What follows belongs to an exercise in optimizing a design on an open flow for small area, a short achievable clock period and few clock cycles per item; a production flow would make more cautious choices. In this exercise RTL edits were held to simulation tests only and were not proved equivalent to the original. The series may have gaps, and a smaller design here may also do less where the tests do not look. Power is estimated from default activity; no workload was simulated.

run_1/cell_classes.png
Drawn at 3 px/um.
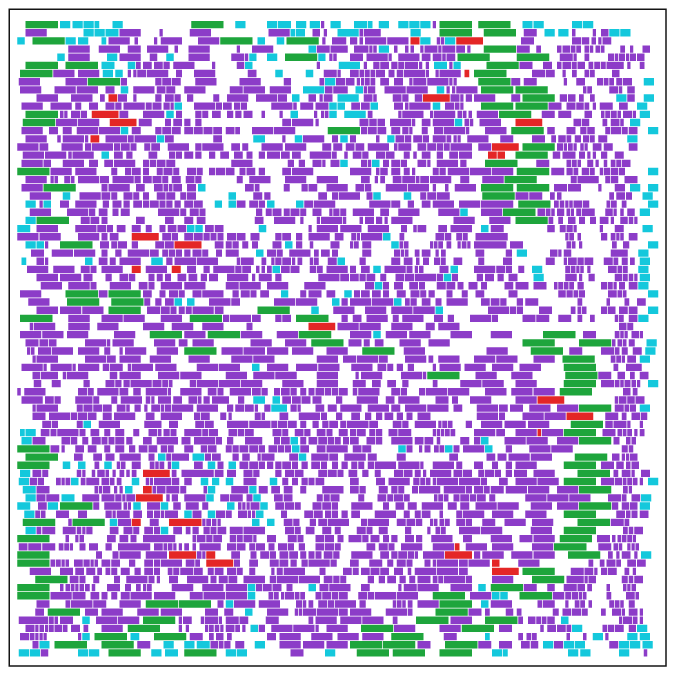
run_1/drive_strength.png
Drawn at 2 px/um.
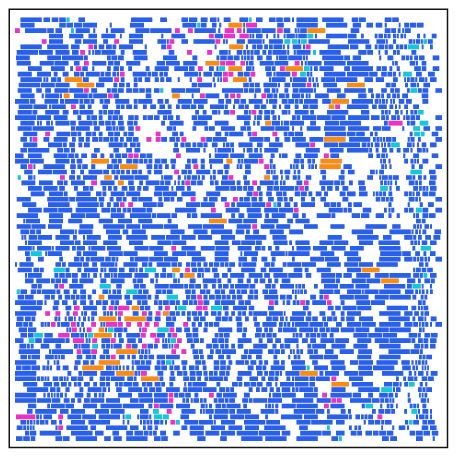
run_1/registers.png
Drawn at 3 px/um. Other cells in grey.
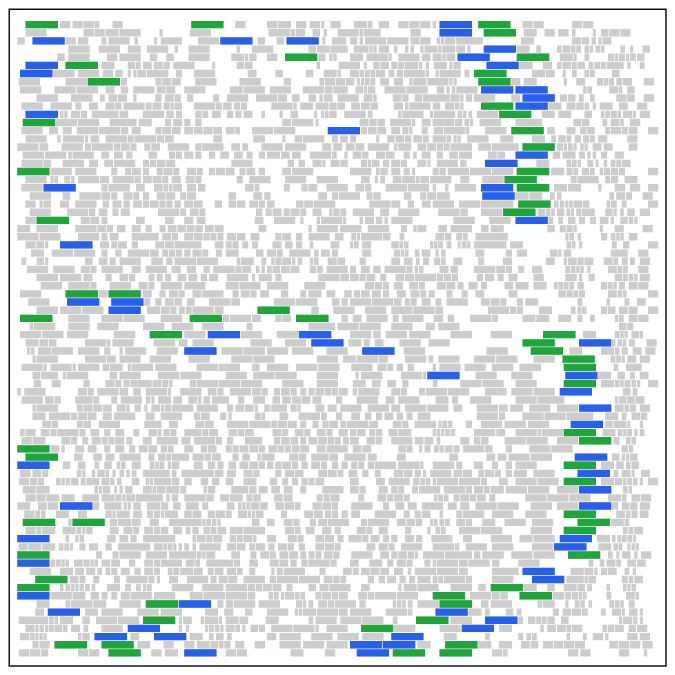
run_1/port_nets.png
Drawn at 1.5 px/um.
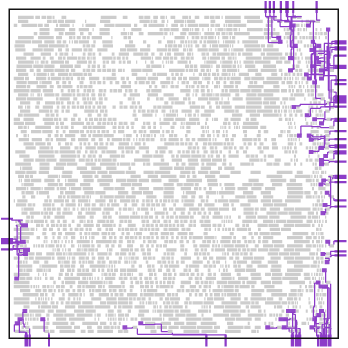
<file path="flow/config.mk">
export PLATFORM = sky130hd
export DESIGN_NAME = multiplier
export DESIGN_NICKNAME = multiplier
export VERILOG_FILES = /design/flow/design.v
export SDC_FILE = /design/flow/constraint.sdc
export NUM_CORES = 4
export LEC_CHECK = 0
export ABC_CLOCK_PERIOD_IN_PS = 3000
export CAP_MARGIN = 20
export CORE_MARGIN = 2
export CORE_UTILIZATION = 60
export SETUP_SLACK_MARGIN = 2.0
export SLEW_MARGIN = 20
</file>
<file path="flow/constraint.sdc">
create_clock -name core_clock -period 8.0 [get_ports {clk}]
set_input_delay 1.6000 -clock core_clock [delete_from_list [all_inputs] [get_ports {clk}]]
set_output_delay 1.6000 -clock core_clock [all_outputs]
set_load 0.01 [all_outputs]
</file>
<file path="flow/design.v">
module multiplier(
    input clk,
    input logic valid_in,
    input logic[31:0] a,
    input logic[31:0] b,
    output logic valid_out,
    output logic[63:0] r
);
    wire one1;
    wire two2;
    wire neg3;
    wire bx4;
    wire bx5;
    wire bx6;
    wire bx7;
    wire bx8;
    wire bx9;
    wire bx10;
    wire bx11;
    wire bx12;
    wire bx13;
    wire bx14;
    wire bx15;
    wire bx16;
    wire bx17;
    wire bx18;
    wire bx19;
    wire bx20;
    wire bx21;
    wire bx22;
    wire bx23;
    wire bx24;
    wire bx25;
    wire bx26;
    wire bx27;
    wire bx28;
    wire bx29;
    wire bx30;
    wire bx31;
    wire bx32;
    wire bx33;
    wire bx34;
    wire bx35;
    wire bx36;
    wire p37;
    wire p38;
    wire p39;
    wire p40;
    wire p41;
    wire p42;
    wire p43;
    wire p44;
    wire p45;
    wire p46;
    wire p47;
    wire p48;
    wire p49;
    wire p50;
    wire p51;
    wire p52;
    wire p53;
    wire p54;
    wire p55;
    wire p56;
    wire p57;
    wire p58;
    wire p59;
    wire p60;
    wire p61;
    wire p62;
    wire p63;
    wire p64;
    wire p65;
    wire p66;
    wire p67;
    wire p68;
    wire p69;
    wire ns70;
    wire one71;
    wire two72;
    wire neg73;
    wire bx74;
    wire bx75;
    wire bx76;
    wire bx77;
    wire bx78;
    wire bx79;
    wire bx80;
    wire bx81;
    wire bx82;
    wire bx83;
    wire bx84;
    wire bx85;
    wire bx86;
    wire bx87;
    wire bx88;
    wire bx89;
    wire bx90;
    wire bx91;
    wire bx92;
    wire bx93;
    wire bx94;
    wire bx95;
    wire bx96;
    wire bx97;
    wire bx98;
    wire bx99;
    wire bx100;
    wire bx101;
    wire bx102;
    wire bx103;
    wire bx104;
    wire bx105;
    wire bx106;
    wire p107;
    wire p108;
    wire p109;
    wire p110;
    wire p111;
    wire p112;
    wire p113;
    wire p114;
    wire p115;
    wire p116;
    wire p117;
    wire p118;
    wire p119;
    wire p120;
    wire p121;
    wire p122;
    wire p123;
    wire p124;
    wire p125;
    wire p126;
    wire p127;
    wire p128;
    wire p129;
    wire p130;
    wire p131;
    wire p132;
    wire p133;
    wire p134;
    wire p135;
    wire p136;
    wire p137;
    wire p138;
    wire p139;
    wire ns140;
    wire one141;
    wire two142;
    wire neg143;
    wire bx144;
    wire bx145;
    wire bx146;
    wire bx147;
    wire bx148;
    wire bx149;
    wire bx150;
    wire bx151;
    wire bx152;
    wire bx153;
    wire bx154;
    wire bx155;
    wire bx156;
    wire bx157;
    wire bx158;
    wire bx159;
    wire bx160;
    wire bx161;
    wire bx162;
    wire bx163;
    wire bx164;
    wire bx165;
    wire bx166;
    wire bx167;
    wire bx168;
    wire bx169;
    wire bx170;
    wire bx171;
    wire bx172;
    wire bx173;
    wire bx174;
    wire bx175;
    wire bx176;
    wire p177;
    wire p178;
    wire p179;
    wire p180;
    wire p181;
    wire p182;
    wire p183;
    wire p184;
    wire p185;
    wire p186;
    wire p187;
    wire p188;
    wire p189;
    wire p190;
    wire p191;
    wire p192;
    wire p193;
    wire p194;
    wire p195;
    wire p196;
    wire p197;
    wire p198;
    wire p199;
    wire p200;
    wire p201;
    wire p202;
    wire p203;
    wire p204;
    wire p205;
    wire p206;
    wire p207;
    wire p208;
    wire p209;
    wire ns210;
    wire one211;
    wire two212;
    wire neg213;
    wire bx214;
    wire bx215;
    wire bx216;
    wire bx217;
    wire bx218;
    wire bx219;
    wire bx220;
    wire bx221;
    wire bx222;
    wire bx223;
    wire bx224;
    wire bx225;
    wire bx226;
    wire bx227;
    wire bx228;
    wire bx229;
    wire bx230;
    wire bx231;
    wire bx232;
    wire bx233;
    wire bx234;
    wire bx235;
    wire bx236;
    wire bx237;
    wire bx238;
    wire bx239;
    wire bx240;
    wire bx241;
    wire bx242;
    wire bx243;
    wire bx244;
    wire bx245;
    wire bx246;
    wire p247;
    wire p248;
    wire p249;
    wire p250;
    wire p251;
    wire p252;
    wire p253;
    wire p254;
    wire p255;
    wire p256;
    wire p257;
    wire p258;
    wire p259;
    wire p260;
    wire p261;
    wire p262;
    wire p263;
    wire p264;
    wire p265;
    wire p266;
    wire p267;
    wire p268;
    wire p269;
    wire p270;
    wire p271;
    wire p272;
    wire p273;
    wire p274;
    wire p275;
    wire p276;
    wire p277;
    wire p278;
    wire p279;
    wire ns280;
    wire one281;
    wire two282;
    wire neg283;
    wire bx284;
    wire bx285;
    wire bx286;
    wire bx287;
    wire bx288;
    wire bx289;
    wire bx290;
    wire bx291;
    wire bx292;
    wire bx293;
    wire bx294;
    wire bx295;
    wire bx296;
    wire bx297;
    wire bx298;
    wire bx299;
    wire bx300;
    wire bx301;
    wire bx302;
    wire bx303;
    wire bx304;
    wire bx305;
    wire bx306;
    wire bx307;
    wire bx308;
    wire bx309;
    wire bx310;
    wire bx311;
    wire bx312;
    wire bx313;
    wire bx314;
    wire bx315;
    wire bx316;
    wire p317;
    wire p318;
    wire p319;
    wire p320;
    wire p321;
    wire p322;
    wire p323;
    wire p324;
    wire p325;
    wire p326;
    wire p327;
    wire p328;
    wire p329;
    wire p330;
    wire p331;
    wire p332;
    wire p333;
    wire p334;
    wire p335;
    wire p336;
    wire p337;
    wire p338;
    wire p339;
    wire p340;
    wire p341;
    wire p342;
    wire p343;
    wire p344;
    wire p345;
    wire p346;
    wire p347;
    wire p348;
    wire p349;
    wire ns350;
    wire one351;
    wire two352;
    wire neg353;
    wire bx354;
    wire bx355;
    wire bx356;
    wire bx357;
    wire bx358;
    wire bx359;
    wire bx360;
    wire bx361;
    wire bx362;
    wire bx363;
    wire bx364;
    wire bx365;
    wire bx366;
    wire bx367;
    wire bx368;
    wire bx369;
    wire bx370;
    wire bx371;
    wire bx372;
    wire bx373;
    wire bx374;
    wire bx375;
    wire bx376;
    wire bx377;
    wire bx378;
    wire bx379;
    wire bx380;
    wire bx381;
    wire bx382;
    wire bx383;
    wire bx384;
    wire bx385;
    wire bx386;
    wire p387;
    wire p388;
    wire p389;
    wire p390;
    wire p391;
    wire p392;
    wire p393;
    wire p394;
    wire p395;
    wire p396;
    wire p397;
    wire p398;
    wire p399;
    wire p400;
    wire p401;
    wire p402;
    wire p403;
    wire p404;
    wire p405;
    wire p406;
    wire p407;
    wire p408;
    wire p409;
    wire p410;
    wire p411;
    wire p412;
    wire p413;
    wire p414;
    wire p415;
    wire p416;
    wire p417;
    wire p418;
    wire p419;
    wire ns420;
    wire one421;
    wire two422;
    wire neg423;
    wire bx424;
    wire bx425;
    wire bx426;
    wire bx427;
    wire bx428;
    wire bx429;
    wire bx430;
    wire bx431;
    wire bx432;
    wire bx433;
    wire bx434;
    wire bx435;
    wire bx436;
    wire bx437;
    wire bx438;
    wire bx439;
    wire bx440;
    wire bx441;
    wire bx442;
    wire bx443;
    wire bx444;
    wire bx445;
    wire bx446;
    wire bx447;
    wire bx448;
    wire bx449;
    wire bx450;
    wire bx451;
    wire bx452;
    wire bx453;
    wire bx454;
    wire bx455;
    wire bx456;
    wire p457;
    wire p458;
    wire p459;
    wire p460;
    wire p461;
    wire p462;
    wire p463;
    wire p464;
    wire p465;
    wire p466;
    wire p467;
    wire p468;
    wire p469;
    wire p470;
    wire p471;
    wire p472;
    wire p473;
    wire p474;
    wire p475;
    wire p476;
    wire p477;
    wire p478;
    wire p479;
    wire p480;
    wire p481;
    wire p482;
    wire p483;
    wire p484;
    wire p485;
    wire p486;
    wire p487;
    wire p488;
    wire p489;
    wire ns490;
    wire one491;
    wire two492;
    wire neg493;
    wire bx494;
    wire bx495;
    wire bx496;
    wire bx497;
    wire bx498;
    wire bx499;
    wire bx500;
    wire bx501;
    wire bx502;
    wire bx503;
    wire bx504;
    wire bx505;
    wire bx506;
    wire bx507;
    wire bx508;
    wire bx509;
    wire bx510;
    wire bx511;
    wire bx512;
    wire bx513;
    wire bx514;
    wire bx515;
    wire bx516;
    wire bx517;
    wire bx518;
    wire bx519;
    wire bx520;
    wire bx521;
    wire bx522;
    wire bx523;
    wire bx524;
    wire bx525;
    wire bx526;
    wire p527;
    wire p528;
    wire p529;
    wire p530;
    wire p531;
    wire p532;
    wire p533;
    wire p534;
    wire p535;
    wire p536;
    wire p537;
    wire p538;
    wire p539;
    wire p540;
    wire p541;
    wire p542;
    wire p543;
    wire p544;
    wire p545;
    wire p546;
    wire p547;
    wire p548;
    wire p549;
    wire p550;
    wire p551;
    wire p552;
    wire p553;
    wire p554;
    wire p555;
    wire p556;
    wire p557;
    wire p558;
    wire p559;
    wire ns560;
    wire one561;
    wire two562;
    wire neg563;
    wire bx564;
    wire bx565;
    wire bx566;
    wire bx567;
    wire bx568;
    wire bx569;
    wire bx570;
    wire bx571;
    wire bx572;
    wire bx573;
    wire bx574;
    wire bx575;
    wire bx576;
    wire bx577;
    wire bx578;
    wire bx579;
    wire bx580;
    wire bx581;
    wire bx582;
    wire bx583;
    wire bx584;
    wire bx585;
    wire bx586;
    wire bx587;
    wire bx588;
    wire bx589;
    wire bx590;
    wire bx591;
    wire bx592;
    wire bx593;
    wire bx594;
    wire bx595;
    wire bx596;
    wire p597;
    wire p598;
    wire p599;
    wire p600;
    wire p601;
    wire p602;
    wire p603;
    wire p604;
    wire p605;
    wire p606;
    wire p607;
    wire p608;
    wire p609;
    wire p610;
    wire p611;
    wire p612;
    wire p613;
    wire p614;
    wire p615;
    wire p616;
    wire p617;
    wire p618;
    wire p619;
    wire p620;
    wire p621;
    wire p622;
    wire p623;
    wire p624;
    wire p625;
    wire p626;
    wire p627;
    wire p628;
    wire p629;
    wire ns630;
    wire one631;
    wire two632;
    wire neg633;
    wire bx634;
    wire bx635;
    wire bx636;
    wire bx637;
    wire bx638;
    wire bx639;
    wire bx640;
    wire bx641;
    wire bx642;
    wire bx643;
    wire bx644;
    wire bx645;
    wire bx646;
    wire bx647;
    wire bx648;
    wire bx649;
    wire bx650;
    wire bx651;
    wire bx652;
    wire bx653;
    wire bx654;
    wire bx655;
    wire bx656;
    wire bx657;
    wire bx658;
    wire bx659;
    wire bx660;
    wire bx661;
    wire bx662;
    wire bx663;
    wire bx664;
    wire bx665;
    wire bx666;
    wire p667;
    wire p668;
    wire p669;
    wire p670;
    wire p671;
    wire p672;
    wire p673;
    wire p674;
    wire p675;
    wire p676;
    wire p677;
    wire p678;
    wire p679;
    wire p680;
    wire p681;
    wire p682;
    wire p683;
    wire p684;
    wire p685;
    wire p686;
    wire p687;
    wire p688;
    wire p689;
    wire p690;
    wire p691;
    wire p692;
    wire p693;
    wire p694;
    wire p695;
    wire p696;
    wire p697;
    wire p698;
    wire p699;
    wire ns700;
    wire one701;
    wire two702;
    wire neg703;
    wire bx704;
    wire bx705;
    wire bx706;
    wire bx707;
    wire bx708;
    wire bx709;
    wire bx710;
    wire bx711;
    wire bx712;
    wire bx713;
    wire bx714;
    wire bx715;
    wire bx716;
    wire bx717;
    wire bx718;
    wire bx719;
    wire bx720;
    wire bx721;
    wire bx722;
    wire bx723;
    wire bx724;
    wire bx725;
    wire bx726;
    wire bx727;
    wire bx728;
    wire bx729;
    wire bx730;
    wire bx731;
    wire bx732;
    wire bx733;
    wire bx734;
    wire bx735;
    wire bx736;
    wire p737;
    wire p738;
    wire p739;
    wire p740;
    wire p741;
    wire p742;
    wire p743;
    wire p744;
    wire p745;
    wire p746;
    wire p747;
    wire p748;
    wire p749;
    wire p750;
    wire p751;
    wire p752;
    wire p753;
    wire p754;
    wire p755;
    wire p756;
    wire p757;
    wire p758;
    wire p759;
    wire p760;
    wire p761;
    wire p762;
    wire p763;
    wire p764;
    wire p765;
    wire p766;
    wire p767;
    wire p768;
    wire p769;
    wire ns770;
    wire one771;
    wire two772;
    wire neg773;
    wire bx774;
    wire bx775;
    wire bx776;
    wire bx777;
    wire bx778;
    wire bx779;
    wire bx780;
    wire bx781;
    wire bx782;
    wire bx783;
    wire bx784;
    wire bx785;
    wire bx786;
    wire bx787;
    wire bx788;
    wire bx789;
    wire bx790;
    wire bx791;
    wire bx792;
    wire bx793;
    wire bx794;
    wire bx795;
    wire bx796;
    wire bx797;
    wire bx798;
    wire bx799;
    wire bx800;
    wire bx801;
    wire bx802;
    wire bx803;
    wire bx804;
    wire bx805;
    wire bx806;
    wire p807;
    wire p808;
    wire p809;
    wire p810;
    wire p811;
    wire p812;
    wire p813;
    wire p814;
    wire p815;
    wire p816;
    wire p817;
    wire p818;
    wire p819;
    wire p820;
    wire p821;
    wire p822;
    wire p823;
    wire p824;
    wire p825;
    wire p826;
    wire p827;
    wire p828;
    wire p829;
    wire p830;
    wire p831;
    wire p832;
    wire p833;
    wire p834;
    wire p835;
    wire p836;
    wire p837;
    wire p838;
    wire p839;
    wire ns840;
    wire one841;
    wire two842;
    wire neg843;
    wire bx844;
    wire bx845;
    wire bx846;
    wire bx847;
    wire bx848;
    wire bx849;
    wire bx850;
    wire bx851;
    wire bx852;
    wire bx853;
    wire bx854;
    wire bx855;
    wire bx856;
    wire bx857;
    wire bx858;
    wire bx859;
    wire bx860;
    wire bx861;
    wire bx862;
    wire bx863;
    wire bx864;
    wire bx865;
    wire bx866;
    wire bx867;
    wire bx868;
    wire bx869;
    wire bx870;
    wire bx871;
    wire bx872;
    wire bx873;
    wire bx874;
    wire bx875;
    wire bx876;
    wire p877;
    wire p878;
    wire p879;
    wire p880;
    wire p881;
    wire p882;
    wire p883;
    wire p884;
    wire p885;
    wire p886;
    wire p887;
    wire p888;
    wire p889;
    wire p890;
    wire p891;
    wire p892;
    wire p893;
    wire p894;
    wire p895;
    wire p896;
    wire p897;
    wire p898;
    wire p899;
    wire p900;
    wire p901;
    wire p902;
    wire p903;
    wire p904;
    wire p905;
    wire p906;
    wire p907;
    wire p908;
    wire p909;
    wire ns910;
    wire one911;
    wire two912;
    wire neg913;
    wire bx914;
    wire bx915;
    wire bx916;
    wire bx917;
    wire bx918;
    wire bx919;
    wire bx920;
    wire bx921;
    wire bx922;
    wire bx923;
    wire bx924;
    wire bx925;
    wire bx926;
    wire bx927;
    wire bx928;
    wire bx929;
    wire bx930;
    wire bx931;
    wire bx932;
    wire bx933;
    wire bx934;
    wire bx935;
    wire bx936;
    wire bx937;
    wire bx938;
    wire bx939;
    wire bx940;
    wire bx941;
    wire bx942;
    wire bx943;
    wire bx944;
    wire bx945;
    wire bx946;
    wire p947;
    wire p948;
    wire p949;
    wire p950;
    wire p951;
    wire p952;
    wire p953;
    wire p954;
    wire p955;
    wire p956;
    wire p957;
    wire p958;
    wire p959;
    wire p960;
    wire p961;
    wire p962;
    wire p963;
    wire p964;
    wire p965;
    wire p966;
    wire p967;
    wire p968;
    wire p969;
    wire p970;
    wire p971;
    wire p972;
    wire p973;
    wire p974;
    wire p975;
    wire p976;
    wire p977;
    wire p978;
    wire p979;
    wire ns980;
    wire one981;
    wire two982;
    wire neg983;
    wire bx984;
    wire bx985;
    wire bx986;
    wire bx987;
    wire bx988;
    wire bx989;
    wire bx990;
    wire bx991;
    wire bx992;
    wire bx993;
    wire bx994;
    wire bx995;
    wire bx996;
    wire bx997;
    wire bx998;
    wire bx999;
    wire bx1000;
    wire bx1001;
    wire bx1002;
    wire bx1003;
    wire bx1004;
    wire bx1005;
    wire bx1006;
    wire bx1007;
    wire bx1008;
    wire bx1009;
    wire bx1010;
    wire bx1011;
    wire bx1012;
    wire bx1013;
    wire bx1014;
    wire bx1015;
    wire bx1016;
    wire p1017;
    wire p1018;
    wire p1019;
    wire p1020;
    wire p1021;
    wire p1022;
    wire p1023;
    wire p1024;
    wire p1025;
    wire p1026;
    wire p1027;
    wire p1028;
    wire p1029;
    wire p1030;
    wire p1031;
    wire p1032;
    wire p1033;
    wire p1034;
    wire p1035;
    wire p1036;
    wire p1037;
    wire p1038;
    wire p1039;
    wire p1040;
    wire p1041;
    wire p1042;
    wire p1043;
    wire p1044;
    wire p1045;
    wire p1046;
    wire p1047;
    wire p1048;
    wire p1049;
    wire ns1050;
    wire one1051;
    wire two1052;
    wire neg1053;
    wire bx1054;
    wire bx1055;
    wire bx1056;
    wire bx1057;
    wire bx1058;
    wire bx1059;
    wire bx1060;
    wire bx1061;
    wire bx1062;
    wire bx1063;
    wire bx1064;
    wire bx1065;
    wire bx1066;
    wire bx1067;
    wire bx1068;
    wire bx1069;
    wire bx1070;
    wire bx1071;
    wire bx1072;
    wire bx1073;
    wire bx1074;
    wire bx1075;
    wire bx1076;
    wire bx1077;
    wire bx1078;
    wire bx1079;
    wire bx1080;
    wire bx1081;
    wire bx1082;
    wire bx1083;
    wire bx1084;
    wire bx1085;
    wire bx1086;
    wire p1087;
    wire p1088;
    wire p1089;
    wire p1090;
    wire p1091;
    wire p1092;
    wire p1093;
    wire p1094;
    wire p1095;
    wire p1096;
    wire p1097;
    wire p1098;
    wire p1099;
    wire p1100;
    wire p1101;
    wire p1102;
    wire p1103;
    wire p1104;
    wire p1105;
    wire p1106;
    wire p1107;
    wire p1108;
    wire p1109;
    wire p1110;
    wire p1111;
    wire p1112;
    wire p1113;
    wire p1114;
    wire p1115;
    wire p1116;
    wire p1117;
    wire p1118;
    wire p1119;
    wire ns1120;
    wire p1121;
    wire p1122;
    wire p1123;
    wire p1124;
    wire p1125;
    wire p1126;
    wire p1127;
    wire p1128;
    wire p1129;
    wire p1130;
    wire p1131;
    wire p1132;
    wire p1133;
    wire p1134;
    wire p1135;
    wire p1136;
    wire p1137;
    wire p1138;
    wire p1139;
    wire p1140;
    wire p1141;
    wire p1142;
    wire p1143;
    wire p1144;
    wire p1145;
    wire p1146;
    wire p1147;
    wire p1148;
    wire p1149;
    wire p1150;
    wire p1151;
    wire p1152;
    wire s1153;
    wire c1154;
    wire s1155;
    wire c1156;
    wire s1157;
    wire c1158;
    wire s1159;
    wire c1160;
    wire s1161;
    wire c1162;
    wire s1163;
    wire c1164;
    wire s1165;
    wire c1166;
    wire s1167;
    wire c1168;
    wire s1169;
    wire c1170;
    wire s1171;
    wire c1172;
    wire s1173;
    wire c1174;
    wire s1175;
    wire c1176;
    wire s1177;
    wire c1178;
    wire s1179;
    wire c1180;
    wire s1181;
    wire c1182;
    wire s1183;
    wire c1184;
    wire s1185;
    wire c1186;
    wire s1187;
    wire c1188;
    wire s1189;
    wire c1190;
    wire s1191;
    wire c1192;
    wire s1193;
    wire c1194;
    wire s1195;
    wire c1196;
    wire s1197;
    wire c1198;
    wire s1199;
    wire c1200;
    wire s1201;
    wire c1202;
    wire s1203;
    wire c1204;
    wire s1205;
    wire c1206;
    wire s1207;
    wire c1208;
    wire s1209;
    wire c1210;
    wire s1211;
    wire c1212;
    wire s1213;
    wire c1214;
    wire s1215;
    wire c1216;
    wire s1217;
    wire c1218;
    wire s1219;
    wire c1220;
    wire s1221;
    wire c1222;
    wire s1223;
    wire c1224;
    wire s1225;
    wire c1226;
    wire s1227;
    wire c1228;
    wire s1229;
    wire c1230;
    wire s1231;
    wire c1232;
    wire s1233;
    wire c1234;
    wire s1235;
    wire c1236;
    wire s1237;
    wire c1238;
    wire s1239;
    wire c1240;
    wire s1241;
    wire c1242;
    wire s1243;
    wire c1244;
    wire s1245;
    wire c1246;
    wire s1247;
    wire c1248;
    wire s1249;
    wire c1250;
    wire s1251;
    wire c1252;
    wire s1253;
    wire c1254;
    wire s1255;
    wire c1256;
    wire s1257;
    wire c1258;
    wire s1259;
    wire c1260;
    wire s1261;
    wire c1262;
    wire s1263;
    wire c1264;
    wire s1265;
    wire c1266;
    wire s1267;
    wire c1268;
    wire s1269;
    wire c1270;
    wire s1271;
    wire c1272;
    wire s1273;
    wire c1274;
    wire s1275;
    wire c1276;
    wire s1277;
    wire c1278;
    wire s1279;
    wire c1280;
    wire s1281;
    wire c1282;
    wire s1283;
    wire c1284;
    wire s1285;
    wire c1286;
    wire s1287;
    wire c1288;
    wire s1289;
    wire c1290;
    wire s1291;
    wire c1292;
    wire s1293;
    wire c1294;
    wire s1295;
    wire c1296;
    wire s1297;
    wire c1298;
    wire s1299;
    wire c1300;
    wire s1301;
    wire c1302;
    wire s1303;
    wire c1304;
    wire s1305;
    wire c1306;
    wire s1307;
    wire c1308;
    wire s1309;
    wire c1310;
    wire s1311;
    wire c1312;
    wire s1313;
    wire c1314;
    wire s1315;
    wire c1316;
    wire s1317;
    wire c1318;
    wire s1319;
    wire c1320;
    wire s1321;
    wire c1322;
    wire s1323;
    wire c1324;
    wire s1325;
    wire c1326;
    wire s1327;
    wire c1328;
    wire s1329;
    wire c1330;
    wire s1331;
    wire c1332;
    wire s1333;
    wire c1334;
    wire s1335;
    wire c1336;
    wire s1337;
    wire c1338;
    wire s1339;
    wire c1340;
    wire s1341;
    wire c1342;
    wire s1343;
    wire c1344;
    wire s1345;
    wire c1346;
    wire s1347;
    wire c1348;
    wire s1349;
    wire c1350;
    wire s1351;
    wire c1352;
    wire s1353;
    wire c1354;
    wire s1355;
    wire c1356;
    wire s1357;
    wire c1358;
    wire s1359;
    wire c1360;
    wire s1361;
    wire c1362;
    wire s1363;
    wire c1364;
    wire s1365;
    wire c1366;
    wire s1367;
    wire c1368;
    wire s1369;
    wire c1370;
    wire s1371;
    wire c1372;
    wire s1373;
    wire c1374;
    wire s1375;
    wire c1376;
    wire s1377;
    wire c1378;
    wire s1379;
    wire c1380;
    wire s1381;
    wire c1382;
    wire s1383;
    wire c1384;
    wire s1385;
    wire c1386;
    wire s1387;
    wire c1388;
    wire s1389;
    wire c1390;
    wire s1391;
    wire c1392;
    wire s1393;
    wire c1394;
    wire s1395;
    wire c1396;
    wire s1397;
    wire c1398;
    wire s1399;
    wire c1400;
    wire s1401;
    wire c1402;
    wire s1403;
    wire c1404;
    wire s1405;
    wire c1406;
    wire s1407;
    wire c1408;
    wire s1409;
    wire c1410;
    wire s1411;
    wire c1412;
    wire s1413;
    wire c1414;
    wire s1415;
    wire c1416;
    wire s1417;
    wire c1418;
    wire s1419;
    wire c1420;
    wire s1421;
    wire c1422;
    wire s1423;
    wire c1424;
    wire s1425;
    wire c1426;
    wire s1427;
    wire c1428;
    wire s1429;
    wire c1430;
    wire s1431;
    wire c1432;
    wire s1433;
    wire c1434;
    wire s1435;
    wire c1436;
    wire s1437;
    wire c1438;
    wire s1439;
    wire c1440;
    wire s1441;
    wire c1442;
    wire s1443;
    wire c1444;
    wire s1445;
    wire c1446;
    wire s1447;
    wire c1448;
    wire s1449;
    wire c1450;
    wire s1451;
    wire c1452;
    wire s1453;
    wire c1454;
    wire s1455;
    wire c1456;
    wire s1457;
    wire c1458;
    wire s1459;
    wire c1460;
    wire s1461;
    wire c1462;
    wire s1463;
    wire c1464;
    wire s1465;
    wire c1466;
    wire s1467;
    wire c1468;
    wire s1469;
    wire c1470;
    wire s1471;
    wire c1472;
    wire s1473;
    wire c1474;
    wire s1475;
    wire c1476;
    wire s1477;
    wire c1478;
    wire s1479;
    wire c1480;
    wire s1481;
    wire c1482;
    wire s1483;
    wire c1484;
    wire s1485;
    wire c1486;
    wire s1487;
    wire c1488;
    wire s1489;
    wire c1490;
    wire s1491;
    wire c1492;
    wire s1493;
    wire c1494;
    wire s1495;
    wire c1496;
    wire s1497;
    wire c1498;
    wire s1499;
    wire c1500;
    wire s1501;
    wire c1502;
    wire s1503;
    wire c1504;
    wire s1505;
    wire c1506;
    wire s1507;
    wire c1508;
    wire s1509;
    wire c1510;
    wire s1511;
    wire c1512;
    wire s1513;
    wire c1514;
    wire s1515;
    wire c1516;
    wire s1517;
    wire c1518;
    wire s1519;
    wire c1520;
    wire s1521;
    wire c1522;
    wire s1523;
    wire c1524;
    wire s1525;
    wire c1526;
    wire s1527;
    wire c1528;
    wire s1529;
    wire c1530;
    wire s1531;
    wire c1532;
    wire s1533;
    wire c1534;
    wire s1535;
    wire c1536;
    wire s1537;
    wire c1538;
    wire s1539;
    wire c1540;
    wire s1541;
    wire c1542;
    wire s1543;
    wire c1544;
    wire s1545;
    wire c1546;
    wire s1547;
    wire c1548;
    wire s1549;
    wire c1550;
    wire s1551;
    wire c1552;
    wire s1553;
    wire c1554;
    wire s1555;
    wire c1556;
    wire s1557;
    wire c1558;
    wire s1559;
    wire c1560;
    wire s1561;
    wire c1562;
    wire s1563;
    wire c1564;
    wire s1565;
    wire c1566;
    wire s1567;
    wire c1568;
    wire s1569;
    wire c1570;
    wire s1571;
    wire c1572;
    wire s1573;
    wire c1574;
    wire s1575;
    wire c1576;
    wire s1577;
    wire c1578;
    wire s1579;
    wire c1580;
    wire s1581;
    wire c1582;
    wire s1583;
    wire c1584;
    wire s1585;
    wire c1586;
    wire s1587;
    wire c1588;
    wire s1589;
    wire c1590;
    wire s1591;
    wire c1592;
    wire s1593;
    wire c1594;
    wire s1595;
    wire c1596;
    wire s1597;
    wire c1598;
    wire s1599;
    wire c1600;
    wire s1601;
    wire c1602;
    wire s1603;
    wire c1604;
    wire s1605;
    wire c1606;
    wire s1607;
    wire c1608;
    wire s1609;
    wire c1610;
    wire s1611;
    wire c1612;
    wire s1613;
    wire c1614;
    wire s1615;
    wire c1616;
    wire s1617;
    wire c1618;
    wire s1619;
    wire c1620;
    wire s1621;
    wire c1622;
    wire s1623;
    wire c1624;
    wire s1625;
    wire c1626;
    wire s1627;
    wire c1628;
    wire s1629;
    wire c1630;
    wire s1631;
    wire c1632;
    wire s1633;
    wire c1634;
    wire s1635;
    wire c1636;
    wire s1637;
    wire c1638;
    wire s1639;
    wire c1640;
    wire s1641;
    wire c1642;
    wire s1643;
    wire c1644;
    wire s1645;
    wire c1646;
    wire s1647;
    wire c1648;
    wire s1649;
    wire c1650;
    wire s1651;
    wire c1652;
    wire s1653;
    wire c1654;
    wire s1655;
    wire c1656;
    wire s1657;
    wire c1658;
    wire s1659;
    wire c1660;
    wire s1661;
    wire c1662;
    wire s1663;
    wire c1664;
    wire s1665;
    wire c1666;
    wire s1667;
    wire c1668;
    wire s1669;
    wire c1670;
    wire s1671;
    wire c1672;
    wire s1673;
    wire c1674;
    wire s1675;
    wire c1676;
    wire s1677;
    wire c1678;
    wire s1679;
    wire c1680;
    wire s1681;
    wire c1682;
    wire s1683;
    wire c1684;
    wire s1685;
    wire c1686;
    wire s1687;
    wire c1688;
    wire s1689;
    wire c1690;
    wire s1691;
    wire c1692;
    wire s1693;
    wire c1694;
    wire s1695;
    wire c1696;
    wire s1697;
    wire c1698;
    wire s1699;
    wire c1700;
    wire s1701;
    wire c1702;
    wire s1703;
    wire c1704;
    wire s1705;
    wire c1706;
    wire s1707;
    wire c1708;
    wire s1709;
    wire c1710;
    wire s1711;
    wire c1712;
    wire s1713;
    wire c1714;
    wire s1715;
    wire c1716;
    wire s1717;
    wire c1718;
    wire s1719;
    wire c1720;
    wire s1721;
    wire c1722;
    wire s1723;
    wire c1724;
    wire s1725;
    wire c1726;
    wire s1727;
    wire c1728;
    wire s1729;
    wire c1730;
    wire s1731;
    wire c1732;
    wire s1733;
    wire c1734;
    wire s1735;
    wire c1736;
    wire s1737;
    wire c1738;
    wire s1739;
    wire c1740;
    wire s1741;
    wire c1742;
    wire s1743;
    wire c1744;
    wire s1745;
    wire c1746;
    wire s1747;
    wire c1748;
    wire s1749;
    wire c1750;
    wire s1751;
    wire c1752;
    wire s1753;
    wire c1754;
    wire s1755;
    wire c1756;
    wire s1757;
    wire c1758;
    wire s1759;
    wire c1760;
    wire s1761;
    wire c1762;
    wire s1763;
    wire c1764;
    wire s1765;
    wire c1766;
    wire s1767;
    wire c1768;
    wire s1769;
    wire c1770;
    wire s1771;
    wire c1772;
    wire s1773;
    wire c1774;
    wire s1775;
    wire c1776;
    wire s1777;
    wire c1778;
    wire s1779;
    wire c1780;
    wire s1781;
    wire c1782;
    wire s1783;
    wire c1784;
    wire s1785;
    wire c1786;
    wire s1787;
    wire c1788;
    wire s1789;
    wire c1790;
    wire s1791;
    wire c1792;
    wire s1793;
    wire c1794;
    wire s1795;
    wire c1796;
    wire s1797;
    wire c1798;
    wire s1799;
    wire c1800;
    wire s1801;
    wire c1802;
    wire s1803;
    wire c1804;
    wire s1805;
    wire c1806;
    wire s1807;
    wire c1808;
    wire s1809;
    wire c1810;
    wire s1811;
    wire c1812;
    wire s1813;
    wire c1814;
    wire s1815;
    wire c1816;
    wire s1817;
    wire c1818;
    wire s1819;
    wire c1820;
    wire s1821;
    wire c1822;
    wire s1823;
    wire c1824;
    wire s1825;
    wire c1826;
    wire s1827;
    wire c1828;
    wire s1829;
    wire c1830;
    wire s1831;
    wire c1832;
    wire s1833;
    wire c1834;
    wire s1835;
    wire c1836;
    wire s1837;
    wire c1838;
    wire s1839;
    wire c1840;
    wire s1841;
    wire c1842;
    wire s1843;
    wire c1844;
    wire s1845;
    wire c1846;
    wire s1847;
    wire c1848;
    wire s1849;
    wire c1850;
    wire s1851;
    wire c1852;
    wire s1853;
    wire c1854;
    wire s1855;
    wire c1856;
    wire s1857;
    wire c1858;
    wire s1859;
    wire c1860;
    wire s1861;
    wire c1862;
    wire s1863;
    wire c1864;
    wire s1865;
    wire c1866;
    wire s1867;
    wire c1868;
    wire s1869;
    wire c1870;
    wire s1871;
    wire c1872;
    wire s1873;
    wire c1874;
    wire s1875;
    wire c1876;
    wire s1877;
    wire c1878;
    wire s1879;
    wire c1880;
    wire s1881;
    wire c1882;
    wire s1883;
    wire c1884;
    wire s1885;
    wire c1886;
    wire s1887;
    wire c1888;
    wire s1889;
    wire c1890;
    wire s1891;
    wire c1892;
    wire s1893;
    wire c1894;
    wire s1895;
    wire c1896;
    wire s1897;
    wire c1898;
    wire s1899;
    wire c1900;
    wire s1901;
    wire c1902;
    wire s1903;
    wire c1904;
    wire s1905;
    wire c1906;
    wire s1907;
    wire c1908;
    wire s1909;
    wire c1910;
    wire s1911;
    wire c1912;
    wire s1913;
    wire c1914;
    wire s1915;
    wire c1916;
    wire s1917;
    wire c1918;
    wire s1919;
    wire c1920;
    wire s1921;
    wire c1922;
    wire s1923;
    wire c1924;
    wire s1925;
    wire c1926;
    wire s1927;
    wire c1928;
    wire s1929;
    wire c1930;
    wire s1931;
    wire c1932;
    wire s1933;
    wire c1934;
    wire s1935;
    wire c1936;
    wire s1937;
    wire c1938;
    wire s1939;
    wire c1940;
    wire s1941;
    wire c1942;
    wire s1943;
    wire c1944;
    wire s1945;
    wire c1946;
    wire s1947;
    wire c1948;
    wire s1949;
    wire c1950;
    wire s1951;
    wire c1952;
    wire s1953;
    wire c1954;
    wire s1955;
    wire c1956;
    wire s1957;
    wire c1958;
    wire s1959;
    wire c1960;
    wire s1961;
    wire c1962;
    wire s1963;
    wire c1964;
    wire s1965;
    wire c1966;
    wire s1967;
    wire c1968;
    wire s1969;
    wire c1970;
    wire s1971;
    wire c1972;
    wire s1973;
    wire c1974;
    wire s1975;
    wire c1976;
    wire s1977;
    wire c1978;
    wire s1979;
    wire c1980;
    wire s1981;
    wire c1982;
    wire s1983;
    wire c1984;
    wire s1985;
    wire c1986;
    wire s1987;
    wire c1988;
    wire s1989;
    wire c1990;
    wire s1991;
    wire c1992;
    wire s1993;
    wire c1994;
    wire s1995;
    wire c1996;
    wire s1997;
    wire c1998;
    wire s1999;
    wire c2000;
    wire s2001;
    wire c2002;
    wire s2003;
    wire c2004;
    wire s2005;
    wire c2006;
    wire s2007;
    wire c2008;
    wire s2009;
    wire c2010;
    wire s2011;
    wire c2012;
    wire s2013;
    wire c2014;
    wire s2015;
    wire c2016;
    wire s2017;
    wire c2018;
    wire s2019;
    wire c2020;
    wire s2021;
    wire c2022;
    wire s2023;
    wire c2024;
    wire s2025;
    wire c2026;
    wire s2027;
    wire c2028;
    wire s2029;
    wire c2030;
    wire s2031;
    wire c2032;
    wire s2033;
    wire c2034;
    wire s2035;
    wire c2036;
    wire s2037;
    wire c2038;
    wire s2039;
    wire c2040;
    wire s2041;
    wire c2042;
    wire s2043;
    wire c2044;
    wire s2045;
    wire c2046;
    wire s2047;
    wire c2048;
    wire s2049;
    wire c2050;
    wire s2051;
    wire c2052;
    wire s2053;
    wire c2054;
    wire s2055;
    wire c2056;
    wire s2057;
    wire c2058;
    wire s2059;
    wire c2060;
    wire s2061;
    wire c2062;
    wire s2063;
    wire c2064;
    wire s2065;
    wire c2066;
    wire s2067;
    wire c2068;
    wire s2069;
    wire c2070;
    wire s2071;
    wire c2072;
    wire s2073;
    wire c2074;
    wire s2075;
    wire c2076;
    wire s2077;
    wire c2078;
    wire s2079;
    wire c2080;
    wire s2081;
    wire c2082;
    wire s2083;
    wire c2084;
    wire s2085;
    wire c2086;
    wire s2087;
    wire c2088;
    wire s2089;
    wire c2090;
    wire s2091;
    wire c2092;
    wire s2093;
    wire c2094;
    wire s2095;
    wire c2096;
    wire s2097;
    wire c2098;
    wire s2099;
    wire c2100;
    wire s2101;
    wire c2102;
    wire s2103;
    wire c2104;
    wire s2105;
    wire c2106;
    wire s2107;
    wire c2108;
    wire s2109;
    wire c2110;
    wire s2111;
    wire c2112;
    wire s2113;
    wire c2114;
    wire s2115;
    wire c2116;
    wire s2117;
    wire c2118;
    wire s2119;
    wire c2120;
    wire s2121;
    wire c2122;
    wire s2123;
    wire c2124;
    wire s2125;
    wire c2126;
    wire s2127;
    wire c2128;
    wire s2129;
    wire c2130;
    wire s2131;
    wire c2132;
    wire s2133;
    wire c2134;
    wire s2135;
    wire c2136;
    wire s2137;
    wire c2138;
    wire s2139;
    wire c2140;
    wire s2141;
    wire c2142;
    wire s2143;
    wire c2144;
    wire s2145;
    wire c2146;
    wire s2147;
    wire c2148;
    wire s2149;
    wire c2150;
    wire s2151;
    wire c2152;
    wire s2153;
    wire c2154;
    wire s2155;
    wire c2156;
    wire s2157;
    wire c2158;
    wire s2159;
    wire c2160;
    wire s2161;
    wire c2162;
    wire s2163;
    wire c2164;
    wire s2165;
    wire c2166;
    wire s2167;
    wire c2168;
    wire s2169;
    wire c2170;
    wire s2171;
    wire c2172;
    wire s2173;
    wire c2174;
    wire s2175;
    wire c2176;
    wire s2177;
    wire c2178;
    wire s2179;
    wire c2180;
    wire s2181;
    wire c2182;
    wire s2183;
    wire c2184;
    wire s2185;
    wire c2186;
    wire s2187;
    wire c2188;
    wire s2189;
    wire c2190;
    wire s2191;
    wire c2192;
    wire s2193;
    wire c2194;
    wire s2195;
    wire c2196;
    wire s2197;
    wire c2198;
    wire s2199;
    wire c2200;
    wire s2201;
    wire c2202;
    wire s2203;
    wire c2204;
    wire [63:0] x, y;
    assign one1 = a[0] ^ 1'b0;
    assign two2 = (a[1] & ~a[0] & ~1'b0) | (~a[1] & a[0] & 1'b0);
    assign neg3 = a[1] & ~(a[0] & 1'b0);
    assign bx4 = b[0] ^ neg3;
    assign bx5 = b[1] ^ neg3;
    assign bx6 = b[2] ^ neg3;
    assign bx7 = b[3] ^ neg3;
    assign bx8 = b[4] ^ neg3;
    assign bx9 = b[5] ^ neg3;
    assign bx10 = b[6] ^ neg3;
    assign bx11 = b[7] ^ neg3;
    assign bx12 = b[8] ^ neg3;
    assign bx13 = b[9] ^ neg3;
    assign bx14 = b[10] ^ neg3;
    assign bx15 = b[11] ^ neg3;
    assign bx16 = b[12] ^ neg3;
    assign bx17 = b[13] ^ neg3;
    assign bx18 = b[14] ^ neg3;
    assign bx19 = b[15] ^ neg3;
    assign bx20 = b[16] ^ neg3;
    assign bx21 = b[17] ^ neg3;
    assign bx22 = b[18] ^ neg3;
    assign bx23 = b[19] ^ neg3;
    assign bx24 = b[20] ^ neg3;
    assign bx25 = b[21] ^ neg3;
    assign bx26 = b[22] ^ neg3;
    assign bx27 = b[23] ^ neg3;
    assign bx28 = b[24] ^ neg3;
    assign bx29 = b[25] ^ neg3;
    assign bx30 = b[26] ^ neg3;
    assign bx31 = b[27] ^ neg3;
    assign bx32 = b[28] ^ neg3;
    assign bx33 = b[29] ^ neg3;
    assign bx34 = b[30] ^ neg3;
    assign bx35 = b[31] ^ neg3;
    assign bx36 = 1'b0 ^ neg3;
    assign p37 = (one1 & bx4) | (two2 & neg3);
    assign p38 = (one1 & bx5) | (two2 & bx4);
    assign p39 = (one1 & bx6) | (two2 & bx5);
    assign p40 = (one1 & bx7) | (two2 & bx6);
    assign p41 = (one1 & bx8) | (two2 & bx7);
    assign p42 = (one1 & bx9) | (two2 & bx8);
    assign p43 = (one1 & bx10) | (two2 & bx9);
    assign p44 = (one1 & bx11) | (two2 & bx10);
    assign p45 = (one1 & bx12) | (two2 & bx11);
    assign p46 = (one1 & bx13) | (two2 & bx12);
    assign p47 = (one1 & bx14) | (two2 & bx13);
    assign p48 = (one1 & bx15) | (two2 & bx14);
    assign p49 = (one1 & bx16) | (two2 & bx15);
    assign p50 = (one1 & bx17) | (two2 & bx16);
    assign p51 = (one1 & bx18) | (two2 & bx17);
    assign p52 = (one1 & bx19) | (two2 & bx18);
    assign p53 = (one1 & bx20) | (two2 & bx19);
    assign p54 = (one1 & bx21) | (two2 & bx20);
    assign p55 = (one1 & bx22) | (two2 & bx21);
    assign p56 = (one1 & bx23) | (two2 & bx22);
    assign p57 = (one1 & bx24) | (two2 & bx23);
    assign p58 = (one1 & bx25) | (two2 & bx24);
    assign p59 = (one1 & bx26) | (two2 & bx25);
    assign p60 = (one1 & bx27) | (two2 & bx26);
    assign p61 = (one1 & bx28) | (two2 & bx27);
    assign p62 = (one1 & bx29) | (two2 & bx28);
    assign p63 = (one1 & bx30) | (two2 & bx29);
    assign p64 = (one1 & bx31) | (two2 & bx30);
    assign p65 = (one1 & bx32) | (two2 & bx31);
    assign p66 = (one1 & bx33) | (two2 & bx32);
    assign p67 = (one1 & bx34) | (two2 & bx33);
    assign p68 = (one1 & bx35) | (two2 & bx34);
    assign p69 = (one1 & bx36) | (two2 & bx35);
    assign ns70 = ~neg3;
    assign one71 = a[2] ^ a[1];
    assign two72 = (a[3] & ~a[2] & ~a[1]) | (~a[3] & a[2] & a[1]);
    assign neg73 = a[3] & ~(a[2] & a[1]);
    assign bx74 = b[0] ^ neg73;
    assign bx75 = b[1] ^ neg73;
    assign bx76 = b[2] ^ neg73;
    assign bx77 = b[3] ^ neg73;
    assign bx78 = b[4] ^ neg73;
    assign bx79 = b[5] ^ neg73;
    assign bx80 = b[6] ^ neg73;
    assign bx81 = b[7] ^ neg73;
    assign bx82 = b[8] ^ neg73;
    assign bx83 = b[9] ^ neg73;
    assign bx84 = b[10] ^ neg73;
    assign bx85 = b[11] ^ neg73;
    assign bx86 = b[12] ^ neg73;
    assign bx87 = b[13] ^ neg73;
    assign bx88 = b[14] ^ neg73;
    assign bx89 = b[15] ^ neg73;
    assign bx90 = b[16] ^ neg73;
    assign bx91 = b[17] ^ neg73;
    assign bx92 = b[18] ^ neg73;
    assign bx93 = b[19] ^ neg73;
    assign bx94 = b[20] ^ neg73;
    assign bx95 = b[21] ^ neg73;
    assign bx96 = b[22] ^ neg73;
    assign bx97 = b[23] ^ neg73;
    assign bx98 = b[24] ^ neg73;
    assign bx99 = b[25] ^ neg73;
    assign bx100 = b[26] ^ neg73;
    assign bx101 = b[27] ^ neg73;
    assign bx102 = b[28] ^ neg73;
    assign bx103 = b[29] ^ neg73;
    assign bx104 = b[30] ^ neg73;
    assign bx105 = b[31] ^ neg73;
    assign bx106 = 1'b0 ^ neg73;
    assign p107 = (one71 & bx74) | (two72 & neg73);
    assign p108 = (one71 & bx75) | (two72 & bx74);
    assign p109 = (one71 & bx76) | (two72 & bx75);
    assign p110 = (one71 & bx77) | (two72 & bx76);
    assign p111 = (one71 & bx78) | (two72 & bx77);
    assign p112 = (one71 & bx79) | (two72 & bx78);
    assign p113 = (one71 & bx80) | (two72 & bx79);
    assign p114 = (one71 & bx81) | (two72 & bx80);
    assign p115 = (one71 & bx82) | (two72 & bx81);
    assign p116 = (one71 & bx83) | (two72 & bx82);
    assign p117 = (one71 & bx84) | (two72 & bx83);
    assign p118 = (one71 & bx85) | (two72 & bx84);
    assign p119 = (one71 & bx86) | (two72 & bx85);
    assign p120 = (one71 & bx87) | (two72 & bx86);
    assign p121 = (one71 & bx88) | (two72 & bx87);
    assign p122 = (one71 & bx89) | (two72 & bx88);
    assign p123 = (one71 & bx90) | (two72 & bx89);
    assign p124 = (one71 & bx91) | (two72 & bx90);
    assign p125 = (one71 & bx92) | (two72 & bx91);
    assign p126 = (one71 & bx93) | (two72 & bx92);
    assign p127 = (one71 & bx94) | (two72 & bx93);
    assign p128 = (one71 & bx95) | (two72 & bx94);
    assign p129 = (one71 & bx96) | (two72 & bx95);
    assign p130 = (one71 & bx97) | (two72 & bx96);
    assign p131 = (one71 & bx98) | (two72 & bx97);
    assign p132 = (one71 & bx99) | (two72 & bx98);
    assign p133 = (one71 & bx100) | (two72 & bx99);
    assign p134 = (one71 & bx101) | (two72 & bx100);
    assign p135 = (one71 & bx102) | (two72 & bx101);
    assign p136 = (one71 & bx103) | (two72 & bx102);
    assign p137 = (one71 & bx104) | (two72 & bx103);
    assign p138 = (one71 & bx105) | (two72 & bx104);
    assign p139 = (one71 & bx106) | (two72 & bx105);
    assign ns140 = ~neg73;
    assign one141 = a[4] ^ a[3];
    assign two142 = (a[5] & ~a[4] & ~a[3]) | (~a[5] & a[4] & a[3]);
    assign neg143 = a[5] & ~(a[4] & a[3]);
    assign bx144 = b[0] ^ neg143;
    assign bx145 = b[1] ^ neg143;
    assign bx146 = b[2] ^ neg143;
    assign bx147 = b[3] ^ neg143;
    assign bx148 = b[4] ^ neg143;
    assign bx149 = b[5] ^ neg143;
    assign bx150 = b[6] ^ neg143;
    assign bx151 = b[7] ^ neg143;
    assign bx152 = b[8] ^ neg143;
    assign bx153 = b[9] ^ neg143;
    assign bx154 = b[10] ^ neg143;
    assign bx155 = b[11] ^ neg143;
    assign bx156 = b[12] ^ neg143;
    assign bx157 = b[13] ^ neg143;
    assign bx158 = b[14] ^ neg143;
    assign bx159 = b[15] ^ neg143;
    assign bx160 = b[16] ^ neg143;
    assign bx161 = b[17] ^ neg143;
    assign bx162 = b[18] ^ neg143;
    assign bx163 = b[19] ^ neg143;
    assign bx164 = b[20] ^ neg143;
    assign bx165 = b[21] ^ neg143;
    assign bx166 = b[22] ^ neg143;
    assign bx167 = b[23] ^ neg143;
    assign bx168 = b[24] ^ neg143;
    assign bx169 = b[25] ^ neg143;
    assign bx170 = b[26] ^ neg143;
    assign bx171 = b[27] ^ neg143;
    assign bx172 = b[28] ^ neg143;
    assign bx173 = b[29] ^ neg143;
    assign bx174 = b[30] ^ neg143;
    assign bx175 = b[31] ^ neg143;
    assign bx176 = 1'b0 ^ neg143;
    assign p177 = (one141 & bx144) | (two142 & neg143);
    assign p178 = (one141 & bx145) | (two142 & bx144);
    assign p179 = (one141 & bx146) | (two142 & bx145);
    assign p180 = (one141 & bx147) | (two142 & bx146);
    assign p181 = (one141 & bx148) | (two142 & bx147);
    assign p182 = (one141 & bx149) | (two142 & bx148);
    assign p183 = (one141 & bx150) | (two142 & bx149);
    assign p184 = (one141 & bx151) | (two142 & bx150);
    assign p185 = (one141 & bx152) | (two142 & bx151);
    assign p186 = (one141 & bx153) | (two142 & bx152);
    assign p187 = (one141 & bx154) | (two142 & bx153);
    assign p188 = (one141 & bx155) | (two142 & bx154);
    assign p189 = (one141 & bx156) | (two142 & bx155);
    assign p190 = (one141 & bx157) | (two142 & bx156);
    assign p191 = (one141 & bx158) | (two142 & bx157);
    assign p192 = (one141 & bx159) | (two142 & bx158);
    assign p193 = (one141 & bx160) | (two142 & bx159);
    assign p194 = (one141 & bx161) | (two142 & bx160);
    assign p195 = (one141 & bx162) | (two142 & bx161);
    assign p196 = (one141 & bx163) | (two142 & bx162);
    assign p197 = (one141 & bx164) | (two142 & bx163);
    assign p198 = (one141 & bx165) | (two142 & bx164);
    assign p199 = (one141 & bx166) | (two142 & bx165);
    assign p200 = (one141 & bx167) | (two142 & bx166);
    assign p201 = (one141 & bx168) | (two142 & bx167);
    assign p202 = (one141 & bx169) | (two142 & bx168);
    assign p203 = (one141 & bx170) | (two142 & bx169);
    assign p204 = (one141 & bx171) | (two142 & bx170);
    assign p205 = (one141 & bx172) | (two142 & bx171);
    assign p206 = (one141 & bx173) | (two142 & bx172);
    assign p207 = (one141 & bx174) | (two142 & bx173);
    assign p208 = (one141 & bx175) | (two142 & bx174);
    assign p209 = (one141 & bx176) | (two142 & bx175);
    assign ns210 = ~neg143;
    assign one211 = a[6] ^ a[5];
    assign two212 = (a[7] & ~a[6] & ~a[5]) | (~a[7] & a[6] & a[5]);
    assign neg213 = a[7] & ~(a[6] & a[5]);
    assign bx214 = b[0] ^ neg213;
    assign bx215 = b[1] ^ neg213;
    assign bx216 = b[2] ^ neg213;
    assign bx217 = b[3] ^ neg213;
    assign bx218 = b[4] ^ neg213;
    assign bx219 = b[5] ^ neg213;
    assign bx220 = b[6] ^ neg213;
    assign bx221 = b[7] ^ neg213;
    assign bx222 = b[8] ^ neg213;
    assign bx223 = b[9] ^ neg213;
    assign bx224 = b[10] ^ neg213;
    assign bx225 = b[11] ^ neg213;
    assign bx226 = b[12] ^ neg213;
    assign bx227 = b[13] ^ neg213;
    assign bx228 = b[14] ^ neg213;
    assign bx229 = b[15] ^ neg213;
    assign bx230 = b[16] ^ neg213;
    assign bx231 = b[17] ^ neg213;
    assign bx232 = b[18] ^ neg213;
    assign bx233 = b[19] ^ neg213;
    assign bx234 = b[20] ^ neg213;
    assign bx235 = b[21] ^ neg213;
    assign bx236 = b[22] ^ neg213;
    assign bx237 = b[23] ^ neg213;
    assign bx238 = b[24] ^ neg213;
    assign bx239 = b[25] ^ neg213;
    assign bx240 = b[26] ^ neg213;
    assign bx241 = b[27] ^ neg213;
    assign bx242 = b[28] ^ neg213;
    assign bx243 = b[29] ^ neg213;
    assign bx244 = b[30] ^ neg213;
    assign bx245 = b[31] ^ neg213;
    assign bx246 = 1'b0 ^ neg213;
    assign p247 = (one211 & bx214) | (two212 & neg213);
    assign p248 = (one211 & bx215) | (two212 & bx214);
    assign p249 = (one211 & bx216) | (two212 & bx215);
    assign p250 = (one211 & bx217) | (two212 & bx216);
    assign p251 = (one211 & bx218) | (two212 & bx217);
    assign p252 = (one211 & bx219) | (two212 & bx218);
    assign p253 = (one211 & bx220) | (two212 & bx219);
    assign p254 = (one211 & bx221) | (two212 & bx220);
    assign p255 = (one211 & bx222) | (two212 & bx221);
    assign p256 = (one211 & bx223) | (two212 & bx222);
    assign p257 = (one211 & bx224) | (two212 & bx223);
    assign p258 = (one211 & bx225) | (two212 & bx224);
    assign p259 = (one211 & bx226) | (two212 & bx225);
    assign p260 = (one211 & bx227) | (two212 & bx226);
    assign p261 = (one211 & bx228) | (two212 & bx227);
    assign p262 = (one211 & bx229) | (two212 & bx228);
    assign p263 = (one211 & bx230) | (two212 & bx229);
    assign p264 = (one211 & bx231) | (two212 & bx230);
    assign p265 = (one211 & bx232) | (two212 & bx231);
    assign p266 = (one211 & bx233) | (two212 & bx232);
    assign p267 = (one211 & bx234) | (two212 & bx233);
    assign p268 = (one211 & bx235) | (two212 & bx234);
    assign p269 = (one211 & bx236) | (two212 & bx235);
    assign p270 = (one211 & bx237) | (two212 & bx236);
    assign p271 = (one211 & bx238) | (two212 & bx237);
    assign p272 = (one211 & bx239) | (two212 & bx238);
    assign p273 = (one211 & bx240) | (two212 & bx239);
    assign p274 = (one211 & bx241) | (two212 & bx240);
    assign p275 = (one211 & bx242) | (two212 & bx241);
    assign p276 = (one211 & bx243) | (two212 & bx242);
    assign p277 = (one211 & bx244) | (two212 & bx243);
    assign p278 = (one211 & bx245) | (two212 & bx244);
    assign p279 = (one211 & bx246) | (two212 & bx245);
    assign ns280 = ~neg213;
    assign one281 = a[8] ^ a[7];
    assign two282 = (a[9] & ~a[8] & ~a[7]) | (~a[9] & a[8] & a[7]);
    assign neg283 = a[9] & ~(a[8] & a[7]);
    assign bx284 = b[0] ^ neg283;
    assign bx285 = b[1] ^ neg283;
    assign bx286 = b[2] ^ neg283;
    assign bx287 = b[3] ^ neg283;
    assign bx288 = b[4] ^ neg283;
    assign bx289 = b[5] ^ neg283;
    assign bx290 = b[6] ^ neg283;
    assign bx291 = b[7] ^ neg283;
    assign bx292 = b[8] ^ neg283;
    assign bx293 = b[9] ^ neg283;
    assign bx294 = b[10] ^ neg283;
    assign bx295 = b[11] ^ neg283;
    assign bx296 = b[12] ^ neg283;
    assign bx297 = b[13] ^ neg283;
    assign bx298 = b[14] ^ neg283;
    assign bx299 = b[15] ^ neg283;
    assign bx300 = b[16] ^ neg283;
    assign bx301 = b[17] ^ neg283;
    assign bx302 = b[18] ^ neg283;
    assign bx303 = b[19] ^ neg283;
    assign bx304 = b[20] ^ neg283;
    assign bx305 = b[21] ^ neg283;
    assign bx306 = b[22] ^ neg283;
    assign bx307 = b[23] ^ neg283;
    assign bx308 = b[24] ^ neg283;
    assign bx309 = b[25] ^ neg283;
    assign bx310 = b[26] ^ neg283;
    assign bx311 = b[27] ^ neg283;
    assign bx312 = b[28] ^ neg283;
    assign bx313 = b[29] ^ neg283;
    assign bx314 = b[30] ^ neg283;
    assign bx315 = b[31] ^ neg283;
    assign bx316 = 1'b0 ^ neg283;
    assign p317 = (one281 & bx284) | (two282 & neg283);
    assign p318 = (one281 & bx285) | (two282 & bx284);
    assign p319 = (one281 & bx286) | (two282 & bx285);
    assign p320 = (one281 & bx287) | (two282 & bx286);
    assign p321 = (one281 & bx288) | (two282 & bx287);
    assign p322 = (one281 & bx289) | (two282 & bx288);
    assign p323 = (one281 & bx290) | (two282 & bx289);
    assign p324 = (one281 & bx291) | (two282 & bx290);
    assign p325 = (one281 & bx292) | (two282 & bx291);
    assign p326 = (one281 & bx293) | (two282 & bx292);
    assign p327 = (one281 & bx294) | (two282 & bx293);
    assign p328 = (one281 & bx295) | (two282 & bx294);
    assign p329 = (one281 & bx296) | (two282 & bx295);
    assign p330 = (one281 & bx297) | (two282 & bx296);
    assign p331 = (one281 & bx298) | (two282 & bx297);
    assign p332 = (one281 & bx299) | (two282 & bx298);
    assign p333 = (one281 & bx300) | (two282 & bx299);
    assign p334 = (one281 & bx301) | (two282 & bx300);
    assign p335 = (one281 & bx302) | (two282 & bx301);
    assign p336 = (one281 & bx303) | (two282 & bx302);
    assign p337 = (one281 & bx304) | (two282 & bx303);
    assign p338 = (one281 & bx305) | (two282 & bx304);
    assign p339 = (one281 & bx306) | (two282 & bx305);
    assign p340 = (one281 & bx307) | (two282 & bx306);
    assign p341 = (one281 & bx308) | (two282 & bx307);
    assign p342 = (one281 & bx309) | (two282 & bx308);
    assign p343 = (one281 & bx310) | (two282 & bx309);
    assign p344 = (one281 & bx311) | (two282 & bx310);
    assign p345 = (one281 & bx312) | (two282 & bx311);
    assign p346 = (one281 & bx313) | (two282 & bx312);
    assign p347 = (one281 & bx314) | (two282 & bx313);
    assign p348 = (one281 & bx315) | (two282 & bx314);
    assign p349 = (one281 & bx316) | (two282 & bx315);
    assign ns350 = ~neg283;
    assign one351 = a[10] ^ a[9];
    assign two352 = (a[11] & ~a[10] & ~a[9]) | (~a[11] & a[10] & a[9]);
    assign neg353 = a[11] & ~(a[10] & a[9]);
    assign bx354 = b[0] ^ neg353;
    assign bx355 = b[1] ^ neg353;
    assign bx356 = b[2] ^ neg353;
    assign bx357 = b[3] ^ neg353;
    assign bx358 = b[4] ^ neg353;
    assign bx359 = b[5] ^ neg353;
    assign bx360 = b[6] ^ neg353;
    assign bx361 = b[7] ^ neg353;
    assign bx362 = b[8] ^ neg353;
    assign bx363 = b[9] ^ neg353;
    assign bx364 = b[10] ^ neg353;
    assign bx365 = b[11] ^ neg353;
    assign bx366 = b[12] ^ neg353;
    assign bx367 = b[13] ^ neg353;
    assign bx368 = b[14] ^ neg353;
    assign bx369 = b[15] ^ neg353;
    assign bx370 = b[16] ^ neg353;
    assign bx371 = b[17] ^ neg353;
    assign bx372 = b[18] ^ neg353;
    assign bx373 = b[19] ^ neg353;
    assign bx374 = b[20] ^ neg353;
    assign bx375 = b[21] ^ neg353;
    assign bx376 = b[22] ^ neg353;
    assign bx377 = b[23] ^ neg353;
    assign bx378 = b[24] ^ neg353;
    assign bx379 = b[25] ^ neg353;
    assign bx380 = b[26] ^ neg353;
    assign bx381 = b[27] ^ neg353;
    assign bx382 = b[28] ^ neg353;
    assign bx383 = b[29] ^ neg353;
    assign bx384 = b[30] ^ neg353;
    assign bx385 = b[31] ^ neg353;
    assign bx386 = 1'b0 ^ neg353;
    assign p387 = (one351 & bx354) | (two352 & neg353);
    assign p388 = (one351 & bx355) | (two352 & bx354);
    assign p389 = (one351 & bx356) | (two352 & bx355);
    assign p390 = (one351 & bx357) | (two352 & bx356);
    assign p391 = (one351 & bx358) | (two352 & bx357);
    assign p392 = (one351 & bx359) | (two352 & bx358);
    assign p393 = (one351 & bx360) | (two352 & bx359);
    assign p394 = (one351 & bx361) | (two352 & bx360);
    assign p395 = (one351 & bx362) | (two352 & bx361);
    assign p396 = (one351 & bx363) | (two352 & bx362);
    assign p397 = (one351 & bx364) | (two352 & bx363);
    assign p398 = (one351 & bx365) | (two352 & bx364);
    assign p399 = (one351 & bx366) | (two352 & bx365);
    assign p400 = (one351 & bx367) | (two352 & bx366);
    assign p401 = (one351 & bx368) | (two352 & bx367);
    assign p402 = (one351 & bx369) | (two352 & bx368);
    assign p403 = (one351 & bx370) | (two352 & bx369);
    assign p404 = (one351 & bx371) | (two352 & bx370);
    assign p405 = (one351 & bx372) | (two352 & bx371);
    assign p406 = (one351 & bx373) | (two352 & bx372);
    assign p407 = (one351 & bx374) | (two352 & bx373);
    assign p408 = (one351 & bx375) | (two352 & bx374);
    assign p409 = (one351 & bx376) | (two352 & bx375);
    assign p410 = (one351 & bx377) | (two352 & bx376);
    assign p411 = (one351 & bx378) | (two352 & bx377);
    assign p412 = (one351 & bx379) | (two352 & bx378);
    assign p413 = (one351 & bx380) | (two352 & bx379);
    assign p414 = (one351 & bx381) | (two352 & bx380);
    assign p415 = (one351 & bx382) | (two352 & bx381);
    assign p416 = (one351 & bx383) | (two352 & bx382);
    assign p417 = (one351 & bx384) | (two352 & bx383);
    assign p418 = (one351 & bx385) | (two352 & bx384);
    assign p419 = (one351 & bx386) | (two352 & bx385);
    assign ns420 = ~neg353;
    assign one421 = a[12] ^ a[11];
    assign two422 = (a[13] & ~a[12] & ~a[11]) | (~a[13] & a[12] & a[11]);
    assign neg423 = a[13] & ~(a[12] & a[11]);
    assign bx424 = b[0] ^ neg423;
    assign bx425 = b[1] ^ neg423;
    assign bx426 = b[2] ^ neg423;
    assign bx427 = b[3] ^ neg423;
    assign bx428 = b[4] ^ neg423;
    assign bx429 = b[5] ^ neg423;
    assign bx430 = b[6] ^ neg423;
    assign bx431 = b[7] ^ neg423;
    assign bx432 = b[8] ^ neg423;
    assign bx433 = b[9] ^ neg423;
    assign bx434 = b[10] ^ neg423;
    assign bx435 = b[11] ^ neg423;
    assign bx436 = b[12] ^ neg423;
    assign bx437 = b[13] ^ neg423;
    assign bx438 = b[14] ^ neg423;
    assign bx439 = b[15] ^ neg423;
    assign bx440 = b[16] ^ neg423;
    assign bx441 = b[17] ^ neg423;
    assign bx442 = b[18] ^ neg423;
    assign bx443 = b[19] ^ neg423;
    assign bx444 = b[20] ^ neg423;
    assign bx445 = b[21] ^ neg423;
    assign bx446 = b[22] ^ neg423;
    assign bx447 = b[23] ^ neg423;
    assign bx448 = b[24] ^ neg423;
    assign bx449 = b[25] ^ neg423;
    assign bx450 = b[26] ^ neg423;
    assign bx451 = b[27] ^ neg423;
    assign bx452 = b[28] ^ neg423;
    assign bx453 = b[29] ^ neg423;
    assign bx454 = b[30] ^ neg423;
    assign bx455 = b[31] ^ neg423;
    assign bx456 = 1'b0 ^ neg423;
    assign p457 = (one421 & bx424) | (two422 & neg423);
    assign p458 = (one421 & bx425) | (two422 & bx424);
    assign p459 = (one421 & bx426) | (two422 & bx425);
    assign p460 = (one421 & bx427) | (two422 & bx426);
    assign p461 = (one421 & bx428) | (two422 & bx427);
    assign p462 = (one421 & bx429) | (two422 & bx428);
    assign p463 = (one421 & bx430) | (two422 & bx429);
    assign p464 = (one421 & bx431) | (two422 & bx430);
    assign p465 = (one421 & bx432) | (two422 & bx431);
    assign p466 = (one421 & bx433) | (two422 & bx432);
    assign p467 = (one421 & bx434) | (two422 & bx433);
    assign p468 = (one421 & bx435) | (two422 & bx434);
    assign p469 = (one421 & bx436) | (two422 & bx435);
    assign p470 = (one421 & bx437) | (two422 & bx436);
    assign p471 = (one421 & bx438) | (two422 & bx437);
    assign p472 = (one421 & bx439) | (two422 & bx438);
    assign p473 = (one421 & bx440) | (two422 & bx439);
    assign p474 = (one421 & bx441) | (two422 & bx440);
    assign p475 = (one421 & bx442) | (two422 & bx441);
    assign p476 = (one421 & bx443) | (two422 & bx442);
    assign p477 = (one421 & bx444) | (two422 & bx443);
    assign p478 = (one421 & bx445) | (two422 & bx444);
    assign p479 = (one421 & bx446) | (two422 & bx445);
    assign p480 = (one421 & bx447) | (two422 & bx446);
    assign p481 = (one421 & bx448) | (two422 & bx447);
    assign p482 = (one421 & bx449) | (two422 & bx448);
    assign p483 = (one421 & bx450) | (two422 & bx449);
    assign p484 = (one421 & bx451) | (two422 & bx450);
    assign p485 = (one421 & bx452) | (two422 & bx451);
    assign p486 = (one421 & bx453) | (two422 & bx452);
    assign p487 = (one421 & bx454) | (two422 & bx453);
    assign p488 = (one421 & bx455) | (two422 & bx454);
    assign p489 = (one421 & bx456) | (two422 & bx455);
    assign ns490 = ~neg423;
    assign one491 = a[14] ^ a[13];
    assign two492 = (a[15] & ~a[14] & ~a[13]) | (~a[15] & a[14] & a[13]);
    assign neg493 = a[15] & ~(a[14] & a[13]);
    assign bx494 = b[0] ^ neg493;
    assign bx495 = b[1] ^ neg493;
    assign bx496 = b[2] ^ neg493;
    assign bx497 = b[3] ^ neg493;
    assign bx498 = b[4] ^ neg493;
    assign bx499 = b[5] ^ neg493;
    assign bx500 = b[6] ^ neg493;
    assign bx501 = b[7] ^ neg493;
    assign bx502 = b[8] ^ neg493;
    assign bx503 = b[9] ^ neg493;
    assign bx504 = b[10] ^ neg493;
    assign bx505 = b[11] ^ neg493;
    assign bx506 = b[12] ^ neg493;
    assign bx507 = b[13] ^ neg493;
    assign bx508 = b[14] ^ neg493;
    assign bx509 = b[15] ^ neg493;
    assign bx510 = b[16] ^ neg493;
    assign bx511 = b[17] ^ neg493;
    assign bx512 = b[18] ^ neg493;
    assign bx513 = b[19] ^ neg493;
    assign bx514 = b[20] ^ neg493;
    assign bx515 = b[21] ^ neg493;
    assign bx516 = b[22] ^ neg493;
    assign bx517 = b[23] ^ neg493;
    assign bx518 = b[24] ^ neg493;
    assign bx519 = b[25] ^ neg493;
    assign bx520 = b[26] ^ neg493;
    assign bx521 = b[27] ^ neg493;
    assign bx522 = b[28] ^ neg493;
    assign bx523 = b[29] ^ neg493;
    assign bx524 = b[30] ^ neg493;
    assign bx525 = b[31] ^ neg493;
    assign bx526 = 1'b0 ^ neg493;
    assign p527 = (one491 & bx494) | (two492 & neg493);
    assign p528 = (one491 & bx495) | (two492 & bx494);
    assign p529 = (one491 & bx496) | (two492 & bx495);
    assign p530 = (one491 & bx497) | (two492 & bx496);
    assign p531 = (one491 & bx498) | (two492 & bx497);
    assign p532 = (one491 & bx499) | (two492 & bx498);
    assign p533 = (one491 & bx500) | (two492 & bx499);
    assign p534 = (one491 & bx501) | (two492 & bx500);
    assign p535 = (one491 & bx502) | (two492 & bx501);
    assign p536 = (one491 & bx503) | (two492 & bx502);
    assign p537 = (one491 & bx504) | (two492 & bx503);
    assign p538 = (one491 & bx505) | (two492 & bx504);
    assign p539 = (one491 & bx506) | (two492 & bx505);
    assign p540 = (one491 & bx507) | (two492 & bx506);
    assign p541 = (one491 & bx508) | (two492 & bx507);
    assign p542 = (one491 & bx509) | (two492 & bx508);
    assign p543 = (one491 & bx510) | (two492 & bx509);
    assign p544 = (one491 & bx511) | (two492 & bx510);
    assign p545 = (one491 & bx512) | (two492 & bx511);
    assign p546 = (one491 & bx513) | (two492 & bx512);
    assign p547 = (one491 & bx514) | (two492 & bx513);
    assign p548 = (one491 & bx515) | (two492 & bx514);
    assign p549 = (one491 & bx516) | (two492 & bx515);
    assign p550 = (one491 & bx517) | (two492 & bx516);
    assign p551 = (one491 & bx518) | (two492 & bx517);
    assign p552 = (one491 & bx519) | (two492 & bx518);
    assign p553 = (one491 & bx520) | (two492 & bx519);
    assign p554 = (one491 & bx521) | (two492 & bx520);
    assign p555 = (one491 & bx522) | (two492 & bx521);
    assign p556 = (one491 & bx523) | (two492 & bx522);
    assign p557 = (one491 & bx524) | (two492 & bx523);
    assign p558 = (one491 & bx525) | (two492 & bx524);
    assign p559 = (one491 & bx526) | (two492 & bx525);
    assign ns560 = ~neg493;
    assign one561 = a[16] ^ a[15];
    assign two562 = (a[17] & ~a[16] & ~a[15]) | (~a[17] & a[16] & a[15]);
    assign neg563 = a[17] & ~(a[16] & a[15]);
    assign bx564 = b[0] ^ neg563;
    assign bx565 = b[1] ^ neg563;
    assign bx566 = b[2] ^ neg563;
    assign bx567 = b[3] ^ neg563;
    assign bx568 = b[4] ^ neg563;
    assign bx569 = b[5] ^ neg563;
    assign bx570 = b[6] ^ neg563;
    assign bx571 = b[7] ^ neg563;
    assign bx572 = b[8] ^ neg563;
    assign bx573 = b[9] ^ neg563;
    assign bx574 = b[10] ^ neg563;
    assign bx575 = b[11] ^ neg563;
    assign bx576 = b[12] ^ neg563;
    assign bx577 = b[13] ^ neg563;
    assign bx578 = b[14] ^ neg563;
    assign bx579 = b[15] ^ neg563;
    assign bx580 = b[16] ^ neg563;
    assign bx581 = b[17] ^ neg563;
    assign bx582 = b[18] ^ neg563;
    assign bx583 = b[19] ^ neg563;
    assign bx584 = b[20] ^ neg563;
    assign bx585 = b[21] ^ neg563;
    assign bx586 = b[22] ^ neg563;
    assign bx587 = b[23] ^ neg563;
    assign bx588 = b[24] ^ neg563;
    assign bx589 = b[25] ^ neg563;
    assign bx590 = b[26] ^ neg563;
    assign bx591 = b[27] ^ neg563;
    assign bx592 = b[28] ^ neg563;
    assign bx593 = b[29] ^ neg563;
    assign bx594 = b[30] ^ neg563;
    assign bx595 = b[31] ^ neg563;
    assign bx596 = 1'b0 ^ neg563;
    assign p597 = (one561 & bx564) | (two562 & neg563);
    assign p598 = (one561 & bx565) | (two562 & bx564);
    assign p599 = (one561 & bx566) | (two562 & bx565);
    assign p600 = (one561 & bx567) | (two562 & bx566);
    assign p601 = (one561 & bx568) | (two562 & bx567);
    assign p602 = (one561 & bx569) | (two562 & bx568);
    assign p603 = (one561 & bx570) | (two562 & bx569);
    assign p604 = (one561 & bx571) | (two562 & bx570);
    assign p605 = (one561 & bx572) | (two562 & bx571);
    assign p606 = (one561 & bx573) | (two562 & bx572);
    assign p607 = (one561 & bx574) | (two562 & bx573);
    assign p608 = (one561 & bx575) | (two562 & bx574);
    assign p609 = (one561 & bx576) | (two562 & bx575);
    assign p610 = (one561 & bx577) | (two562 & bx576);
    assign p611 = (one561 & bx578) | (two562 & bx577);
    assign p612 = (one561 & bx579) | (two562 & bx578);
    assign p613 = (one561 & bx580) | (two562 & bx579);
    assign p614 = (one561 & bx581) | (two562 & bx580);
    assign p615 = (one561 & bx582) | (two562 & bx581);
    assign p616 = (one561 & bx583) | (two562 & bx582);
    assign p617 = (one561 & bx584) | (two562 & bx583);
    assign p618 = (one561 & bx585) | (two562 & bx584);
    assign p619 = (one561 & bx586) | (two562 & bx585);
    assign p620 = (one561 & bx587) | (two562 & bx586);
    assign p621 = (one561 & bx588) | (two562 & bx587);
    assign p622 = (one561 & bx589) | (two562 & bx588);
    assign p623 = (one561 & bx590) | (two562 & bx589);
    assign p624 = (one561 & bx591) | (two562 & bx590);
    assign p625 = (one561 & bx592) | (two562 & bx591);
    assign p626 = (one561 & bx593) | (two562 & bx592);
    assign p627 = (one561 & bx594) | (two562 & bx593);
    assign p628 = (one561 & bx595) | (two562 & bx594);
    assign p629 = (one561 & bx596) | (two562 & bx595);
    assign ns630 = ~neg563;
    assign one631 = a[18] ^ a[17];
    assign two632 = (a[19] & ~a[18] & ~a[17]) | (~a[19] & a[18] & a[17]);
    assign neg633 = a[19] & ~(a[18] & a[17]);
    assign bx634 = b[0] ^ neg633;
    assign bx635 = b[1] ^ neg633;
    assign bx636 = b[2] ^ neg633;
    assign bx637 = b[3] ^ neg633;
    assign bx638 = b[4] ^ neg633;
    assign bx639 = b[5] ^ neg633;
    assign bx640 = b[6] ^ neg633;
    assign bx641 = b[7] ^ neg633;
    assign bx642 = b[8] ^ neg633;
    assign bx643 = b[9] ^ neg633;
    assign bx644 = b[10] ^ neg633;
    assign bx645 = b[11] ^ neg633;
    assign bx646 = b[12] ^ neg633;
    assign bx647 = b[13] ^ neg633;
    assign bx648 = b[14] ^ neg633;
    assign bx649 = b[15] ^ neg633;
    assign bx650 = b[16] ^ neg633;
    assign bx651 = b[17] ^ neg633;
    assign bx652 = b[18] ^ neg633;
    assign bx653 = b[19] ^ neg633;
    assign bx654 = b[20] ^ neg633;
    assign bx655 = b[21] ^ neg633;
    assign bx656 = b[22] ^ neg633;
    assign bx657 = b[23] ^ neg633;
    assign bx658 = b[24] ^ neg633;
    assign bx659 = b[25] ^ neg633;
    assign bx660 = b[26] ^ neg633;
    assign bx661 = b[27] ^ neg633;
    assign bx662 = b[28] ^ neg633;
    assign bx663 = b[29] ^ neg633;
    assign bx664 = b[30] ^ neg633;
    assign bx665 = b[31] ^ neg633;
    assign bx666 = 1'b0 ^ neg633;
    assign p667 = (one631 & bx634) | (two632 & neg633);
    assign p668 = (one631 & bx635) | (two632 & bx634);
    assign p669 = (one631 & bx636) | (two632 & bx635);
    assign p670 = (one631 & bx637) | (two632 & bx636);
    assign p671 = (one631 & bx638) | (two632 & bx637);
    assign p672 = (one631 & bx639) | (two632 & bx638);
    assign p673 = (one631 & bx640) | (two632 & bx639);
    assign p674 = (one631 & bx641) | (two632 & bx640);
    assign p675 = (one631 & bx642) | (two632 & bx641);
    assign p676 = (one631 & bx643) | (two632 & bx642);
    assign p677 = (one631 & bx644) | (two632 & bx643);
    assign p678 = (one631 & bx645) | (two632 & bx644);
    assign p679 = (one631 & bx646) | (two632 & bx645);
    assign p680 = (one631 & bx647) | (two632 & bx646);
    assign p681 = (one631 & bx648) | (two632 & bx647);
    assign p682 = (one631 & bx649) | (two632 & bx648);
    assign p683 = (one631 & bx650) | (two632 & bx649);
    assign p684 = (one631 & bx651) | (two632 & bx650);
    assign p685 = (one631 & bx652) | (two632 & bx651);
    assign p686 = (one631 & bx653) | (two632 & bx652);
    assign p687 = (one631 & bx654) | (two632 & bx653);
    assign p688 = (one631 & bx655) | (two632 & bx654);
    assign p689 = (one631 & bx656) | (two632 & bx655);
    assign p690 = (one631 & bx657) | (two632 & bx656);
    assign p691 = (one631 & bx658) | (two632 & bx657);
    assign p692 = (one631 & bx659) | (two632 & bx658);
    assign p693 = (one631 & bx660) | (two632 & bx659);
    assign p694 = (one631 & bx661) | (two632 & bx660);
    assign p695 = (one631 & bx662) | (two632 & bx661);
    assign p696 = (one631 & bx663) | (two632 & bx662);
    assign p697 = (one631 & bx664) | (two632 & bx663);
    assign p698 = (one631 & bx665) | (two632 & bx664);
    assign p699 = (one631 & bx666) | (two632 & bx665);
    assign ns700 = ~neg633;
    assign one701 = a[20] ^ a[19];
    assign two702 = (a[21] & ~a[20] & ~a[19]) | (~a[21] & a[20] & a[19]);
    assign neg703 = a[21] & ~(a[20] & a[19]);
    assign bx704 = b[0] ^ neg703;
    assign bx705 = b[1] ^ neg703;
    assign bx706 = b[2] ^ neg703;
    assign bx707 = b[3] ^ neg703;
    assign bx708 = b[4] ^ neg703;
    assign bx709 = b[5] ^ neg703;
    assign bx710 = b[6] ^ neg703;
    assign bx711 = b[7] ^ neg703;
    assign bx712 = b[8] ^ neg703;
    assign bx713 = b[9] ^ neg703;
    assign bx714 = b[10] ^ neg703;
    assign bx715 = b[11] ^ neg703;
    assign bx716 = b[12] ^ neg703;
    assign bx717 = b[13] ^ neg703;
    assign bx718 = b[14] ^ neg703;
    assign bx719 = b[15] ^ neg703;
    assign bx720 = b[16] ^ neg703;
    assign bx721 = b[17] ^ neg703;
    assign bx722 = b[18] ^ neg703;
    assign bx723 = b[19] ^ neg703;
    assign bx724 = b[20] ^ neg703;
    assign bx725 = b[21] ^ neg703;
    assign bx726 = b[22] ^ neg703;
    assign bx727 = b[23] ^ neg703;
    assign bx728 = b[24] ^ neg703;
    assign bx729 = b[25] ^ neg703;
    assign bx730 = b[26] ^ neg703;
    assign bx731 = b[27] ^ neg703;
    assign bx732 = b[28] ^ neg703;
    assign bx733 = b[29] ^ neg703;
    assign bx734 = b[30] ^ neg703;
    assign bx735 = b[31] ^ neg703;
    assign bx736 = 1'b0 ^ neg703;
    assign p737 = (one701 & bx704) | (two702 & neg703);
    assign p738 = (one701 & bx705) | (two702 & bx704);
    assign p739 = (one701 & bx706) | (two702 & bx705);
    assign p740 = (one701 & bx707) | (two702 & bx706);
    assign p741 = (one701 & bx708) | (two702 & bx707);
    assign p742 = (one701 & bx709) | (two702 & bx708);
    assign p743 = (one701 & bx710) | (two702 & bx709);
    assign p744 = (one701 & bx711) | (two702 & bx710);
    assign p745 = (one701 & bx712) | (two702 & bx711);
    assign p746 = (one701 & bx713) | (two702 & bx712);
    assign p747 = (one701 & bx714) | (two702 & bx713);
    assign p748 = (one701 & bx715) | (two702 & bx714);
    assign p749 = (one701 & bx716) | (two702 & bx715);
    assign p750 = (one701 & bx717) | (two702 & bx716);
    assign p751 = (one701 & bx718) | (two702 & bx717);
    assign p752 = (one701 & bx719) | (two702 & bx718);
    assign p753 = (one701 & bx720) | (two702 & bx719);
    assign p754 = (one701 & bx721) | (two702 & bx720);
    assign p755 = (one701 & bx722) | (two702 & bx721);
    assign p756 = (one701 & bx723) | (two702 & bx722);
    assign p757 = (one701 & bx724) | (two702 & bx723);
    assign p758 = (one701 & bx725) | (two702 & bx724);
    assign p759 = (one701 & bx726) | (two702 & bx725);
    assign p760 = (one701 & bx727) | (two702 & bx726);
    assign p761 = (one701 & bx728) | (two702 & bx727);
    assign p762 = (one701 & bx729) | (two702 & bx728);
    assign p763 = (one701 & bx730) | (two702 & bx729);
    assign p764 = (one701 & bx731) | (two702 & bx730);
    assign p765 = (one701 & bx732) | (two702 & bx731);
    assign p766 = (one701 & bx733) | (two702 & bx732);
    assign p767 = (one701 & bx734) | (two702 & bx733);
    assign p768 = (one701 & bx735) | (two702 & bx734);
    assign p769 = (one701 & bx736) | (two702 & bx735);
    assign ns770 = ~neg703;
    assign one771 = a[22] ^ a[21];
    assign two772 = (a[23] & ~a[22] & ~a[21]) | (~a[23] & a[22] & a[21]);
    assign neg773 = a[23] & ~(a[22] & a[21]);
    assign bx774 = b[0] ^ neg773;
    assign bx775 = b[1] ^ neg773;
    assign bx776 = b[2] ^ neg773;
    assign bx777 = b[3] ^ neg773;
    assign bx778 = b[4] ^ neg773;
    assign bx779 = b[5] ^ neg773;
    assign bx780 = b[6] ^ neg773;
    assign bx781 = b[7] ^ neg773;
    assign bx782 = b[8] ^ neg773;
    assign bx783 = b[9] ^ neg773;
    assign bx784 = b[10] ^ neg773;
    assign bx785 = b[11] ^ neg773;
    assign bx786 = b[12] ^ neg773;
    assign bx787 = b[13] ^ neg773;
    assign bx788 = b[14] ^ neg773;
    assign bx789 = b[15] ^ neg773;
    assign bx790 = b[16] ^ neg773;
    assign bx791 = b[17] ^ neg773;
    assign bx792 = b[18] ^ neg773;
    assign bx793 = b[19] ^ neg773;
    assign bx794 = b[20] ^ neg773;
    assign bx795 = b[21] ^ neg773;
    assign bx796 = b[22] ^ neg773;
    assign bx797 = b[23] ^ neg773;
    assign bx798 = b[24] ^ neg773;
    assign bx799 = b[25] ^ neg773;
    assign bx800 = b[26] ^ neg773;
    assign bx801 = b[27] ^ neg773;
    assign bx802 = b[28] ^ neg773;
    assign bx803 = b[29] ^ neg773;
    assign bx804 = b[30] ^ neg773;
    assign bx805 = b[31] ^ neg773;
    assign bx806 = 1'b0 ^ neg773;
    assign p807 = (one771 & bx774) | (two772 & neg773);
    assign p808 = (one771 & bx775) | (two772 & bx774);
    assign p809 = (one771 & bx776) | (two772 & bx775);
    assign p810 = (one771 & bx777) | (two772 & bx776);
    assign p811 = (one771 & bx778) | (two772 & bx777);
    assign p812 = (one771 & bx779) | (two772 & bx778);
    assign p813 = (one771 & bx780) | (two772 & bx779);
    assign p814 = (one771 & bx781) | (two772 & bx780);
    assign p815 = (one771 & bx782) | (two772 & bx781);
    assign p816 = (one771 & bx783) | (two772 & bx782);
    assign p817 = (one771 & bx784) | (two772 & bx783);
    assign p818 = (one771 & bx785) | (two772 & bx784);
    assign p819 = (one771 & bx786) | (two772 & bx785);
    assign p820 = (one771 & bx787) | (two772 & bx786);
    assign p821 = (one771 & bx788) | (two772 & bx787);
    assign p822 = (one771 & bx789) | (two772 & bx788);
    assign p823 = (one771 & bx790) | (two772 & bx789);
    assign p824 = (one771 & bx791) | (two772 & bx790);
    assign p825 = (one771 & bx792) | (two772 & bx791);
    assign p826 = (one771 & bx793) | (two772 & bx792);
    assign p827 = (one771 & bx794) | (two772 & bx793);
    assign p828 = (one771 & bx795) | (two772 & bx794);
    assign p829 = (one771 & bx796) | (two772 & bx795);
    assign p830 = (one771 & bx797) | (two772 & bx796);
    assign p831 = (one771 & bx798) | (two772 & bx797);
    assign p832 = (one771 & bx799) | (two772 & bx798);
    assign p833 = (one771 & bx800) | (two772 & bx799);
    assign p834 = (one771 & bx801) | (two772 & bx800);
    assign p835 = (one771 & bx802) | (two772 & bx801);
    assign p836 = (one771 & bx803) | (two772 & bx802);
    assign p837 = (one771 & bx804) | (two772 & bx803);
    assign p838 = (one771 & bx805) | (two772 & bx804);
    assign p839 = (one771 & bx806) | (two772 & bx805);
    assign ns840 = ~neg773;
    assign one841 = a[24] ^ a[23];
    assign two842 = (a[25] & ~a[24] & ~a[23]) | (~a[25] & a[24] & a[23]);
    assign neg843 = a[25] & ~(a[24] & a[23]);
    assign bx844 = b[0] ^ neg843;
    assign bx845 = b[1] ^ neg843;
    assign bx846 = b[2] ^ neg843;
    assign bx847 = b[3] ^ neg843;
    assign bx848 = b[4] ^ neg843;
    assign bx849 = b[5] ^ neg843;
    assign bx850 = b[6] ^ neg843;
    assign bx851 = b[7] ^ neg843;
    assign bx852 = b[8] ^ neg843;
    assign bx853 = b[9] ^ neg843;
    assign bx854 = b[10] ^ neg843;
    assign bx855 = b[11] ^ neg843;
    assign bx856 = b[12] ^ neg843;
    assign bx857 = b[13] ^ neg843;
    assign bx858 = b[14] ^ neg843;
    assign bx859 = b[15] ^ neg843;
    assign bx860 = b[16] ^ neg843;
    assign bx861 = b[17] ^ neg843;
    assign bx862 = b[18] ^ neg843;
    assign bx863 = b[19] ^ neg843;
    assign bx864 = b[20] ^ neg843;
    assign bx865 = b[21] ^ neg843;
    assign bx866 = b[22] ^ neg843;
    assign bx867 = b[23] ^ neg843;
    assign bx868 = b[24] ^ neg843;
    assign bx869 = b[25] ^ neg843;
    assign bx870 = b[26] ^ neg843;
    assign bx871 = b[27] ^ neg843;
    assign bx872 = b[28] ^ neg843;
    assign bx873 = b[29] ^ neg843;
    assign bx874 = b[30] ^ neg843;
    assign bx875 = b[31] ^ neg843;
    assign bx876 = 1'b0 ^ neg843;
    assign p877 = (one841 & bx844) | (two842 & neg843);
    assign p878 = (one841 & bx845) | (two842 & bx844);
    assign p879 = (one841 & bx846) | (two842 & bx845);
    assign p880 = (one841 & bx847) | (two842 & bx846);
    assign p881 = (one841 & bx848) | (two842 & bx847);
    assign p882 = (one841 & bx849) | (two842 & bx848);
    assign p883 = (one841 & bx850) | (two842 & bx849);
    assign p884 = (one841 & bx851) | (two842 & bx850);
    assign p885 = (one841 & bx852) | (two842 & bx851);
    assign p886 = (one841 & bx853) | (two842 & bx852);
    assign p887 = (one841 & bx854) | (two842 & bx853);
    assign p888 = (one841 & bx855) | (two842 & bx854);
    assign p889 = (one841 & bx856) | (two842 & bx855);
    assign p890 = (one841 & bx857) | (two842 & bx856);
    assign p891 = (one841 & bx858) | (two842 & bx857);
    assign p892 = (one841 & bx859) | (two842 & bx858);
    assign p893 = (one841 & bx860) | (two842 & bx859);
    assign p894 = (one841 & bx861) | (two842 & bx860);
    assign p895 = (one841 & bx862) | (two842 & bx861);
    assign p896 = (one841 & bx863) | (two842 & bx862);
    assign p897 = (one841 & bx864) | (two842 & bx863);
    assign p898 = (one841 & bx865) | (two842 & bx864);
    assign p899 = (one841 & bx866) | (two842 & bx865);
    assign p900 = (one841 & bx867) | (two842 & bx866);
    assign p901 = (one841 & bx868) | (two842 & bx867);
    assign p902 = (one841 & bx869) | (two842 & bx868);
    assign p903 = (one841 & bx870) | (two842 & bx869);
    assign p904 = (one841 & bx871) | (two842 & bx870);
    assign p905 = (one841 & bx872) | (two842 & bx871);
    assign p906 = (one841 & bx873) | (two842 & bx872);
    assign p907 = (one841 & bx874) | (two842 & bx873);
    assign p908 = (one841 & bx875) | (two842 & bx874);
    assign p909 = (one841 & bx876) | (two842 & bx875);
    assign ns910 = ~neg843;
    assign one911 = a[26] ^ a[25];
    assign two912 = (a[27] & ~a[26] & ~a[25]) | (~a[27] & a[26] & a[25]);
    assign neg913 = a[27] & ~(a[26] & a[25]);
    assign bx914 = b[0] ^ neg913;
    assign bx915 = b[1] ^ neg913;
    assign bx916 = b[2] ^ neg913;
    assign bx917 = b[3] ^ neg913;
    assign bx918 = b[4] ^ neg913;
    assign bx919 = b[5] ^ neg913;
    assign bx920 = b[6] ^ neg913;
    assign bx921 = b[7] ^ neg913;
    assign bx922 = b[8] ^ neg913;
    assign bx923 = b[9] ^ neg913;
    assign bx924 = b[10] ^ neg913;
    assign bx925 = b[11] ^ neg913;
    assign bx926 = b[12] ^ neg913;
    assign bx927 = b[13] ^ neg913;
    assign bx928 = b[14] ^ neg913;
    assign bx929 = b[15] ^ neg913;
    assign bx930 = b[16] ^ neg913;
    assign bx931 = b[17] ^ neg913;
    assign bx932 = b[18] ^ neg913;
    assign bx933 = b[19] ^ neg913;
    assign bx934 = b[20] ^ neg913;
    assign bx935 = b[21] ^ neg913;
    assign bx936 = b[22] ^ neg913;
    assign bx937 = b[23] ^ neg913;
    assign bx938 = b[24] ^ neg913;
    assign bx939 = b[25] ^ neg913;
    assign bx940 = b[26] ^ neg913;
    assign bx941 = b[27] ^ neg913;
    assign bx942 = b[28] ^ neg913;
    assign bx943 = b[29] ^ neg913;
    assign bx944 = b[30] ^ neg913;
    assign bx945 = b[31] ^ neg913;
    assign bx946 = 1'b0 ^ neg913;
    assign p947 = (one911 & bx914) | (two912 & neg913);
    assign p948 = (one911 & bx915) | (two912 & bx914);
    assign p949 = (one911 & bx916) | (two912 & bx915);
    assign p950 = (one911 & bx917) | (two912 & bx916);
    assign p951 = (one911 & bx918) | (two912 & bx917);
    assign p952 = (one911 & bx919) | (two912 & bx918);
    assign p953 = (one911 & bx920) | (two912 & bx919);
    assign p954 = (one911 & bx921) | (two912 & bx920);
    assign p955 = (one911 & bx922) | (two912 & bx921);
    assign p956 = (one911 & bx923) | (two912 & bx922);
    assign p957 = (one911 & bx924) | (two912 & bx923);
    assign p958 = (one911 & bx925) | (two912 & bx924);
    assign p959 = (one911 & bx926) | (two912 & bx925);
    assign p960 = (one911 & bx927) | (two912 & bx926);
    assign p961 = (one911 & bx928) | (two912 & bx927);
    assign p962 = (one911 & bx929) | (two912 & bx928);
    assign p963 = (one911 & bx930) | (two912 & bx929);
    assign p964 = (one911 & bx931) | (two912 & bx930);
    assign p965 = (one911 & bx932) | (two912 & bx931);
    assign p966 = (one911 & bx933) | (two912 & bx932);
    assign p967 = (one911 & bx934) | (two912 & bx933);
    assign p968 = (one911 & bx935) | (two912 & bx934);
    assign p969 = (one911 & bx936) | (two912 & bx935);
    assign p970 = (one911 & bx937) | (two912 & bx936);
    assign p971 = (one911 & bx938) | (two912 & bx937);
    assign p972 = (one911 & bx939) | (two912 & bx938);
    assign p973 = (one911 & bx940) | (two912 & bx939);
    assign p974 = (one911 & bx941) | (two912 & bx940);
    assign p975 = (one911 & bx942) | (two912 & bx941);
    assign p976 = (one911 & bx943) | (two912 & bx942);
    assign p977 = (one911 & bx944) | (two912 & bx943);
    assign p978 = (one911 & bx945) | (two912 & bx944);
    assign p979 = (one911 & bx946) | (two912 & bx945);
    assign ns980 = ~neg913;
    assign one981 = a[28] ^ a[27];
    assign two982 = (a[29] & ~a[28] & ~a[27]) | (~a[29] & a[28] & a[27]);
    assign neg983 = a[29] & ~(a[28] & a[27]);
    assign bx984 = b[0] ^ neg983;
    assign bx985 = b[1] ^ neg983;
    assign bx986 = b[2] ^ neg983;
    assign bx987 = b[3] ^ neg983;
    assign bx988 = b[4] ^ neg983;
    assign bx989 = b[5] ^ neg983;
    assign bx990 = b[6] ^ neg983;
    assign bx991 = b[7] ^ neg983;
    assign bx992 = b[8] ^ neg983;
    assign bx993 = b[9] ^ neg983;
    assign bx994 = b[10] ^ neg983;
    assign bx995 = b[11] ^ neg983;
    assign bx996 = b[12] ^ neg983;
    assign bx997 = b[13] ^ neg983;
    assign bx998 = b[14] ^ neg983;
    assign bx999 = b[15] ^ neg983;
    assign bx1000 = b[16] ^ neg983;
    assign bx1001 = b[17] ^ neg983;
    assign bx1002 = b[18] ^ neg983;
    assign bx1003 = b[19] ^ neg983;
    assign bx1004 = b[20] ^ neg983;
    assign bx1005 = b[21] ^ neg983;
    assign bx1006 = b[22] ^ neg983;
    assign bx1007 = b[23] ^ neg983;
    assign bx1008 = b[24] ^ neg983;
    assign bx1009 = b[25] ^ neg983;
    assign bx1010 = b[26] ^ neg983;
    assign bx1011 = b[27] ^ neg983;
    assign bx1012 = b[28] ^ neg983;
    assign bx1013 = b[29] ^ neg983;
    assign bx1014 = b[30] ^ neg983;
    assign bx1015 = b[31] ^ neg983;
    assign bx1016 = 1'b0 ^ neg983;
    assign p1017 = (one981 & bx984) | (two982 & neg983);
    assign p1018 = (one981 & bx985) | (two982 & bx984);
    assign p1019 = (one981 & bx986) | (two982 & bx985);
    assign p1020 = (one981 & bx987) | (two982 & bx986);
    assign p1021 = (one981 & bx988) | (two982 & bx987);
    assign p1022 = (one981 & bx989) | (two982 & bx988);
    assign p1023 = (one981 & bx990) | (two982 & bx989);
    assign p1024 = (one981 & bx991) | (two982 & bx990);
    assign p1025 = (one981 & bx992) | (two982 & bx991);
    assign p1026 = (one981 & bx993) | (two982 & bx992);
    assign p1027 = (one981 & bx994) | (two982 & bx993);
    assign p1028 = (one981 & bx995) | (two982 & bx994);
    assign p1029 = (one981 & bx996) | (two982 & bx995);
    assign p1030 = (one981 & bx997) | (two982 & bx996);
    assign p1031 = (one981 & bx998) | (two982 & bx997);
    assign p1032 = (one981 & bx999) | (two982 & bx998);
    assign p1033 = (one981 & bx1000) | (two982 & bx999);
    assign p1034 = (one981 & bx1001) | (two982 & bx1000);
    assign p1035 = (one981 & bx1002) | (two982 & bx1001);
    assign p1036 = (one981 & bx1003) | (two982 & bx1002);
    assign p1037 = (one981 & bx1004) | (two982 & bx1003);
    assign p1038 = (one981 & bx1005) | (two982 & bx1004);
    assign p1039 = (one981 & bx1006) | (two982 & bx1005);
    assign p1040 = (one981 & bx1007) | (two982 & bx1006);
    assign p1041 = (one981 & bx1008) | (two982 & bx1007);
    assign p1042 = (one981 & bx1009) | (two982 & bx1008);
    assign p1043 = (one981 & bx1010) | (two982 & bx1009);
    assign p1044 = (one981 & bx1011) | (two982 & bx1010);
    assign p1045 = (one981 & bx1012) | (two982 & bx1011);
    assign p1046 = (one981 & bx1013) | (two982 & bx1012);
    assign p1047 = (one981 & bx1014) | (two982 & bx1013);
    assign p1048 = (one981 & bx1015) | (two982 & bx1014);
    assign p1049 = (one981 & bx1016) | (two982 & bx1015);
    assign ns1050 = ~neg983;
    assign one1051 = a[30] ^ a[29];
    assign two1052 = (a[31] & ~a[30] & ~a[29]) | (~a[31] & a[30] & a[29]);
    assign neg1053 = a[31] & ~(a[30] & a[29]);
    assign bx1054 = b[0] ^ neg1053;
    assign bx1055 = b[1] ^ neg1053;
    assign bx1056 = b[2] ^ neg1053;
    assign bx1057 = b[3] ^ neg1053;
    assign bx1058 = b[4] ^ neg1053;
    assign bx1059 = b[5] ^ neg1053;
    assign bx1060 = b[6] ^ neg1053;
    assign bx1061 = b[7] ^ neg1053;
    assign bx1062 = b[8] ^ neg1053;
    assign bx1063 = b[9] ^ neg1053;
    assign bx1064 = b[10] ^ neg1053;
    assign bx1065 = b[11] ^ neg1053;
    assign bx1066 = b[12] ^ neg1053;
    assign bx1067 = b[13] ^ neg1053;
    assign bx1068 = b[14] ^ neg1053;
    assign bx1069 = b[15] ^ neg1053;
    assign bx1070 = b[16] ^ neg1053;
    assign bx1071 = b[17] ^ neg1053;
    assign bx1072 = b[18] ^ neg1053;
    assign bx1073 = b[19] ^ neg1053;
    assign bx1074 = b[20] ^ neg1053;
    assign bx1075 = b[21] ^ neg1053;
    assign bx1076 = b[22] ^ neg1053;
    assign bx1077 = b[23] ^ neg1053;
    assign bx1078 = b[24] ^ neg1053;
    assign bx1079 = b[25] ^ neg1053;
    assign bx1080 = b[26] ^ neg1053;
    assign bx1081 = b[27] ^ neg1053;
    assign bx1082 = b[28] ^ neg1053;
    assign bx1083 = b[29] ^ neg1053;
    assign bx1084 = b[30] ^ neg1053;
    assign bx1085 = b[31] ^ neg1053;
    assign bx1086 = 1'b0 ^ neg1053;
    assign p1087 = (one1051 & bx1054) | (two1052 & neg1053);
    assign p1088 = (one1051 & bx1055) | (two1052 & bx1054);
    assign p1089 = (one1051 & bx1056) | (two1052 & bx1055);
    assign p1090 = (one1051 & bx1057) | (two1052 & bx1056);
    assign p1091 = (one1051 & bx1058) | (two1052 & bx1057);
    assign p1092 = (one1051 & bx1059) | (two1052 & bx1058);
    assign p1093 = (one1051 & bx1060) | (two1052 & bx1059);
    assign p1094 = (one1051 & bx1061) | (two1052 & bx1060);
    assign p1095 = (one1051 & bx1062) | (two1052 & bx1061);
    assign p1096 = (one1051 & bx1063) | (two1052 & bx1062);
    assign p1097 = (one1051 & bx1064) | (two1052 & bx1063);
    assign p1098 = (one1051 & bx1065) | (two1052 & bx1064);
    assign p1099 = (one1051 & bx1066) | (two1052 & bx1065);
    assign p1100 = (one1051 & bx1067) | (two1052 & bx1066);
    assign p1101 = (one1051 & bx1068) | (two1052 & bx1067);
    assign p1102 = (one1051 & bx1069) | (two1052 & bx1068);
    assign p1103 = (one1051 & bx1070) | (two1052 & bx1069);
    assign p1104 = (one1051 & bx1071) | (two1052 & bx1070);
    assign p1105 = (one1051 & bx1072) | (two1052 & bx1071);
    assign p1106 = (one1051 & bx1073) | (two1052 & bx1072);
    assign p1107 = (one1051 & bx1074) | (two1052 & bx1073);
    assign p1108 = (one1051 & bx1075) | (two1052 & bx1074);
    assign p1109 = (one1051 & bx1076) | (two1052 & bx1075);
    assign p1110 = (one1051 & bx1077) | (two1052 & bx1076);
    assign p1111 = (one1051 & bx1078) | (two1052 & bx1077);
    assign p1112 = (one1051 & bx1079) | (two1052 & bx1078);
    assign p1113 = (one1051 & bx1080) | (two1052 & bx1079);
    assign p1114 = (one1051 & bx1081) | (two1052 & bx1080);
    assign p1115 = (one1051 & bx1082) | (two1052 & bx1081);
    assign p1116 = (one1051 & bx1083) | (two1052 & bx1082);
    assign p1117 = (one1051 & bx1084) | (two1052 & bx1083);
    assign p1118 = (one1051 & bx1085) | (two1052 & bx1084);
    assign p1119 = (one1051 & bx1086) | (two1052 & bx1085);
    assign ns1120 = ~neg1053;
    assign p1121 = a[31] & b[0];
    assign p1122 = a[31] & b[1];
    assign p1123 = a[31] & b[2];
    assign p1124 = a[31] & b[3];
    assign p1125 = a[31] & b[4];
    assign p1126 = a[31] & b[5];
    assign p1127 = a[31] & b[6];
    assign p1128 = a[31] & b[7];
    assign p1129 = a[31] & b[8];
    assign p1130 = a[31] & b[9];
    assign p1131 = a[31] & b[10];
    assign p1132 = a[31] & b[11];
    assign p1133 = a[31] & b[12];
    assign p1134 = a[31] & b[13];
    assign p1135 = a[31] & b[14];
    assign p1136 = a[31] & b[15];
    assign p1137 = a[31] & b[16];
    assign p1138 = a[31] & b[17];
    assign p1139 = a[31] & b[18];
    assign p1140 = a[31] & b[19];
    assign p1141 = a[31] & b[20];
    assign p1142 = a[31] & b[21];
    assign p1143 = a[31] & b[22];
    assign p1144 = a[31] & b[23];
    assign p1145 = a[31] & b[24];
    assign p1146 = a[31] & b[25];
    assign p1147 = a[31] & b[26];
    assign p1148 = a[31] & b[27];
    assign p1149 = a[31] & b[28];
    assign p1150 = a[31] & b[29];
    assign p1151 = a[31] & b[30];
    assign p1152 = a[31] & b[31];
    assign s1153 = neg843 ^ p129;
    assign c1154 = neg843 & p129;
    assign s1155 = p130 ^ p198;
    assign c1156 = p130 & p198;
    assign s1157 = neg913 ^ p131 ^ p199;
    assign c1158 = (neg913 & p131) | (neg913 & p199) | (p131 & p199);
    assign s1159 = p267 ^ p335;
    assign c1160 = p267 & p335;
    assign s1161 = p132 ^ p200 ^ p268;
    assign c1162 = (p132 & p200) | (p132 & p268) | (p200 & p268);
    assign s1163 = p336 ^ p404;
    assign c1164 = p336 & p404;
    assign s1165 = neg983 ^ p1017 ^ p133;
    assign c1166 = (neg983 & p1017) | (neg983 & p133) | (p1017 & p133);
    assign s1167 = p201 ^ p269 ^ p337;
    assign c1168 = (p201 & p269) | (p201 & p337) | (p269 & p337);
    assign s1169 = p405 ^ p473;
    assign c1170 = p405 & p473;
    assign s1171 = p1018 ^ p134 ^ p202;
    assign c1172 = (p1018 & p134) | (p1018 & p202) | (p134 & p202);
    assign s1173 = p270 ^ p338 ^ p406;
    assign c1174 = (p270 & p338) | (p270 & p406) | (p338 & p406);
    assign s1175 = p474 ^ p542;
    assign c1176 = p474 & p542;
    assign s1177 = neg1053 ^ p1019 ^ p1087;
    assign c1178 = (neg1053 & p1019) | (neg1053 & p1087) | (p1019 & p1087);
    assign s1179 = p135 ^ p203 ^ p271;
    assign c1180 = (p135 & p203) | (p135 & p271) | (p203 & p271);
    assign s1181 = p339 ^ p407 ^ p475;
    assign c1182 = (p339 & p407) | (p339 & p475) | (p407 & p475);
    assign s1183 = p543 ^ p611;
    assign c1184 = p543 & p611;
    assign s1185 = p1020 ^ p1088 ^ p136;
    assign c1186 = (p1020 & p1088) | (p1020 & p136) | (p1088 & p136);
    assign s1187 = p204 ^ p272 ^ p340;
    assign c1188 = (p204 & p272) | (p204 & p340) | (p272 & p340);
    assign s1189 = p408 ^ p476 ^ p544;
    assign c1190 = (p408 & p476) | (p408 & p544) | (p476 & p544);
    assign s1191 = p612 ^ p68;
    assign c1192 = p612 & p68;
    assign s1193 = p1121 ^ p1021 ^ p1089;
    assign c1194 = (p1121 & p1021) | (p1121 & p1089) | (p1021 & p1089);
    assign s1195 = p137 ^ p205 ^ p273;
    assign c1196 = (p137 & p205) | (p137 & p273) | (p205 & p273);
    assign s1197 = p341 ^ p409 ^ p477;
    assign c1198 = (p341 & p409) | (p341 & p477) | (p409 & p477);
    assign s1199 = p545 ^ p613 ^ p681;
    assign c1200 = (p545 & p613) | (p545 & p681) | (p613 & p681);
    assign s1201 = 1'b1 ^ ns70 ^ p1122;
    assign c1202 = (1'b1 & ns70) | (1'b1 & p1122) | (ns70 & p1122);
    assign s1203 = p1022 ^ p1090 ^ p138;
    assign c1204 = (p1022 & p1090) | (p1022 & p138) | (p1090 & p138);
    assign s1205 = p206 ^ p274 ^ p342;
    assign c1206 = (p206 & p274) | (p206 & p342) | (p274 & p342);
    assign s1207 = p410 ^ p478 ^ p546;
    assign c1208 = (p410 & p478) | (p410 & p546) | (p478 & p546);
    assign s1209 = p614 ^ p682;
    assign c1210 = p614 & p682;
    assign s1211 = 1'b1 ^ p1123 ^ p1023;
    assign c1212 = (1'b1 & p1123) | (1'b1 & p1023) | (p1123 & p1023);
    assign s1213 = p1091 ^ p139 ^ p207;
    assign c1214 = (p1091 & p139) | (p1091 & p207) | (p139 & p207);
    assign s1215 = p275 ^ p343 ^ p411;
    assign c1216 = (p275 & p343) | (p275 & p411) | (p343 & p411);
    assign s1217 = p479 ^ p547 ^ p615;
    assign c1218 = (p479 & p547) | (p479 & p615) | (p547 & p615);
    assign s1219 = p683 ^ p751;
    assign c1220 = p683 & p751;
    assign s1221 = ns140 ^ p1124 ^ p1024;
    assign c1222 = (ns140 & p1124) | (ns140 & p1024) | (p1124 & p1024);
    assign s1223 = p1092 ^ p208 ^ p276;
    assign c1224 = (p1092 & p208) | (p1092 & p276) | (p208 & p276);
    assign s1225 = p344 ^ p412 ^ p480;
    assign c1226 = (p344 & p412) | (p344 & p480) | (p412 & p480);
    assign s1227 = p548 ^ p616 ^ p684;
    assign c1228 = (p548 & p616) | (p548 & p684) | (p616 & p684);
    assign s1229 = 1'b1 ^ p1125 ^ p1025;
    assign c1230 = (1'b1 & p1125) | (1'b1 & p1025) | (p1125 & p1025);
    assign s1231 = p1093 ^ p209 ^ p277;
    assign c1232 = (p1093 & p209) | (p1093 & p277) | (p209 & p277);
    assign s1233 = p345 ^ p413 ^ p481;
    assign c1234 = (p345 & p413) | (p345 & p481) | (p413 & p481);
    assign s1235 = p549 ^ p617;
    assign c1236 = p549 & p617;
    assign s1237 = ns210 ^ p1126 ^ p1026;
    assign c1238 = (ns210 & p1126) | (ns210 & p1026) | (p1126 & p1026);
    assign s1239 = p1094 ^ p278 ^ p346;
    assign c1240 = (p1094 & p278) | (p1094 & p346) | (p278 & p346);
    assign s1241 = p414 ^ p482 ^ p550;
    assign c1242 = (p414 & p482) | (p414 & p550) | (p482 & p550);
    assign s1243 = 1'b1 ^ p1127 ^ p1027;
    assign c1244 = (1'b1 & p1127) | (1'b1 & p1027) | (p1127 & p1027);
    assign s1245 = p1095 ^ p279 ^ p347;
    assign c1246 = (p1095 & p279) | (p1095 & p347) | (p279 & p347);
    assign s1247 = p415 ^ p483;
    assign c1248 = p415 & p483;
    assign s1249 = ns280 ^ p1128 ^ p1028;
    assign c1250 = (ns280 & p1128) | (ns280 & p1028) | (p1128 & p1028);
    assign s1251 = p1096 ^ p348 ^ p416;
    assign c1252 = (p1096 & p348) | (p1096 & p416) | (p348 & p416);
    assign s1253 = 1'b1 ^ p1129 ^ p1029;
    assign c1254 = (1'b1 & p1129) | (1'b1 & p1029) | (p1129 & p1029);
    assign s1255 = p1097 ^ p349;
    assign c1256 = p1097 & p349;
    assign s1257 = ns350 ^ p1130 ^ p1030;
    assign c1258 = (ns350 & p1130) | (ns350 & p1030) | (p1130 & p1030);
    assign s1259 = 1'b1 ^ p1131;
    assign c1260 = 1'b1 & p1131;
    assign s1261 = neg563 ^ p121;
    assign c1262 = neg563 & p121;
    assign s1263 = p122 ^ p190;
    assign c1264 = p122 & p190;
    assign s1265 = neg633 ^ p123 ^ p191;
    assign c1266 = (neg633 & p123) | (neg633 & p191) | (p123 & p191);
    assign s1267 = p259 ^ p327;
    assign c1268 = p259 & p327;
    assign s1269 = p124 ^ p192 ^ p260;
    assign c1270 = (p124 & p192) | (p124 & p260) | (p192 & p260);
    assign s1271 = p328 ^ p396;
    assign c1272 = p328 & p396;
    assign s1273 = neg703 ^ p125 ^ p193;
    assign c1274 = (neg703 & p125) | (neg703 & p193) | (p125 & p193);
    assign s1275 = p261 ^ p329 ^ p397;
    assign c1276 = (p261 & p329) | (p261 & p397) | (p329 & p397);
    assign s1277 = p465 ^ p533;
    assign c1278 = p465 & p533;
    assign s1279 = p126 ^ p194 ^ p262;
    assign c1280 = (p126 & p194) | (p126 & p262) | (p194 & p262);
    assign s1281 = p330 ^ p398 ^ p466;
    assign c1282 = (p330 & p398) | (p330 & p466) | (p398 & p466);
    assign s1283 = p534 ^ p58;
    assign c1284 = p534 & p58;
    assign s1285 = neg773 ^ p127 ^ p195;
    assign c1286 = (neg773 & p127) | (neg773 & p195) | (p127 & p195);
    assign s1287 = p263 ^ p331 ^ p399;
    assign c1288 = (p263 & p331) | (p263 & p399) | (p331 & p399);
    assign s1289 = p467 ^ p535 ^ p59;
    assign c1290 = (p467 & p535) | (p467 & p59) | (p535 & p59);
    assign s1291 = p603 ^ p671;
    assign c1292 = p603 & p671;
    assign s1293 = p128 ^ p196 ^ p264;
    assign c1294 = (p128 & p196) | (p128 & p264) | (p196 & p264);
    assign s1295 = p332 ^ p400 ^ p468;
    assign c1296 = (p332 & p400) | (p332 & p468) | (p400 & p468);
    assign s1297 = p536 ^ p60 ^ p604;
    assign c1298 = (p536 & p60) | (p536 & p604) | (p60 & p604);
    assign s1299 = p672 ^ p740;
    assign c1300 = p672 & p740;
    assign s1301 = p197 ^ p265 ^ p333;
    assign c1302 = (p197 & p265) | (p197 & p333) | (p265 & p333);
    assign s1303 = p401 ^ p469 ^ p537;
    assign c1304 = (p401 & p469) | (p401 & p537) | (p469 & p537);
    assign s1305 = p605 ^ p61 ^ p673;
    assign c1306 = (p605 & p61) | (p605 & p673) | (p61 & p673);
    assign s1307 = p741 ^ p809 ^ p877;
    assign c1308 = (p741 & p809) | (p741 & p877) | (p809 & p877);
    assign s1309 = p266 ^ p334 ^ p402;
    assign c1310 = (p266 & p334) | (p266 & p402) | (p334 & p402);
    assign s1311 = p470 ^ p538 ^ p606;
    assign c1312 = (p470 & p538) | (p470 & p606) | (p538 & p606);
    assign s1313 = p62 ^ p674 ^ p742;
    assign c1314 = (p62 & p674) | (p62 & p742) | (p674 & p742);
    assign s1315 = p810 ^ p878 ^ c1154;
    assign c1316 = (p810 & p878) | (p810 & c1154) | (p878 & c1154);
    assign s1317 = p403 ^ p471 ^ p539;
    assign c1318 = (p403 & p471) | (p403 & p539) | (p471 & p539);
    assign s1319 = p607 ^ p63 ^ p675;
    assign c1320 = (p607 & p63) | (p607 & p675) | (p63 & p675);
    assign s1321 = p743 ^ p811 ^ p879;
    assign c1322 = (p743 & p811) | (p743 & p879) | (p811 & p879);
    assign s1323 = p947 ^ c1156 ^ s1159;
    assign c1324 = (p947 & c1156) | (p947 & s1159) | (c1156 & s1159);
    assign s1325 = p472 ^ p540 ^ p608;
    assign c1326 = (p472 & p540) | (p472 & p608) | (p540 & p608);
    assign s1327 = p64 ^ p676 ^ p744;
    assign c1328 = (p64 & p676) | (p64 & p744) | (p676 & p744);
    assign s1329 = p812 ^ p880 ^ p948;
    assign c1330 = (p812 & p880) | (p812 & p948) | (p880 & p948);
    assign s1331 = c1160 ^ s1163 ^ c1158;
    assign c1332 = (c1160 & s1163) | (c1160 & c1158) | (s1163 & c1158);
    assign s1333 = p541 ^ p609 ^ p65;
    assign c1334 = (p541 & p609) | (p541 & p65) | (p609 & p65);
    assign s1335 = p677 ^ p745 ^ p813;
    assign c1336 = (p677 & p745) | (p677 & p813) | (p745 & p813);
    assign s1337 = p881 ^ p949 ^ c1164;
    assign c1338 = (p881 & p949) | (p881 & c1164) | (p949 & c1164);
    assign s1339 = s1169 ^ c1162 ^ s1165;
    assign c1340 = (s1169 & c1162) | (s1169 & s1165) | (c1162 & s1165);
    assign s1341 = p610 ^ p66 ^ p678;
    assign c1342 = (p610 & p66) | (p610 & p678) | (p66 & p678);
    assign s1343 = p746 ^ p814 ^ p882;
    assign c1344 = (p746 & p814) | (p746 & p882) | (p814 & p882);
    assign s1345 = p950 ^ c1170 ^ s1175;
    assign c1346 = (p950 & c1170) | (p950 & s1175) | (c1170 & s1175);
    assign s1347 = c1166 ^ c1168 ^ s1171;
    assign c1348 = (c1166 & c1168) | (c1166 & s1171) | (c1168 & s1171);
    assign s1349 = p67 ^ p679 ^ p747;
    assign c1350 = (p67 & p679) | (p67 & p747) | (p679 & p747);
    assign s1351 = p815 ^ p883 ^ p951;
    assign c1352 = (p815 & p883) | (p815 & p951) | (p883 & p951);
    assign s1353 = c1176 ^ s1183 ^ c1172;
    assign c1354 = (c1176 & s1183) | (c1176 & c1172) | (s1183 & c1172);
    assign s1355 = c1174 ^ s1177 ^ s1179;
    assign c1356 = (c1174 & s1177) | (c1174 & s1179) | (s1177 & s1179);
    assign s1357 = p680 ^ p748 ^ p816;
    assign c1358 = (p680 & p748) | (p680 & p816) | (p748 & p816);
    assign s1359 = p884 ^ p952 ^ c1184;
    assign c1360 = (p884 & p952) | (p884 & c1184) | (p952 & c1184);
    assign s1361 = s1191 ^ c1178 ^ c1180;
    assign c1362 = (s1191 & c1178) | (s1191 & c1180) | (c1178 & c1180);
    assign s1363 = c1182 ^ s1185 ^ s1187;
    assign c1364 = (c1182 & s1185) | (c1182 & s1187) | (s1185 & s1187);
    assign s1365 = p69 ^ p749 ^ p817;
    assign c1366 = (p69 & p749) | (p69 & p817) | (p749 & p817);
    assign s1367 = p885 ^ p953 ^ c1192;
    assign c1368 = (p885 & p953) | (p885 & c1192) | (p953 & c1192);
    assign s1369 = c1186 ^ c1188 ^ c1190;
    assign c1370 = (c1186 & c1188) | (c1186 & c1190) | (c1188 & c1190);
    assign s1371 = s1193 ^ s1195 ^ s1197;
    assign c1372 = (s1193 & s1195) | (s1193 & s1197) | (s1195 & s1197);
    assign s1373 = p750 ^ p818 ^ p886;
    assign c1374 = (p750 & p818) | (p750 & p886) | (p818 & p886);
    assign s1375 = p954 ^ s1201 ^ s1209;
    assign c1376 = (p954 & s1201) | (p954 & s1209) | (s1201 & s1209);
    assign s1377 = c1194 ^ c1196 ^ c1198;
    assign c1378 = (c1194 & c1196) | (c1194 & c1198) | (c1196 & c1198);
    assign s1379 = c1200 ^ s1203 ^ s1205;
    assign c1380 = (c1200 & s1203) | (c1200 & s1205) | (s1203 & s1205);
    assign s1381 = p819 ^ p887 ^ p955;
    assign c1382 = (p819 & p887) | (p819 & p955) | (p887 & p955);
    assign s1383 = c1202 ^ c1210 ^ s1219;
    assign c1384 = (c1202 & c1210) | (c1202 & s1219) | (c1210 & s1219);
    assign s1385 = c1204 ^ c1206 ^ c1208;
    assign c1386 = (c1204 & c1206) | (c1204 & c1208) | (c1206 & c1208);
    assign s1387 = s1211 ^ s1213 ^ s1215;
    assign c1388 = (s1211 & s1213) | (s1211 & s1215) | (s1213 & s1215);
    assign s1389 = p752 ^ p820 ^ p888;
    assign c1390 = (p752 & p820) | (p752 & p888) | (p820 & p888);
    assign s1391 = p956 ^ c1220 ^ c1212;
    assign c1392 = (p956 & c1220) | (p956 & c1212) | (c1220 & c1212);
    assign s1393 = c1214 ^ c1216 ^ c1218;
    assign c1394 = (c1214 & c1216) | (c1214 & c1218) | (c1216 & c1218);
    assign s1395 = s1221 ^ s1223 ^ s1225;
    assign c1396 = (s1221 & s1223) | (s1221 & s1225) | (s1223 & s1225);
    assign s1397 = p685 ^ p753 ^ p821;
    assign c1398 = (p685 & p753) | (p685 & p821) | (p753 & p821);
    assign s1399 = p889 ^ p957 ^ s1235;
    assign c1400 = (p889 & p957) | (p889 & s1235) | (p957 & s1235);
    assign s1401 = c1222 ^ c1224 ^ c1226;
    assign c1402 = (c1222 & c1224) | (c1222 & c1226) | (c1224 & c1226);
    assign s1403 = c1228 ^ s1229 ^ s1231;
    assign c1404 = (c1228 & s1229) | (c1228 & s1231) | (s1229 & s1231);
    assign s1405 = p618 ^ p686 ^ p754;
    assign c1406 = (p618 & p686) | (p618 & p754) | (p686 & p754);
    assign s1407 = p822 ^ p890 ^ p958;
    assign c1408 = (p822 & p890) | (p822 & p958) | (p890 & p958);
    assign s1409 = c1236 ^ c1230 ^ c1232;
    assign c1410 = (c1236 & c1230) | (c1236 & c1232) | (c1230 & c1232);
    assign s1411 = c1234 ^ s1237 ^ s1239;
    assign c1412 = (c1234 & s1237) | (c1234 & s1239) | (s1237 & s1239);
    assign s1413 = p551 ^ p619 ^ p687;
    assign c1414 = (p551 & p619) | (p551 & p687) | (p619 & p687);
    assign s1415 = p755 ^ p823 ^ p891;
    assign c1416 = (p755 & p823) | (p755 & p891) | (p823 & p891);
    assign s1417 = p959 ^ s1247 ^ c1238;
    assign c1418 = (p959 & s1247) | (p959 & c1238) | (s1247 & c1238);
    assign s1419 = c1240 ^ c1242 ^ s1243;
    assign c1420 = (c1240 & c1242) | (c1240 & s1243) | (c1242 & s1243);
    assign s1421 = p484 ^ p552 ^ p620;
    assign c1422 = (p484 & p552) | (p484 & p620) | (p552 & p620);
    assign s1423 = p688 ^ p756 ^ p824;
    assign c1424 = (p688 & p756) | (p688 & p824) | (p756 & p824);
    assign s1425 = p892 ^ p960 ^ c1248;
    assign c1426 = (p892 & p960) | (p892 & c1248) | (p960 & c1248);
    assign s1427 = c1244 ^ c1246 ^ s1249;
    assign c1428 = (c1244 & c1246) | (c1244 & s1249) | (c1246 & s1249);
    assign s1429 = p417 ^ p485 ^ p553;
    assign c1430 = (p417 & p485) | (p417 & p553) | (p485 & p553);
    assign s1431 = p621 ^ p689 ^ p757;
    assign c1432 = (p621 & p689) | (p621 & p757) | (p689 & p757);
    assign s1433 = p825 ^ p893 ^ p961;
    assign c1434 = (p825 & p893) | (p825 & p961) | (p893 & p961);
    assign s1435 = s1255 ^ c1250 ^ c1252;
    assign c1436 = (s1255 & c1250) | (s1255 & c1252) | (c1250 & c1252);
    assign s1437 = p1098 ^ p418 ^ p486;
    assign c1438 = (p1098 & p418) | (p1098 & p486) | (p418 & p486);
    assign s1439 = p554 ^ p622 ^ p690;
    assign c1440 = (p554 & p622) | (p554 & p690) | (p622 & p690);
    assign s1441 = p758 ^ p826 ^ p894;
    assign c1442 = (p758 & p826) | (p758 & p894) | (p826 & p894);
    assign s1443 = p962 ^ c1256 ^ c1254;
    assign c1444 = (p962 & c1256) | (p962 & c1254) | (c1256 & c1254);
    assign s1445 = p1031 ^ p1099 ^ p419;
    assign c1446 = (p1031 & p1099) | (p1031 & p419) | (p1099 & p419);
    assign s1447 = p487 ^ p555 ^ p623;
    assign c1448 = (p487 & p555) | (p487 & p623) | (p555 & p623);
    assign s1449 = p691 ^ p759 ^ p827;
    assign c1450 = (p691 & p759) | (p691 & p827) | (p759 & p827);
    assign s1451 = p895 ^ p963 ^ s1259;
    assign c1452 = (p895 & p963) | (p895 & s1259) | (p963 & s1259);
    assign s1453 = ns420 ^ p1132 ^ c1260;
    assign c1454 = (ns420 & p1132) | (ns420 & c1260) | (p1132 & c1260);
    assign s1455 = p1032 ^ p1100 ^ p488;
    assign c1456 = (p1032 & p1100) | (p1032 & p488) | (p1100 & p488);
    assign s1457 = p556 ^ p624 ^ p692;
    assign c1458 = (p556 & p624) | (p556 & p692) | (p624 & p692);
    assign s1459 = p760 ^ p828 ^ p896;
    assign c1460 = (p760 & p828) | (p760 & p896) | (p828 & p896);
    assign s1461 = 1'b1 ^ p1133 ^ p1033;
    assign c1462 = (1'b1 & p1133) | (1'b1 & p1033) | (p1133 & p1033);
    assign s1463 = p1101 ^ p489 ^ p557;
    assign c1464 = (p1101 & p489) | (p1101 & p557) | (p489 & p557);
    assign s1465 = p625 ^ p693 ^ p761;
    assign c1466 = (p625 & p693) | (p625 & p761) | (p693 & p761);
    assign s1467 = p829 ^ p897;
    assign c1468 = p829 & p897;
    assign s1469 = ns490 ^ p1134 ^ p1034;
    assign c1470 = (ns490 & p1134) | (ns490 & p1034) | (p1134 & p1034);
    assign s1471 = p1102 ^ p558 ^ p626;
    assign c1472 = (p1102 & p558) | (p1102 & p626) | (p558 & p626);
    assign s1473 = p694 ^ p762 ^ p830;
    assign c1474 = (p694 & p762) | (p694 & p830) | (p762 & p830);
    assign s1475 = 1'b1 ^ p1135 ^ p1035;
    assign c1476 = (1'b1 & p1135) | (1'b1 & p1035) | (p1135 & p1035);
    assign s1477 = p1103 ^ p559 ^ p627;
    assign c1478 = (p1103 & p559) | (p1103 & p627) | (p559 & p627);
    assign s1479 = p695 ^ p763;
    assign c1480 = p695 & p763;
    assign s1481 = ns560 ^ p1136 ^ p1036;
    assign c1482 = (ns560 & p1136) | (ns560 & p1036) | (p1136 & p1036);
    assign s1483 = p1104 ^ p628 ^ p696;
    assign c1484 = (p1104 & p628) | (p1104 & p696) | (p628 & p696);
    assign s1485 = 1'b1 ^ p1137 ^ p1037;
    assign c1486 = (1'b1 & p1137) | (1'b1 & p1037) | (p1137 & p1037);
    assign s1487 = p1105 ^ p629;
    assign c1488 = p1105 & p629;
    assign s1489 = ns630 ^ p1138 ^ p1038;
    assign c1490 = (ns630 & p1138) | (ns630 & p1038) | (p1138 & p1038);
    assign s1491 = 1'b1 ^ p1139;
    assign c1492 = 1'b1 & p1139;
    assign s1493 = neg353 ^ p115;
    assign c1494 = neg353 & p115;
    assign s1495 = p116 ^ p184;
    assign c1496 = p116 & p184;
    assign s1497 = neg423 ^ p117 ^ p185;
    assign c1498 = (neg423 & p117) | (neg423 & p185) | (p117 & p185);
    assign s1499 = p253 ^ p321;
    assign c1500 = p253 & p321;
    assign s1501 = p118 ^ p186 ^ p254;
    assign c1502 = (p118 & p186) | (p118 & p254) | (p186 & p254);
    assign s1503 = p322 ^ p390;
    assign c1504 = p322 & p390;
    assign s1505 = neg493 ^ p119 ^ p187;
    assign c1506 = (neg493 & p119) | (neg493 & p187) | (p119 & p187);
    assign s1507 = p255 ^ p323 ^ p391;
    assign c1508 = (p255 & p323) | (p255 & p391) | (p323 & p391);
    assign s1509 = p459 ^ p51;
    assign c1510 = p459 & p51;
    assign s1511 = p120 ^ p188 ^ p256;
    assign c1512 = (p120 & p188) | (p120 & p256) | (p188 & p256);
    assign s1513 = p324 ^ p392 ^ p460;
    assign c1514 = (p324 & p392) | (p324 & p460) | (p392 & p460);
    assign s1515 = p52 ^ p528;
    assign c1516 = p52 & p528;
    assign s1517 = p189 ^ p257 ^ p325;
    assign c1518 = (p189 & p257) | (p189 & p325) | (p257 & p325);
    assign s1519 = p393 ^ p461 ^ p529;
    assign c1520 = (p393 & p461) | (p393 & p529) | (p461 & p529);
    assign s1521 = p53 ^ p597 ^ s1261;
    assign c1522 = (p53 & p597) | (p53 & s1261) | (p597 & s1261);
    assign s1523 = p258 ^ p326 ^ p394;
    assign c1524 = (p258 & p326) | (p258 & p394) | (p326 & p394);
    assign s1525 = p462 ^ p530 ^ p54;
    assign c1526 = (p462 & p530) | (p462 & p54) | (p530 & p54);
    assign s1527 = p598 ^ c1262 ^ s1263;
    assign c1528 = (p598 & c1262) | (p598 & s1263) | (c1262 & s1263);
    assign s1529 = p395 ^ p463 ^ p531;
    assign c1530 = (p395 & p463) | (p395 & p531) | (p463 & p531);
    assign s1531 = p55 ^ p599 ^ p667;
    assign c1532 = (p55 & p599) | (p55 & p667) | (p599 & p667);
    assign s1533 = c1264 ^ s1267 ^ s1265;
    assign c1534 = (c1264 & s1267) | (c1264 & s1265) | (s1267 & s1265);
    assign s1535 = p464 ^ p532 ^ p56;
    assign c1536 = (p464 & p532) | (p464 & p56) | (p532 & p56);
    assign s1537 = p600 ^ p668 ^ c1268;
    assign c1538 = (p600 & p668) | (p600 & c1268) | (p668 & c1268);
    assign s1539 = s1271 ^ c1266 ^ s1269;
    assign c1540 = (s1271 & c1266) | (s1271 & s1269) | (c1266 & s1269);
    assign s1541 = p57 ^ p601 ^ p669;
    assign c1542 = (p57 & p601) | (p57 & p669) | (p601 & p669);
    assign s1543 = p737 ^ c1272 ^ s1277;
    assign c1544 = (p737 & c1272) | (p737 & s1277) | (c1272 & s1277);
    assign s1545 = c1270 ^ s1273 ^ s1275;
    assign c1546 = (c1270 & s1273) | (c1270 & s1275) | (s1273 & s1275);
    assign s1547 = p602 ^ p670 ^ p738;
    assign c1548 = (p602 & p670) | (p602 & p738) | (p670 & p738);
    assign s1549 = c1278 ^ s1283 ^ c1274;
    assign c1550 = (c1278 & s1283) | (c1278 & c1274) | (s1283 & c1274);
    assign s1551 = c1276 ^ s1279 ^ s1281;
    assign c1552 = (c1276 & s1279) | (c1276 & s1281) | (s1279 & s1281);
    assign s1553 = p739 ^ p807 ^ c1284;
    assign c1554 = (p739 & p807) | (p739 & c1284) | (p807 & c1284);
    assign s1555 = s1291 ^ c1280 ^ c1282;
    assign c1556 = (s1291 & c1280) | (s1291 & c1282) | (c1280 & c1282);
    assign s1557 = s1285 ^ s1287 ^ s1289;
    assign c1558 = (s1285 & s1287) | (s1285 & s1289) | (s1287 & s1289);
    assign s1559 = p808 ^ c1292 ^ s1299;
    assign c1560 = (p808 & c1292) | (p808 & s1299) | (c1292 & s1299);
    assign s1561 = c1286 ^ c1288 ^ c1290;
    assign c1562 = (c1286 & c1288) | (c1286 & c1290) | (c1288 & c1290);
    assign s1563 = s1293 ^ s1295 ^ s1297;
    assign c1564 = (s1293 & s1295) | (s1293 & s1297) | (s1295 & s1297);
    assign s1565 = c1300 ^ s1153 ^ c1294;
    assign c1566 = (c1300 & s1153) | (c1300 & c1294) | (s1153 & c1294);
    assign s1567 = c1296 ^ c1298 ^ s1301;
    assign c1568 = (c1296 & c1298) | (c1296 & s1301) | (c1298 & s1301);
    assign s1569 = s1303 ^ s1305 ^ s1307;
    assign c1570 = (s1303 & s1305) | (s1303 & s1307) | (s1305 & s1307);
    assign s1571 = s1155 ^ c1302 ^ c1304;
    assign c1572 = (s1155 & c1302) | (s1155 & c1304) | (c1302 & c1304);
    assign s1573 = c1306 ^ c1308 ^ s1309;
    assign c1574 = (c1306 & c1308) | (c1306 & s1309) | (c1308 & s1309);
    assign s1575 = s1311 ^ s1313 ^ s1315;
    assign c1576 = (s1311 & s1313) | (s1311 & s1315) | (s1313 & s1315);
    assign s1577 = c1310 ^ c1312 ^ c1314;
    assign c1578 = (c1310 & c1312) | (c1310 & c1314) | (c1312 & c1314);
    assign s1579 = s1157 ^ s1317 ^ s1319;
    assign c1580 = (s1157 & s1317) | (s1157 & s1319) | (s1317 & s1319);
    assign s1581 = s1321 ^ c1316 ^ s1323;
    assign c1582 = (s1321 & c1316) | (s1321 & s1323) | (c1316 & s1323);
    assign s1583 = c1318 ^ c1320 ^ c1322;
    assign c1584 = (c1318 & c1320) | (c1318 & c1322) | (c1320 & c1322);
    assign s1585 = s1161 ^ s1325 ^ s1327;
    assign c1586 = (s1161 & s1325) | (s1161 & s1327) | (s1325 & s1327);
    assign s1587 = s1329 ^ c1324 ^ s1331;
    assign c1588 = (s1329 & c1324) | (s1329 & s1331) | (c1324 & s1331);
    assign s1589 = c1326 ^ c1328 ^ c1330;
    assign c1590 = (c1326 & c1328) | (c1326 & c1330) | (c1328 & c1330);
    assign s1591 = s1167 ^ s1333 ^ s1335;
    assign c1592 = (s1167 & s1333) | (s1167 & s1335) | (s1333 & s1335);
    assign s1593 = s1337 ^ c1332 ^ s1589;
    assign c1594 = (s1337 & c1332) | (s1337 & s1589) | (c1332 & s1589);
    assign s1595 = c1334 ^ c1336 ^ s1173;
    assign c1596 = (c1334 & c1336) | (c1334 & s1173) | (c1336 & s1173);
    assign s1597 = s1341 ^ s1343 ^ c1338;
    assign c1598 = (s1341 & s1343) | (s1341 & c1338) | (s1343 & c1338);
    assign s1599 = s1345 ^ c1340 ^ s1347;
    assign c1600 = (s1345 & c1340) | (s1345 & s1347) | (c1340 & s1347);
    assign s1601 = c1342 ^ c1344 ^ s1181;
    assign c1602 = (c1342 & c1344) | (c1342 & s1181) | (c1344 & s1181);
    assign s1603 = s1349 ^ s1351 ^ c1346;
    assign c1604 = (s1349 & s1351) | (s1349 & c1346) | (s1351 & c1346);
    assign s1605 = c1348 ^ s1353 ^ s1355;
    assign c1606 = (c1348 & s1353) | (c1348 & s1355) | (s1353 & s1355);
    assign s1607 = c1350 ^ c1352 ^ s1189;
    assign c1608 = (c1350 & c1352) | (c1350 & s1189) | (c1352 & s1189);
    assign s1609 = s1357 ^ s1359 ^ c1354;
    assign c1610 = (s1357 & s1359) | (s1357 & c1354) | (s1359 & c1354);
    assign s1611 = c1356 ^ s1361 ^ s1363;
    assign c1612 = (c1356 & s1361) | (c1356 & s1363) | (s1361 & s1363);
    assign s1613 = c1358 ^ s1199 ^ s1365;
    assign c1614 = (c1358 & s1199) | (c1358 & s1365) | (s1199 & s1365);
    assign s1615 = c1360 ^ s1367 ^ c1362;
    assign c1616 = (c1360 & s1367) | (c1360 & c1362) | (s1367 & c1362);
    assign s1617 = c1364 ^ s1369 ^ s1371;
    assign c1618 = (c1364 & s1369) | (c1364 & s1371) | (s1369 & s1371);
    assign s1619 = c1366 ^ s1207 ^ s1373;
    assign c1620 = (c1366 & s1207) | (c1366 & s1373) | (s1207 & s1373);
    assign s1621 = c1368 ^ s1375 ^ c1370;
    assign c1622 = (c1368 & s1375) | (c1368 & c1370) | (s1375 & c1370);
    assign s1623 = c1372 ^ s1377 ^ s1379;
    assign c1624 = (c1372 & s1377) | (c1372 & s1379) | (s1377 & s1379);
    assign s1625 = c1374 ^ s1217 ^ s1381;
    assign c1626 = (c1374 & s1217) | (c1374 & s1381) | (s1217 & s1381);
    assign s1627 = c1376 ^ s1383 ^ c1378;
    assign c1628 = (c1376 & s1383) | (c1376 & c1378) | (s1383 & c1378);
    assign s1629 = c1380 ^ s1385 ^ s1387;
    assign c1630 = (c1380 & s1385) | (c1380 & s1387) | (s1385 & s1387);
    assign s1631 = c1382 ^ s1227 ^ s1389;
    assign c1632 = (c1382 & s1227) | (c1382 & s1389) | (s1227 & s1389);
    assign s1633 = c1384 ^ c1386 ^ c1388;
    assign c1634 = (c1384 & c1386) | (c1384 & c1388) | (c1386 & c1388);
    assign s1635 = s1391 ^ s1393 ^ s1395;
    assign c1636 = (s1391 & s1393) | (s1391 & s1395) | (s1393 & s1395);
    assign s1637 = c1390 ^ s1233 ^ s1397;
    assign c1638 = (c1390 & s1233) | (c1390 & s1397) | (s1233 & s1397);
    assign s1639 = s1399 ^ c1392 ^ c1394;
    assign c1640 = (s1399 & c1392) | (s1399 & c1394) | (c1392 & c1394);
    assign s1641 = c1396 ^ s1401 ^ s1403;
    assign c1642 = (c1396 & s1401) | (c1396 & s1403) | (s1401 & s1403);
    assign s1643 = c1398 ^ s1241 ^ s1405;
    assign c1644 = (c1398 & s1241) | (c1398 & s1405) | (s1241 & s1405);
    assign s1645 = s1407 ^ c1400 ^ c1402;
    assign c1646 = (s1407 & c1400) | (s1407 & c1402) | (c1400 & c1402);
    assign s1647 = c1404 ^ s1409 ^ s1411;
    assign c1648 = (c1404 & s1409) | (c1404 & s1411) | (s1409 & s1411);
    assign s1649 = c1406 ^ c1408 ^ s1245;
    assign c1650 = (c1406 & c1408) | (c1406 & s1245) | (c1408 & s1245);
    assign s1651 = s1413 ^ s1415 ^ c1410;
    assign c1652 = (s1413 & s1415) | (s1413 & c1410) | (s1415 & c1410);
    assign s1653 = c1412 ^ s1417 ^ s1419;
    assign c1654 = (c1412 & s1417) | (c1412 & s1419) | (s1417 & s1419);
    assign s1655 = c1414 ^ c1416 ^ s1251;
    assign c1656 = (c1414 & c1416) | (c1414 & s1251) | (c1416 & s1251);
    assign s1657 = s1421 ^ s1423 ^ s1425;
    assign c1658 = (s1421 & s1423) | (s1421 & s1425) | (s1423 & s1425);
    assign s1659 = c1418 ^ c1420 ^ s1427;
    assign c1660 = (c1418 & c1420) | (c1418 & s1427) | (c1420 & s1427);
    assign s1661 = c1422 ^ c1424 ^ s1253;
    assign c1662 = (c1422 & c1424) | (c1422 & s1253) | (c1424 & s1253);
    assign s1663 = s1429 ^ s1431 ^ s1433;
    assign c1664 = (s1429 & s1431) | (s1429 & s1433) | (s1431 & s1433);
    assign s1665 = c1426 ^ c1428 ^ s1435;
    assign c1666 = (c1426 & c1428) | (c1426 & s1435) | (c1428 & s1435);
    assign s1667 = c1430 ^ c1432 ^ c1434;
    assign c1668 = (c1430 & c1432) | (c1430 & c1434) | (c1432 & c1434);
    assign s1669 = s1257 ^ s1437 ^ s1439;
    assign c1670 = (s1257 & s1437) | (s1257 & s1439) | (s1437 & s1439);
    assign s1671 = s1441 ^ c1436 ^ s1443;
    assign c1672 = (s1441 & c1436) | (s1441 & s1443) | (c1436 & s1443);
    assign s1673 = c1258 ^ c1438 ^ c1440;
    assign c1674 = (c1258 & c1438) | (c1258 & c1440) | (c1438 & c1440);
    assign s1675 = c1442 ^ s1445 ^ s1447;
    assign c1676 = (c1442 & s1445) | (c1442 & s1447) | (s1445 & s1447);
    assign s1677 = s1449 ^ s1451 ^ c1444;
    assign c1678 = (s1449 & s1451) | (s1449 & c1444) | (s1451 & c1444);
    assign s1679 = p964 ^ c1446 ^ c1448;
    assign c1680 = (p964 & c1446) | (p964 & c1448) | (c1446 & c1448);
    assign s1681 = c1450 ^ c1452 ^ s1453;
    assign c1682 = (c1450 & c1452) | (c1450 & s1453) | (c1452 & s1453);
    assign s1683 = s1455 ^ s1457 ^ s1459;
    assign c1684 = (s1455 & s1457) | (s1455 & s1459) | (s1457 & s1459);
    assign s1685 = p965 ^ s1467 ^ c1454;
    assign c1686 = (p965 & s1467) | (p965 & c1454) | (s1467 & c1454);
    assign s1687 = c1456 ^ c1458 ^ c1460;
    assign c1688 = (c1456 & c1458) | (c1456 & c1460) | (c1458 & c1460);
    assign s1689 = s1461 ^ s1463 ^ s1465;
    assign c1690 = (s1461 & s1463) | (s1461 & s1465) | (s1463 & s1465);
    assign s1691 = p898 ^ p966 ^ c1468;
    assign c1692 = (p898 & p966) | (p898 & c1468) | (p966 & c1468);
    assign s1693 = c1462 ^ c1464 ^ c1466;
    assign c1694 = (c1462 & c1464) | (c1462 & c1466) | (c1464 & c1466);
    assign s1695 = s1469 ^ s1471 ^ s1473;
    assign c1696 = (s1469 & s1471) | (s1469 & s1473) | (s1471 & s1473);
    assign s1697 = p831 ^ p899 ^ p967;
    assign c1698 = (p831 & p899) | (p831 & p967) | (p899 & p967);
    assign s1699 = s1479 ^ c1470 ^ c1472;
    assign c1700 = (s1479 & c1470) | (s1479 & c1472) | (c1470 & c1472);
    assign s1701 = c1474 ^ s1475 ^ s1477;
    assign c1702 = (c1474 & s1475) | (c1474 & s1477) | (s1475 & s1477);
    assign s1703 = p764 ^ p832 ^ p900;
    assign c1704 = (p764 & p832) | (p764 & p900) | (p832 & p900);
    assign s1705 = p968 ^ c1480 ^ c1476;
    assign c1706 = (p968 & c1480) | (p968 & c1476) | (c1480 & c1476);
    assign s1707 = c1478 ^ s1481 ^ s1483;
    assign c1708 = (c1478 & s1481) | (c1478 & s1483) | (s1481 & s1483);
    assign s1709 = p697 ^ p765 ^ p833;
    assign c1710 = (p697 & p765) | (p697 & p833) | (p765 & p833);
    assign s1711 = p901 ^ p969 ^ s1487;
    assign c1712 = (p901 & p969) | (p901 & s1487) | (p969 & s1487);
    assign s1713 = c1482 ^ c1484 ^ s1485;
    assign c1714 = (c1482 & c1484) | (c1482 & s1485) | (c1484 & s1485);
    assign s1715 = p1106 ^ p698 ^ p766;
    assign c1716 = (p1106 & p698) | (p1106 & p766) | (p698 & p766);
    assign s1717 = p834 ^ p902 ^ p970;
    assign c1718 = (p834 & p902) | (p834 & p970) | (p902 & p970);
    assign s1719 = c1488 ^ c1486 ^ s1489;
    assign c1720 = (c1488 & c1486) | (c1488 & s1489) | (c1486 & s1489);
    assign s1721 = p1039 ^ p1107 ^ p699;
    assign c1722 = (p1039 & p1107) | (p1039 & p699) | (p1107 & p699);
    assign s1723 = p767 ^ p835 ^ p903;
    assign c1724 = (p767 & p835) | (p767 & p903) | (p835 & p903);
    assign s1725 = p971 ^ s1491 ^ c1490;
    assign c1726 = (p971 & s1491) | (p971 & c1490) | (s1491 & c1490);
    assign s1727 = ns700 ^ p1140 ^ c1492;
    assign c1728 = (ns700 & p1140) | (ns700 & c1492) | (p1140 & c1492);
    assign s1729 = p1040 ^ p1108 ^ p768;
    assign c1730 = (p1040 & p1108) | (p1040 & p768) | (p1108 & p768);
    assign s1731 = p836 ^ p904 ^ p972;
    assign c1732 = (p836 & p904) | (p836 & p972) | (p904 & p972);
    assign s1733 = 1'b1 ^ p1141 ^ p1041;
    assign c1734 = (1'b1 & p1141) | (1'b1 & p1041) | (p1141 & p1041);
    assign s1735 = p1109 ^ p769 ^ p837;
    assign c1736 = (p1109 & p769) | (p1109 & p837) | (p769 & p837);
    assign s1737 = p905 ^ p973;
    assign c1738 = p905 & p973;
    assign s1739 = ns770 ^ p1142 ^ p1042;
    assign c1740 = (ns770 & p1142) | (ns770 & p1042) | (p1142 & p1042);
    assign s1741 = p1110 ^ p838 ^ p906;
    assign c1742 = (p1110 & p838) | (p1110 & p906) | (p838 & p906);
    assign s1743 = 1'b1 ^ p1143 ^ p1043;
    assign c1744 = (1'b1 & p1143) | (1'b1 & p1043) | (p1143 & p1043);
    assign s1745 = p1111 ^ p839;
    assign c1746 = p1111 & p839;
    assign s1747 = ns840 ^ p1144 ^ p1044;
    assign c1748 = (ns840 & p1144) | (ns840 & p1044) | (p1144 & p1044);
    assign s1749 = 1'b1 ^ p1145;
    assign c1750 = 1'b1 & p1145;
    assign s1751 = neg213 ^ p111;
    assign c1752 = neg213 & p111;
    assign s1753 = p112 ^ p180;
    assign c1754 = p112 & p180;
    assign s1755 = neg283 ^ p113 ^ p181;
    assign c1756 = (neg283 & p113) | (neg283 & p181) | (p113 & p181);
    assign s1757 = p249 ^ p317;
    assign c1758 = p249 & p317;
    assign s1759 = p114 ^ p182 ^ p250;
    assign c1760 = (p114 & p182) | (p114 & p250) | (p182 & p250);
    assign s1761 = p318 ^ p46;
    assign c1762 = p318 & p46;
    assign s1763 = p183 ^ p251 ^ p319;
    assign c1764 = (p183 & p251) | (p183 & p319) | (p251 & p319);
    assign s1765 = p387 ^ p47 ^ s1493;
    assign c1766 = (p387 & p47) | (p387 & s1493) | (p47 & s1493);
    assign s1767 = p252 ^ p320 ^ p388;
    assign c1768 = (p252 & p320) | (p252 & p388) | (p320 & p388);
    assign s1769 = p48 ^ c1494 ^ s1495;
    assign c1770 = (p48 & c1494) | (p48 & s1495) | (c1494 & s1495);
    assign s1771 = p389 ^ p457 ^ p49;
    assign c1772 = (p389 & p457) | (p389 & p49) | (p457 & p49);
    assign s1773 = c1496 ^ s1499 ^ s1497;
    assign c1774 = (c1496 & s1499) | (c1496 & s1497) | (s1499 & s1497);
    assign s1775 = p458 ^ p50 ^ c1500;
    assign c1776 = (p458 & p50) | (p458 & c1500) | (p50 & c1500);
    assign s1777 = s1503 ^ c1498 ^ s1501;
    assign c1778 = (s1503 & c1498) | (s1503 & s1501) | (c1498 & s1501);
    assign s1779 = p527 ^ c1504 ^ s1509;
    assign c1780 = (p527 & c1504) | (p527 & s1509) | (c1504 & s1509);
    assign s1781 = c1502 ^ s1505 ^ s1507;
    assign c1782 = (c1502 & s1505) | (c1502 & s1507) | (s1505 & s1507);
    assign s1783 = c1510 ^ s1515 ^ c1506;
    assign c1784 = (c1510 & s1515) | (c1510 & c1506) | (s1515 & c1506);
    assign s1785 = c1508 ^ s1511 ^ s1513;
    assign c1786 = (c1508 & s1511) | (c1508 & s1513) | (s1511 & s1513);
    assign s1787 = c1516 ^ c1512 ^ c1514;
    assign c1788 = (c1516 & c1512) | (c1516 & c1514) | (c1512 & c1514);
    assign s1789 = s1517 ^ s1519 ^ s1521;
    assign c1790 = (s1517 & s1519) | (s1517 & s1521) | (s1519 & s1521);
    assign s1791 = c1518 ^ c1520 ^ s1523;
    assign c1792 = (c1518 & c1520) | (c1518 & s1523) | (c1520 & s1523);
    assign s1793 = s1525 ^ c1522 ^ s1527;
    assign c1794 = (s1525 & c1522) | (s1525 & s1527) | (c1522 & s1527);
    assign s1795 = c1524 ^ c1526 ^ s1529;
    assign c1796 = (c1524 & c1526) | (c1524 & s1529) | (c1526 & s1529);
    assign s1797 = s1531 ^ c1528 ^ s1533;
    assign c1798 = (s1531 & c1528) | (s1531 & s1533) | (c1528 & s1533);
    assign s1799 = c1530 ^ c1532 ^ s1535;
    assign c1800 = (c1530 & c1532) | (c1530 & s1535) | (c1532 & s1535);
    assign s1801 = s1537 ^ c1534 ^ s1539;
    assign c1802 = (s1537 & c1534) | (s1537 & s1539) | (c1534 & s1539);
    assign s1803 = c1536 ^ s1541 ^ c1538;
    assign c1804 = (c1536 & s1541) | (c1536 & c1538) | (s1541 & c1538);
    assign s1805 = s1543 ^ c1540 ^ s1545;
    assign c1806 = (s1543 & c1540) | (s1543 & s1545) | (c1540 & s1545);
    assign s1807 = c1542 ^ s1547 ^ c1544;
    assign c1808 = (c1542 & s1547) | (c1542 & c1544) | (s1547 & c1544);
    assign s1809 = c1546 ^ s1549 ^ s1551;
    assign c1810 = (c1546 & s1549) | (c1546 & s1551) | (s1549 & s1551);
    assign s1811 = c1548 ^ s1553 ^ c1550;
    assign c1812 = (c1548 & s1553) | (c1548 & c1550) | (s1553 & c1550);
    assign s1813 = c1552 ^ s1555 ^ s1557;
    assign c1814 = (c1552 & s1555) | (c1552 & s1557) | (s1555 & s1557);
    assign s1815 = c1554 ^ s1559 ^ c1556;
    assign c1816 = (c1554 & s1559) | (c1554 & c1556) | (s1559 & c1556);
    assign s1817 = c1558 ^ s1561 ^ s1563;
    assign c1818 = (c1558 & s1561) | (c1558 & s1563) | (s1561 & s1563);
    assign s1819 = c1560 ^ c1562 ^ c1564;
    assign c1820 = (c1560 & c1562) | (c1560 & c1564) | (c1562 & c1564);
    assign s1821 = s1565 ^ s1567 ^ s1569;
    assign c1822 = (s1565 & s1567) | (s1565 & s1569) | (s1567 & s1569);
    assign s1823 = c1566 ^ c1568 ^ c1570;
    assign c1824 = (c1566 & c1568) | (c1566 & c1570) | (c1568 & c1570);
    assign s1825 = s1571 ^ s1573 ^ s1575;
    assign c1826 = (s1571 & s1573) | (s1571 & s1575) | (s1573 & s1575);
    assign s1827 = c1572 ^ c1574 ^ s1577;
    assign c1828 = (c1572 & c1574) | (c1572 & s1577) | (c1574 & s1577);
    assign s1829 = s1579 ^ c1576 ^ s1581;
    assign c1830 = (s1579 & c1576) | (s1579 & s1581) | (c1576 & s1581);
    assign s1831 = c1578 ^ c1580 ^ s1583;
    assign c1832 = (c1578 & c1580) | (c1578 & s1583) | (c1580 & s1583);
    assign s1833 = s1585 ^ c1582 ^ s1587;
    assign c1834 = (s1585 & c1582) | (s1585 & s1587) | (c1582 & s1587);
    assign s1835 = c1584 ^ c1586 ^ s1339;
    assign c1836 = (c1584 & c1586) | (c1584 & s1339) | (c1586 & s1339);
    assign s1837 = s1591 ^ c1588 ^ s1593;
    assign c1838 = (s1591 & c1588) | (s1591 & s1593) | (c1588 & s1593);
    assign s1839 = c1590 ^ c1592 ^ s1595;
    assign c1840 = (c1590 & c1592) | (c1590 & s1595) | (c1592 & s1595);
    assign s1841 = s1597 ^ c1594 ^ s1599;
    assign c1842 = (s1597 & c1594) | (s1597 & s1599) | (c1594 & s1599);
    assign s1843 = c1596 ^ s1601 ^ c1598;
    assign c1844 = (c1596 & s1601) | (c1596 & c1598) | (s1601 & c1598);
    assign s1845 = s1603 ^ c1600 ^ s1605;
    assign c1846 = (s1603 & c1600) | (s1603 & s1605) | (c1600 & s1605);
    assign s1847 = c1602 ^ s1607 ^ c1604;
    assign c1848 = (c1602 & s1607) | (c1602 & c1604) | (s1607 & c1604);
    assign s1849 = s1609 ^ c1606 ^ s1611;
    assign c1850 = (s1609 & c1606) | (s1609 & s1611) | (c1606 & s1611);
    assign s1851 = c1608 ^ s1613 ^ c1610;
    assign c1852 = (c1608 & s1613) | (c1608 & c1610) | (s1613 & c1610);
    assign s1853 = s1615 ^ c1612 ^ s1617;
    assign c1854 = (s1615 & c1612) | (s1615 & s1617) | (c1612 & s1617);
    assign s1855 = c1614 ^ s1619 ^ c1616;
    assign c1856 = (c1614 & s1619) | (c1614 & c1616) | (s1619 & c1616);
    assign s1857 = s1621 ^ c1618 ^ s1623;
    assign c1858 = (s1621 & c1618) | (s1621 & s1623) | (c1618 & s1623);
    assign s1859 = c1620 ^ s1625 ^ c1622;
    assign c1860 = (c1620 & s1625) | (c1620 & c1622) | (s1625 & c1622);
    assign s1861 = s1627 ^ c1624 ^ s1629;
    assign c1862 = (s1627 & c1624) | (s1627 & s1629) | (c1624 & s1629);
    assign s1863 = c1626 ^ s1631 ^ c1628;
    assign c1864 = (c1626 & s1631) | (c1626 & c1628) | (s1631 & c1628);
    assign s1865 = c1630 ^ s1633 ^ s1635;
    assign c1866 = (c1630 & s1633) | (c1630 & s1635) | (s1633 & s1635);
    assign s1867 = c1632 ^ s1637 ^ c1634;
    assign c1868 = (c1632 & s1637) | (c1632 & c1634) | (s1637 & c1634);
    assign s1869 = s1639 ^ c1636 ^ s1641;
    assign c1870 = (s1639 & c1636) | (s1639 & s1641) | (c1636 & s1641);
    assign s1871 = c1638 ^ s1643 ^ c1640;
    assign c1872 = (c1638 & s1643) | (c1638 & c1640) | (s1643 & c1640);
    assign s1873 = s1645 ^ c1642 ^ s1647;
    assign c1874 = (s1645 & c1642) | (s1645 & s1647) | (c1642 & s1647);
    assign s1875 = c1644 ^ s1649 ^ c1646;
    assign c1876 = (c1644 & s1649) | (c1644 & c1646) | (s1649 & c1646);
    assign s1877 = s1651 ^ c1648 ^ s1653;
    assign c1878 = (s1651 & c1648) | (s1651 & s1653) | (c1648 & s1653);
    assign s1879 = c1650 ^ s1655 ^ s1657;
    assign c1880 = (c1650 & s1655) | (c1650 & s1657) | (s1655 & s1657);
    assign s1881 = c1652 ^ c1654 ^ s1659;
    assign c1882 = (c1652 & c1654) | (c1652 & s1659) | (c1654 & s1659);
    assign s1883 = c1656 ^ s1661 ^ s1663;
    assign c1884 = (c1656 & s1661) | (c1656 & s1663) | (s1661 & s1663);
    assign s1885 = c1658 ^ c1660 ^ s1665;
    assign c1886 = (c1658 & c1660) | (c1658 & s1665) | (c1660 & s1665);
    assign s1887 = c1662 ^ c1664 ^ s1667;
    assign c1888 = (c1662 & c1664) | (c1662 & s1667) | (c1664 & s1667);
    assign s1889 = s1669 ^ c1666 ^ s1671;
    assign c1890 = (s1669 & c1666) | (s1669 & s1671) | (c1666 & s1671);
    assign s1891 = c1668 ^ c1670 ^ s1673;
    assign c1892 = (c1668 & c1670) | (c1668 & s1673) | (c1670 & s1673);
    assign s1893 = s1675 ^ c1672 ^ s1677;
    assign c1894 = (s1675 & c1672) | (s1675 & s1677) | (c1672 & s1677);
    assign s1895 = c1674 ^ c1676 ^ s1679;
    assign c1896 = (c1674 & c1676) | (c1674 & s1679) | (c1676 & s1679);
    assign s1897 = s1681 ^ s1683 ^ c1678;
    assign c1898 = (s1681 & s1683) | (s1681 & c1678) | (s1683 & c1678);
    assign s1899 = c1680 ^ c1682 ^ s1685;
    assign c1900 = (c1680 & c1682) | (c1680 & s1685) | (c1682 & s1685);
    assign s1901 = c1684 ^ s1687 ^ s1689;
    assign c1902 = (c1684 & s1687) | (c1684 & s1689) | (s1687 & s1689);
    assign s1903 = s1691 ^ c1686 ^ c1688;
    assign c1904 = (s1691 & c1686) | (s1691 & c1688) | (c1686 & c1688);
    assign s1905 = c1690 ^ s1693 ^ s1695;
    assign c1906 = (c1690 & s1693) | (c1690 & s1695) | (s1693 & s1695);
    assign s1907 = s1697 ^ c1692 ^ c1694;
    assign c1908 = (s1697 & c1692) | (s1697 & c1694) | (c1692 & c1694);
    assign s1909 = c1696 ^ s1699 ^ s1701;
    assign c1910 = (c1696 & s1699) | (c1696 & s1701) | (s1699 & s1701);
    assign s1911 = c1698 ^ s1703 ^ c1700;
    assign c1912 = (c1698 & s1703) | (c1698 & c1700) | (s1703 & c1700);
    assign s1913 = c1702 ^ s1705 ^ s1707;
    assign c1914 = (c1702 & s1705) | (c1702 & s1707) | (s1705 & s1707);
    assign s1915 = c1704 ^ s1709 ^ s1711;
    assign c1916 = (c1704 & s1709) | (c1704 & s1711) | (s1709 & s1711);
    assign s1917 = c1706 ^ c1708 ^ s1713;
    assign c1918 = (c1706 & c1708) | (c1706 & s1713) | (c1708 & s1713);
    assign s1919 = c1710 ^ s1715 ^ s1717;
    assign c1920 = (c1710 & s1715) | (c1710 & s1717) | (s1715 & s1717);
    assign s1921 = c1712 ^ c1714 ^ s1719;
    assign c1922 = (c1712 & c1714) | (c1712 & s1719) | (c1714 & s1719);
    assign s1923 = c1716 ^ c1718 ^ s1721;
    assign c1924 = (c1716 & c1718) | (c1716 & s1721) | (c1718 & s1721);
    assign s1925 = s1723 ^ c1720 ^ s1725;
    assign c1926 = (s1723 & c1720) | (s1723 & s1725) | (c1720 & s1725);
    assign s1927 = c1722 ^ c1724 ^ s1727;
    assign c1928 = (c1722 & c1724) | (c1722 & s1727) | (c1724 & s1727);
    assign s1929 = s1729 ^ s1731 ^ c1726;
    assign c1930 = (s1729 & s1731) | (s1729 & c1726) | (s1731 & c1726);
    assign s1931 = s1737 ^ c1728 ^ c1730;
    assign c1932 = (s1737 & c1728) | (s1737 & c1730) | (c1728 & c1730);
    assign s1933 = c1732 ^ s1733 ^ s1735;
    assign c1934 = (c1732 & s1733) | (c1732 & s1735) | (s1733 & s1735);
    assign s1935 = p974 ^ c1738 ^ c1734;
    assign c1936 = (p974 & c1738) | (p974 & c1734) | (c1738 & c1734);
    assign s1937 = c1736 ^ s1739 ^ s1741;
    assign c1938 = (c1736 & s1739) | (c1736 & s1741) | (s1739 & s1741);
    assign s1939 = p907 ^ p975 ^ s1745;
    assign c1940 = (p907 & p975) | (p907 & s1745) | (p975 & s1745);
    assign s1941 = c1740 ^ c1742 ^ s1743;
    assign c1942 = (c1740 & c1742) | (c1740 & s1743) | (c1742 & s1743);
    assign s1943 = p1112 ^ p908 ^ p976;
    assign c1944 = (p1112 & p908) | (p1112 & p976) | (p908 & p976);
    assign s1945 = c1746 ^ c1744 ^ s1747;
    assign c1946 = (c1746 & c1744) | (c1746 & s1747) | (c1744 & s1747);
    assign s1947 = p1045 ^ p1113 ^ p909;
    assign c1948 = (p1045 & p1113) | (p1045 & p909) | (p1113 & p909);
    assign s1949 = p977 ^ s1749 ^ c1748;
    assign c1950 = (p977 & s1749) | (p977 & c1748) | (s1749 & c1748);
    assign s1951 = ns910 ^ p1146 ^ c1750;
    assign c1952 = (ns910 & p1146) | (ns910 & c1750) | (p1146 & c1750);
    assign s1953 = p1046 ^ p1114 ^ p978;
    assign c1954 = (p1046 & p1114) | (p1046 & p978) | (p1114 & p978);
    assign s1955 = 1'b1 ^ p1147 ^ p1047;
    assign c1956 = (1'b1 & p1147) | (1'b1 & p1047) | (p1147 & p1047);
    assign s1957 = p1115 ^ p979;
    assign c1958 = p1115 & p979;
    assign s1959 = ns980 ^ p1148 ^ p1048;
    assign c1960 = (ns980 & p1148) | (ns980 & p1048) | (p1148 & p1048);
    assign s1961 = 1'b1 ^ p1149;
    assign c1962 = 1'b1 & p1149;
    assign s1963 = neg143 ^ p109;
    assign c1964 = neg143 & p109;
    assign s1965 = p110 ^ p178;
    assign c1966 = p110 & p178;
    assign s1967 = p179 ^ p247 ^ p43;
    assign c1968 = (p179 & p247) | (p179 & p43) | (p247 & p43);
    assign s1969 = p248 ^ p44 ^ c1752;
    assign c1970 = (p248 & p44) | (p248 & c1752) | (p44 & c1752);
    assign s1971 = p45 ^ c1754 ^ s1757;
    assign c1972 = (p45 & c1754) | (p45 & s1757) | (c1754 & s1757);
    assign s1973 = c1758 ^ s1761 ^ c1756;
    assign c1974 = (c1758 & s1761) | (c1758 & c1756) | (s1761 & c1756);
    assign s1975 = c1762 ^ c1760 ^ s1763;
    assign c1976 = (c1762 & c1760) | (c1762 & s1763) | (c1760 & s1763);
    assign s1977 = c1764 ^ s1767 ^ c1766;
    assign c1978 = (c1764 & s1767) | (c1764 & c1766) | (s1767 & c1766);
    assign s1979 = c1768 ^ s1771 ^ c1770;
    assign c1980 = (c1768 & s1771) | (c1768 & c1770) | (s1771 & c1770);
    assign s1981 = c1772 ^ s1775 ^ c1774;
    assign c1982 = (c1772 & s1775) | (c1772 & c1774) | (s1775 & c1774);
    assign s1983 = c1776 ^ s1779 ^ c1778;
    assign c1984 = (c1776 & s1779) | (c1776 & c1778) | (s1779 & c1778);
    assign s1985 = c1780 ^ c1782 ^ s1783;
    assign c1986 = (c1780 & c1782) | (c1780 & s1783) | (c1782 & s1783);
    assign s1987 = c1784 ^ c1786 ^ s1787;
    assign c1988 = (c1784 & c1786) | (c1784 & s1787) | (c1786 & s1787);
    assign s1989 = c1788 ^ s1791 ^ c1790;
    assign c1990 = (c1788 & s1791) | (c1788 & c1790) | (s1791 & c1790);
    assign s1991 = c1792 ^ s1795 ^ c1794;
    assign c1992 = (c1792 & s1795) | (c1792 & c1794) | (s1795 & c1794);
    assign s1993 = c1796 ^ s1799 ^ c1798;
    assign c1994 = (c1796 & s1799) | (c1796 & c1798) | (s1799 & c1798);
    assign s1995 = c1800 ^ s1803 ^ c1802;
    assign c1996 = (c1800 & s1803) | (c1800 & c1802) | (s1803 & c1802);
    assign s1997 = c1804 ^ s1807 ^ c1806;
    assign c1998 = (c1804 & s1807) | (c1804 & c1806) | (s1807 & c1806);
    assign s1999 = c1808 ^ s1811 ^ c1810;
    assign c2000 = (c1808 & s1811) | (c1808 & c1810) | (s1811 & c1810);
    assign s2001 = c1812 ^ s1815 ^ c1814;
    assign c2002 = (c1812 & s1815) | (c1812 & c1814) | (s1815 & c1814);
    assign s2003 = c1816 ^ c1818 ^ s1819;
    assign c2004 = (c1816 & c1818) | (c1816 & s1819) | (c1818 & s1819);
    assign s2005 = c1820 ^ c1822 ^ s1823;
    assign c2006 = (c1820 & c1822) | (c1820 & s1823) | (c1822 & s1823);
    assign s2007 = c1824 ^ s1827 ^ c1826;
    assign c2008 = (c1824 & s1827) | (c1824 & c1826) | (s1827 & c1826);
    assign s2009 = c1828 ^ s1831 ^ c1830;
    assign c2010 = (c1828 & s1831) | (c1828 & c1830) | (s1831 & c1830);
    assign s2011 = c1832 ^ s1835 ^ c1834;
    assign c2012 = (c1832 & s1835) | (c1832 & c1834) | (s1835 & c1834);
    assign s2013 = c1836 ^ s1839 ^ c1838;
    assign c2014 = (c1836 & s1839) | (c1836 & c1838) | (s1839 & c1838);
    assign s2015 = c1840 ^ s1843 ^ c1842;
    assign c2016 = (c1840 & s1843) | (c1840 & c1842) | (s1843 & c1842);
    assign s2017 = c1844 ^ s1847 ^ c1846;
    assign c2018 = (c1844 & s1847) | (c1844 & c1846) | (s1847 & c1846);
    assign s2019 = c1848 ^ s1851 ^ c1850;
    assign c2020 = (c1848 & s1851) | (c1848 & c1850) | (s1851 & c1850);
    assign s2021 = c1852 ^ s1855 ^ c1854;
    assign c2022 = (c1852 & s1855) | (c1852 & c1854) | (s1855 & c1854);
    assign s2023 = c1856 ^ s1859 ^ c1858;
    assign c2024 = (c1856 & s1859) | (c1856 & c1858) | (s1859 & c1858);
    assign s2025 = c1860 ^ s1863 ^ c1862;
    assign c2026 = (c1860 & s1863) | (c1860 & c1862) | (s1863 & c1862);
    assign s2027 = c1864 ^ s1867 ^ c1866;
    assign c2028 = (c1864 & s1867) | (c1864 & c1866) | (s1867 & c1866);
    assign s2029 = c1868 ^ s1871 ^ c1870;
    assign c2030 = (c1868 & s1871) | (c1868 & c1870) | (s1871 & c1870);
    assign s2031 = c1872 ^ s1875 ^ c1874;
    assign c2032 = (c1872 & s1875) | (c1872 & c1874) | (s1875 & c1874);
    assign s2033 = c1876 ^ s1879 ^ c1878;
    assign c2034 = (c1876 & s1879) | (c1876 & c1878) | (s1879 & c1878);
    assign s2035 = s1883 ^ c1880 ^ c1882;
    assign c2036 = (s1883 & c1880) | (s1883 & c1882) | (c1880 & c1882);
    assign s2037 = c1884 ^ s1887 ^ c1886;
    assign c2038 = (c1884 & s1887) | (c1884 & c1886) | (s1887 & c1886);
    assign s2039 = c1888 ^ s1891 ^ c1890;
    assign c2040 = (c1888 & s1891) | (c1888 & c1890) | (s1891 & c1890);
    assign s2041 = c1892 ^ s1895 ^ c1894;
    assign c2042 = (c1892 & s1895) | (c1892 & c1894) | (s1895 & c1894);
    assign s2043 = c1896 ^ s1899 ^ s1901;
    assign c2044 = (c1896 & s1899) | (c1896 & s1901) | (s1899 & s1901);
    assign s2045 = c1900 ^ s1903 ^ c1902;
    assign c2046 = (c1900 & s1903) | (c1900 & c1902) | (s1903 & c1902);
    assign s2047 = c1904 ^ s1907 ^ c1906;
    assign c2048 = (c1904 & s1907) | (c1904 & c1906) | (s1907 & c1906);
    assign s2049 = c1908 ^ s1911 ^ c1910;
    assign c2050 = (c1908 & s1911) | (c1908 & c1910) | (s1911 & c1910);
    assign s2051 = c1912 ^ s1915 ^ c1914;
    assign c2052 = (c1912 & s1915) | (c1912 & c1914) | (s1915 & c1914);
    assign s2053 = s1919 ^ c1916 ^ c1918;
    assign c2054 = (s1919 & c1916) | (s1919 & c1918) | (c1916 & c1918);
    assign s2055 = c1920 ^ s1923 ^ c1922;
    assign c2056 = (c1920 & s1923) | (c1920 & c1922) | (s1923 & c1922);
    assign s2057 = c1924 ^ s1927 ^ c1926;
    assign c2058 = (c1924 & s1927) | (c1924 & c1926) | (s1927 & c1926);
    assign s2059 = c1928 ^ s1931 ^ s1933;
    assign c2060 = (c1928 & s1931) | (c1928 & s1933) | (s1931 & s1933);
    assign s2061 = c1932 ^ c1934 ^ s1935;
    assign c2062 = (c1932 & c1934) | (c1932 & s1935) | (c1934 & s1935);
    assign s2063 = s1939 ^ c1936 ^ c1938;
    assign c2064 = (s1939 & c1936) | (s1939 & c1938) | (c1936 & c1938);
    assign s2065 = s1943 ^ c1940 ^ c1942;
    assign c2066 = (s1943 & c1940) | (s1943 & c1942) | (c1940 & c1942);
    assign s2067 = c1944 ^ s1947 ^ c1946;
    assign c2068 = (c1944 & s1947) | (c1944 & c1946) | (s1947 & c1946);
    assign s2069 = c1948 ^ s1951 ^ s1953;
    assign c2070 = (c1948 & s1951) | (c1948 & s1953) | (s1951 & s1953);
    assign s2071 = s1957 ^ c1952 ^ c1954;
    assign c2072 = (s1957 & c1952) | (s1957 & c1954) | (c1952 & c1954);
    assign s2073 = p1116 ^ c1958 ^ c1956;
    assign c2074 = (p1116 & c1958) | (p1116 & c1956) | (c1958 & c1956);
    assign s2075 = p1049 ^ p1117 ^ s1961;
    assign c2076 = (p1049 & p1117) | (p1049 & s1961) | (p1117 & s1961);
    assign s2077 = ns1050 ^ p1150 ^ c1962;
    assign c2078 = (ns1050 & p1150) | (ns1050 & c1962) | (p1150 & c1962);
    assign s2079 = 1'b1 ^ p1151;
    assign c2080 = 1'b1 & p1151;
    assign s2081 = neg73 ^ p107;
    assign c2082 = neg73 & p107;
    assign s2083 = p108 ^ p40;
    assign c2084 = p108 & p40;
    assign s2085 = p177 ^ p41 ^ s1963;
    assign c2086 = (p177 & p41) | (p177 & s1963) | (p41 & s1963);
    assign s2087 = p42 ^ c1964 ^ s1965;
    assign c2088 = (p42 & c1964) | (p42 & s1965) | (c1964 & s1965);
    assign s2089 = c1966 ^ s1751 ^ s1967;
    assign c2090 = (c1966 & s1751) | (c1966 & s1967) | (s1751 & s1967);
    assign s2091 = s1753 ^ c1968 ^ s1969;
    assign c2092 = (s1753 & c1968) | (s1753 & s1969) | (c1968 & s1969);
    assign s2093 = s1755 ^ c1970 ^ s1971;
    assign c2094 = (s1755 & c1970) | (s1755 & s1971) | (c1970 & s1971);
    assign s2095 = s1759 ^ c1972 ^ s1973;
    assign c2096 = (s1759 & c1972) | (s1759 & s1973) | (c1972 & s1973);
    assign s2097 = s1765 ^ c1974 ^ s1975;
    assign c2098 = (s1765 & c1974) | (s1765 & s1975) | (c1974 & s1975);
    assign s2099 = s1769 ^ c1976 ^ s1977;
    assign c2100 = (s1769 & c1976) | (s1769 & s1977) | (c1976 & s1977);
    assign s2101 = s1773 ^ c1978 ^ s1979;
    assign c2102 = (s1773 & c1978) | (s1773 & s1979) | (c1978 & s1979);
    assign s2103 = s1777 ^ c1980 ^ s1981;
    assign c2104 = (s1777 & c1980) | (s1777 & s1981) | (c1980 & s1981);
    assign s2105 = s1781 ^ c1982 ^ s1983;
    assign c2106 = (s1781 & c1982) | (s1781 & s1983) | (c1982 & s1983);
    assign s2107 = s1785 ^ c1984 ^ s1985;
    assign c2108 = (s1785 & c1984) | (s1785 & s1985) | (c1984 & s1985);
    assign s2109 = s1789 ^ c1986 ^ s1987;
    assign c2110 = (s1789 & c1986) | (s1789 & s1987) | (c1986 & s1987);
    assign s2111 = s1793 ^ c1988 ^ s1989;
    assign c2112 = (s1793 & c1988) | (s1793 & s1989) | (c1988 & s1989);
    assign s2113 = s1797 ^ c1990 ^ s1991;
    assign c2114 = (s1797 & c1990) | (s1797 & s1991) | (c1990 & s1991);
    assign s2115 = s1801 ^ c1992 ^ s1993;
    assign c2116 = (s1801 & c1992) | (s1801 & s1993) | (c1992 & s1993);
    assign s2117 = s1805 ^ c1994 ^ s1995;
    assign c2118 = (s1805 & c1994) | (s1805 & s1995) | (c1994 & s1995);
    assign s2119 = s1809 ^ c1996 ^ s1997;
    assign c2120 = (s1809 & c1996) | (s1809 & s1997) | (c1996 & s1997);
    assign s2121 = s1813 ^ c1998 ^ s1999;
    assign c2122 = (s1813 & c1998) | (s1813 & s1999) | (c1998 & s1999);
    assign s2123 = s1817 ^ c2000 ^ s2001;
    assign c2124 = (s1817 & c2000) | (s1817 & s2001) | (c2000 & s2001);
    assign s2125 = s1821 ^ c2002 ^ s2003;
    assign c2126 = (s1821 & c2002) | (s1821 & s2003) | (c2002 & s2003);
    assign s2127 = s1825 ^ c2004 ^ s2005;
    assign c2128 = (s1825 & c2004) | (s1825 & s2005) | (c2004 & s2005);
    assign s2129 = s1829 ^ c2006 ^ s2007;
    assign c2130 = (s1829 & c2006) | (s1829 & s2007) | (c2006 & s2007);
    assign s2131 = s1833 ^ c2008 ^ s2009;
    assign c2132 = (s1833 & c2008) | (s1833 & s2009) | (c2008 & s2009);
    assign s2133 = s1837 ^ c2010 ^ s2011;
    assign c2134 = (s1837 & c2010) | (s1837 & s2011) | (c2010 & s2011);
    assign s2135 = s1841 ^ c2012 ^ s2013;
    assign c2136 = (s1841 & c2012) | (s1841 & s2013) | (c2012 & s2013);
    assign s2137 = s1845 ^ c2014 ^ s2015;
    assign c2138 = (s1845 & c2014) | (s1845 & s2015) | (c2014 & s2015);
    assign s2139 = s1849 ^ c2016 ^ s2017;
    assign c2140 = (s1849 & c2016) | (s1849 & s2017) | (c2016 & s2017);
    assign s2141 = s1853 ^ c2018 ^ s2019;
    assign c2142 = (s1853 & c2018) | (s1853 & s2019) | (c2018 & s2019);
    assign s2143 = s1857 ^ c2020 ^ s2021;
    assign c2144 = (s1857 & c2020) | (s1857 & s2021) | (c2020 & s2021);
    assign s2145 = s1861 ^ c2022 ^ s2023;
    assign c2146 = (s1861 & c2022) | (s1861 & s2023) | (c2022 & s2023);
    assign s2147 = s1865 ^ c2024 ^ s2025;
    assign c2148 = (s1865 & c2024) | (s1865 & s2025) | (c2024 & s2025);
    assign s2149 = s1869 ^ c2026 ^ s2027;
    assign c2150 = (s1869 & c2026) | (s1869 & s2027) | (c2026 & s2027);
    assign s2151 = s1873 ^ c2028 ^ s2029;
    assign c2152 = (s1873 & c2028) | (s1873 & s2029) | (c2028 & s2029);
    assign s2153 = s1877 ^ c2030 ^ s2031;
    assign c2154 = (s1877 & c2030) | (s1877 & s2031) | (c2030 & s2031);
    assign s2155 = s1881 ^ c2032 ^ s2033;
    assign c2156 = (s1881 & c2032) | (s1881 & s2033) | (c2032 & s2033);
    assign s2157 = s1885 ^ c2034 ^ s2035;
    assign c2158 = (s1885 & c2034) | (s1885 & s2035) | (c2034 & s2035);
    assign s2159 = s1889 ^ c2036 ^ s2037;
    assign c2160 = (s1889 & c2036) | (s1889 & s2037) | (c2036 & s2037);
    assign s2161 = s1893 ^ c2038 ^ s2039;
    assign c2162 = (s1893 & c2038) | (s1893 & s2039) | (c2038 & s2039);
    assign s2163 = s1897 ^ c2040 ^ s2041;
    assign c2164 = (s1897 & c2040) | (s1897 & s2041) | (c2040 & s2041);
    assign s2165 = c1898 ^ s2043 ^ c2042;
    assign c2166 = (c1898 & s2043) | (c1898 & c2042) | (s2043 & c2042);
    assign s2167 = s1905 ^ c2044 ^ s2045;
    assign c2168 = (s1905 & c2044) | (s1905 & s2045) | (c2044 & s2045);
    assign s2169 = s1909 ^ c2046 ^ s2047;
    assign c2170 = (s1909 & c2046) | (s1909 & s2047) | (c2046 & s2047);
    assign s2171 = s1913 ^ c2048 ^ s2049;
    assign c2172 = (s1913 & c2048) | (s1913 & s2049) | (c2048 & s2049);
    assign s2173 = s1917 ^ c2050 ^ s2051;
    assign c2174 = (s1917 & c2050) | (s1917 & s2051) | (c2050 & s2051);
    assign s2175 = s1921 ^ c2052 ^ s2053;
    assign c2176 = (s1921 & c2052) | (s1921 & s2053) | (c2052 & s2053);
    assign s2177 = s1925 ^ c2054 ^ s2055;
    assign c2178 = (s1925 & c2054) | (s1925 & s2055) | (c2054 & s2055);
    assign s2179 = s1929 ^ c2056 ^ s2057;
    assign c2180 = (s1929 & c2056) | (s1929 & s2057) | (c2056 & s2057);
    assign s2181 = c1930 ^ s2059 ^ c2058;
    assign c2182 = (c1930 & s2059) | (c1930 & c2058) | (s2059 & c2058);
    assign s2183 = s1937 ^ c2060 ^ s2061;
    assign c2184 = (s1937 & c2060) | (s1937 & s2061) | (c2060 & s2061);
    assign s2185 = s1941 ^ c2062 ^ s2063;
    assign c2186 = (s1941 & c2062) | (s1941 & s2063) | (c2062 & s2063);
    assign s2187 = s1945 ^ c2064 ^ s2065;
    assign c2188 = (s1945 & c2064) | (s1945 & s2065) | (c2064 & s2065);
    assign s2189 = s1949 ^ c2066 ^ s2067;
    assign c2190 = (s1949 & c2066) | (s1949 & s2067) | (c2066 & s2067);
    assign s2191 = c1950 ^ s2069 ^ c2068;
    assign c2192 = (c1950 & s2069) | (c1950 & c2068) | (s2069 & c2068);
    assign s2193 = s1955 ^ c2070 ^ s2071;
    assign c2194 = (s1955 & c2070) | (s1955 & s2071) | (c2070 & s2071);
    assign s2195 = s1959 ^ c2072 ^ s2073;
    assign c2196 = (s1959 & c2072) | (s1959 & s2073) | (c2072 & s2073);
    assign s2197 = c1960 ^ s2075 ^ c2074;
    assign c2198 = (c1960 & s2075) | (c1960 & c2074) | (s2075 & c2074);
    assign s2199 = p1118 ^ c2076 ^ s2077;
    assign c2200 = (p1118 & c2076) | (p1118 & s2077) | (c2076 & s2077);
    assign s2201 = p1119 ^ s2079 ^ c2078;
    assign c2202 = (p1119 & s2079) | (p1119 & c2078) | (s2079 & c2078);
    assign s2203 = ns1120 ^ p1152 ^ c2080;
    assign c2204 = (ns1120 & p1152) | (ns1120 & c2080) | (p1152 & c2080);
    assign x = {s2203, c2200, s2199, c2196, c2194, s2193, c2190, c2188, c2186, c2184, s2183, c2180, c2178, c2176, c2174, c2172, c2170, c2168, s2167, c2164, c2162, c2160, c2158, c2156, c2154, c2152, c2150, c2148, c2146, c2144, c2142, c2140, c2138, c2136, c2134, c2132, c2130, c2128, c2126, c2124, c2122, c2120, c2118, c2116, c2114, c2112, c2110, c2108, c2106, c2104, c2102, c2100, c2098, c2096, c2094, c2092, c2090, c2088, c2086, c2084, c2082, p39, p38, neg3};
    assign y = {c2202, s2201, c2198, s2197, s2195, c2192, s2191, s2189, s2187, s2185, c2182, s2181, s2179, s2177, s2175, s2173, s2171, s2169, c2166, s2165, s2163, s2161, s2159, s2157, s2155, s2153, s2151, s2149, s2147, s2145, s2143, s2141, s2139, s2137, s2135, s2133, s2131, s2129, s2127, s2125, s2123, s2121, s2119, s2117, s2115, s2113, s2111, s2109, s2107, s2105, s2103, s2101, s2099, s2097, s2095, s2093, s2091, s2089, s2087, s2085, s2083, s2081, 1'b0, p37};
    logic [63:0] xr, yr;
    logic v;
    always_ff @(posedge clk) begin
        if (valid_in) begin
            xr <= x;
            yr <= y;
            v <= 1'b1;
        end
    end
    assign valid_out = v;
    assign r = xr + yr;
endmodule
</file>
<file path="flow/flow/run.sh">
#!/bin/bash
# The standard layout, with Yosys's generic abc pass in synth's fine stage
# skipped (SYNTH_ARGS=-noabc) so that extract_fa maps the RTL's carry-save
# full adders to adder cells without inverters between them. Everything else,
# including the final abc mapping, is the standard flow.
set -euo pipefail
cd "$(dirname "$0")/.."
bash standard.sh SYNTH_ARGS=-noabc finish > standard_make.log 2>&1
</file>
<file path="flow/standard.sh">
#!/bin/bash
# synth_recipe.tcl (not shown) runs the flow's synth.tcl, then flattens the netlist and writes it again
# the make line also repeats each setting of config.mk as NAME=value (left out here)
make -C /OpenROAD-flow-scripts/flow DESIGN_CONFIG=/design/flow/config.mk WORK_HOME=/design/flow/orfs CLKGATE_MAP_FILE= SYNTH_SCRIPT=/design/flow/synth_recipe.tcl "${@:-finish}"
</file>
==> results.cfg, run 1 <==
[clock_network]
clock-sinks = 127
cts_inserted_buffers = 17
cts_tree = done
path_clk_slew_ns = 0.08

[placed_design]
gp_congestion = 1.02
pre_cts_slack_ns = 1.17
dpl.hpwl_um = 79200
placedCellCount = 3391

[floorplanning]
die_y_um = 218
taps = 600
io_pins = 131

[synth]
synth_top_area_share_pct = 34.0
synthCells = 2807
synth.distinct_cells = 66
synth_edf_count = 127
synth.cell_area_um2 = 27600
yosysWarnings = 1
yosys_most_used_dff = edfxtp_1

[route]
met2_wirelength_um = 42600
post_drt_wl_per_cell_um = 29.5
vias_per_cell = 6.94
wl_um = 102000
wl_met3_um = 15100
drtPass1Iterations = 8
first_iter_violations = 3719
dr.max_layer_used = met5
postRouteAntennaNets = 0
wl_met1_um = 38400

[worst_setup_path]
cp-end-kind = register
worstPathRequired_ns = 8.21
path_class = in2reg
startpoint_type = input pin
critical_path_arrival_ns = 6.23

[final_layout]
instances_no_fill = 3458
num-multi-input-gates = 2325
multi_input_area_share_pct = 73.6
fillers = 3587
syn2layout_area_growth_pct = 11.7
nNonClkBuffers = 261
inv_count = 111
multi_input_area_um2 = 22700
nFlopsAndLatches = 127

[timing]
fin_crit_sh_pct = 75.2
hold_viol_final = 0
drv_slew = 0
fin_ws_ns = 1.98
setup_viol = 0
relSlewSlack_pct = 17.6
timing.setup.tns_ns = 0
holdWs_ns = 1.57
tightest_slew_ns = 1.23

[run]
drv_cap = 0

[outcome]
status = finished clean

[grt]
use_met3_pct = 14.8
met1_usage_pct = 58.9
antenna_found_initial = 2
grt_remaining_overflow = 0
grt_first_pass_wirelength_um = 151000
grt_max_degree = 83

[worst_hold_path]
hold_path.class = in2reg
whs_path_depth = 1
Testbench counts for the RTL of run 1, summed over its fixed seeds: cycles 16,000, items 16,000.
## Picture notes: cell_classes.png
legend:
  clock drivers and dummy loads:
    colour: red
    cells: 32
    share_of_their_area: 1.9%
  flip-flops:
    colour: green
    cells: 127
    share_of_their_area: 13%
  all other logic:
    colour: purple
    cells: 2436
    share_of_their_area: 78%
  other buffers and delay cells:
    colour: cyan
    cells: 261
    share_of_their_area: 7.8%

## Picture notes: drive_strength.png
legend:
  drive 1 or less:
    colour: blue
    cells: 2598
    share: 91%
  drive 2:
    colour: cyan
    cells: 62
    share: 2.2%
  drive 6 and up:
    colour: orange
    cells: 43
    share: 1.5%
  drive 3 to 4:
    colour: magenta
    cells: 153
    share: 5.4%

## Picture notes: registers.png
legend:
  xr:
    colour: green
    placed_flops: 64
    where: all over the die
  yr:
    colour: blue
    placed_flops: 63
    where: all over the die

## Picture notes: port_nets.png
legend:
  r:
    colour: purple
    direction: output
    edge: 31 right, 20 bottom, 8 top, 5 left
    end_cells: 64
    wire: 1550 um

run 1: layout by cell type (no fill, tap or decap), types with 11 or more instances in the layout:
master,n
clkbuf_16,17
nand4_1,21
buf_4,123
a22oi_1,14
edfxtp_1,127
clkdlybuf4s50_1,107
dlymetal6s2s_1,11
nand2b_1,12
o211ai_1,11
nand3_1,50
o22ai_1,459
nor2_1,82
ha_1,131
o21ai_0,96
a21oi_2,12
nand2_1,186
inv_1,85
a21o_1,25
xor2_1,41
fa_1,468
o21bai_1,11
a21oi_1,86
xnor2_1,495
run 1: sequential cells by signal, indices dropped and copies added (netlist names):
name  count
xr       64
yr       63
run 1: critical path: stages:
cell and delay [ns]:
clkdlybuf4s50_1 1.05, xnor2_1 0.59, o22ai_1 0.16, fa_1 0.47, fa_1 0.46, fa_1 0.51
fa_1 0.41, fa_1 0.55, fa_1 0.42
run 1: where the power goes:
group	switching (uW)	internal, uW
clock network	364	430
logic	6420	5340
registers	278	1760
total	7060	7530
run 1: final timing paths:
check / startpoint / to / slack [ns]
max: b[13] / yr[35] / 1.98
min: a[1] / xr[0] / 1.57
run 1: metrics by stage:
step	area, um^2	power [uW]
4_1_cts	30300	14400
3_5_place_dp	29500	13500
3_3_place_gp	29500	13100
5_1_grt	30800	15900
6_report	30800	14600
2_1_floorplan	27600	9200
run 1: cells by family after synthesis:
family	synth area share, %
flip-flops	13.8
buffers and inverters	4.90
adder cells (fa/ha/maj)	39.9
AND/OR/NAND/NOR	6.38
other	0.0136
AO/OA/AOI/OAI	17.7
XOR/XNOR	17.3
run 1: cell usage after synthesis, types with 11 or more instances:
master / count
xnor2_1: 501
fa_1: 468
o22ai_1: 460
nand2_1: 187
clkbuf_1: 163
ha_1: 131
edfxtp_1: 127
a21oi_1: 102
o21ai_0: 98
inv_1: 93
nor2_1: 83
buf_1: 75
nand3_1: 50
xor2_1: 43
a21o_1: 25
nand4_1: 21
nand2b_1: 17
a22oi_1: 14
inv_2: 12
buf_2: 11
o211ai_1: 11
o21bai_1: 11
run 1: timing repair:
action	CTS	global route
resized for setup	37	60
gates cloned	2	4
pin swaps	1	2
setup buffers	9	18
hold buffers	0	0
endpoints found under the setup margin	60	56
--- run 2 (diff from run 1) ---
--- a/flow/config.mk
+++ b/flow/config.mk
@@ -7,3 +7,2 @@
 export LEC_CHECK = 0
-export ABC_CLOCK_PERIOD_IN_PS = 3000
 export CAP_MARGIN = 20
==> run 2 against run 1 <==
Still clean. Non-clock buffer count unchanged. Worst hold slack unchanged. Die area unchanged. Synthesized cell count is the same. Critical path depth unchanged. Area after synthesis stayed put. Routed wire length unchanged. Global-route usage stayed put. First-iteration DRC count unchanged. Utilization is the same. Largest cell class unchanged.
==> results.cfg, run 2 <==
[timing]
setup_viol = 0
fin_ws_ns = 1.98
fin_crit_sh_pct = 75.2
drv_slew = 0
timing.setup.tns_ns = 0
hold_viol_final = 0
relSlewSlack_pct = 17.6
tightest_slew_ns = 1.23

[power_and_ir_drop]
swShare_pct = 48.4
p_clk_share_pct = 5.4
comb_power_share_pct = 80.6
p_switching_uw = 7060
pwr-share-seq_pct = 14.0
internal_power_uw = 7530

[floorplanning]
die_y_um = 218
io_pins = 131

[final_layout]
regMostFlops = xr
largestRegisters = xr (64), yr (63)
final_common_cell = xnor2_1
fillers = 3587
largest_reg_flops = 64
syn2layout_area_growth_pct = 11.7
drive_above_1_share_pct = 9.03
most-common-layout-cells = xnor2_1, fa_1, o22ai_1

[placed_design]
gp_congestion = 1.02
dpl.hpwl_um = 79200
pre_cts_slack_ns = 1.17

[route]
vias_per_cell = 6.94
drc = 0
wl_um = 102000
post_drt_wl_per_cell_um = 29.5
drtPass1Iterations = 8
first_iter_violations = 3719
postRouteAntennaNets = 0

[run]
drv_cap = 0

[synth]
yosysMostFrequentCell = xnor2_1
synth.cell_area_um2 = 27600
synth_top_area_share_pct = 34.0
ys_ff_latch = 127
yosysWarnings = 1
synth_edf_count = 127
ys_top_cells_by_count = xnor2_1, fa_1, o22ai_1
synthCells = 2807
synthTopCellsByArea = fa_1, xnor2_1, edfxtp_1
yosys_most_used_dff = edfxtp_1
synth.distinct_cells = 66
async_reset_ff_share_pct = 0

[worst_setup_path]
startpoint_type = input pin
worstPathCellList = clkdlybuf4s50_1, xnor2_1, o22ai_1, fa_1, fa_1, fa_1, fa_1, fa_1, fa_1
path_class = in2reg
path_common_cell = fa_1
critical_path_arrival_ns = 6.23
cp-end-kind = register
path_buf_inv = 1
worstPathRequired_ns = 8.21
path_delay_family = adder cells
critPathSlowestCell = clkdlybuf4s50_1
max_stage_delay_ns = 1.05

[worst_hold_path]
whs_path_depth = 1
hold_end = xr[0]
hold_path.class = in2reg
hp-start = a[1]

[clock_network]
path_clk_slew_ns = 0.08
cts_root_buf = clkbuf_16
clock-sinks = 127
ctsHtreeMaxLevel = 4
cts_inserted_buffers = 17
cts_tree = done

[outcome]
status = finished clean

[grt]
antenna_found_initial = 2
grt_remaining_overflow = 0
grt_first_pass_wirelength_um = 151000
grt_max_degree = 83
==> run 2: cell counts after synthesis <==
No cell type changed its count.
==> run 2: layout make-up <==
type | instances | area [um^2] | area share [%]
antenna | 2 | 5.00 | 0.0163
clock buffer | 17 | 425 | 1.38
clock inverter | 15 | 138 | 0.447
inverter | 105 | 604 | 1.96
multi-input combinational | 2325 | 22700 | 73.6
sequential | 127 | 3810 | 12.4
tap | 600 | 751 | 2.44
timing repair buffer | 261 | 2350 | 7.63
timing repair inverter | 6 | 45.0 | 0.146
==> run 2: cells by family after synthesis <==
group,synth area share [%]
compound gates,17.7
fa+ha+maj,39.9
xor+xnor,17.3
simple gates,6.38
buf+inv,4.90
flops,13.8
other cells,0.0136
==> run 2: worst max-delay path by stage <==
stage,start,end,slack [ns],depth (start not counted)
final,b[13],yr[35],1.98,9
after global placement,a[19],yr[30],1.19,12
after detailed placement,a[19],yr[29],1.17,12
after floorplan,a[27],yr[34],2.03,12
after CTS,a[5],yr[31],2.01,12
after global routing,xr[38],r[49],1.96,10
==> run 2: per-layer routing <==
| layer | GRT usage (%) | routed length, um | vias to the layer above |
|---|---|---|---|
| li1 | - | - | 9981 |
| met1 | 58.9 | 38400 | 11714 |
| met2 | 62.2 | 42600 | 1933 |
| met3 | 14.8 | 15100 | 370 |
| met4 | 20.5 | 5700 | 4 |
| met5 | 0 | 192 | - |
==> run 2: power by group through the flow <==
stage / Combinational [uW] / Clock, uW / Sequential (uW)
finish: 11800 / 793 / 2040
global route: 13000 / 824 / 2050
CTS: 11600 / 802 / 2000
detailed placement: 11400 / 0 / 2010
global placement: 11000 / 0 / 2020
floorplan: 7370 / 0 / 1830
==> run 2: per-stage QoR <==
step | power [uW] | hold slack (ns) | std cells | area, um^2 | util (%)
3_3_place_gp | 13100 | 2.06 | 3391 | 29500 | 65.0
2_1_floorplan | 9200 | 1.70 | 2807 | 27600 | -
6_report | 14600 | 1.57 | 3458 | 30800 | 67.8
3_5_place_dp | 13500 | 2.06 | 3391 | 29500 | 65.0
5_1_grt | 15900 | 1.59 | 3456 | 30800 | 67.8
4_1_cts | 14400 | 1.55 | 3434 | 30300 | 66.9
==> run 2: timing repair <==
action | CTS | global route
gates cloned | 2 | 4
hold buffers | 0 | 0
setup buffers | 9 | 18
pin swaps | 1 | 2
endpoints found under the setup margin | 60 | 56
gates resized for setup | 37 | 60
--- run 3 (diff from run 2) ---
--- a/flow/config.mk
+++ b/flow/config.mk
@@ -7,2 +7,3 @@
 export LEC_CHECK = 0
+export ABC_AREA = 1
 export CAP_MARGIN = 20
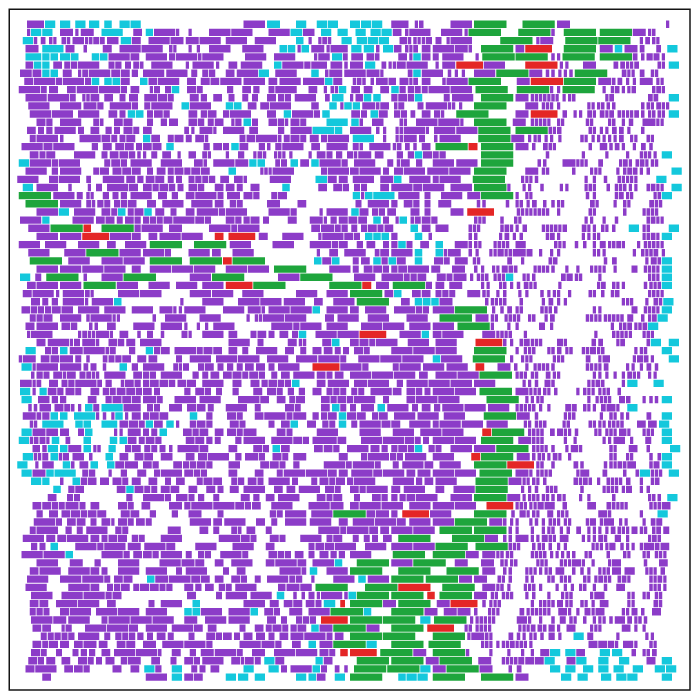
run_3/cell_classes.png
Drawn at 3 px/um.
legend:
  clock drivers and dummy loads:
    colour: red
    cells: 31
    share_of_their_area: 1.9%
  flip-flops:
    colour: green
    cells: 127
    share_of_their_area: 12%
  other buffers and delay cells:
    colour: cyan
    cells: 291
    share_of_their_area: 8.3%
  all other logic:
    colour: purple
    cells: 3125
    share_of_their_area: 78%

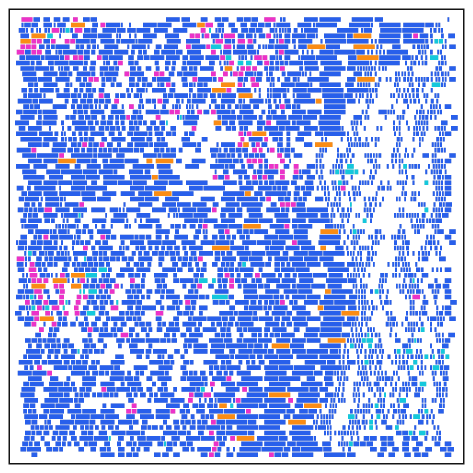
run_3/drive_strength.png
Drawn at 2 px/um.
legend:
  drive 1 or less:
    colour: blue
    cells: 3257
    share: 91%
  drive 2:
    colour: cyan
    cells: 81
    share: 2.3%
  drive 6 and up:
    colour: orange
    cells: 44
    share: 1.2%
  drive 3 to 4:
    colour: magenta
    cells: 192
    share: 5.4%

==> run 3 against run 2 <==
Still clean on timing, DRC and antenna. Routed wire length rose by 12%. Area after synthesis rose by 7.7%. First-iteration DRC count fell by 2.6%. Clock-buffer cell count did not move. Combinational power rose by 19%. Die area rose by 7.5%. Global-route usage rose by 1.6 points. Critical path depth rose by 1. Largest cell class unchanged. Highest routed layer unchanged.
==> results.cfg, run 3 <==
[outcome]
status = finished clean

[synth]
synth.distinct_cells = 31
yosysMostFrequentCell = nand2_1
synth.cell_area_um2 = 29700
ys_top_cells_by_count = nand2_1, o22ai_1, fa_1
yosysWarnings = 1
async_reset_ff_share_pct = 0
ys_ff_latch = 127
synth-seq-area-share_pct = 12.8
synthTopCellsByArea = fa_1, edfxtp_1, o22ai_1
yosys_most_used_dff = edfxtp_1
synth_top_area_cell = fa_1
synth_top_area_share_pct = 31.6
synth_edf_count = 127
synthCells = 3440
synth_nets = 4105

[floorplanning]
die_w_um = 226
initial_core_util_pct = 60.8
design.core.area_um2 = 48800
dieArea_um2 = 51300
io_pins = 131
die_y_um = 226

[route]
wl_um = 114000
drc = 0
postRouteAntennaNets = 0
vias_per_cell = 6.45
post_drt_wl_per_cell_um = 26.9
vias = 27363
first_iter_violations = 3622
drtPass1Iterations = 9

[clock_network]
cts_inserted_buffers = 17
clockBufferDepth = 2
cts_tree = done
path_clk_slew_ns = 0.06
ctsHtreeMaxLevel = 4
clock-sinks = 127
cts_root_buf = clkbuf_16

[final_layout]
most-common-layout-cells = nand2_1, o22ai_1, fa_1
fin_area_um2 = 33100
drive_above_1_share_pct = 8.87
fillers = 4054
multi_input_area_um2 = 23300
largestRegisters = xr (64), yr (63)
seq_area_um2 = 3810
largest_reg_flops = 64
syn2layout_area_growth_pct = 11.4
instances_no_fill = 4240
regMostFlops = xr
final_common_cell = nand2_1

[grt]
use_met2_pct = 66.8
globalRouteTotalUtil_pct = 44.8
grt_first_pass_wirelength_um = 166000
use_met3_pct = 15.7
grt_max_degree = 67
met1_usage_pct = 56.5
antenna_found_initial = 5
grt_remaining_overflow = 0
gr-max-usage-layer = met2

[worst_hold_path]
hold_path.class = in2reg
whs_path_depth = 1
hold_end = xr[0]
hp-start = a[1]

[power_and_ir_drop]
ir_drop_mv = 0.446
p_per_area_nw_per_um2 = 509
p_leak_uw = 0.0148

[worst_setup_path]
path_class = in2reg
max_stage_delay_ns = 0.67
path_common_cell = fa_1
crit_path_max_fanout = 15
critPathSlowestCell = clkdlybuf4s50_1
worstPathCellList = clkdlybuf4s50_1, inv_2, xor2_1, o22ai_1, fa_1, fa_1, fa_1, fa_1, fa_1, fa_1
startpoint_type = input pin
cp-end-kind = register
worstPathRequired_ns = 8.20
critical_path_arrival_ns = 6.19

[placed_design]
gp_congestion = 1.04
placedCellCount = 4127
dpl_cell_area_um2 = 31600
dpl.hpwl_um = 90100
pre_cts_slack_ns = 1.21
port_buffers = 129

[timing]
setup_viol = 0
hold_viol_final = 0
holdWs_ns = 1.59
fin_crit_sh_pct = 75.0
tightest_slew_ns = 0.997
relSlewSlack_pct = 33.3
rsz0062_at_grt = true
post-route-min-period_ns = 6.00
drv_slew = 0
timing.setup.tns_ns = 0
fmax_mhz = 167
fin_ws_ns = 2.00

[run]
drv_cap = 0
run 3: per-stage QoR:
step                      total power, uW  util (%)
after global routing                18100      67.7
final                               16800      67.7
after floorplan                     10100         -
after CTS                           16400      66.2
after global placement              14900      64.6
after detailed placement            15400      64.6
run 3: worst max path at each step:
| stage | from | to |
|---|---|---|
| floorplan | a[29] | yr[33] |
| global placement | a[27] | yr[33] |
| detailed placement | a[27] | yr[33] |
| CTS | a[27] | yr[33] |
| global route | a[1] | yr[31] |
| finish | b[16] | yr[33] |
run 3: kinds of logic (layout without fill, tap and decap cells):
logic type	after synthesis	in the layout	synth area share, %
other	1	3	0.0126
buffers and inverters	661	789	9.30
XOR/XNOR	525	525	15.5
AND/OR/NAND/NOR	909	915	12.6
flip-flops	127	127	12.8
adder cells (fa/ha/maj)	599	599	37.1
AO/OA/AOI/OAI	618	618	12.7
run 3: timing repair:
item | 4_1_cts | 5_1_grt
setup endpoints to repair | 38 | 47
resized for setup | 8 | 53
pin swaps | 10 | 11
buffers inserted | 13 | 60
hold buffers | 0 | 0
cloned | 5 | 2
run 3: area by class of cell:
type | instances | area share [%]
flip-flops and latches | 127 | 11.5
repair inverters | 1 | 0.0227
multi-input cells | 2658 | 70.6
diodes | 2 | 0.0151
clock inverters | 14 | 0.541
well taps | 664 | 2.51
clock buffers | 17 | 1.29
inverters | 466 | 5.46
repair buffers | 291 | 8.04
run 3: worst max-delay path, delay by kind of cell:
kind | cells | cell delay (ns)
buffers and inverters | 2 | 1.23
AO/OA/AOI/OAI | 1 | 0.18
adder cells (fa/ha/maj) | 6 | 2.88
XOR/XNOR | 1 | 0.30
run 3: power by group:
part           switching [uW]  total (uW)  internal [uW]
clock network             322         814            493
registers                 191        2030           1840
logic                    8230       14000           5750
total                    8740       16800           8080
run 3: routing by layer:
layer | up-vias | wire, um
li1 | 11566 | -
met1 | 13033 | 40300
met2 | 2203 | 48000
met3 | 559 | 16500
met4 | 2 | 9070
met5 | - | 13
run_3/port_nets.png
Drawn at 1.5 px/um.
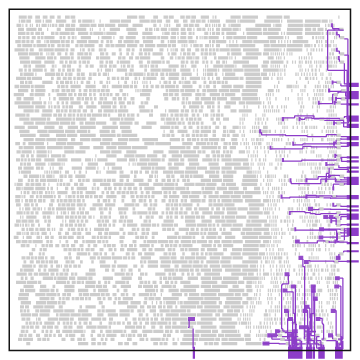

--- run 4 (diff from run 3) ---
--- a/flow/config.mk
+++ b/flow/config.mk
@@ -7,3 +7,3 @@
 export LEC_CHECK = 0
-export ABC_AREA = 1
+export ABC_CLOCK_PERIOD_IN_PS = 3000
 export CAP_MARGIN = 20
@@ -11,3 +11,4 @@
 export CORE_UTILIZATION = 60
-export SETUP_SLACK_MARGIN = 2.0
+export SETUP_SLACK_MARGIN = 2.5
 export SLEW_MARGIN = 20
+export TNS_END_PERCENT = 0
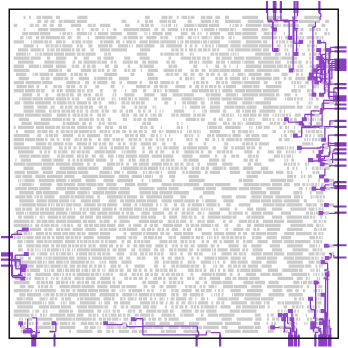
run_4/port_nets.png
Drawn at 1.5 px/um.
legend:
  r:
    colour: purple
    direction: output
    edge: 31 right, 21 bottom, 7 top, 5 left
    end_cells: 64
    wire: 1540 um

==> run 4 against run 3 <==
Still clean. Sequential share of layout area is 0.36 points higher. Die area down 7.0%. Clock power up 6.0%. Power fell by 11%. Critical path depth down 1. Combinational power is 13% lower. Largest power group unchanged.
==> results.cfg, run 4 <==
[synth]
synth.distinct_cells = 66
synth-seq-area-share_pct = 13.8
synth_nets = 3472
yosysWarnings = 1
synth_edf_count = 127
ys_top_cells_by_count = xnor2_1, fa_1, o22ai_1
synth.cell_area_um2 = 27600
synth_xor_area_share_pct = 17.3
synthTopCellsByArea = fa_1, xnor2_1, edfxtp_1
async_reset_ff_share_pct = 0
synthCells = 2807
synth-simple-area-share_pct = 6.38
yosysMostFrequentCell = xnor2_1
synth_top_area_cell = fa_1
synth_top_family_by_area = adder cells
synth_compound_area_share_pct = 17.7
yosys_most_used_dff = edfxtp_1
synth_adder_area_share_pct = 39.9
synth_mux_area_share_pct = 0
synth_top_area_share_pct = 34.0
ys_ff_latch = 127

[clock_network]
ctsHtreeMaxLevel = 4
clock-sinks = 127
cts_root_buf = clkbuf_16
path_clk_slew_ns = 0.08
cts_tree = done
clockBufferDepth = 2
cts_inserted_buffers = 17

[worst_setup_path]
cp-end-kind = register
path_class = in2reg
crit_path_max_fanout = 11
critical_path_arrival_ns = 6.11
worstPathRequired_ns = 8.21
startpoint_type = input pin

[final_layout]
seq_area_um2 = 3810
nets = 3535
fillers = 3373
most-common-layout-cells = xnor2_1, o22ai_1, fa_1
fin_util_pct = 70.7
largestRegisters = xr (64), yr (63)
final_common_cell = xnor2_1
syn2layout_area_growth_pct = 16.3
multi_input_area_um2 = 23500
largest_reg_flops = 64
drive_above_1_share_pct = 15.0
regMostFlops = xr

[run]
drv_cap = 0

[route]
first_iter_violations = 3585
wl_um = 105000
postRouteAntennaNets = 0
post_drt_wl_per_cell_um = 30.1
drtPass1Iterations = 7
vias = 24516
vias_per_cell = 7.03
drc = 0

[timing]
setup_viol = 0
tightest_slew_ns = 1.34
rsz0062_at_grt = true
fmax_mhz = 169
fin_crit_sh_pct = 73.8
drv_slew = 0
timing.setup.tns_ns = 0
post-route-min-period_ns = 5.90
hold_viol_final = 0
relSlewSlack_pct = 10.3

[placed_design]
gp_congestion = 1.02
port_buffers = 129
dpl.hpwl_um = 79100

[floorplanning]
dieArea_um2 = 47700
die_y_um = 218
row_count = 78
die_w_um = 218
initial_core_util_pct = 60.8
design.core.area_um2 = 45400
io_pins = 131

[grt]
grt_max_degree = 82
globalRouteTotalUtil_pct = 43.7
grt_pass1_vias = 24230
grt_remaining_overflow = 0
grt_first_pass_wirelength_um = 151000
antenna_found_initial = 4

[power_and_ir_drop]
ir_drop_mv = 0.581
p_leak_uw = 0.0121
p_per_area_nw_per_um2 = 469

[outcome]
status = finished clean

[worst_hold_path]
hold_path.class = in2reg
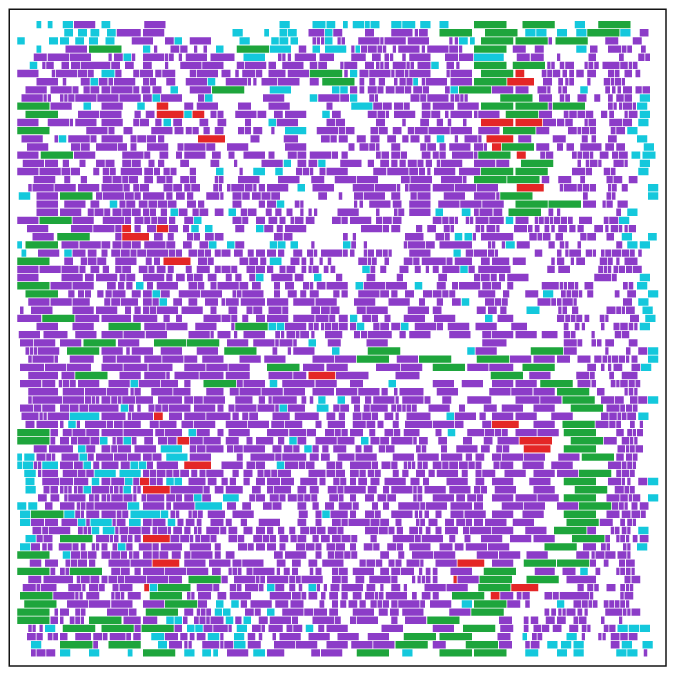
run_4/cell_classes.png
Drawn at 3 px/um.
legend:
  all other logic:
    colour: purple
    cells: 2441
    share_of_their_area: 78%
  clock drivers and dummy loads:
    colour: red
    cells: 32
    share_of_their_area: 1.9%
  flip-flops:
    colour: green
    cells: 127
    share_of_their_area: 12%
  other buffers and delay cells:
    colour: cyan
    cells: 283
    share_of_their_area: 8.4%

==> run 4: layout make-up <==
type | count | share of cell area (%)
diodes | 3 | 0.0234
inverters | 105 | 2.08
clock inverters | 14 | 0.535
flip-flops and latches | 127 | 11.9
well taps | 600 | 2.34
repair buffers | 283 | 8.16
multi-input cells | 2325 | 73.3
repair inverters | 11 | 0.320
clock buffers | 18 | 1.34
==> run 4: worst max-delay path: stages <==
cell and delay (ns):
dlygate4sd2_1 1.10, xnor2_1 0.24, o22ai_1 0.32, fa_2 0.50, fa_1 0.55, fa_2 0.49
fa_2 0.36, fa_1 0.54, fa_1 0.41
==> run 4: worst paths after layout <==
kind	to	startpoint	cells after the start
setup / recovery	yr[30]	b[26]	9
hold / removal	xr[0]	a[1]	1
==> run 4: report_power, final <==
group	switching, uW	internal, uW
registers	269	1760
clock network	391	472
logic	6610	5550
==> run 4: kinds of logic after synthesis <==
kind of cell	Yosys count
compound gates	782
fa+ha+maj	599
xor+xnor	544
simple gates	399
buf+inv	355
flops	127
other cells	1
==> run 4: layer usage <==
layer	up-vias	wire length [um]	track usage [%]
li1	10041	-	-
met1	11983	39400	58.2
met2	2023	43300	62.0
met3	465	15400	15.9
met4	4	6860	23.6
met5	-	25	0
==> run 4: through the flow <==
step                std cells  hold slack (ns)  setup WS [ns]  power (uW)  cell area, um^2
global placement         3387             2.07           1.14       13200            29500
floorplan                2807             1.70           2.46        9250            27900
CTS                      3462             1.56           2.32       14600            31200
finish                   3486             1.59           2.10       15100            32100
global route             3483             1.59           2.17       16200            32100
detailed placement       3387             2.07           1.03       13500            29500
==> run 4: repair_timing <==
item | CTS | global route
gates resized for setup | 194 | 124
hold buffers | 0 | 0
gates cloned | 9 | 3
setup endpoints to repair | 117 | 93
pin swaps | 19 | 32
buffers inserted | 34 | 17
run_4/drive_strength.png
Drawn at 2 px/um.
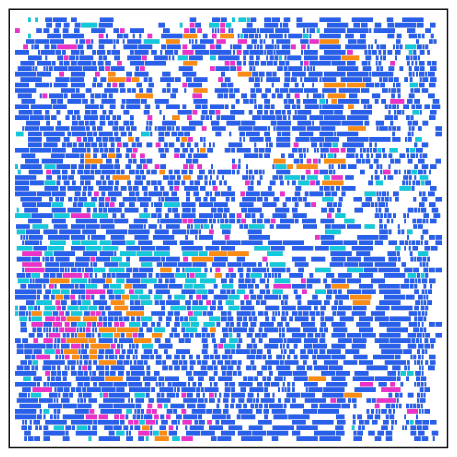

--- run 5 (diff from run 4) ---
--- a/flow/config.mk
+++ b/flow/config.mk
@@ -10,5 +10,4 @@
 export CORE_MARGIN = 2
-export CORE_UTILIZATION = 60
+export CORE_UTILIZATION = 50
 export SETUP_SLACK_MARGIN = 2.5
 export SLEW_MARGIN = 20
-export TNS_END_PERCENT = 0
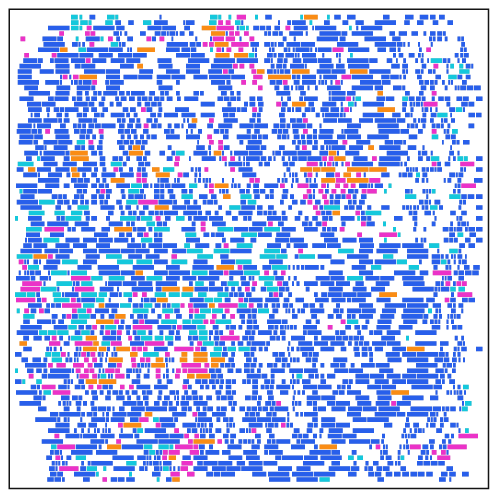
run_5/drive_strength.png
Drawn at 2 px/um.
legend:
  drive 3 to 4:
    colour: magenta
    cells: 276
    share: 9.3%
  drive 6 and up:
    colour: orange
    cells: 85
    share: 2.9%
  drive 2:
    colour: cyan
    cells: 230
    share: 7.8%
  drive 1 or less:
    colour: blue
    cells: 2370
    share: 80%

==> run 5 against run 4 <==
Via count up 0.19%. Sequential cell count unchanged. Area after synthesis unchanged. Sequential share of layout area down 0.40 points. Non-clock buffer count up 73. First-iteration DRC count down 18%. Final cell count up 5.2%. Sequential power up 2%.
==> results.cfg, run 5 <==
[grt]
antenna_found_initial = 6
grt_first_pass_wirelength_um = 161000
grt_remaining_overflow = 0
gr-max-usage-layer = met2
use_met2_pct = 56.8
met1_usage_pct = 52.9
globalRouteTotalUtil_pct = 39.1

[power_and_ir_drop]
comb_power_share_pct = 81.6
pwr-share-seq_pct = 13.4
p_per_area_nw_per_um2 = 464
ir_drop_mv = 0.430
internal_power_uw = 7910
swShare_pct = 48.6

[timing]
timing.setup.tns_ns = 0
post-route-min-period_ns = 5.62
fin_ws_ns = 2.38
setup_viol = 0
rsz0062_at_grt = true
drv_slew = 0
holdWs_ns = 1.41
relSlewSlack_pct = 34.3
fmax_mhz = 178
fin_crit_sh_pct = 70.2

[clock_network]
cts_tree = done
clock-sinks = 127
cts_inserted_buffers = 17
ctsHoldBuffers = 0
path_clk_slew_ns = 0.08
ctsHtreeMaxLevel = 4

[synth]
synth_top_area_cell = fa_1
synth_top_family_by_area = adder cells
synth_adder_area_share_pct = 39.9
synth.cell_area_um2 = 27600
yosysMostFrequentCell = xnor2_1
synth_edf_count = 127
synth.distinct_cells = 66
synthTopCellsByArea = fa_1, xnor2_1, edfxtp_1
synth_mux_area_share_pct = 0
yosys_most_used_dff = edfxtp_1
ys_ff_latch = 127
synthCells = 2807
synth-simple-area-share_pct = 6.38
yosysWarnings = 1

[worst_setup_path]
critPathSlowestCell = fa_1
critical_path_arrival_ns = 5.84
crit_path_max_fanout = 7
worstPathCellList = clkbuf_4, ha_4, nor2b_4, clkbuf_16, xnor2_1, o22ai_1, fa_1, fa_1, fa_1, fa_2, fa_1, fa_2
worstPathRequired_ns = 8.22
crit_path_start = a[29]
path_common_cell = fa_1
path_class = in2reg

[route]
wl_um = 112000
first_iter_violations = 2931
post_drt_wl_per_cell_um = 30.4
postRouteAntennaNets = 0
vias = 24562

[floorplanning]
row_count = 86
die_y_um = 239
dieArea_um2 = 57000
design.core.area_um2 = 54800
die_w_um = 239

[final_layout]
most-common-layout-cells = xnor2_1, o22ai_1, fa_1
drive_above_1_share_pct = 20.0
fin_util_pct = 60.6
seq_area_um2 = 3810
largest_reg_flops = 64
regMostFlops = xr
nets = 3613
fillers = 4661
multi_input_area_um2 = 24000

[placed_design]
dpl.hpwl_um = 83300
gp_congestion = 1.01
port_buffers = 129

[run]
drv_cap = 0

[worst_hold_path]
whs_path_depth = 1

[outcome]
status = finished clean
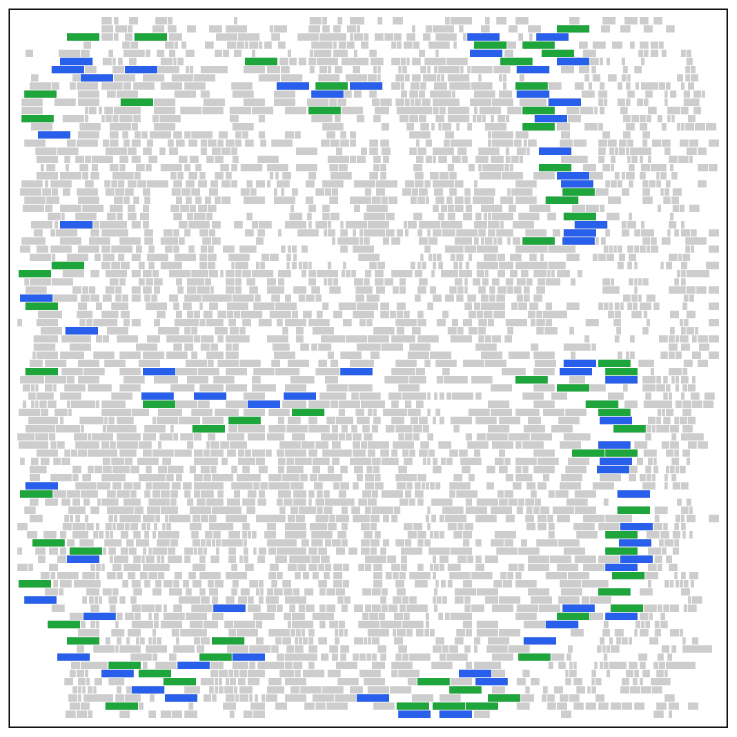
run_5/registers.png
Drawn at 3 px/um. Other cells in grey.
legend:
  yr:
    colour: blue
    placed_flops: 63
    where: all over the die
  xr:
    colour: green
    placed_flops: 64
    where: all over the die

## run 5: cell counts after synthesis
Identical to the previous run, type by type.
## run 5: final timing paths
| check | end | slack [ns] |
|---|---|---|
| min | xr[0] | 1.41 |
| max | yr[32] | 2.38 |
## run 5: area by class of cell
cell class | instances | share of cell area [%]
diodes | 1 | 0.00754
clock buffers | 19 | 1.30
clock inverters | 13 | 0.317
inverters | 105 | 1.95
multi-input cells | 2327 | 72.2
flip-flops and latches | 127 | 11.5
well taps | 704 | 2.65
repair buffers | 356 | 9.66
repair inverters | 14 | 0.434
## run 5: timing repair
action                     in CTS  in global routing
gates cloned                   13                  5
gates resized for setup       271                220
pin swaps                      31                 65
setup endpoints to repair     116                 77
buffers inserted               80                 36
## run 5: power groups by stage
stage,Combinational (uW),Sequential (uW),Clock [uW]
final,12600,2070,770
after global routing,13700,2070,803
after CTS,12100,2030,781
after detailed placement,11700,2040,0
after global placement,11400,2040,0
after floorplan,7450,1830,0
## run 5: cells by family after synthesis
group,count (synthesis)
AO/OA/AOI/OAI,782
XOR/XNOR,544
adder cells (fa/ha/maj),599
buffers and inverters,355
flip-flops,127
other,1
AND/OR/NAND/NOR,399
## run 5: stage by stage
step           total power [uW]  area, um^2  std cells
2_1_floorplan              9270       28000       2807
3_3_place_gp              13400       29800       3498
3_5_place_dp              13800       29800       3499
4_1_cts                   14900       32000       3624
5_1_grt                   16600       33200       3665
6_report                  15400       33200       3666
## run 5: per-layer routing
metal / up-vias / part of all wire (%)
li1: 10202 / -
met1: 12283 / 39
met2: 1693 / 43
met3: 372 / 12
met4: 12 / 5.4
met5: - / 0.086
## run 5: worst max-delay path: cells and delay by family
kind	cells	cell delay [ns]
xor+xnor	1	0.10
compound gates	1	0.29
simple gates	1	0.28
buf+inv	2	0.39
fa+ha+maj	7	3.15
run_5/cell_classes.png
Drawn at 3 px/um.
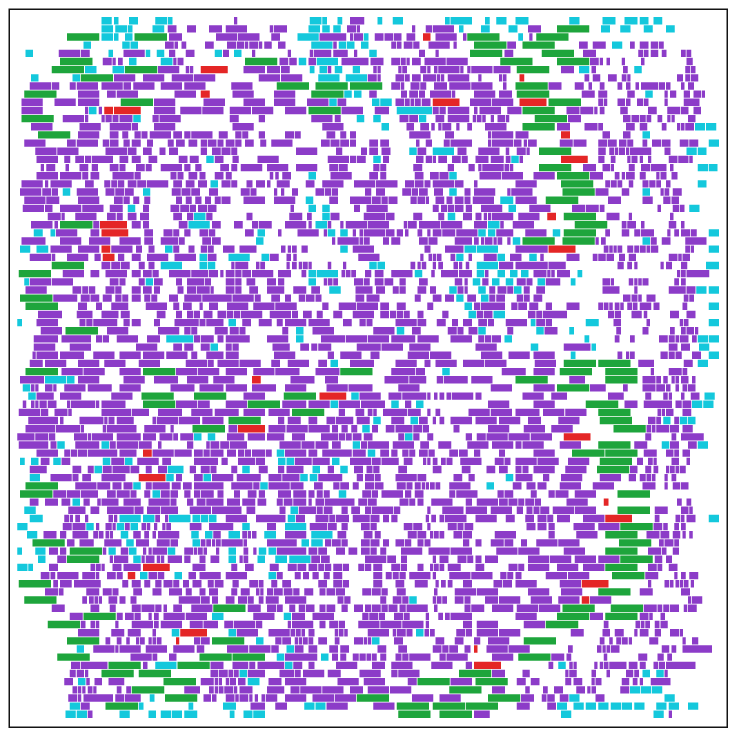

--- run 6 (diff from run 5) ---
==> flow/flow/run.sh (replaced) <==
#!/bin/bash
# The standard layout, with two changes to how it is made:
# - Yosys's generic abc pass in synth's fine stage is skipped (SYNTH_ARGS=-noabc)
#   so that extract_fa maps the RTL's carry-save full adders to adder cells
#   without inverters between them; the final abc mapping is unchanged.
# - every input and output port is still buffered, but with sky130_fd_sc_hd__buf_2
#   instead of the slow delay buffer buffer_ports picks by default.
set -euo pipefail
cd "$(dirname "$0")/.."
bash standard.sh SYNTH_ARGS=-noabc "BUFFER_PORTS_ARGS=-buffer_cell sky130_fd_sc_hd__buf_2" finish > standard_make.log 2>&1
--- a/flow/config.mk
+++ b/flow/config.mk
@@ -10,4 +10,4 @@
 export CORE_MARGIN = 2
-export CORE_UTILIZATION = 50
-export SETUP_SLACK_MARGIN = 2.5
+export CORE_UTILIZATION = 60
+export SETUP_SLACK_MARGIN = 2.0
 export SLEW_MARGIN = 20
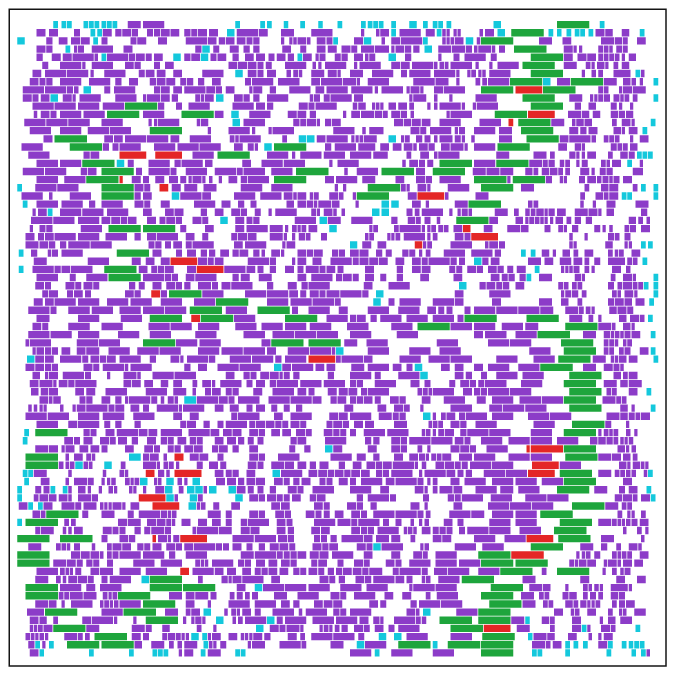
run_6/cell_classes.png
Drawn at 3 px/um.
legend:
  clock drivers and dummy loads:
    colour: red
    cells: 31
    share_of_their_area: 2.0%
  other buffers and delay cells:
    colour: cyan
    cells: 201
    share_of_their_area: 4.2%
  flip-flops:
    colour: green
    cells: 127
    share_of_their_area: 13%
  all other logic:
    colour: purple
    cells: 2430
    share_of_their_area: 80%

==> run 6 against run 5 <==
Sequential power decreased by 3%. Worst hold slack improved by 0.024 ns. Final cell count decreased by 7.6%. Setup slack got worse by 0.38 ns. Area after synthesis unchanged. Combinational power decreased by 12%. Routed wire length decreased by 9.0%. Utilization increased by 3.8 points. Sequential cell count unchanged. Sequential share of layout area increased by 1.5 points. Fmax decreased by 6.4%.
==> results.cfg, run 6 <==
[floorplanning]
die_y_um = 218
design.core.area_um2 = 45400
die_w_um = 218
row_count = 78
dieArea_um2 = 47700
io_pins = 131
initial_core_util_pct = 60.8

[final_layout]
largest_reg_flops = 64
largestRegisters = xr (64), yr (63)
regMostFlops = xr
final_common_cell = xnor2_1
drive_above_1_share_pct = 10.1
fin_area_um2 = 29200
fin_util_pct = 64.4

[outcome]
status = finished clean

[worst_setup_path]
endpoint = yr[39]
worstPathCellList = buf_2, ha_1, nand2b_1, inv_6, xnor2_1, o22ai_1, fa_1, fa_1, fa_1, fa_1, fa_1, fa_1
path_common_cell = fa_1
crit_path_start = a[15]
critical_path_arrival_ns = 6.20
worstPathRequired_ns = 8.20

[synth]
synth-seq-area-share_pct = 13.8
yosysWarnings = 1
synth_top_area_share_pct = 34.0
yosysMostFrequentCell = xnor2_1
synth.distinct_cells = 66
ys_top_cells_by_count = xnor2_1, fa_1, o22ai_1
synth_edf_count = 127
synth_top_area_cell = fa_1
async_reset_ff_share_pct = 0
ys_ff_latch = 127

[grt]
globalRouteTotalUtil_pct = 43.3
antenna_found_initial = 5
grt_max_degree = 72
grt_remaining_overflow = 0

[clock_network]
clock-sinks = 127

[timing]
post-route-min-period_ns = 6.00
setup_viol = 0
fin_ws_ns = 2.00
relSlewSlack_pct = 19.1
timing.setup.tns_ns = 0
holdWs_ns = 1.43
hold_viol_final = 0
rsz0062_at_grt = true
drv_slew = 0
fin_crit_sh_pct = 75.0

[placed_design]
port_buffers = 129
dpl_cell_area_um2 = 28600

[power_and_ir_drop]
p_clk_share_pct = 5.8
power_uw = 14000
p_switching_uw = 7050
comb_power_share_pct = 79.9
internal_power_uw = 6910
swShare_pct = 50.5

[route]
drc = 0
drtPass1Iterations = 6
vias_per_cell = 7.02
first_iter_violations = 3462
wl_um = 102000

[run]
drv_cap = 0
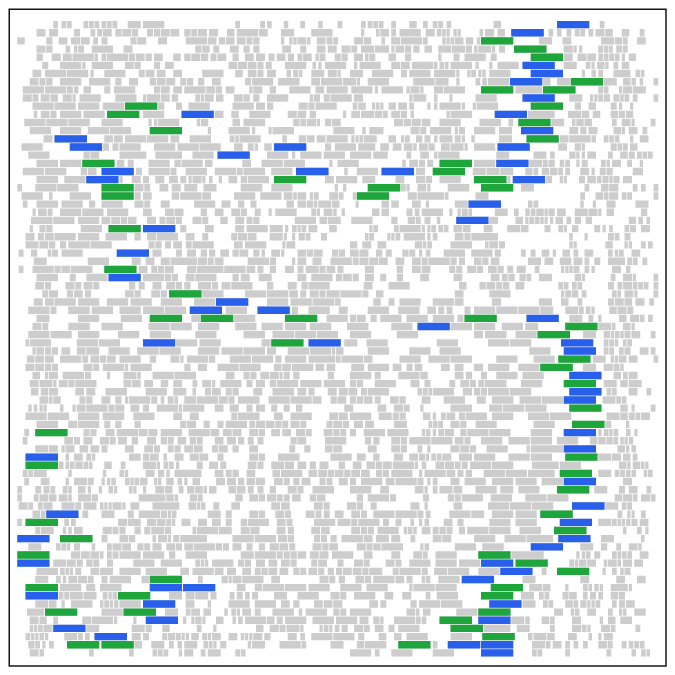
run_6/registers.png
Drawn at 3 px/um. Other cells in grey.
legend:
  xr:
    colour: green
    placed_flops: 64
    where: all over the die
  yr:
    colour: blue
    placed_flops: 63
    where: all over the die

==> run 6: changes by cell type in the layout (fill, tap and decap cells not counted), moves of 34 or more <==
cell | previous run | this run
o22ai_1 | 426 | 460
fa_2 | 46 | 0
xnor2_2 | 40 | 0
clkdlybuf4s50_1 | 58 | 0
o22ai_2 | 34 | 0
fa_1 | 422 | 468
buf_2 | 14 | 128
buf_4 | 189 | 71
xnor2_1 | 449 | 501
==> run 6: timing repair <==
item | 4_1_cts | 5_1_grt
endpoints found under the setup margin | 14 | 31
hold buffers | 0 | 0
gates resized for setup | 2 | 7
==> run 6: cell type report <==
class                   instances  area [um^2]
inverters                     105          404
fillers                      3787        16100
clock inverters                12          136
multi-input cells            2325        22500
well taps                     600          751
flip-flops and latches        127         3810
repair buffers                201         1200
clock buffers                  19          433
==> run 6: logic make-up after synthesis <==
logic type,share of synthesized area (%)
buf+inv,4.90
flops,13.8
compound gates,17.7
fa+ha+maj,39.9
simple gates,6.38
other cells,0.0136
xor+xnor,17.3
==> run 6: worst max-delay path, delay by kind of cell <==
kind | cells | cell delay, ns
fa+ha+maj | 7 | 3.10
buf+inv | 2 | 0.52
simple gates | 1 | 0.48
xor+xnor | 1 | 0.33
compound gates | 1 | 0.14
==> run 6: how the worst min path moves through the flow <==
stage | startpoint | endpoint | slack (ns) | cells after the start
4_1_cts | a[1] | xr[0] | 1.42 | 1
6_report | a[1] | xr[0] | 1.43 | 1
3_3_place_gp | a[1] | xr[0] | 1.92 | 1
2_1_floorplan | a[1] | xr[0] | 1.70 | 0
5_1_grt | a[1] | xr[0] | 1.46 | 1
3_5_place_dp | a[1] | xr[0] | 1.92 | 1
==> run 6: metal layers <==
metal | wire [um] | GRT usage, % | vias to the layer above | share of wire, %
li1 | - | - | 9835 | -
met1 | 38700 | 58.4 | 11720 | 38
met2 | 42400 | 62.0 | 1876 | 42
met3 | 15000 | 16.1 | 353 | 15
met4 | 5340 | 20.0 | 10 | 5.3
met5 | 68 | 0 | - | 0.067
==> run 6: power groups by stage <==
stage	clock network, uW	registers (uW)	logic [uW]
2_1_floorplan	0	1830	7370
3_3_place_gp	0	1990	10500
3_5_place_dp	0	1980	10900
4_1_cts	804	1970	11000
5_1_grt	834	2020	12200
6_report	804	2010	11100
run_6/port_nets.png
Drawn at 1.5 px/um.
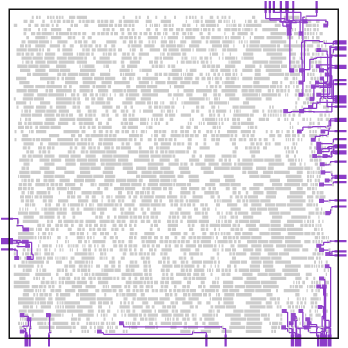

--- run 7 (diff from run 6) ---
==> flow/flow/run.sh (replaced) <==
#!/bin/bash
# The standard layout, with two changes to how it is made:
# - Yosys's generic abc pass in synth's fine stage is skipped (SYNTH_ARGS=-noabc)
#   so that extract_fa maps the RTL's carry-save full adders to adder cells
#   without inverters between them; the final abc mapping is unchanged.
# - every input and output port is still buffered, but with sky130_fd_sc_hd__buf_4
#   instead of the slow delay buffer buffer_ports picks by default.
set -euo pipefail
cd "$(dirname "$0")/.."
bash standard.sh SYNTH_ARGS=-noabc "BUFFER_PORTS_ARGS=-buffer_cell sky130_fd_sc_hd__buf_4" finish > standard_make.log 2>&1
--- a/flow/config.mk
+++ b/flow/config.mk
@@ -11,3 +11,3 @@
 export CORE_UTILIZATION = 60
-export SETUP_SLACK_MARGIN = 2.0
+export SETUP_SLACK_MARGIN = 3.0
 export SLEW_MARGIN = 20
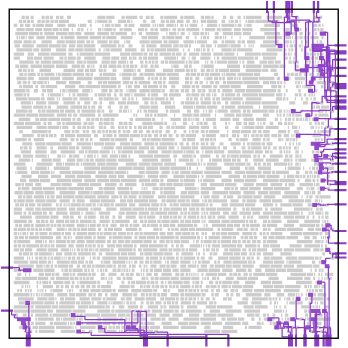
run_7/port_nets.png
Drawn at 1.5 px/um.
legend:
  r:
    colour: purple
    direction: output
    edge: 31 right, 23 bottom, 8 top, 2 left
    end_cells: 64
    wire: 1790 um

==> run 7 against run 6 <==
Die area unchanged. Still clean on timing, DRC and antenna. Via count increased by 11%. Fmax increased by 13%. Clock power increased by 7.2%. Sequential power increased by 3%. Non-clock buffer count increased by 195. Sequential cell count unchanged. Largest cell class unchanged. Largest power group unchanged. First-iteration DRC count increased by 12%.
==> results.cfg, run 7 <==
[outcome]
status = finished clean

[final_layout]
syn2layout_area_growth_pct = 31.0
regMostFlops = xr
final_common_cell = o22ai_1
nets = 3661
largest_reg_flops = 64
fillers = 2723
drive_above_1_share_pct = 35.1

[synth]
ys_ff_latch = 127
async_reset_ff_share_pct = 0
yosys_most_used_dff = edfxtp_1
yosysWarnings = 1
synthTopCellsByArea = fa_1, xnor2_1, edfxtp_1
synth_nets = 3472
synth-seq-area-share_pct = 13.8
synth_edf_count = 127
ys_top_cells_by_count = xnor2_1, fa_1, o22ai_1
synth_top_area_share_pct = 34.0
synth.cell_area_um2 = 27600
synth_top_area_cell = fa_1
yosysMostFrequentCell = xnor2_1

[placed_design]
pre_cts_slack_ns = 1.59
gp_congestion = 1.05
dpl.hpwl_um = 75500
port_buffers = 129
dpl_cell_area_um2 = 29700

[worst_setup_path]
max_stage_delay_ns = 0.57
path_class = in2reg
critPathSlowestCell = fa_2
crit_path_max_fanout = 13
path_delay_family = adder cells
path_buf_inv = 3
worstPathCellList = buf_4, ha_4, nand2b_4, inv_16, buf_4, xnor2_2, o22ai_1, fa_1, fa_2, fa_2, fa_2, fa_2, fa_2
path_common_cell = fa_2
cp-end-kind = register
worstPathRequired_ns = 8.25
critical_path_arrival_ns = 5.54
startpoint_type = input pin

[timing]
hold_viol_final = 0
tightest_slew_ns = 1.16
fin_crit_sh_pct = 66.1
drv_slew = 0
fmax_mhz = 189
fin_ws_ns = 2.71
relSlewSlack_pct = 22.4
rsz0062_at_grt = true
post-route-min-period_ns = 5.29
setup_viol = 0

[clock_network]
ctsHtreeMaxLevel = 4
clockBufferDepth = 2
path_clk_slew_ns = 0.07
ctsHoldBuffers = 0
cts_inserted_buffers = 17
cts_root_buf = clkbuf_16
clock-sinks = 127

[route]
vias_per_cell = 7.31
post_drt_wl_per_cell_um = 32.2
postRouteAntennaNets = 0
first_iter_violations = 3863
drc = 0
met2_wirelength_um = 48700
wl_um = 116000
dr.max_layer_used = met5
wl_met1_um = 40200
wl_met3_um = 18400
drtPass1Iterations = 14

[floorplanning]
dieArea_um2 = 47700
design.core.area_um2 = 45400
io_pins = 131
initial_core_util_pct = 60.8
die_w_um = 218
die_y_um = 218
row_count = 78

[power_and_ir_drop]
p_leak_uw = 0.0136
p_per_area_nw_per_um2 = 448

[grt]
grt_max_degree = 75
grt_pass1_vias = 25531
grt_remaining_overflow = 0
grt_first_pass_wirelength_um = 161000
globalRouteTotalUtil_pct = 46.5
antenna_found_initial = 4

[worst_hold_path]
hold_path.class = in2reg
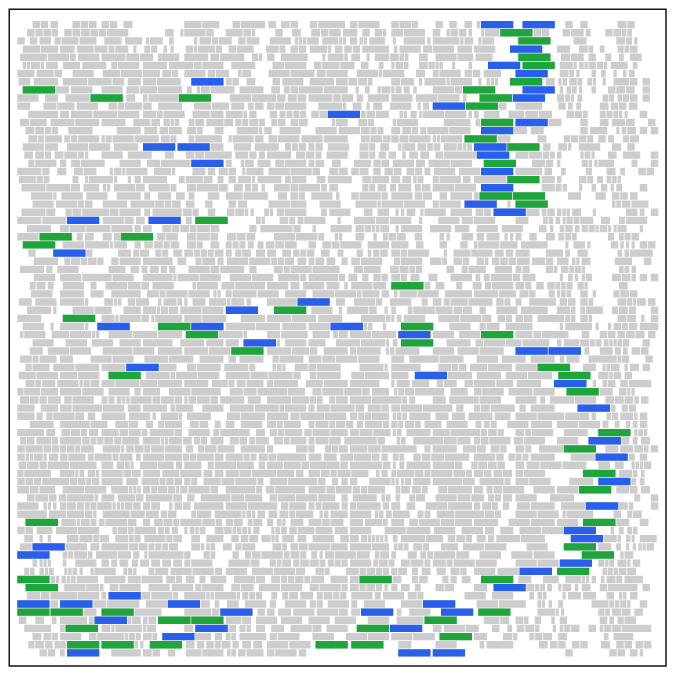
run_7/registers.png
Drawn at 3 px/um. Other cells in grey.
legend:
  xr:
    colour: green
    placed_flops: 64
    where: all over the die
  yr:
    colour: blue
    placed_flops: 63
    where: all over the die

run 7: kinds of logic after synthesis:
| group | after synthesis | synth area share (%) |
|---|---|---|
| AO/OA/AOI/OAI | 782 | 17.7 |
| XOR/XNOR | 544 | 17.3 |
| adder cells (fa/ha/maj) | 599 | 39.9 |
| buffers and inverters | 355 | 4.90 |
| flip-flops | 127 | 13.8 |
| other | 1 | 0.0136 |
| AND/OR/NAND/NOR | 399 | 6.38 |
run 7: metrics by stage:
stage	cells	util (%)	power [uW]	hold slack, ns
2_1_floorplan	2807	-	9500	1.70
3_3_place_gp	3327	65.4	13000	2.13
3_5_place_dp	3327	65.4	13500	2.14
4_1_cts	3520	73.3	15000	1.51
5_1_grt	3609	79.6	17300	1.54
6_report	3610	79.6	16200	1.53
run 7: final timing paths:
kind | depth (start not counted) | endpoint | from
min | 1 | xr[0] | a[1]
max | 13 | yr[40] | a[7]
run 7: per-layer routing:
| layer | vias up | GRT usage, % |
|---|---|---|
| li1 | 10311 | - |
| met1 | 12900 | 59.9 |
| met2 | 2462 | 66.4 |
| met3 | 715 | 19.4 |
| met4 | 12 | 25.6 |
| met5 | - | 0.729 |
run 7: repair_timing:
action	4_1_cts	5_1_grt
endpoints found under the setup margin	127	94
pin swaps	86	118
hold endpoints to repair	0	0
setup buffers	137	84
gates cloned	24	5
gates resized for setup	317	380
run 7: cell type report:
type                       count  area, um^2  share of cell area, %
antenna                        1        2.50                0.00693
clock buffer                  17         425                   1.18
clock inverter                15         181                  0.502
inverter                     105         657                   1.82
multi-input combinational   2325       26200                   72.5
sequential                   127        3810                   10.6
tap                          600         751                   2.08
timing repair buffer         396        3790                   10.5
timing repair inverter        24         323                  0.894
run 7: report_power, final:
group          switching (uW)  total, uW  internal [uW]  leakage, uW
Clock                     370        862            492     0.000296
Sequential                307       2070           1760      0.00124
Combinational            7160      13300           6100       0.0121
Total                    7840      16200           8350       0.0136
run_7/drive_strength.png
Drawn at 2 px/um.
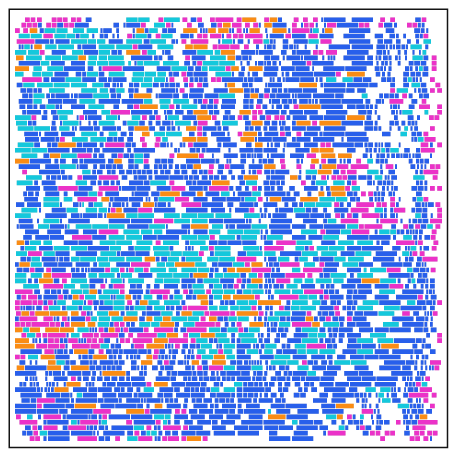

--- run 8 (diff from run 7) ---
--- a/flow/config.mk
+++ b/flow/config.mk
@@ -11,3 +11,3 @@
 export CORE_UTILIZATION = 60
-export SETUP_SLACK_MARGIN = 3.0
+export SETUP_SLACK_MARGIN = 2.75
 export SLEW_MARGIN = 20
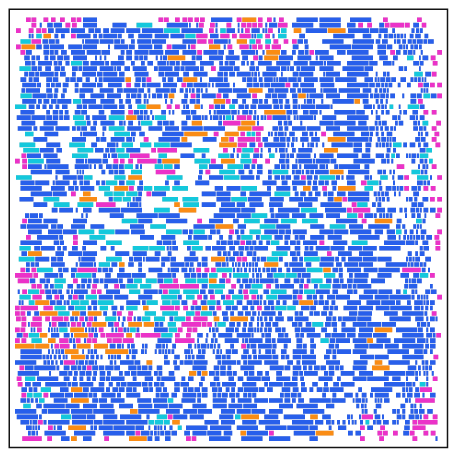
run_8/drive_strength.png
Drawn at 2 px/um.
legend:
  drive 1 or less:
    colour: blue
    cells: 2262
    share: 78%
  drive 3 to 4:
    colour: magenta
    cells: 317
    share: 11%
  drive 2:
    colour: cyan
    cells: 222
    share: 7.7%
  drive 6 and up:
    colour: orange
    cells: 93
    share: 3.2%

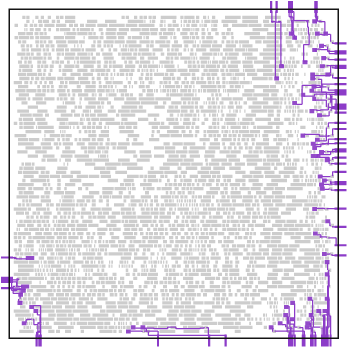
run_8/port_nets.png
Drawn at 1.5 px/um.
legend:
  r:
    colour: purple
    direction: output
    edge: 31 right, 21 bottom, 7 top, 5 left
    end_cells: 64
    wire: 1350 um

==> run 8 against run 7 <==
Clock-buffer cell count stayed put. First-iteration DRC count is 1.6% lower. Final cell count is 3.2% lower. Routed wire length is 7.5% lower. Sequential share of layout area is 1.2 points higher. Critical endpoint is now yr[41]. Highest routed layer unchanged.
==> results.cfg, run 8 <==
[synth]
synth_top_area_share_pct = 34.0
synth-seq-area-share_pct = 13.8
synth.distinct_cells = 66
synthTopCellsByArea = fa_1, xnor2_1, edfxtp_1
yosysWarnings = 1
synth.cell_area_um2 = 27600
yosysMostFrequentCell = xnor2_1
async_reset_ff_share_pct = 0
ys_top_cells_by_count = xnor2_1, fa_1, o22ai_1
ys_ff_latch = 127
synth_edf_count = 127
synthCells = 2807
yosys_most_used_dff = edfxtp_1
synth_top_area_cell = fa_1
synth_nets = 3472

[power_and_ir_drop]
ir_drop_mv = 0.595
power_uw = 15200
internal_power_uw = 7710
p_leak_uw = 0.0123
p_clk_share_pct = 5.3
swShare_pct = 49.4
p_switching_uw = 7530
pwr-share-seq_pct = 13.1
comb_power_share_pct = 81.6

[worst_setup_path]
max_stage_delay_ns = 0.55
path_buf_inv = 2
worstPathCellList = buf_4, ha_2, clkinvlp_4, o21ai_0, nand2_1, o21ai_0, ha_1, fa_2, fa_2, fa_2, fa_2, fa_1
startpoint_type = input pin
crit_path_max_fanout = 12
path_common_cell = fa_2
cp-end-kind = register
crit_path_start = a[7]
worstPathRequired_ns = 8.22
critical_path_arrival_ns = 5.57
path_class = in2reg

[route]
postRouteAntennaNets = 0
post_drt_wl_per_cell_um = 30.8
vias_per_cell = 7.14
drc = 0
first_iter_violations = 3803
vias = 24950
drtPass1Iterations = 7

[timing]
fin_crit_sh_pct = 66.8
post-route-min-period_ns = 5.34
drv_slew = 0
fmax_mhz = 187
hold_viol_final = 0
setup_viol = 0
tightest_slew_ns = 1.03
holdWs_ns = 1.52
timing.setup.tns_ns = 0
rsz0062_at_grt = true
relSlewSlack_pct = 31.3

[final_layout]
regMostFlops = xr
largestRegisters = xr (64), yr (63)
syn2layout_area_growth_pct = 18.0
drive_above_1_share_pct = 21.8
antenna_cells = 0
most-common-layout-cells = xnor2_1, o22ai_1, fa_1
instances_no_fill = 3494
largest_reg_flops = 64
fillers = 3357

[clock_network]
path_clk_slew_ns = 0.08
ctsHoldBuffers = 0
cts_inserted_buffers = 17
ctsHtreeMaxLevel = 4
cts_root_buf = clkbuf_16
clock-sinks = 127
clockBufferDepth = 2
cts_tree = done

[floorplanning]
die_y_um = 218
dieArea_um2 = 47700
io_pins = 131
initial_core_util_pct = 60.8
die_w_um = 218
design.core.area_um2 = 45400

[grt]
antenna_found_initial = 1
grt_remaining_overflow = 0
grt_first_pass_wirelength_um = 154000
globalRouteTotalUtil_pct = 44.5

[placed_design]
gp_congestion = 1.02
dpl.hpwl_um = 76800

[outcome]
status = finished clean

[worst_hold_path]
hold_path.class = in2reg
hp-start = a[1]

[run]
drv_cap = 0
## run 8: metal layers
metal | global-route usage, % | vias to the layer above | wire length [um]
met5 | 0 | - | 13
met4 | 21.9 | 2 | 7160
met3 | 16.0 | 537 | 16500
met2 | 63.1 | 2267 | 44100
met1 | 60.5 | 12046 | 39900
li1 | - | 10098 | -
## run 8: cells by family (layout without fill, tap and decap cells)
kind of cell | Yosys count | after routing | synth area share, %
AO/OA/AOI/OAI | 782 | 783 | 17.7
XOR/XNOR | 544 | 544 | 17.3
adder cells (fa/ha/maj) | 599 | 599 | 39.9
buffers and inverters | 355 | 441 | 4.90
flip-flops | 127 | 127 | 13.8
other | 1 | 1 | 0.0136
AND/OR/NAND/NOR | 399 | 399 | 6.38
## run 8: cell type report
type	count	area, um^2	area share, %
timing repair inverter	16	140	0.431
sequential	127	3810	11.7
tap	600	751	2.31
multi-input combinational	2326	24000	73.8
inverter	105	637	1.96
clock inverter	15	156	0.481
timing repair buffer	288	2590	7.96
clock buffer	17	425	1.31
## run 8: metrics by stage
| step | cell area [um^2] | worst slack (ns) | util [%] |
|---|---|---|---|
| floorplan | 28700 | 2.50 | - |
| global placement | 29400 | 1.58 | 64.8 |
| detailed placement | 29400 | 1.52 | 64.8 |
| CTS | 31200 | 2.70 | 68.9 |
| global route | 32500 | 2.64 | 71.7 |
| finish | 32500 | 2.66 | 71.7 |
## run 8: power groups by stage
| stage | sequential [uW] | combinational [uW] | clock [uW] |
|---|---|---|---|
| 2_1_floorplan | 1830 | 7600 | 0 |
| 3_3_place_gp | 1980 | 11300 | 0 |
| 3_5_place_dp | 1980 | 11700 | 0 |
| 4_1_cts | 1970 | 11900 | 820 |
| 5_1_grt | 2010 | 13400 | 837 |
| 6_report | 2000 | 12400 | 804 |
## run 8: path summary, 6_finish.rpt
kind	endpoint	slack (ns)	cells after the start
setup / recovery	yr[41]	2.66	12
hold / removal	xr[0]	1.52	1
## run 8: what timing repair did
item / CTS / global route
resized for setup: 119 / 144
gates cloned: 14 / 7
setup endpoints to repair: 102 / 70
pin swaps: 5 / 45
buffers inserted: 57 / 46
run_8/registers.png
Drawn at 3 px/um. Other cells in grey.
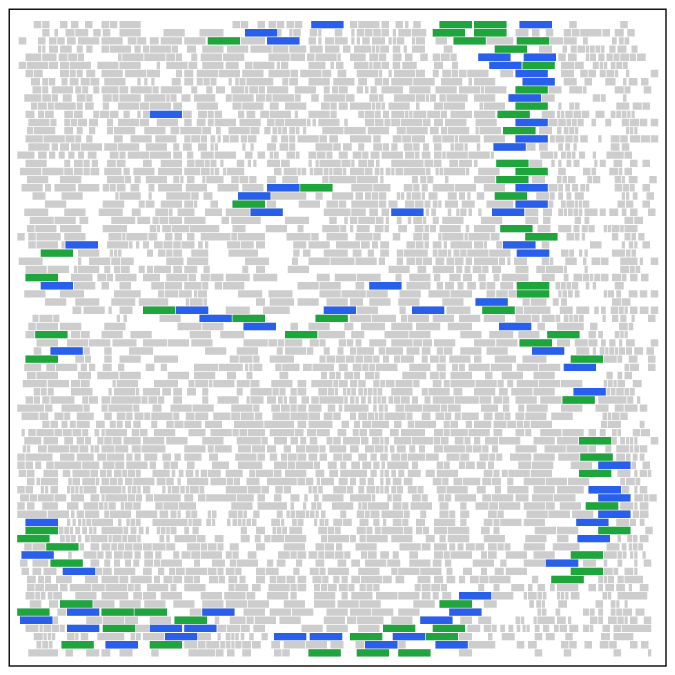

--- run 9 (diff from run 8) ---
--- a/flow/config.mk
+++ b/flow/config.mk
@@ -11,3 +11,3 @@
 export CORE_UTILIZATION = 60
-export SETUP_SLACK_MARGIN = 2.75
+export SETUP_SLACK_MARGIN = 2.25
 export SLEW_MARGIN = 20
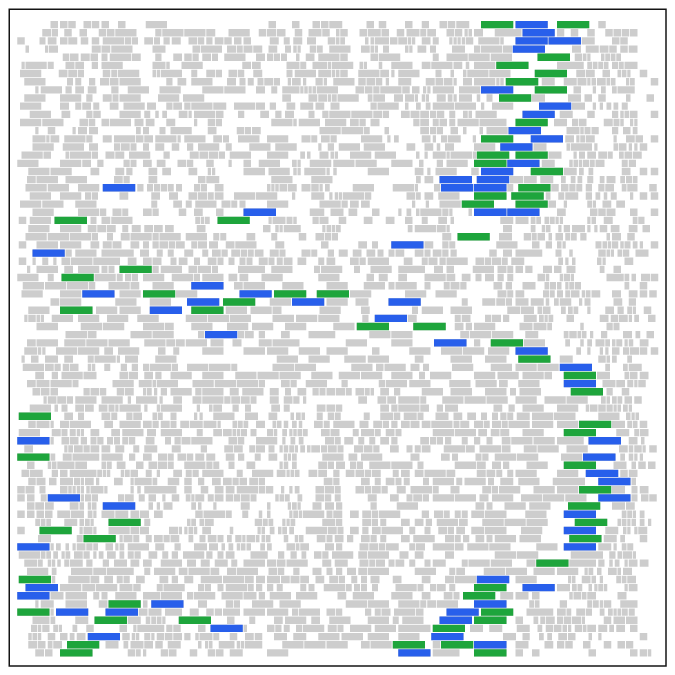
run_9/registers.png
Drawn at 3 px/um. Other cells in grey.
legend:
  xr:
    colour: green
    placed_flops: 64
    where: all over the die
  yr:
    colour: blue
    placed_flops: 63
    where: all over the die

==> run 9 against run 8 <==
Sequential share of layout area up 1.1 points. Combinational power about the same. Critical endpoint is now yr[45]. Largest cell class unchanged. Setup slack worse by 0.35 ns. Non-clock buffer count down 96. Power down 1.9%.
==> results.cfg, run 9 <==
[placed_design]
dpl.hpwl_um = 77500
placedCellCount = 3345
pre_cts_slack_ns = 1.36
dpl_cell_area_um2 = 28900

[final_layout]
drive_above_1_share_pct = 10.2
fillers = 3740
nets = 3434
most-common-layout-cells = xnor2_1, fa_1, o22ai_1
instances_no_fill = 3382
largest_reg_flops = 64

[power_and_ir_drop]
p_clk_share_pct = 5.8
pwr-share-seq_pct = 13.2
swShare_pct = 50.1
comb_power_share_pct = 81.0
internal_power_uw = 7460
p_per_area_nw_per_um2 = 502
p_leak_uw = 0.0112
power_uw = 15000

[synth]
synth_top_area_cell = fa_1
synth-seq-area-share_pct = 13.8
synthCells = 2807
yosys_most_used_dff = edfxtp_1
synth.cell_area_um2 = 27600
synth_edf_count = 127
yosysMostFrequentCell = xnor2_1
synth.distinct_cells = 66
async_reset_ff_share_pct = 0
synth_top_area_share_pct = 34.0

[timing]
fmax_mhz = 176
relSlewSlack_pct = 31.0
fin_crit_sh_pct = 71.2
drv_slew = 0
fin_ws_ns = 2.30

[route]
vias = 23708
postRouteAntennaNets = 0
wl_um = 101000
dr.max_layer_used = met5
wl_met3_um = 14700
drc = 0
vias_per_cell = 7.01
wl_met1_um = 38100
post_drt_wl_per_cell_um = 29.8

[worst_setup_path]
startpoint_type = input pin
critical_path_arrival_ns = 5.87
worstPathRequired_ns = 8.17

[grt]
grt_first_pass_wirelength_um = 149000

[floorplanning]
die_w_um = 218
dieArea_um2 = 47700
die_y_um = 218
design.core.area_um2 = 45400

[worst_hold_path]
whs_path_depth = 1
hold_path.class = in2reg

[outcome]
status = finished clean

[clock_network]
path_clk_slew_ns = 0.06
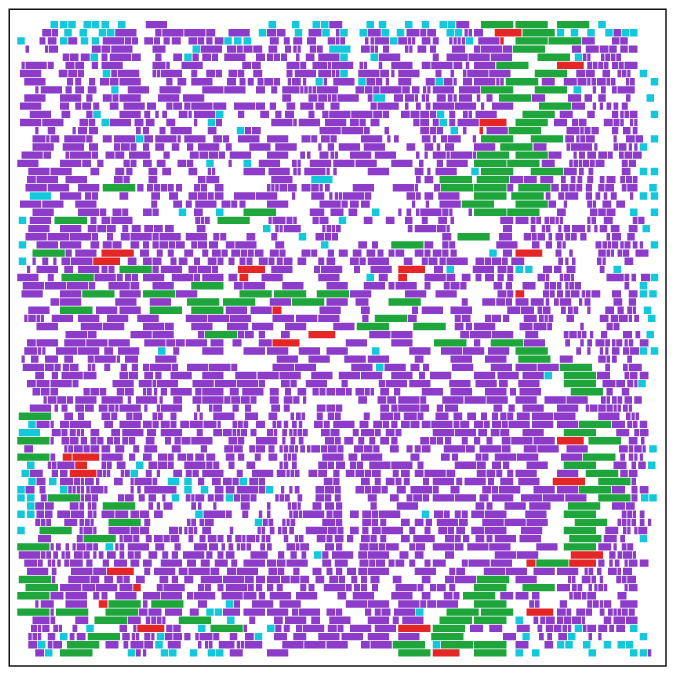
run_9/cell_classes.png
Drawn at 3 px/um.
legend:
  flip-flops:
    colour: green
    cells: 127
    share_of_their_area: 13%
  all other logic:
    colour: purple
    cells: 2431
    share_of_their_area: 80%
  other buffers and delay cells:
    colour: cyan
    cells: 192
    share_of_their_area: 5.2%
  clock drivers and dummy loads:
    colour: red
    cells: 32
    share_of_their_area: 2.2%

-- run 9: worst max-delay path by stage --
stage / startpoint / to / slack, ns
after floorplan: b[29] / yr[32] / 2.26
after global placement: a[1] / yr[33] / 1.43
after detailed placement: a[1] / yr[32] / 1.36
after CTS: a[5] / yr[41] / 2.26
after global routing: a[1] / yr[32] / 2.25
final: a[19] / yr[45] / 2.30
-- run 9: layer usage --
layer | up-vias | GRT usage, %
li1 | 9844 | -
met1 | 11706 | 57.4
met2 | 1837 | 61.8
met3 | 319 | 16.1
met4 | 2 | 20.0
met5 | - | 0.521
-- run 9: power groups by stage --
stage / clock, uW / combinational, uW / sequential (uW)
after floorplan: 0 / 7370 / 1830
after global placement: 0 / 11300 / 1950
after detailed placement: 0 / 11700 / 1960
after CTS: 880 / 11800 / 1940
after global routing: 901 / 13200 / 1980
final: 868 / 12100 / 1970
-- run 9: cell families (layout without fill, tap and decap cells) --
family,Yosys count,in the layout,synth area share (%)
other cells,1,1,0.0136
simple gates,399,399,6.38
compound gates,782,782,17.7
fa+ha+maj,599,599,39.9
flops,127,127,13.8
xor+xnor,544,544,17.3
buf+inv,355,330,4.90
-- run 9: repair_timing --
item	in CTS	in global routing
hold buffers	0	0
gates resized for setup	13	46
setup endpoints to repair	42	53
cloned	0	1
buffers inserted	3	1
-- run 9: cell type report --
| class | count | share of cell area (%) |
|---|---|---|
| multi-input cells | 2325 | 75.8 |
| flip-flops and latches | 127 | 12.8 |
| repair buffers | 192 | 5.04 |
| well taps | 600 | 2.52 |
| inverters | 105 | 1.63 |
| clock buffers | 18 | 1.44 |
| clock inverters | 14 | 0.685 |
| repair inverters | 1 | 0.0294 |
-- run 9: per-stage QoR --
step                hold slack (ns)  utilization (%)
floorplan                      1.70                -
global placement               2.12             63.6
detailed placement             2.13             63.6
CTS                            1.53             65.2
global route                   1.49             65.6
finish                         1.48             65.6
run_9/port_nets.png
Drawn at 1.5 px/um.
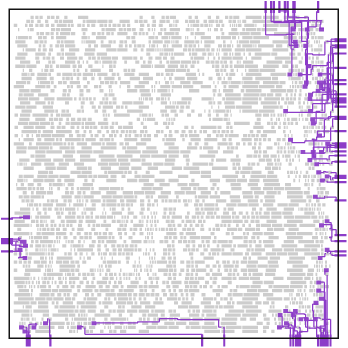

--- run 10 (diff from run 9) ---
--- a/flow/config.mk
+++ b/flow/config.mk
@@ -11,3 +11,3 @@
 export CORE_UTILIZATION = 60
-export SETUP_SLACK_MARGIN = 2.25
+export SETUP_SLACK_MARGIN = 2.0
 export SLEW_MARGIN = 20
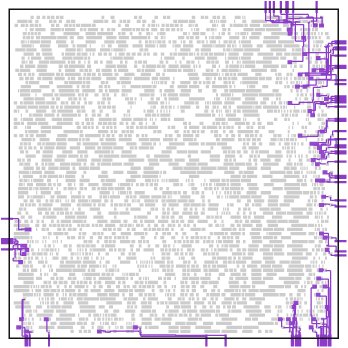
run_10/port_nets.png
Drawn at 1.5 px/um.
legend:
  r:
    colour: purple
    direction: output
    edge: 31 right, 20 bottom, 8 top, 5 left
    end_cells: 64
    wire: 1570 um

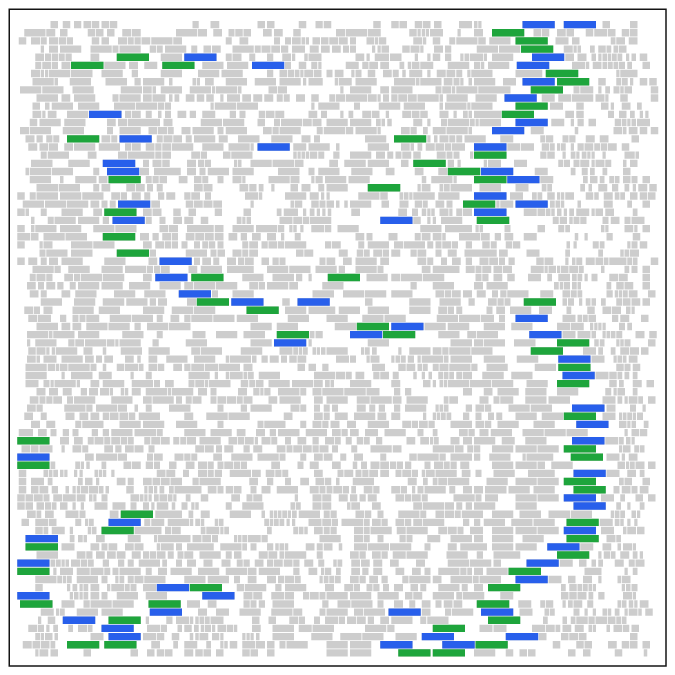
run_10/registers.png
Drawn at 3 px/um. Other cells in grey.
legend:
  xr:
    colour: green
    placed_flops: 64
    where: all over the die
  yr:
    colour: blue
    placed_flops: 63
    where: all over the die

==> run 10 against run 9 <==
Still clean. Utilization down 0.25 points. Via count down 0.17%. Combinational power down 5%. Worst hold slack better by 0.16 ns. Area after synthesis unchanged. Sequential power up 2%. Final area down 0.38%. First-iteration DRC count up 5.7%. Global-route usage down 0.32 points. Sequential cell count unchanged. Power down 3.8%.
==> results.cfg, run 10 <==
[final_layout]
largestRegisters = xr (64), yr (63)
nets = 3443
drive_above_1_share_pct = 10.2
most-common-layout-cells = xnor2_1, fa_1, o22ai_1
fillers = 3726
regMostFlops = xr
largest_reg_flops = 64
syn2layout_area_growth_pct = 7.55

[power_and_ir_drop]
power_leader = combinational cells
internal_power_uw = 7330
clk-power_uw = 883
p_clk_share_pct = 6.1
powerComb_uw = 11500
p_leak_uw = 0.0112
powerSeq_uw = 2010
comb_power_share_pct = 79.9
p_per_area_nw_per_um2 = 485
ir_drop_mv = 0.486
pwr-share-seq_pct = 14.0
p_switching_uw = 7060
power_uw = 14400

[grt]
grt_first_pass_wirelength_um = 148000
globalRouteTotalUtil_pct = 42.6
grt_remaining_overflow = 0
antenna_found_initial = 2
grt_max_degree = 88
grt_pass1_vias = 23563

[worst_hold_path]
hold_path.class = in2reg

[synth]
yosys_most_used_dff = edfxtp_1
synth.distinct_cells = 66
yosysWarnings = 1
async_reset_ff_share_pct = 0
synth.cell_area_um2 = 27600
synthCells = 2807
ys_ff_latch = 127
synth_top_area_share_pct = 34.0
synth_top_area_cell = fa_1
ys_top_cells_by_count = xnor2_1, fa_1, o22ai_1
synthTopCellsByArea = fa_1, xnor2_1, edfxtp_1
synth-seq-area-share_pct = 13.8
yosysMostFrequentCell = xnor2_1
synth_edf_count = 127

[timing]
timing.setup.tns_ns = 0
relSlewSlack_pct = 18.4
setup_viol = 0
fmax_mhz = 170
post-route-min-period_ns = 5.88
tightest_slew_ns = 1.22
fin_crit_sh_pct = 73.5
rsz0062_at_grt = false
drv_slew = 0
fin_ws_ns = 2.12
hold_viol_final = 0

[floorplanning]
row_count = 78
io_pins = 131
initial_core_util_pct = 60.8
die_w_um = 218
dieArea_um2 = 47700
design.core.area_um2 = 45400

[route]
wl_um = 99800
first_iter_violations = 3321
postRouteAntennaNets = 0
vias = 23668
drc = 0
drtPass1Iterations = 6
vias_per_cell = 6.98
post_drt_wl_per_cell_um = 29.4

[placed_design]
gp_congestion = 0.999
port_buffers = 129
pre_cts_slack_ns = 1.50
dpl.hpwl_um = 76600

[clock_network]
ctsHtreeMaxLevel = 4
cts_inserted_buffers = 17
clock-sinks = 127
cts_root_buf = clkbuf_16
clockBufferDepth = 2
path_clk_slew_ns = 0.06

[worst_setup_path]
path_class = in2reg
cp-end-kind = register
max_stage_delay_ns = 0.71
worstPathCellList = buf_4, ha_1, nand2b_1, inv_2, buf_4, xnor2_1, o22ai_1, fa_1, fa_1, fa_1, fa_1, fa_1
worstPathRequired_ns = 8.20
startpoint_type = input pin
critical_path_arrival_ns = 6.08
crit_path_max_fanout = 18
critPathSlowestCell = fa_1

[outcome]
status = finished clean

[run]
drv_cap = 0
-- run 10: changes by cell type in the layout (fill, tap and decap cells not counted), sizes merged --
cell | before | now
bufinv | 5 | 4
clkinvlp | 5 | 2
diode | 0 | 1
buf | 192 | 201
inv | 104 | 109
clkinv | 6 | 5
-- run 10: repair_timing --
| action | in CTS | in global routing |
|---|---|---|
| hold buffers | 0 | 0 |
| pin swaps | 0 | 0 |
| setup buffers | 0 | 6 |
| resized for setup | 2 | 13 |
| endpoints found under the setup margin | 4 | 29 |
-- run 10: cells by family (layout without fill, tap and decap cells) --
logic type      after synthesis  count (layout)  synth area share [%]
simple gates                399             399                  6.38
flops                       127             127                  13.8
other cells                   1               2                0.0136
fa+ha+maj                   599             599                  39.9
xor+xnor                    544             544                  17.3
buf+inv                     355             339                  4.90
compound gates              782             782                  17.7
-- run 10: routing by layer --
metal  up-vias  global-route usage, %  share of wire (%)
li1       9852                      -                  -
met1     11697                   57.8                 39
met2      1785                   61.7                 42
met3       330                   14.3                 14
met4         4                   19.6                5.1
met5         -                      0              0.022
-- run 10: critical path, delay by kind of cell --
| family | cells | cell delay [ns] |
|---|---|---|
| compound gates | 1 | 0.22 |
| xor+xnor | 1 | 0.23 |
| fa+ha+maj | 6 | 2.77 |
| buf+inv | 3 | 1.00 |
| simple gates | 1 | 0.24 |
-- run 10: area by class of cell --
type / instances / area, um^2 / share of cell area (%)
tap: 600 / 751 / 2.53
timing repair buffer: 202 / 1560 / 5.24
clock buffer: 17 / 425 / 1.43
antenna: 1 / 2.50 / 0.00844
multi-input combinational: 2325 / 22500 / 75.9
clock inverter: 15 / 208 / 0.700
inverter: 105 / 407 / 1.37
sequential: 127 / 3810 / 12.9
-- run 10: final timing paths --
check / from / end / slack [ns] / cells after the start
max: a[21] / yr[40] / 2.12 / 12
min: a[1] / xr[0] / 1.64 / 1
-- run 10: through the flow --
step	instances	utilization (%)	instance area [um^2]	hold slack, ns
3_3_place_gp	3353	63.7	28900	2.13
4_1_cts	3385	65.1	29600	1.63
5_1_grt	3391	65.3	29700	1.67
2_1_floorplan	2807	-	27600	1.70
3_5_place_dp	3353	63.7	28900	2.12
6_report	3392	65.4	29700	1.64
run_10/cell_classes.png
Drawn at 3 px/um.
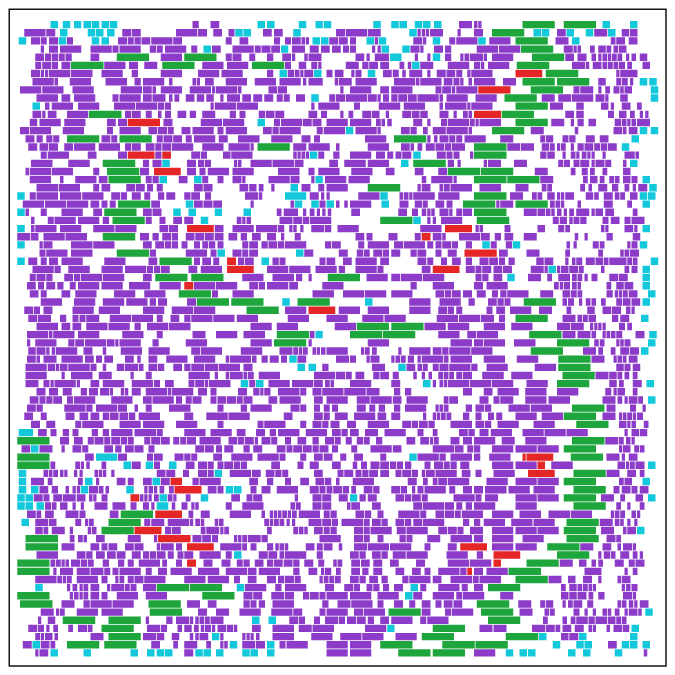

--- run 11 (diff from run 10) ---
--- a/flow/config.mk
+++ b/flow/config.mk
@@ -11,3 +11,3 @@
 export CORE_UTILIZATION = 60
-export SETUP_SLACK_MARGIN = 2.0
+export SETUP_SLACK_MARGIN = 2.5
 export SLEW_MARGIN = 20
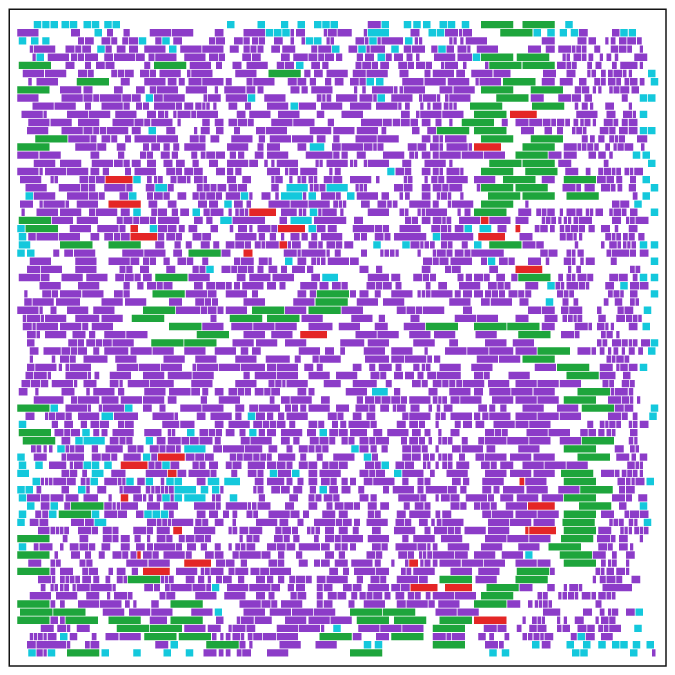
run_11/cell_classes.png
Drawn at 3 px/um.
legend:
  flip-flops:
    colour: green
    cells: 127
    share_of_their_area: 13%
  other buffers and delay cells:
    colour: cyan
    cells: 224
    share_of_their_area: 6.2%
  all other logic:
    colour: purple
    cells: 2438
    share_of_their_area: 79%
  clock drivers and dummy loads:
    colour: red
    cells: 31
    share_of_their_area: 1.9%

==> run 11 against run 10 <==
Final area rose by 3.1%. First-iteration DRC count rose by 2.8%. Power rose by 2.0%. Global-route usage fell by 0.073 points. Final cell count rose by 0.91%. Still clean on timing, DRC and antenna.
==> results.cfg, run 11 <==
[timing]
tightest_slew_ns = 0.976
fin_ws_ns = 2.49
relSlewSlack_pct = 34.9
post-route-min-period_ns = 5.51
hold_viol_final = 0
rsz0062_at_grt = true
fin_crit_sh_pct = 68.9
fmax_mhz = 181
drv_slew = 0
timing.setup.tns_ns = 0

[final_layout]
largestRegisters = xr (64), yr (63)
fin_area_um2 = 30600
regMostFlops = xr
fin_util_pct = 67.4
drive_above_1_share_pct = 13.5
nets = 3473
final_common_cell = xnor2_1
syn2layout_area_growth_pct = 10.9
fillers = 3618

[run]
drv_cap = 0

[worst_setup_path]
startpoint_type = input pin
critical_path_arrival_ns = 5.69
path_common_cell = fa_1
cp-end-kind = register
max_stage_delay_ns = 0.58
crit_path_max_fanout = 10
critPathSlowestCell = fa_1
worstPathCellList = buf_4, ha_1, clkinvlp_2, o22ai_1, ha_1, fa_1, fa_1, fa_2, fa_1, fa_1

[clock_network]
cts_inserted_buffers = 17
ctsHtreeMaxLevel = 4
cts_root_buf = clkbuf_16
clock-sinks = 127
cts_tree = done

[floorplanning]
io_pins = 131
die_y_um = 218

[grt]
grt_first_pass_wirelength_um = 148000
grt_max_degree = 69
grt_pass1_vias = 23443
antenna_found_initial = 2
grt_remaining_overflow = 0

[placed_design]
port_buffers = 129
dpl.hpwl_um = 76700
dpl_cell_area_um2 = 29000
gp_congestion = 1.03

[synth]
synth_top_area_cell = fa_1
synth-seq-area-share_pct = 13.8
ys_ff_latch = 127
synth_top_area_share_pct = 34.0
async_reset_ff_share_pct = 0
synthTopCellsByArea = fa_1, xnor2_1, edfxtp_1
synth_nets = 3472

[worst_hold_path]
hold_path.class = in2reg
hold_end = xr[0]
hp-start = a[1]
whs_path_depth = 1

[outcome]
status = finished clean

[route]
drtPass1Iterations = 8
vias = 23870
drc = 0
first_iter_violations = 3413
wl_um = 102000
vias_per_cell = 6.97

[power_and_ir_drop]
p_leak_uw = 0.0115
p_per_area_nw_per_um2 = 480
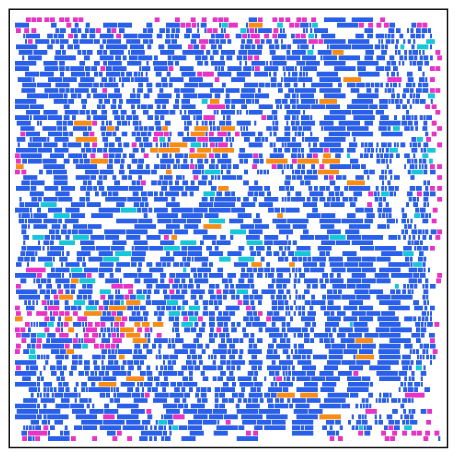
run_11/drive_strength.png
Drawn at 2 px/um.
legend:
  drive 3 to 4:
    colour: magenta
    cells: 251
    share: 8.9%
  drive 2:
    colour: cyan
    cells: 72
    share: 2.6%
  drive 1 or less:
    colour: blue
    cells: 2440
    share: 87%
  drive 6 and up:
    colour: orange
    cells: 57
    share: 2.0%

-- run 11: cell counts after synthesis --
Identical to the previous run, type by type.
-- run 11: worst max-delay path by stage --
stage / cells after the start / start / to
3_3_place_gp: 13 / a[13] / yr[29]
6_report: 10 / a[9] / xr[41]
5_1_grt: 12 / a[23] / yr[29]
3_5_place_dp: 13 / a[13] / yr[29]
2_1_floorplan: 12 / a[1] / yr[31]
4_1_cts: 11 / xr[11] / r[60]
-- run 11: cell families after synthesis --
| logic type | Yosys count | synth area share, % |
|---|---|---|
| adders and majority gates | 599 | 39.9 |
| other | 1 | 0.0136 |
| DFF | 127 | 13.8 |
| xor gates and xnor gates | 544 | 17.3 |
| buffers and inverters | 355 | 4.90 |
| AOI/OAI and AO/OA | 782 | 17.7 |
| and+or+nand+nor | 399 | 6.38 |
-- run 11: routing by layer --
metal,part of all wire [%],track usage (%),up-vias
li1,-,-,9928
met5,0.028,0,-
met4,4.7,17.6,4
met1,38,57.0,11719
met3,15,16.3,325
met2,42,61.9,1894
-- run 11: stage by stage --
stage / total power (uW) / cells
2_1_floorplan: 9270 / 2807
3_3_place_gp: 13100 / 3346
3_5_place_dp: 13400 / 3346
4_1_cts: 14300 / 3384
5_1_grt: 15800 / 3420
6_report: 14700 / 3423
-- run 11: final cells by class --
class	count	area, um^2	area share (%)
multi-input combinational	2325	22900	74.9
sequential	127	3810	12.5
timing repair buffer	224	1860	6.07
tap	600	751	2.46
inverter	105	628	2.05
clock buffer	18	429	1.40
clock inverter	13	139	0.454
timing repair inverter	8	57.6	0.188
antenna	3	7.51	0.0246
-- run 11: repair_timing --
item | 4_1_cts | 5_1_grt
hold buffers | 0 | 0
cloned | 0 | 8
resized for setup | 44 | 76
pin swaps | 0 | 3
setup buffers | 7 | 28
setup endpoints to repair | 79 | 71
-- run 11: critical path, delay by kind of cell --
kind / cells / cell delay [ns]
adders and majority gates: 7 / 3.08
AOI/OAI and AO/OA: 1 / 0.30
buffers and inverters: 2 / 0.70
-- run 11: report_power, final --
| group | internal (uW) | switching [uW] | leakage (uW) |
|---|---|---|---|
| Clock | 456 | 355 | 0.000267 |
| Sequential | 1760 | 251 | 0.00124 |
| Combinational | 5170 | 6680 | 0.00997 |
run_11/registers.png
Drawn at 3 px/um. Other cells in grey.
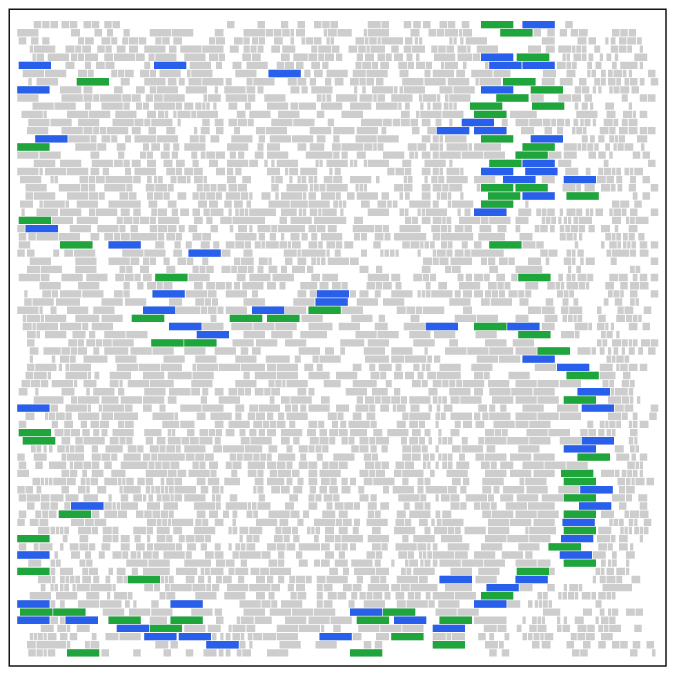

--- run 12 (diff from run 11) ---
--- a/flow/config.mk
+++ b/flow/config.mk
@@ -10,3 +10,3 @@
 export CORE_MARGIN = 2
-export CORE_UTILIZATION = 60
+export CORE_UTILIZATION = 70
 export SETUP_SLACK_MARGIN = 2.5
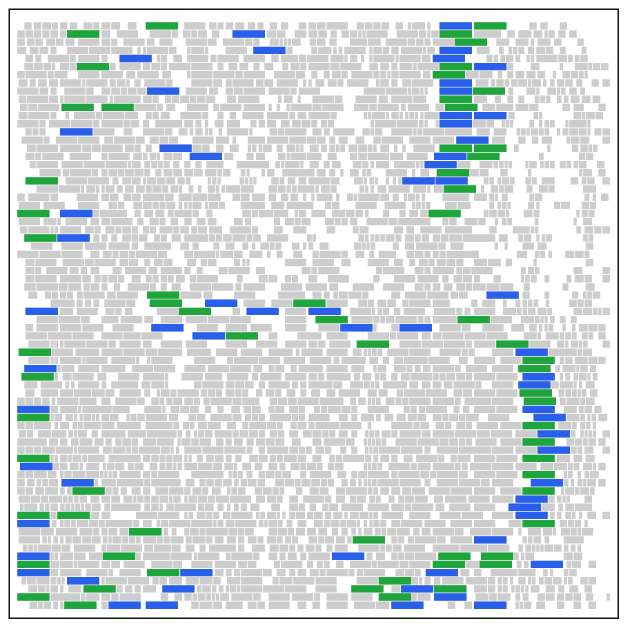
run_12/registers.png
Drawn at 3 px/um. Other cells in grey.
legend:
  xr:
    colour: green
    placed_flops: 64
    where: all over the die
  yr:
    colour: blue
    placed_flops: 63
    where: all over the die

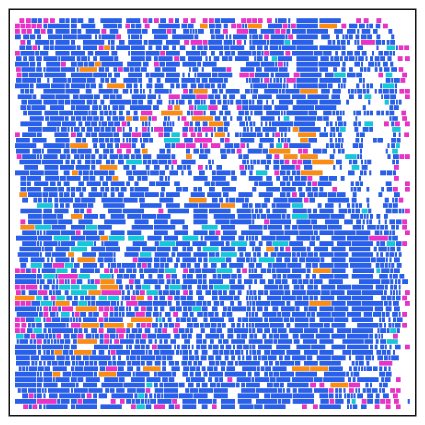
run_12/drive_strength.png
Drawn at 2 px/um.
legend:
  drive 2:
    colour: cyan
    cells: 79
    share: 2.8%
  drive 6 and up:
    colour: orange
    cells: 61
    share: 2.1%
  drive 1 or less:
    colour: blue
    cells: 2422
    share: 85%
  drive 3 to 4:
    colour: magenta
    cells: 277
    share: 9.8%

==> run 12 against run 11 <==
Via count increased by 6.4%. Non-clock buffer count increased by 16. Sequential cell count unchanged. Clock-buffer cell count decreased by 1. Still clean. Largest power group unchanged. Critical endpoint is now yr[37].
==> results.cfg, run 12 <==
[synth]
synth.distinct_cells = 66
yosys_most_used_dff = edfxtp_1
synth_edf_count = 127
synth_top_area_share_pct = 34.0
synth_top_area_cell = fa_1
synthTopCellsByArea = fa_1, xnor2_1, edfxtp_1
synth_nets = 3472
ys_ff_latch = 127
ys_top_cells_by_count = xnor2_1, fa_1, o22ai_1
yosysWarnings = 1
synth.cell_area_um2 = 27600

[worst_setup_path]
path_common_cell = fa_1
worstPathRequired_ns = 8.23
path_class = in2reg
critPathSlowestCell = fa_1
worstPathCellList = buf_4, ha_1, nand2b_4, clkinv_8, xnor2_1, o22ai_1, fa_1, fa_1, fa_2, fa_1, fa_1, fa_1
startpoint_type = input pin

[final_layout]
syn2layout_area_growth_pct = 11.9
drive_above_1_share_pct = 14.7
fillers = 2383
fin_area_um2 = 30900
largest_reg_flops = 64
most-common-layout-cells = xnor2_1, o22ai_1, fa_1
largestRegisters = xr (64), yr (63)
instances_no_fill = 3361

[clock_network]
path_clk_slew_ns = 0.07
cts_root_buf = clkbuf_16
cts_inserted_buffers = 17
ctsHoldBuffers = 0
ctsHtreeMaxLevel = 4
clock-sinks = 127
clockBufferDepth = 2
cts_tree = done

[floorplanning]
die_y_um = 202
die_w_um = 202
design.core.area_um2 = 38700
dieArea_um2 = 41000
row_count = 72
initial_core_util_pct = 71.2

[timing]
drv_slew = 0
timing.setup.tns_ns = 0
fin_ws_ns = 2.41
fmax_mhz = 179
tightest_slew_ns = 1.15
hold_viol_final = 0
holdWs_ns = 1.46
fin_crit_sh_pct = 69.8
rsz0062_at_grt = true
setup_viol = 0

[route]
postRouteAntennaNets = 0
vias_per_cell = 7.55
wl_um = 106000
first_iter_violations = 4662

[outcome]
status = finished clean

[power_and_ir_drop]
p_per_area_nw_per_um2 = 480
power_uw = 14800

[placed_design]
dpl_cell_area_um2 = 28900
placedCellCount = 3261

[grt]
grt_first_pass_wirelength_um = 154000
antenna_found_initial = 4
grt_pass1_vias = 25360
==> run 12: cell counts after synthesis <==
Identical to the previous run, type by type.
==> run 12: final cells by class <==
| class | instances | area [um^2] | share of cell area, % |
|---|---|---|---|
| inverters | 105 | 642 | 2.08 |
| flip-flops and latches | 127 | 3810 | 12.4 |
| well taps | 518 | 648 | 2.10 |
| multi-input cells | 2326 | 23000 | 74.7 |
| diodes | 4 | 10.0 | 0.0324 |
| repair inverters | 9 | 68.8 | 0.223 |
| repair buffers | 240 | 2030 | 6.58 |
| clock inverters | 15 | 173 | 0.560 |
| clock buffers | 17 | 425 | 1.38 |
==> run 12: report_power, final <==
part	internal [uW]	leakage [uW]	switching, uW
clock network	468	0.000291	374
logic	5230	0.0101	6690
registers	1760	0.00124	283
total	7460	0.0117	7350
==> run 12: cells by family after synthesis <==
family                   count (synthesis)  synth area share, %
adder cells (fa/ha/maj)                599                 39.9
other                                    1               0.0136
AND/OR/NAND/NOR                        399                 6.38
flip-flops                             127                 13.8
XOR/XNOR                               544                 17.3
AO/OA/AOI/OAI                          782                 17.7
buffers and inverters                  355                 4.90
==> run 12: metal layers <==
| layer | up-vias | GRT usage [%] | wire, um |
|---|---|---|---|
| li1 | 9934 | - | - |
| met5 | - | 0.357 | 80 |
| met4 | 6 | 29.6 | 8350 |
| met2 | 2565 | 73.2 | 43500 |
| met1 | 12168 | 63.9 | 36000 |
| met3 | 715 | 22.2 | 17900 |
==> run 12: final timing paths <==
| kind | from | to | slack (ns) |
|---|---|---|---|
| worst max-delay path | a[5] | yr[37] | 2.41 |
| worst min-delay path | a[1] | xr[0] | 1.46 |
==> run 12: worst max-delay path, delay by kind of cell <==
kind	cells	cell delay, ns
AND/OR/NAND/NOR	1	0.20
XOR/XNOR	1	0.19
buffers and inverters	2	0.30
AO/OA/AOI/OAI	1	0.44
adder cells (fa/ha/maj)	7	3.06
==> run 12: timing repair <==
item | CTS | global route
pin swaps | 0 | 5
setup buffers | 20 | 32
gates resized for setup | 64 | 89
endpoints found under the hold margin | 0 | 0
gates cloned | 6 | 6
setup endpoints to repair | 79 | 52

## what the ideal ports hide
No port has a modelled driver above. Below, the same layouts with a new extraction and two added sets of constraints. Step 1 assumes that a clkbuf_16 drives the clock port and a buf_2 every other input. Step 2, shift: input delay + t, output delay - t, t = (earliest + latest rising clock arrival at the registers) / 2. This alone moves slack from input paths to output paths. a / b / c = no drivers / after step 1 / after step 2; a / b = the first two.
run	t, ns	slack for setup (ns)	hold slack, ns	worst setup path at the end	slew at the worst register clock pin (ns)
run 1	0.530	1.982 / 2.013 / 1.483	1.567 / 1.526 / 2.056	input to register	0.08 / 0.08
run 2	0.530	1.982 / 2.013 / 1.483	1.567 / 1.526 / 2.056	input to register	0.08 / 0.08
run 3	0.516	2.003 / 2.036 / 1.520	1.594 / 1.555 / 2.071	input to register	0.06 / 0.06
run 4	0.530	2.098 / 2.144 / 1.615	1.594 / 1.550 / 2.080	input to register	0.09 / 0.09
run 5	0.552	2.380 / 2.418 / 1.866	1.410 / 1.386 / 1.938	input to register	0.08 / 0.08
run 6	0.533	1.998 / 2.039 / 1.506	1.434 / 1.389 / 1.922	input to register	0.07 / 0.07
run 7	0.559	2.709 / 2.678 / 2.118	1.534 / 1.551 / 2.110	input to register	0.07 / 0.07
run 8	0.556	2.655 / 2.617 / 2.061	1.521 / 1.541 / 2.097	input to register	0.08 / 0.08
run 9	0.530	2.305 / 2.339 / 1.809	1.484 / 1.467 / 1.998	input to register	0.07 / 0.07
run 10	0.520	2.123 / 2.072 / 1.640	1.644 / 1.614 / 2.133	input to register	0.08 / 0.08
run 11	0.535	2.489 / 2.530 / 1.995	1.474 / 1.443 / 1.978	input to register	0.08 / 0.08
run 12	0.530	2.412 / 2.429 / 1.900	1.463 / 1.573 / 2.103	input to register	0.08 / 0.08
After both steps setup and hold are still met in every run listed. For run 8, which loses most, drivers alone change the setup slack by -0.038 ns; drivers and shift together by -0.594 ns.
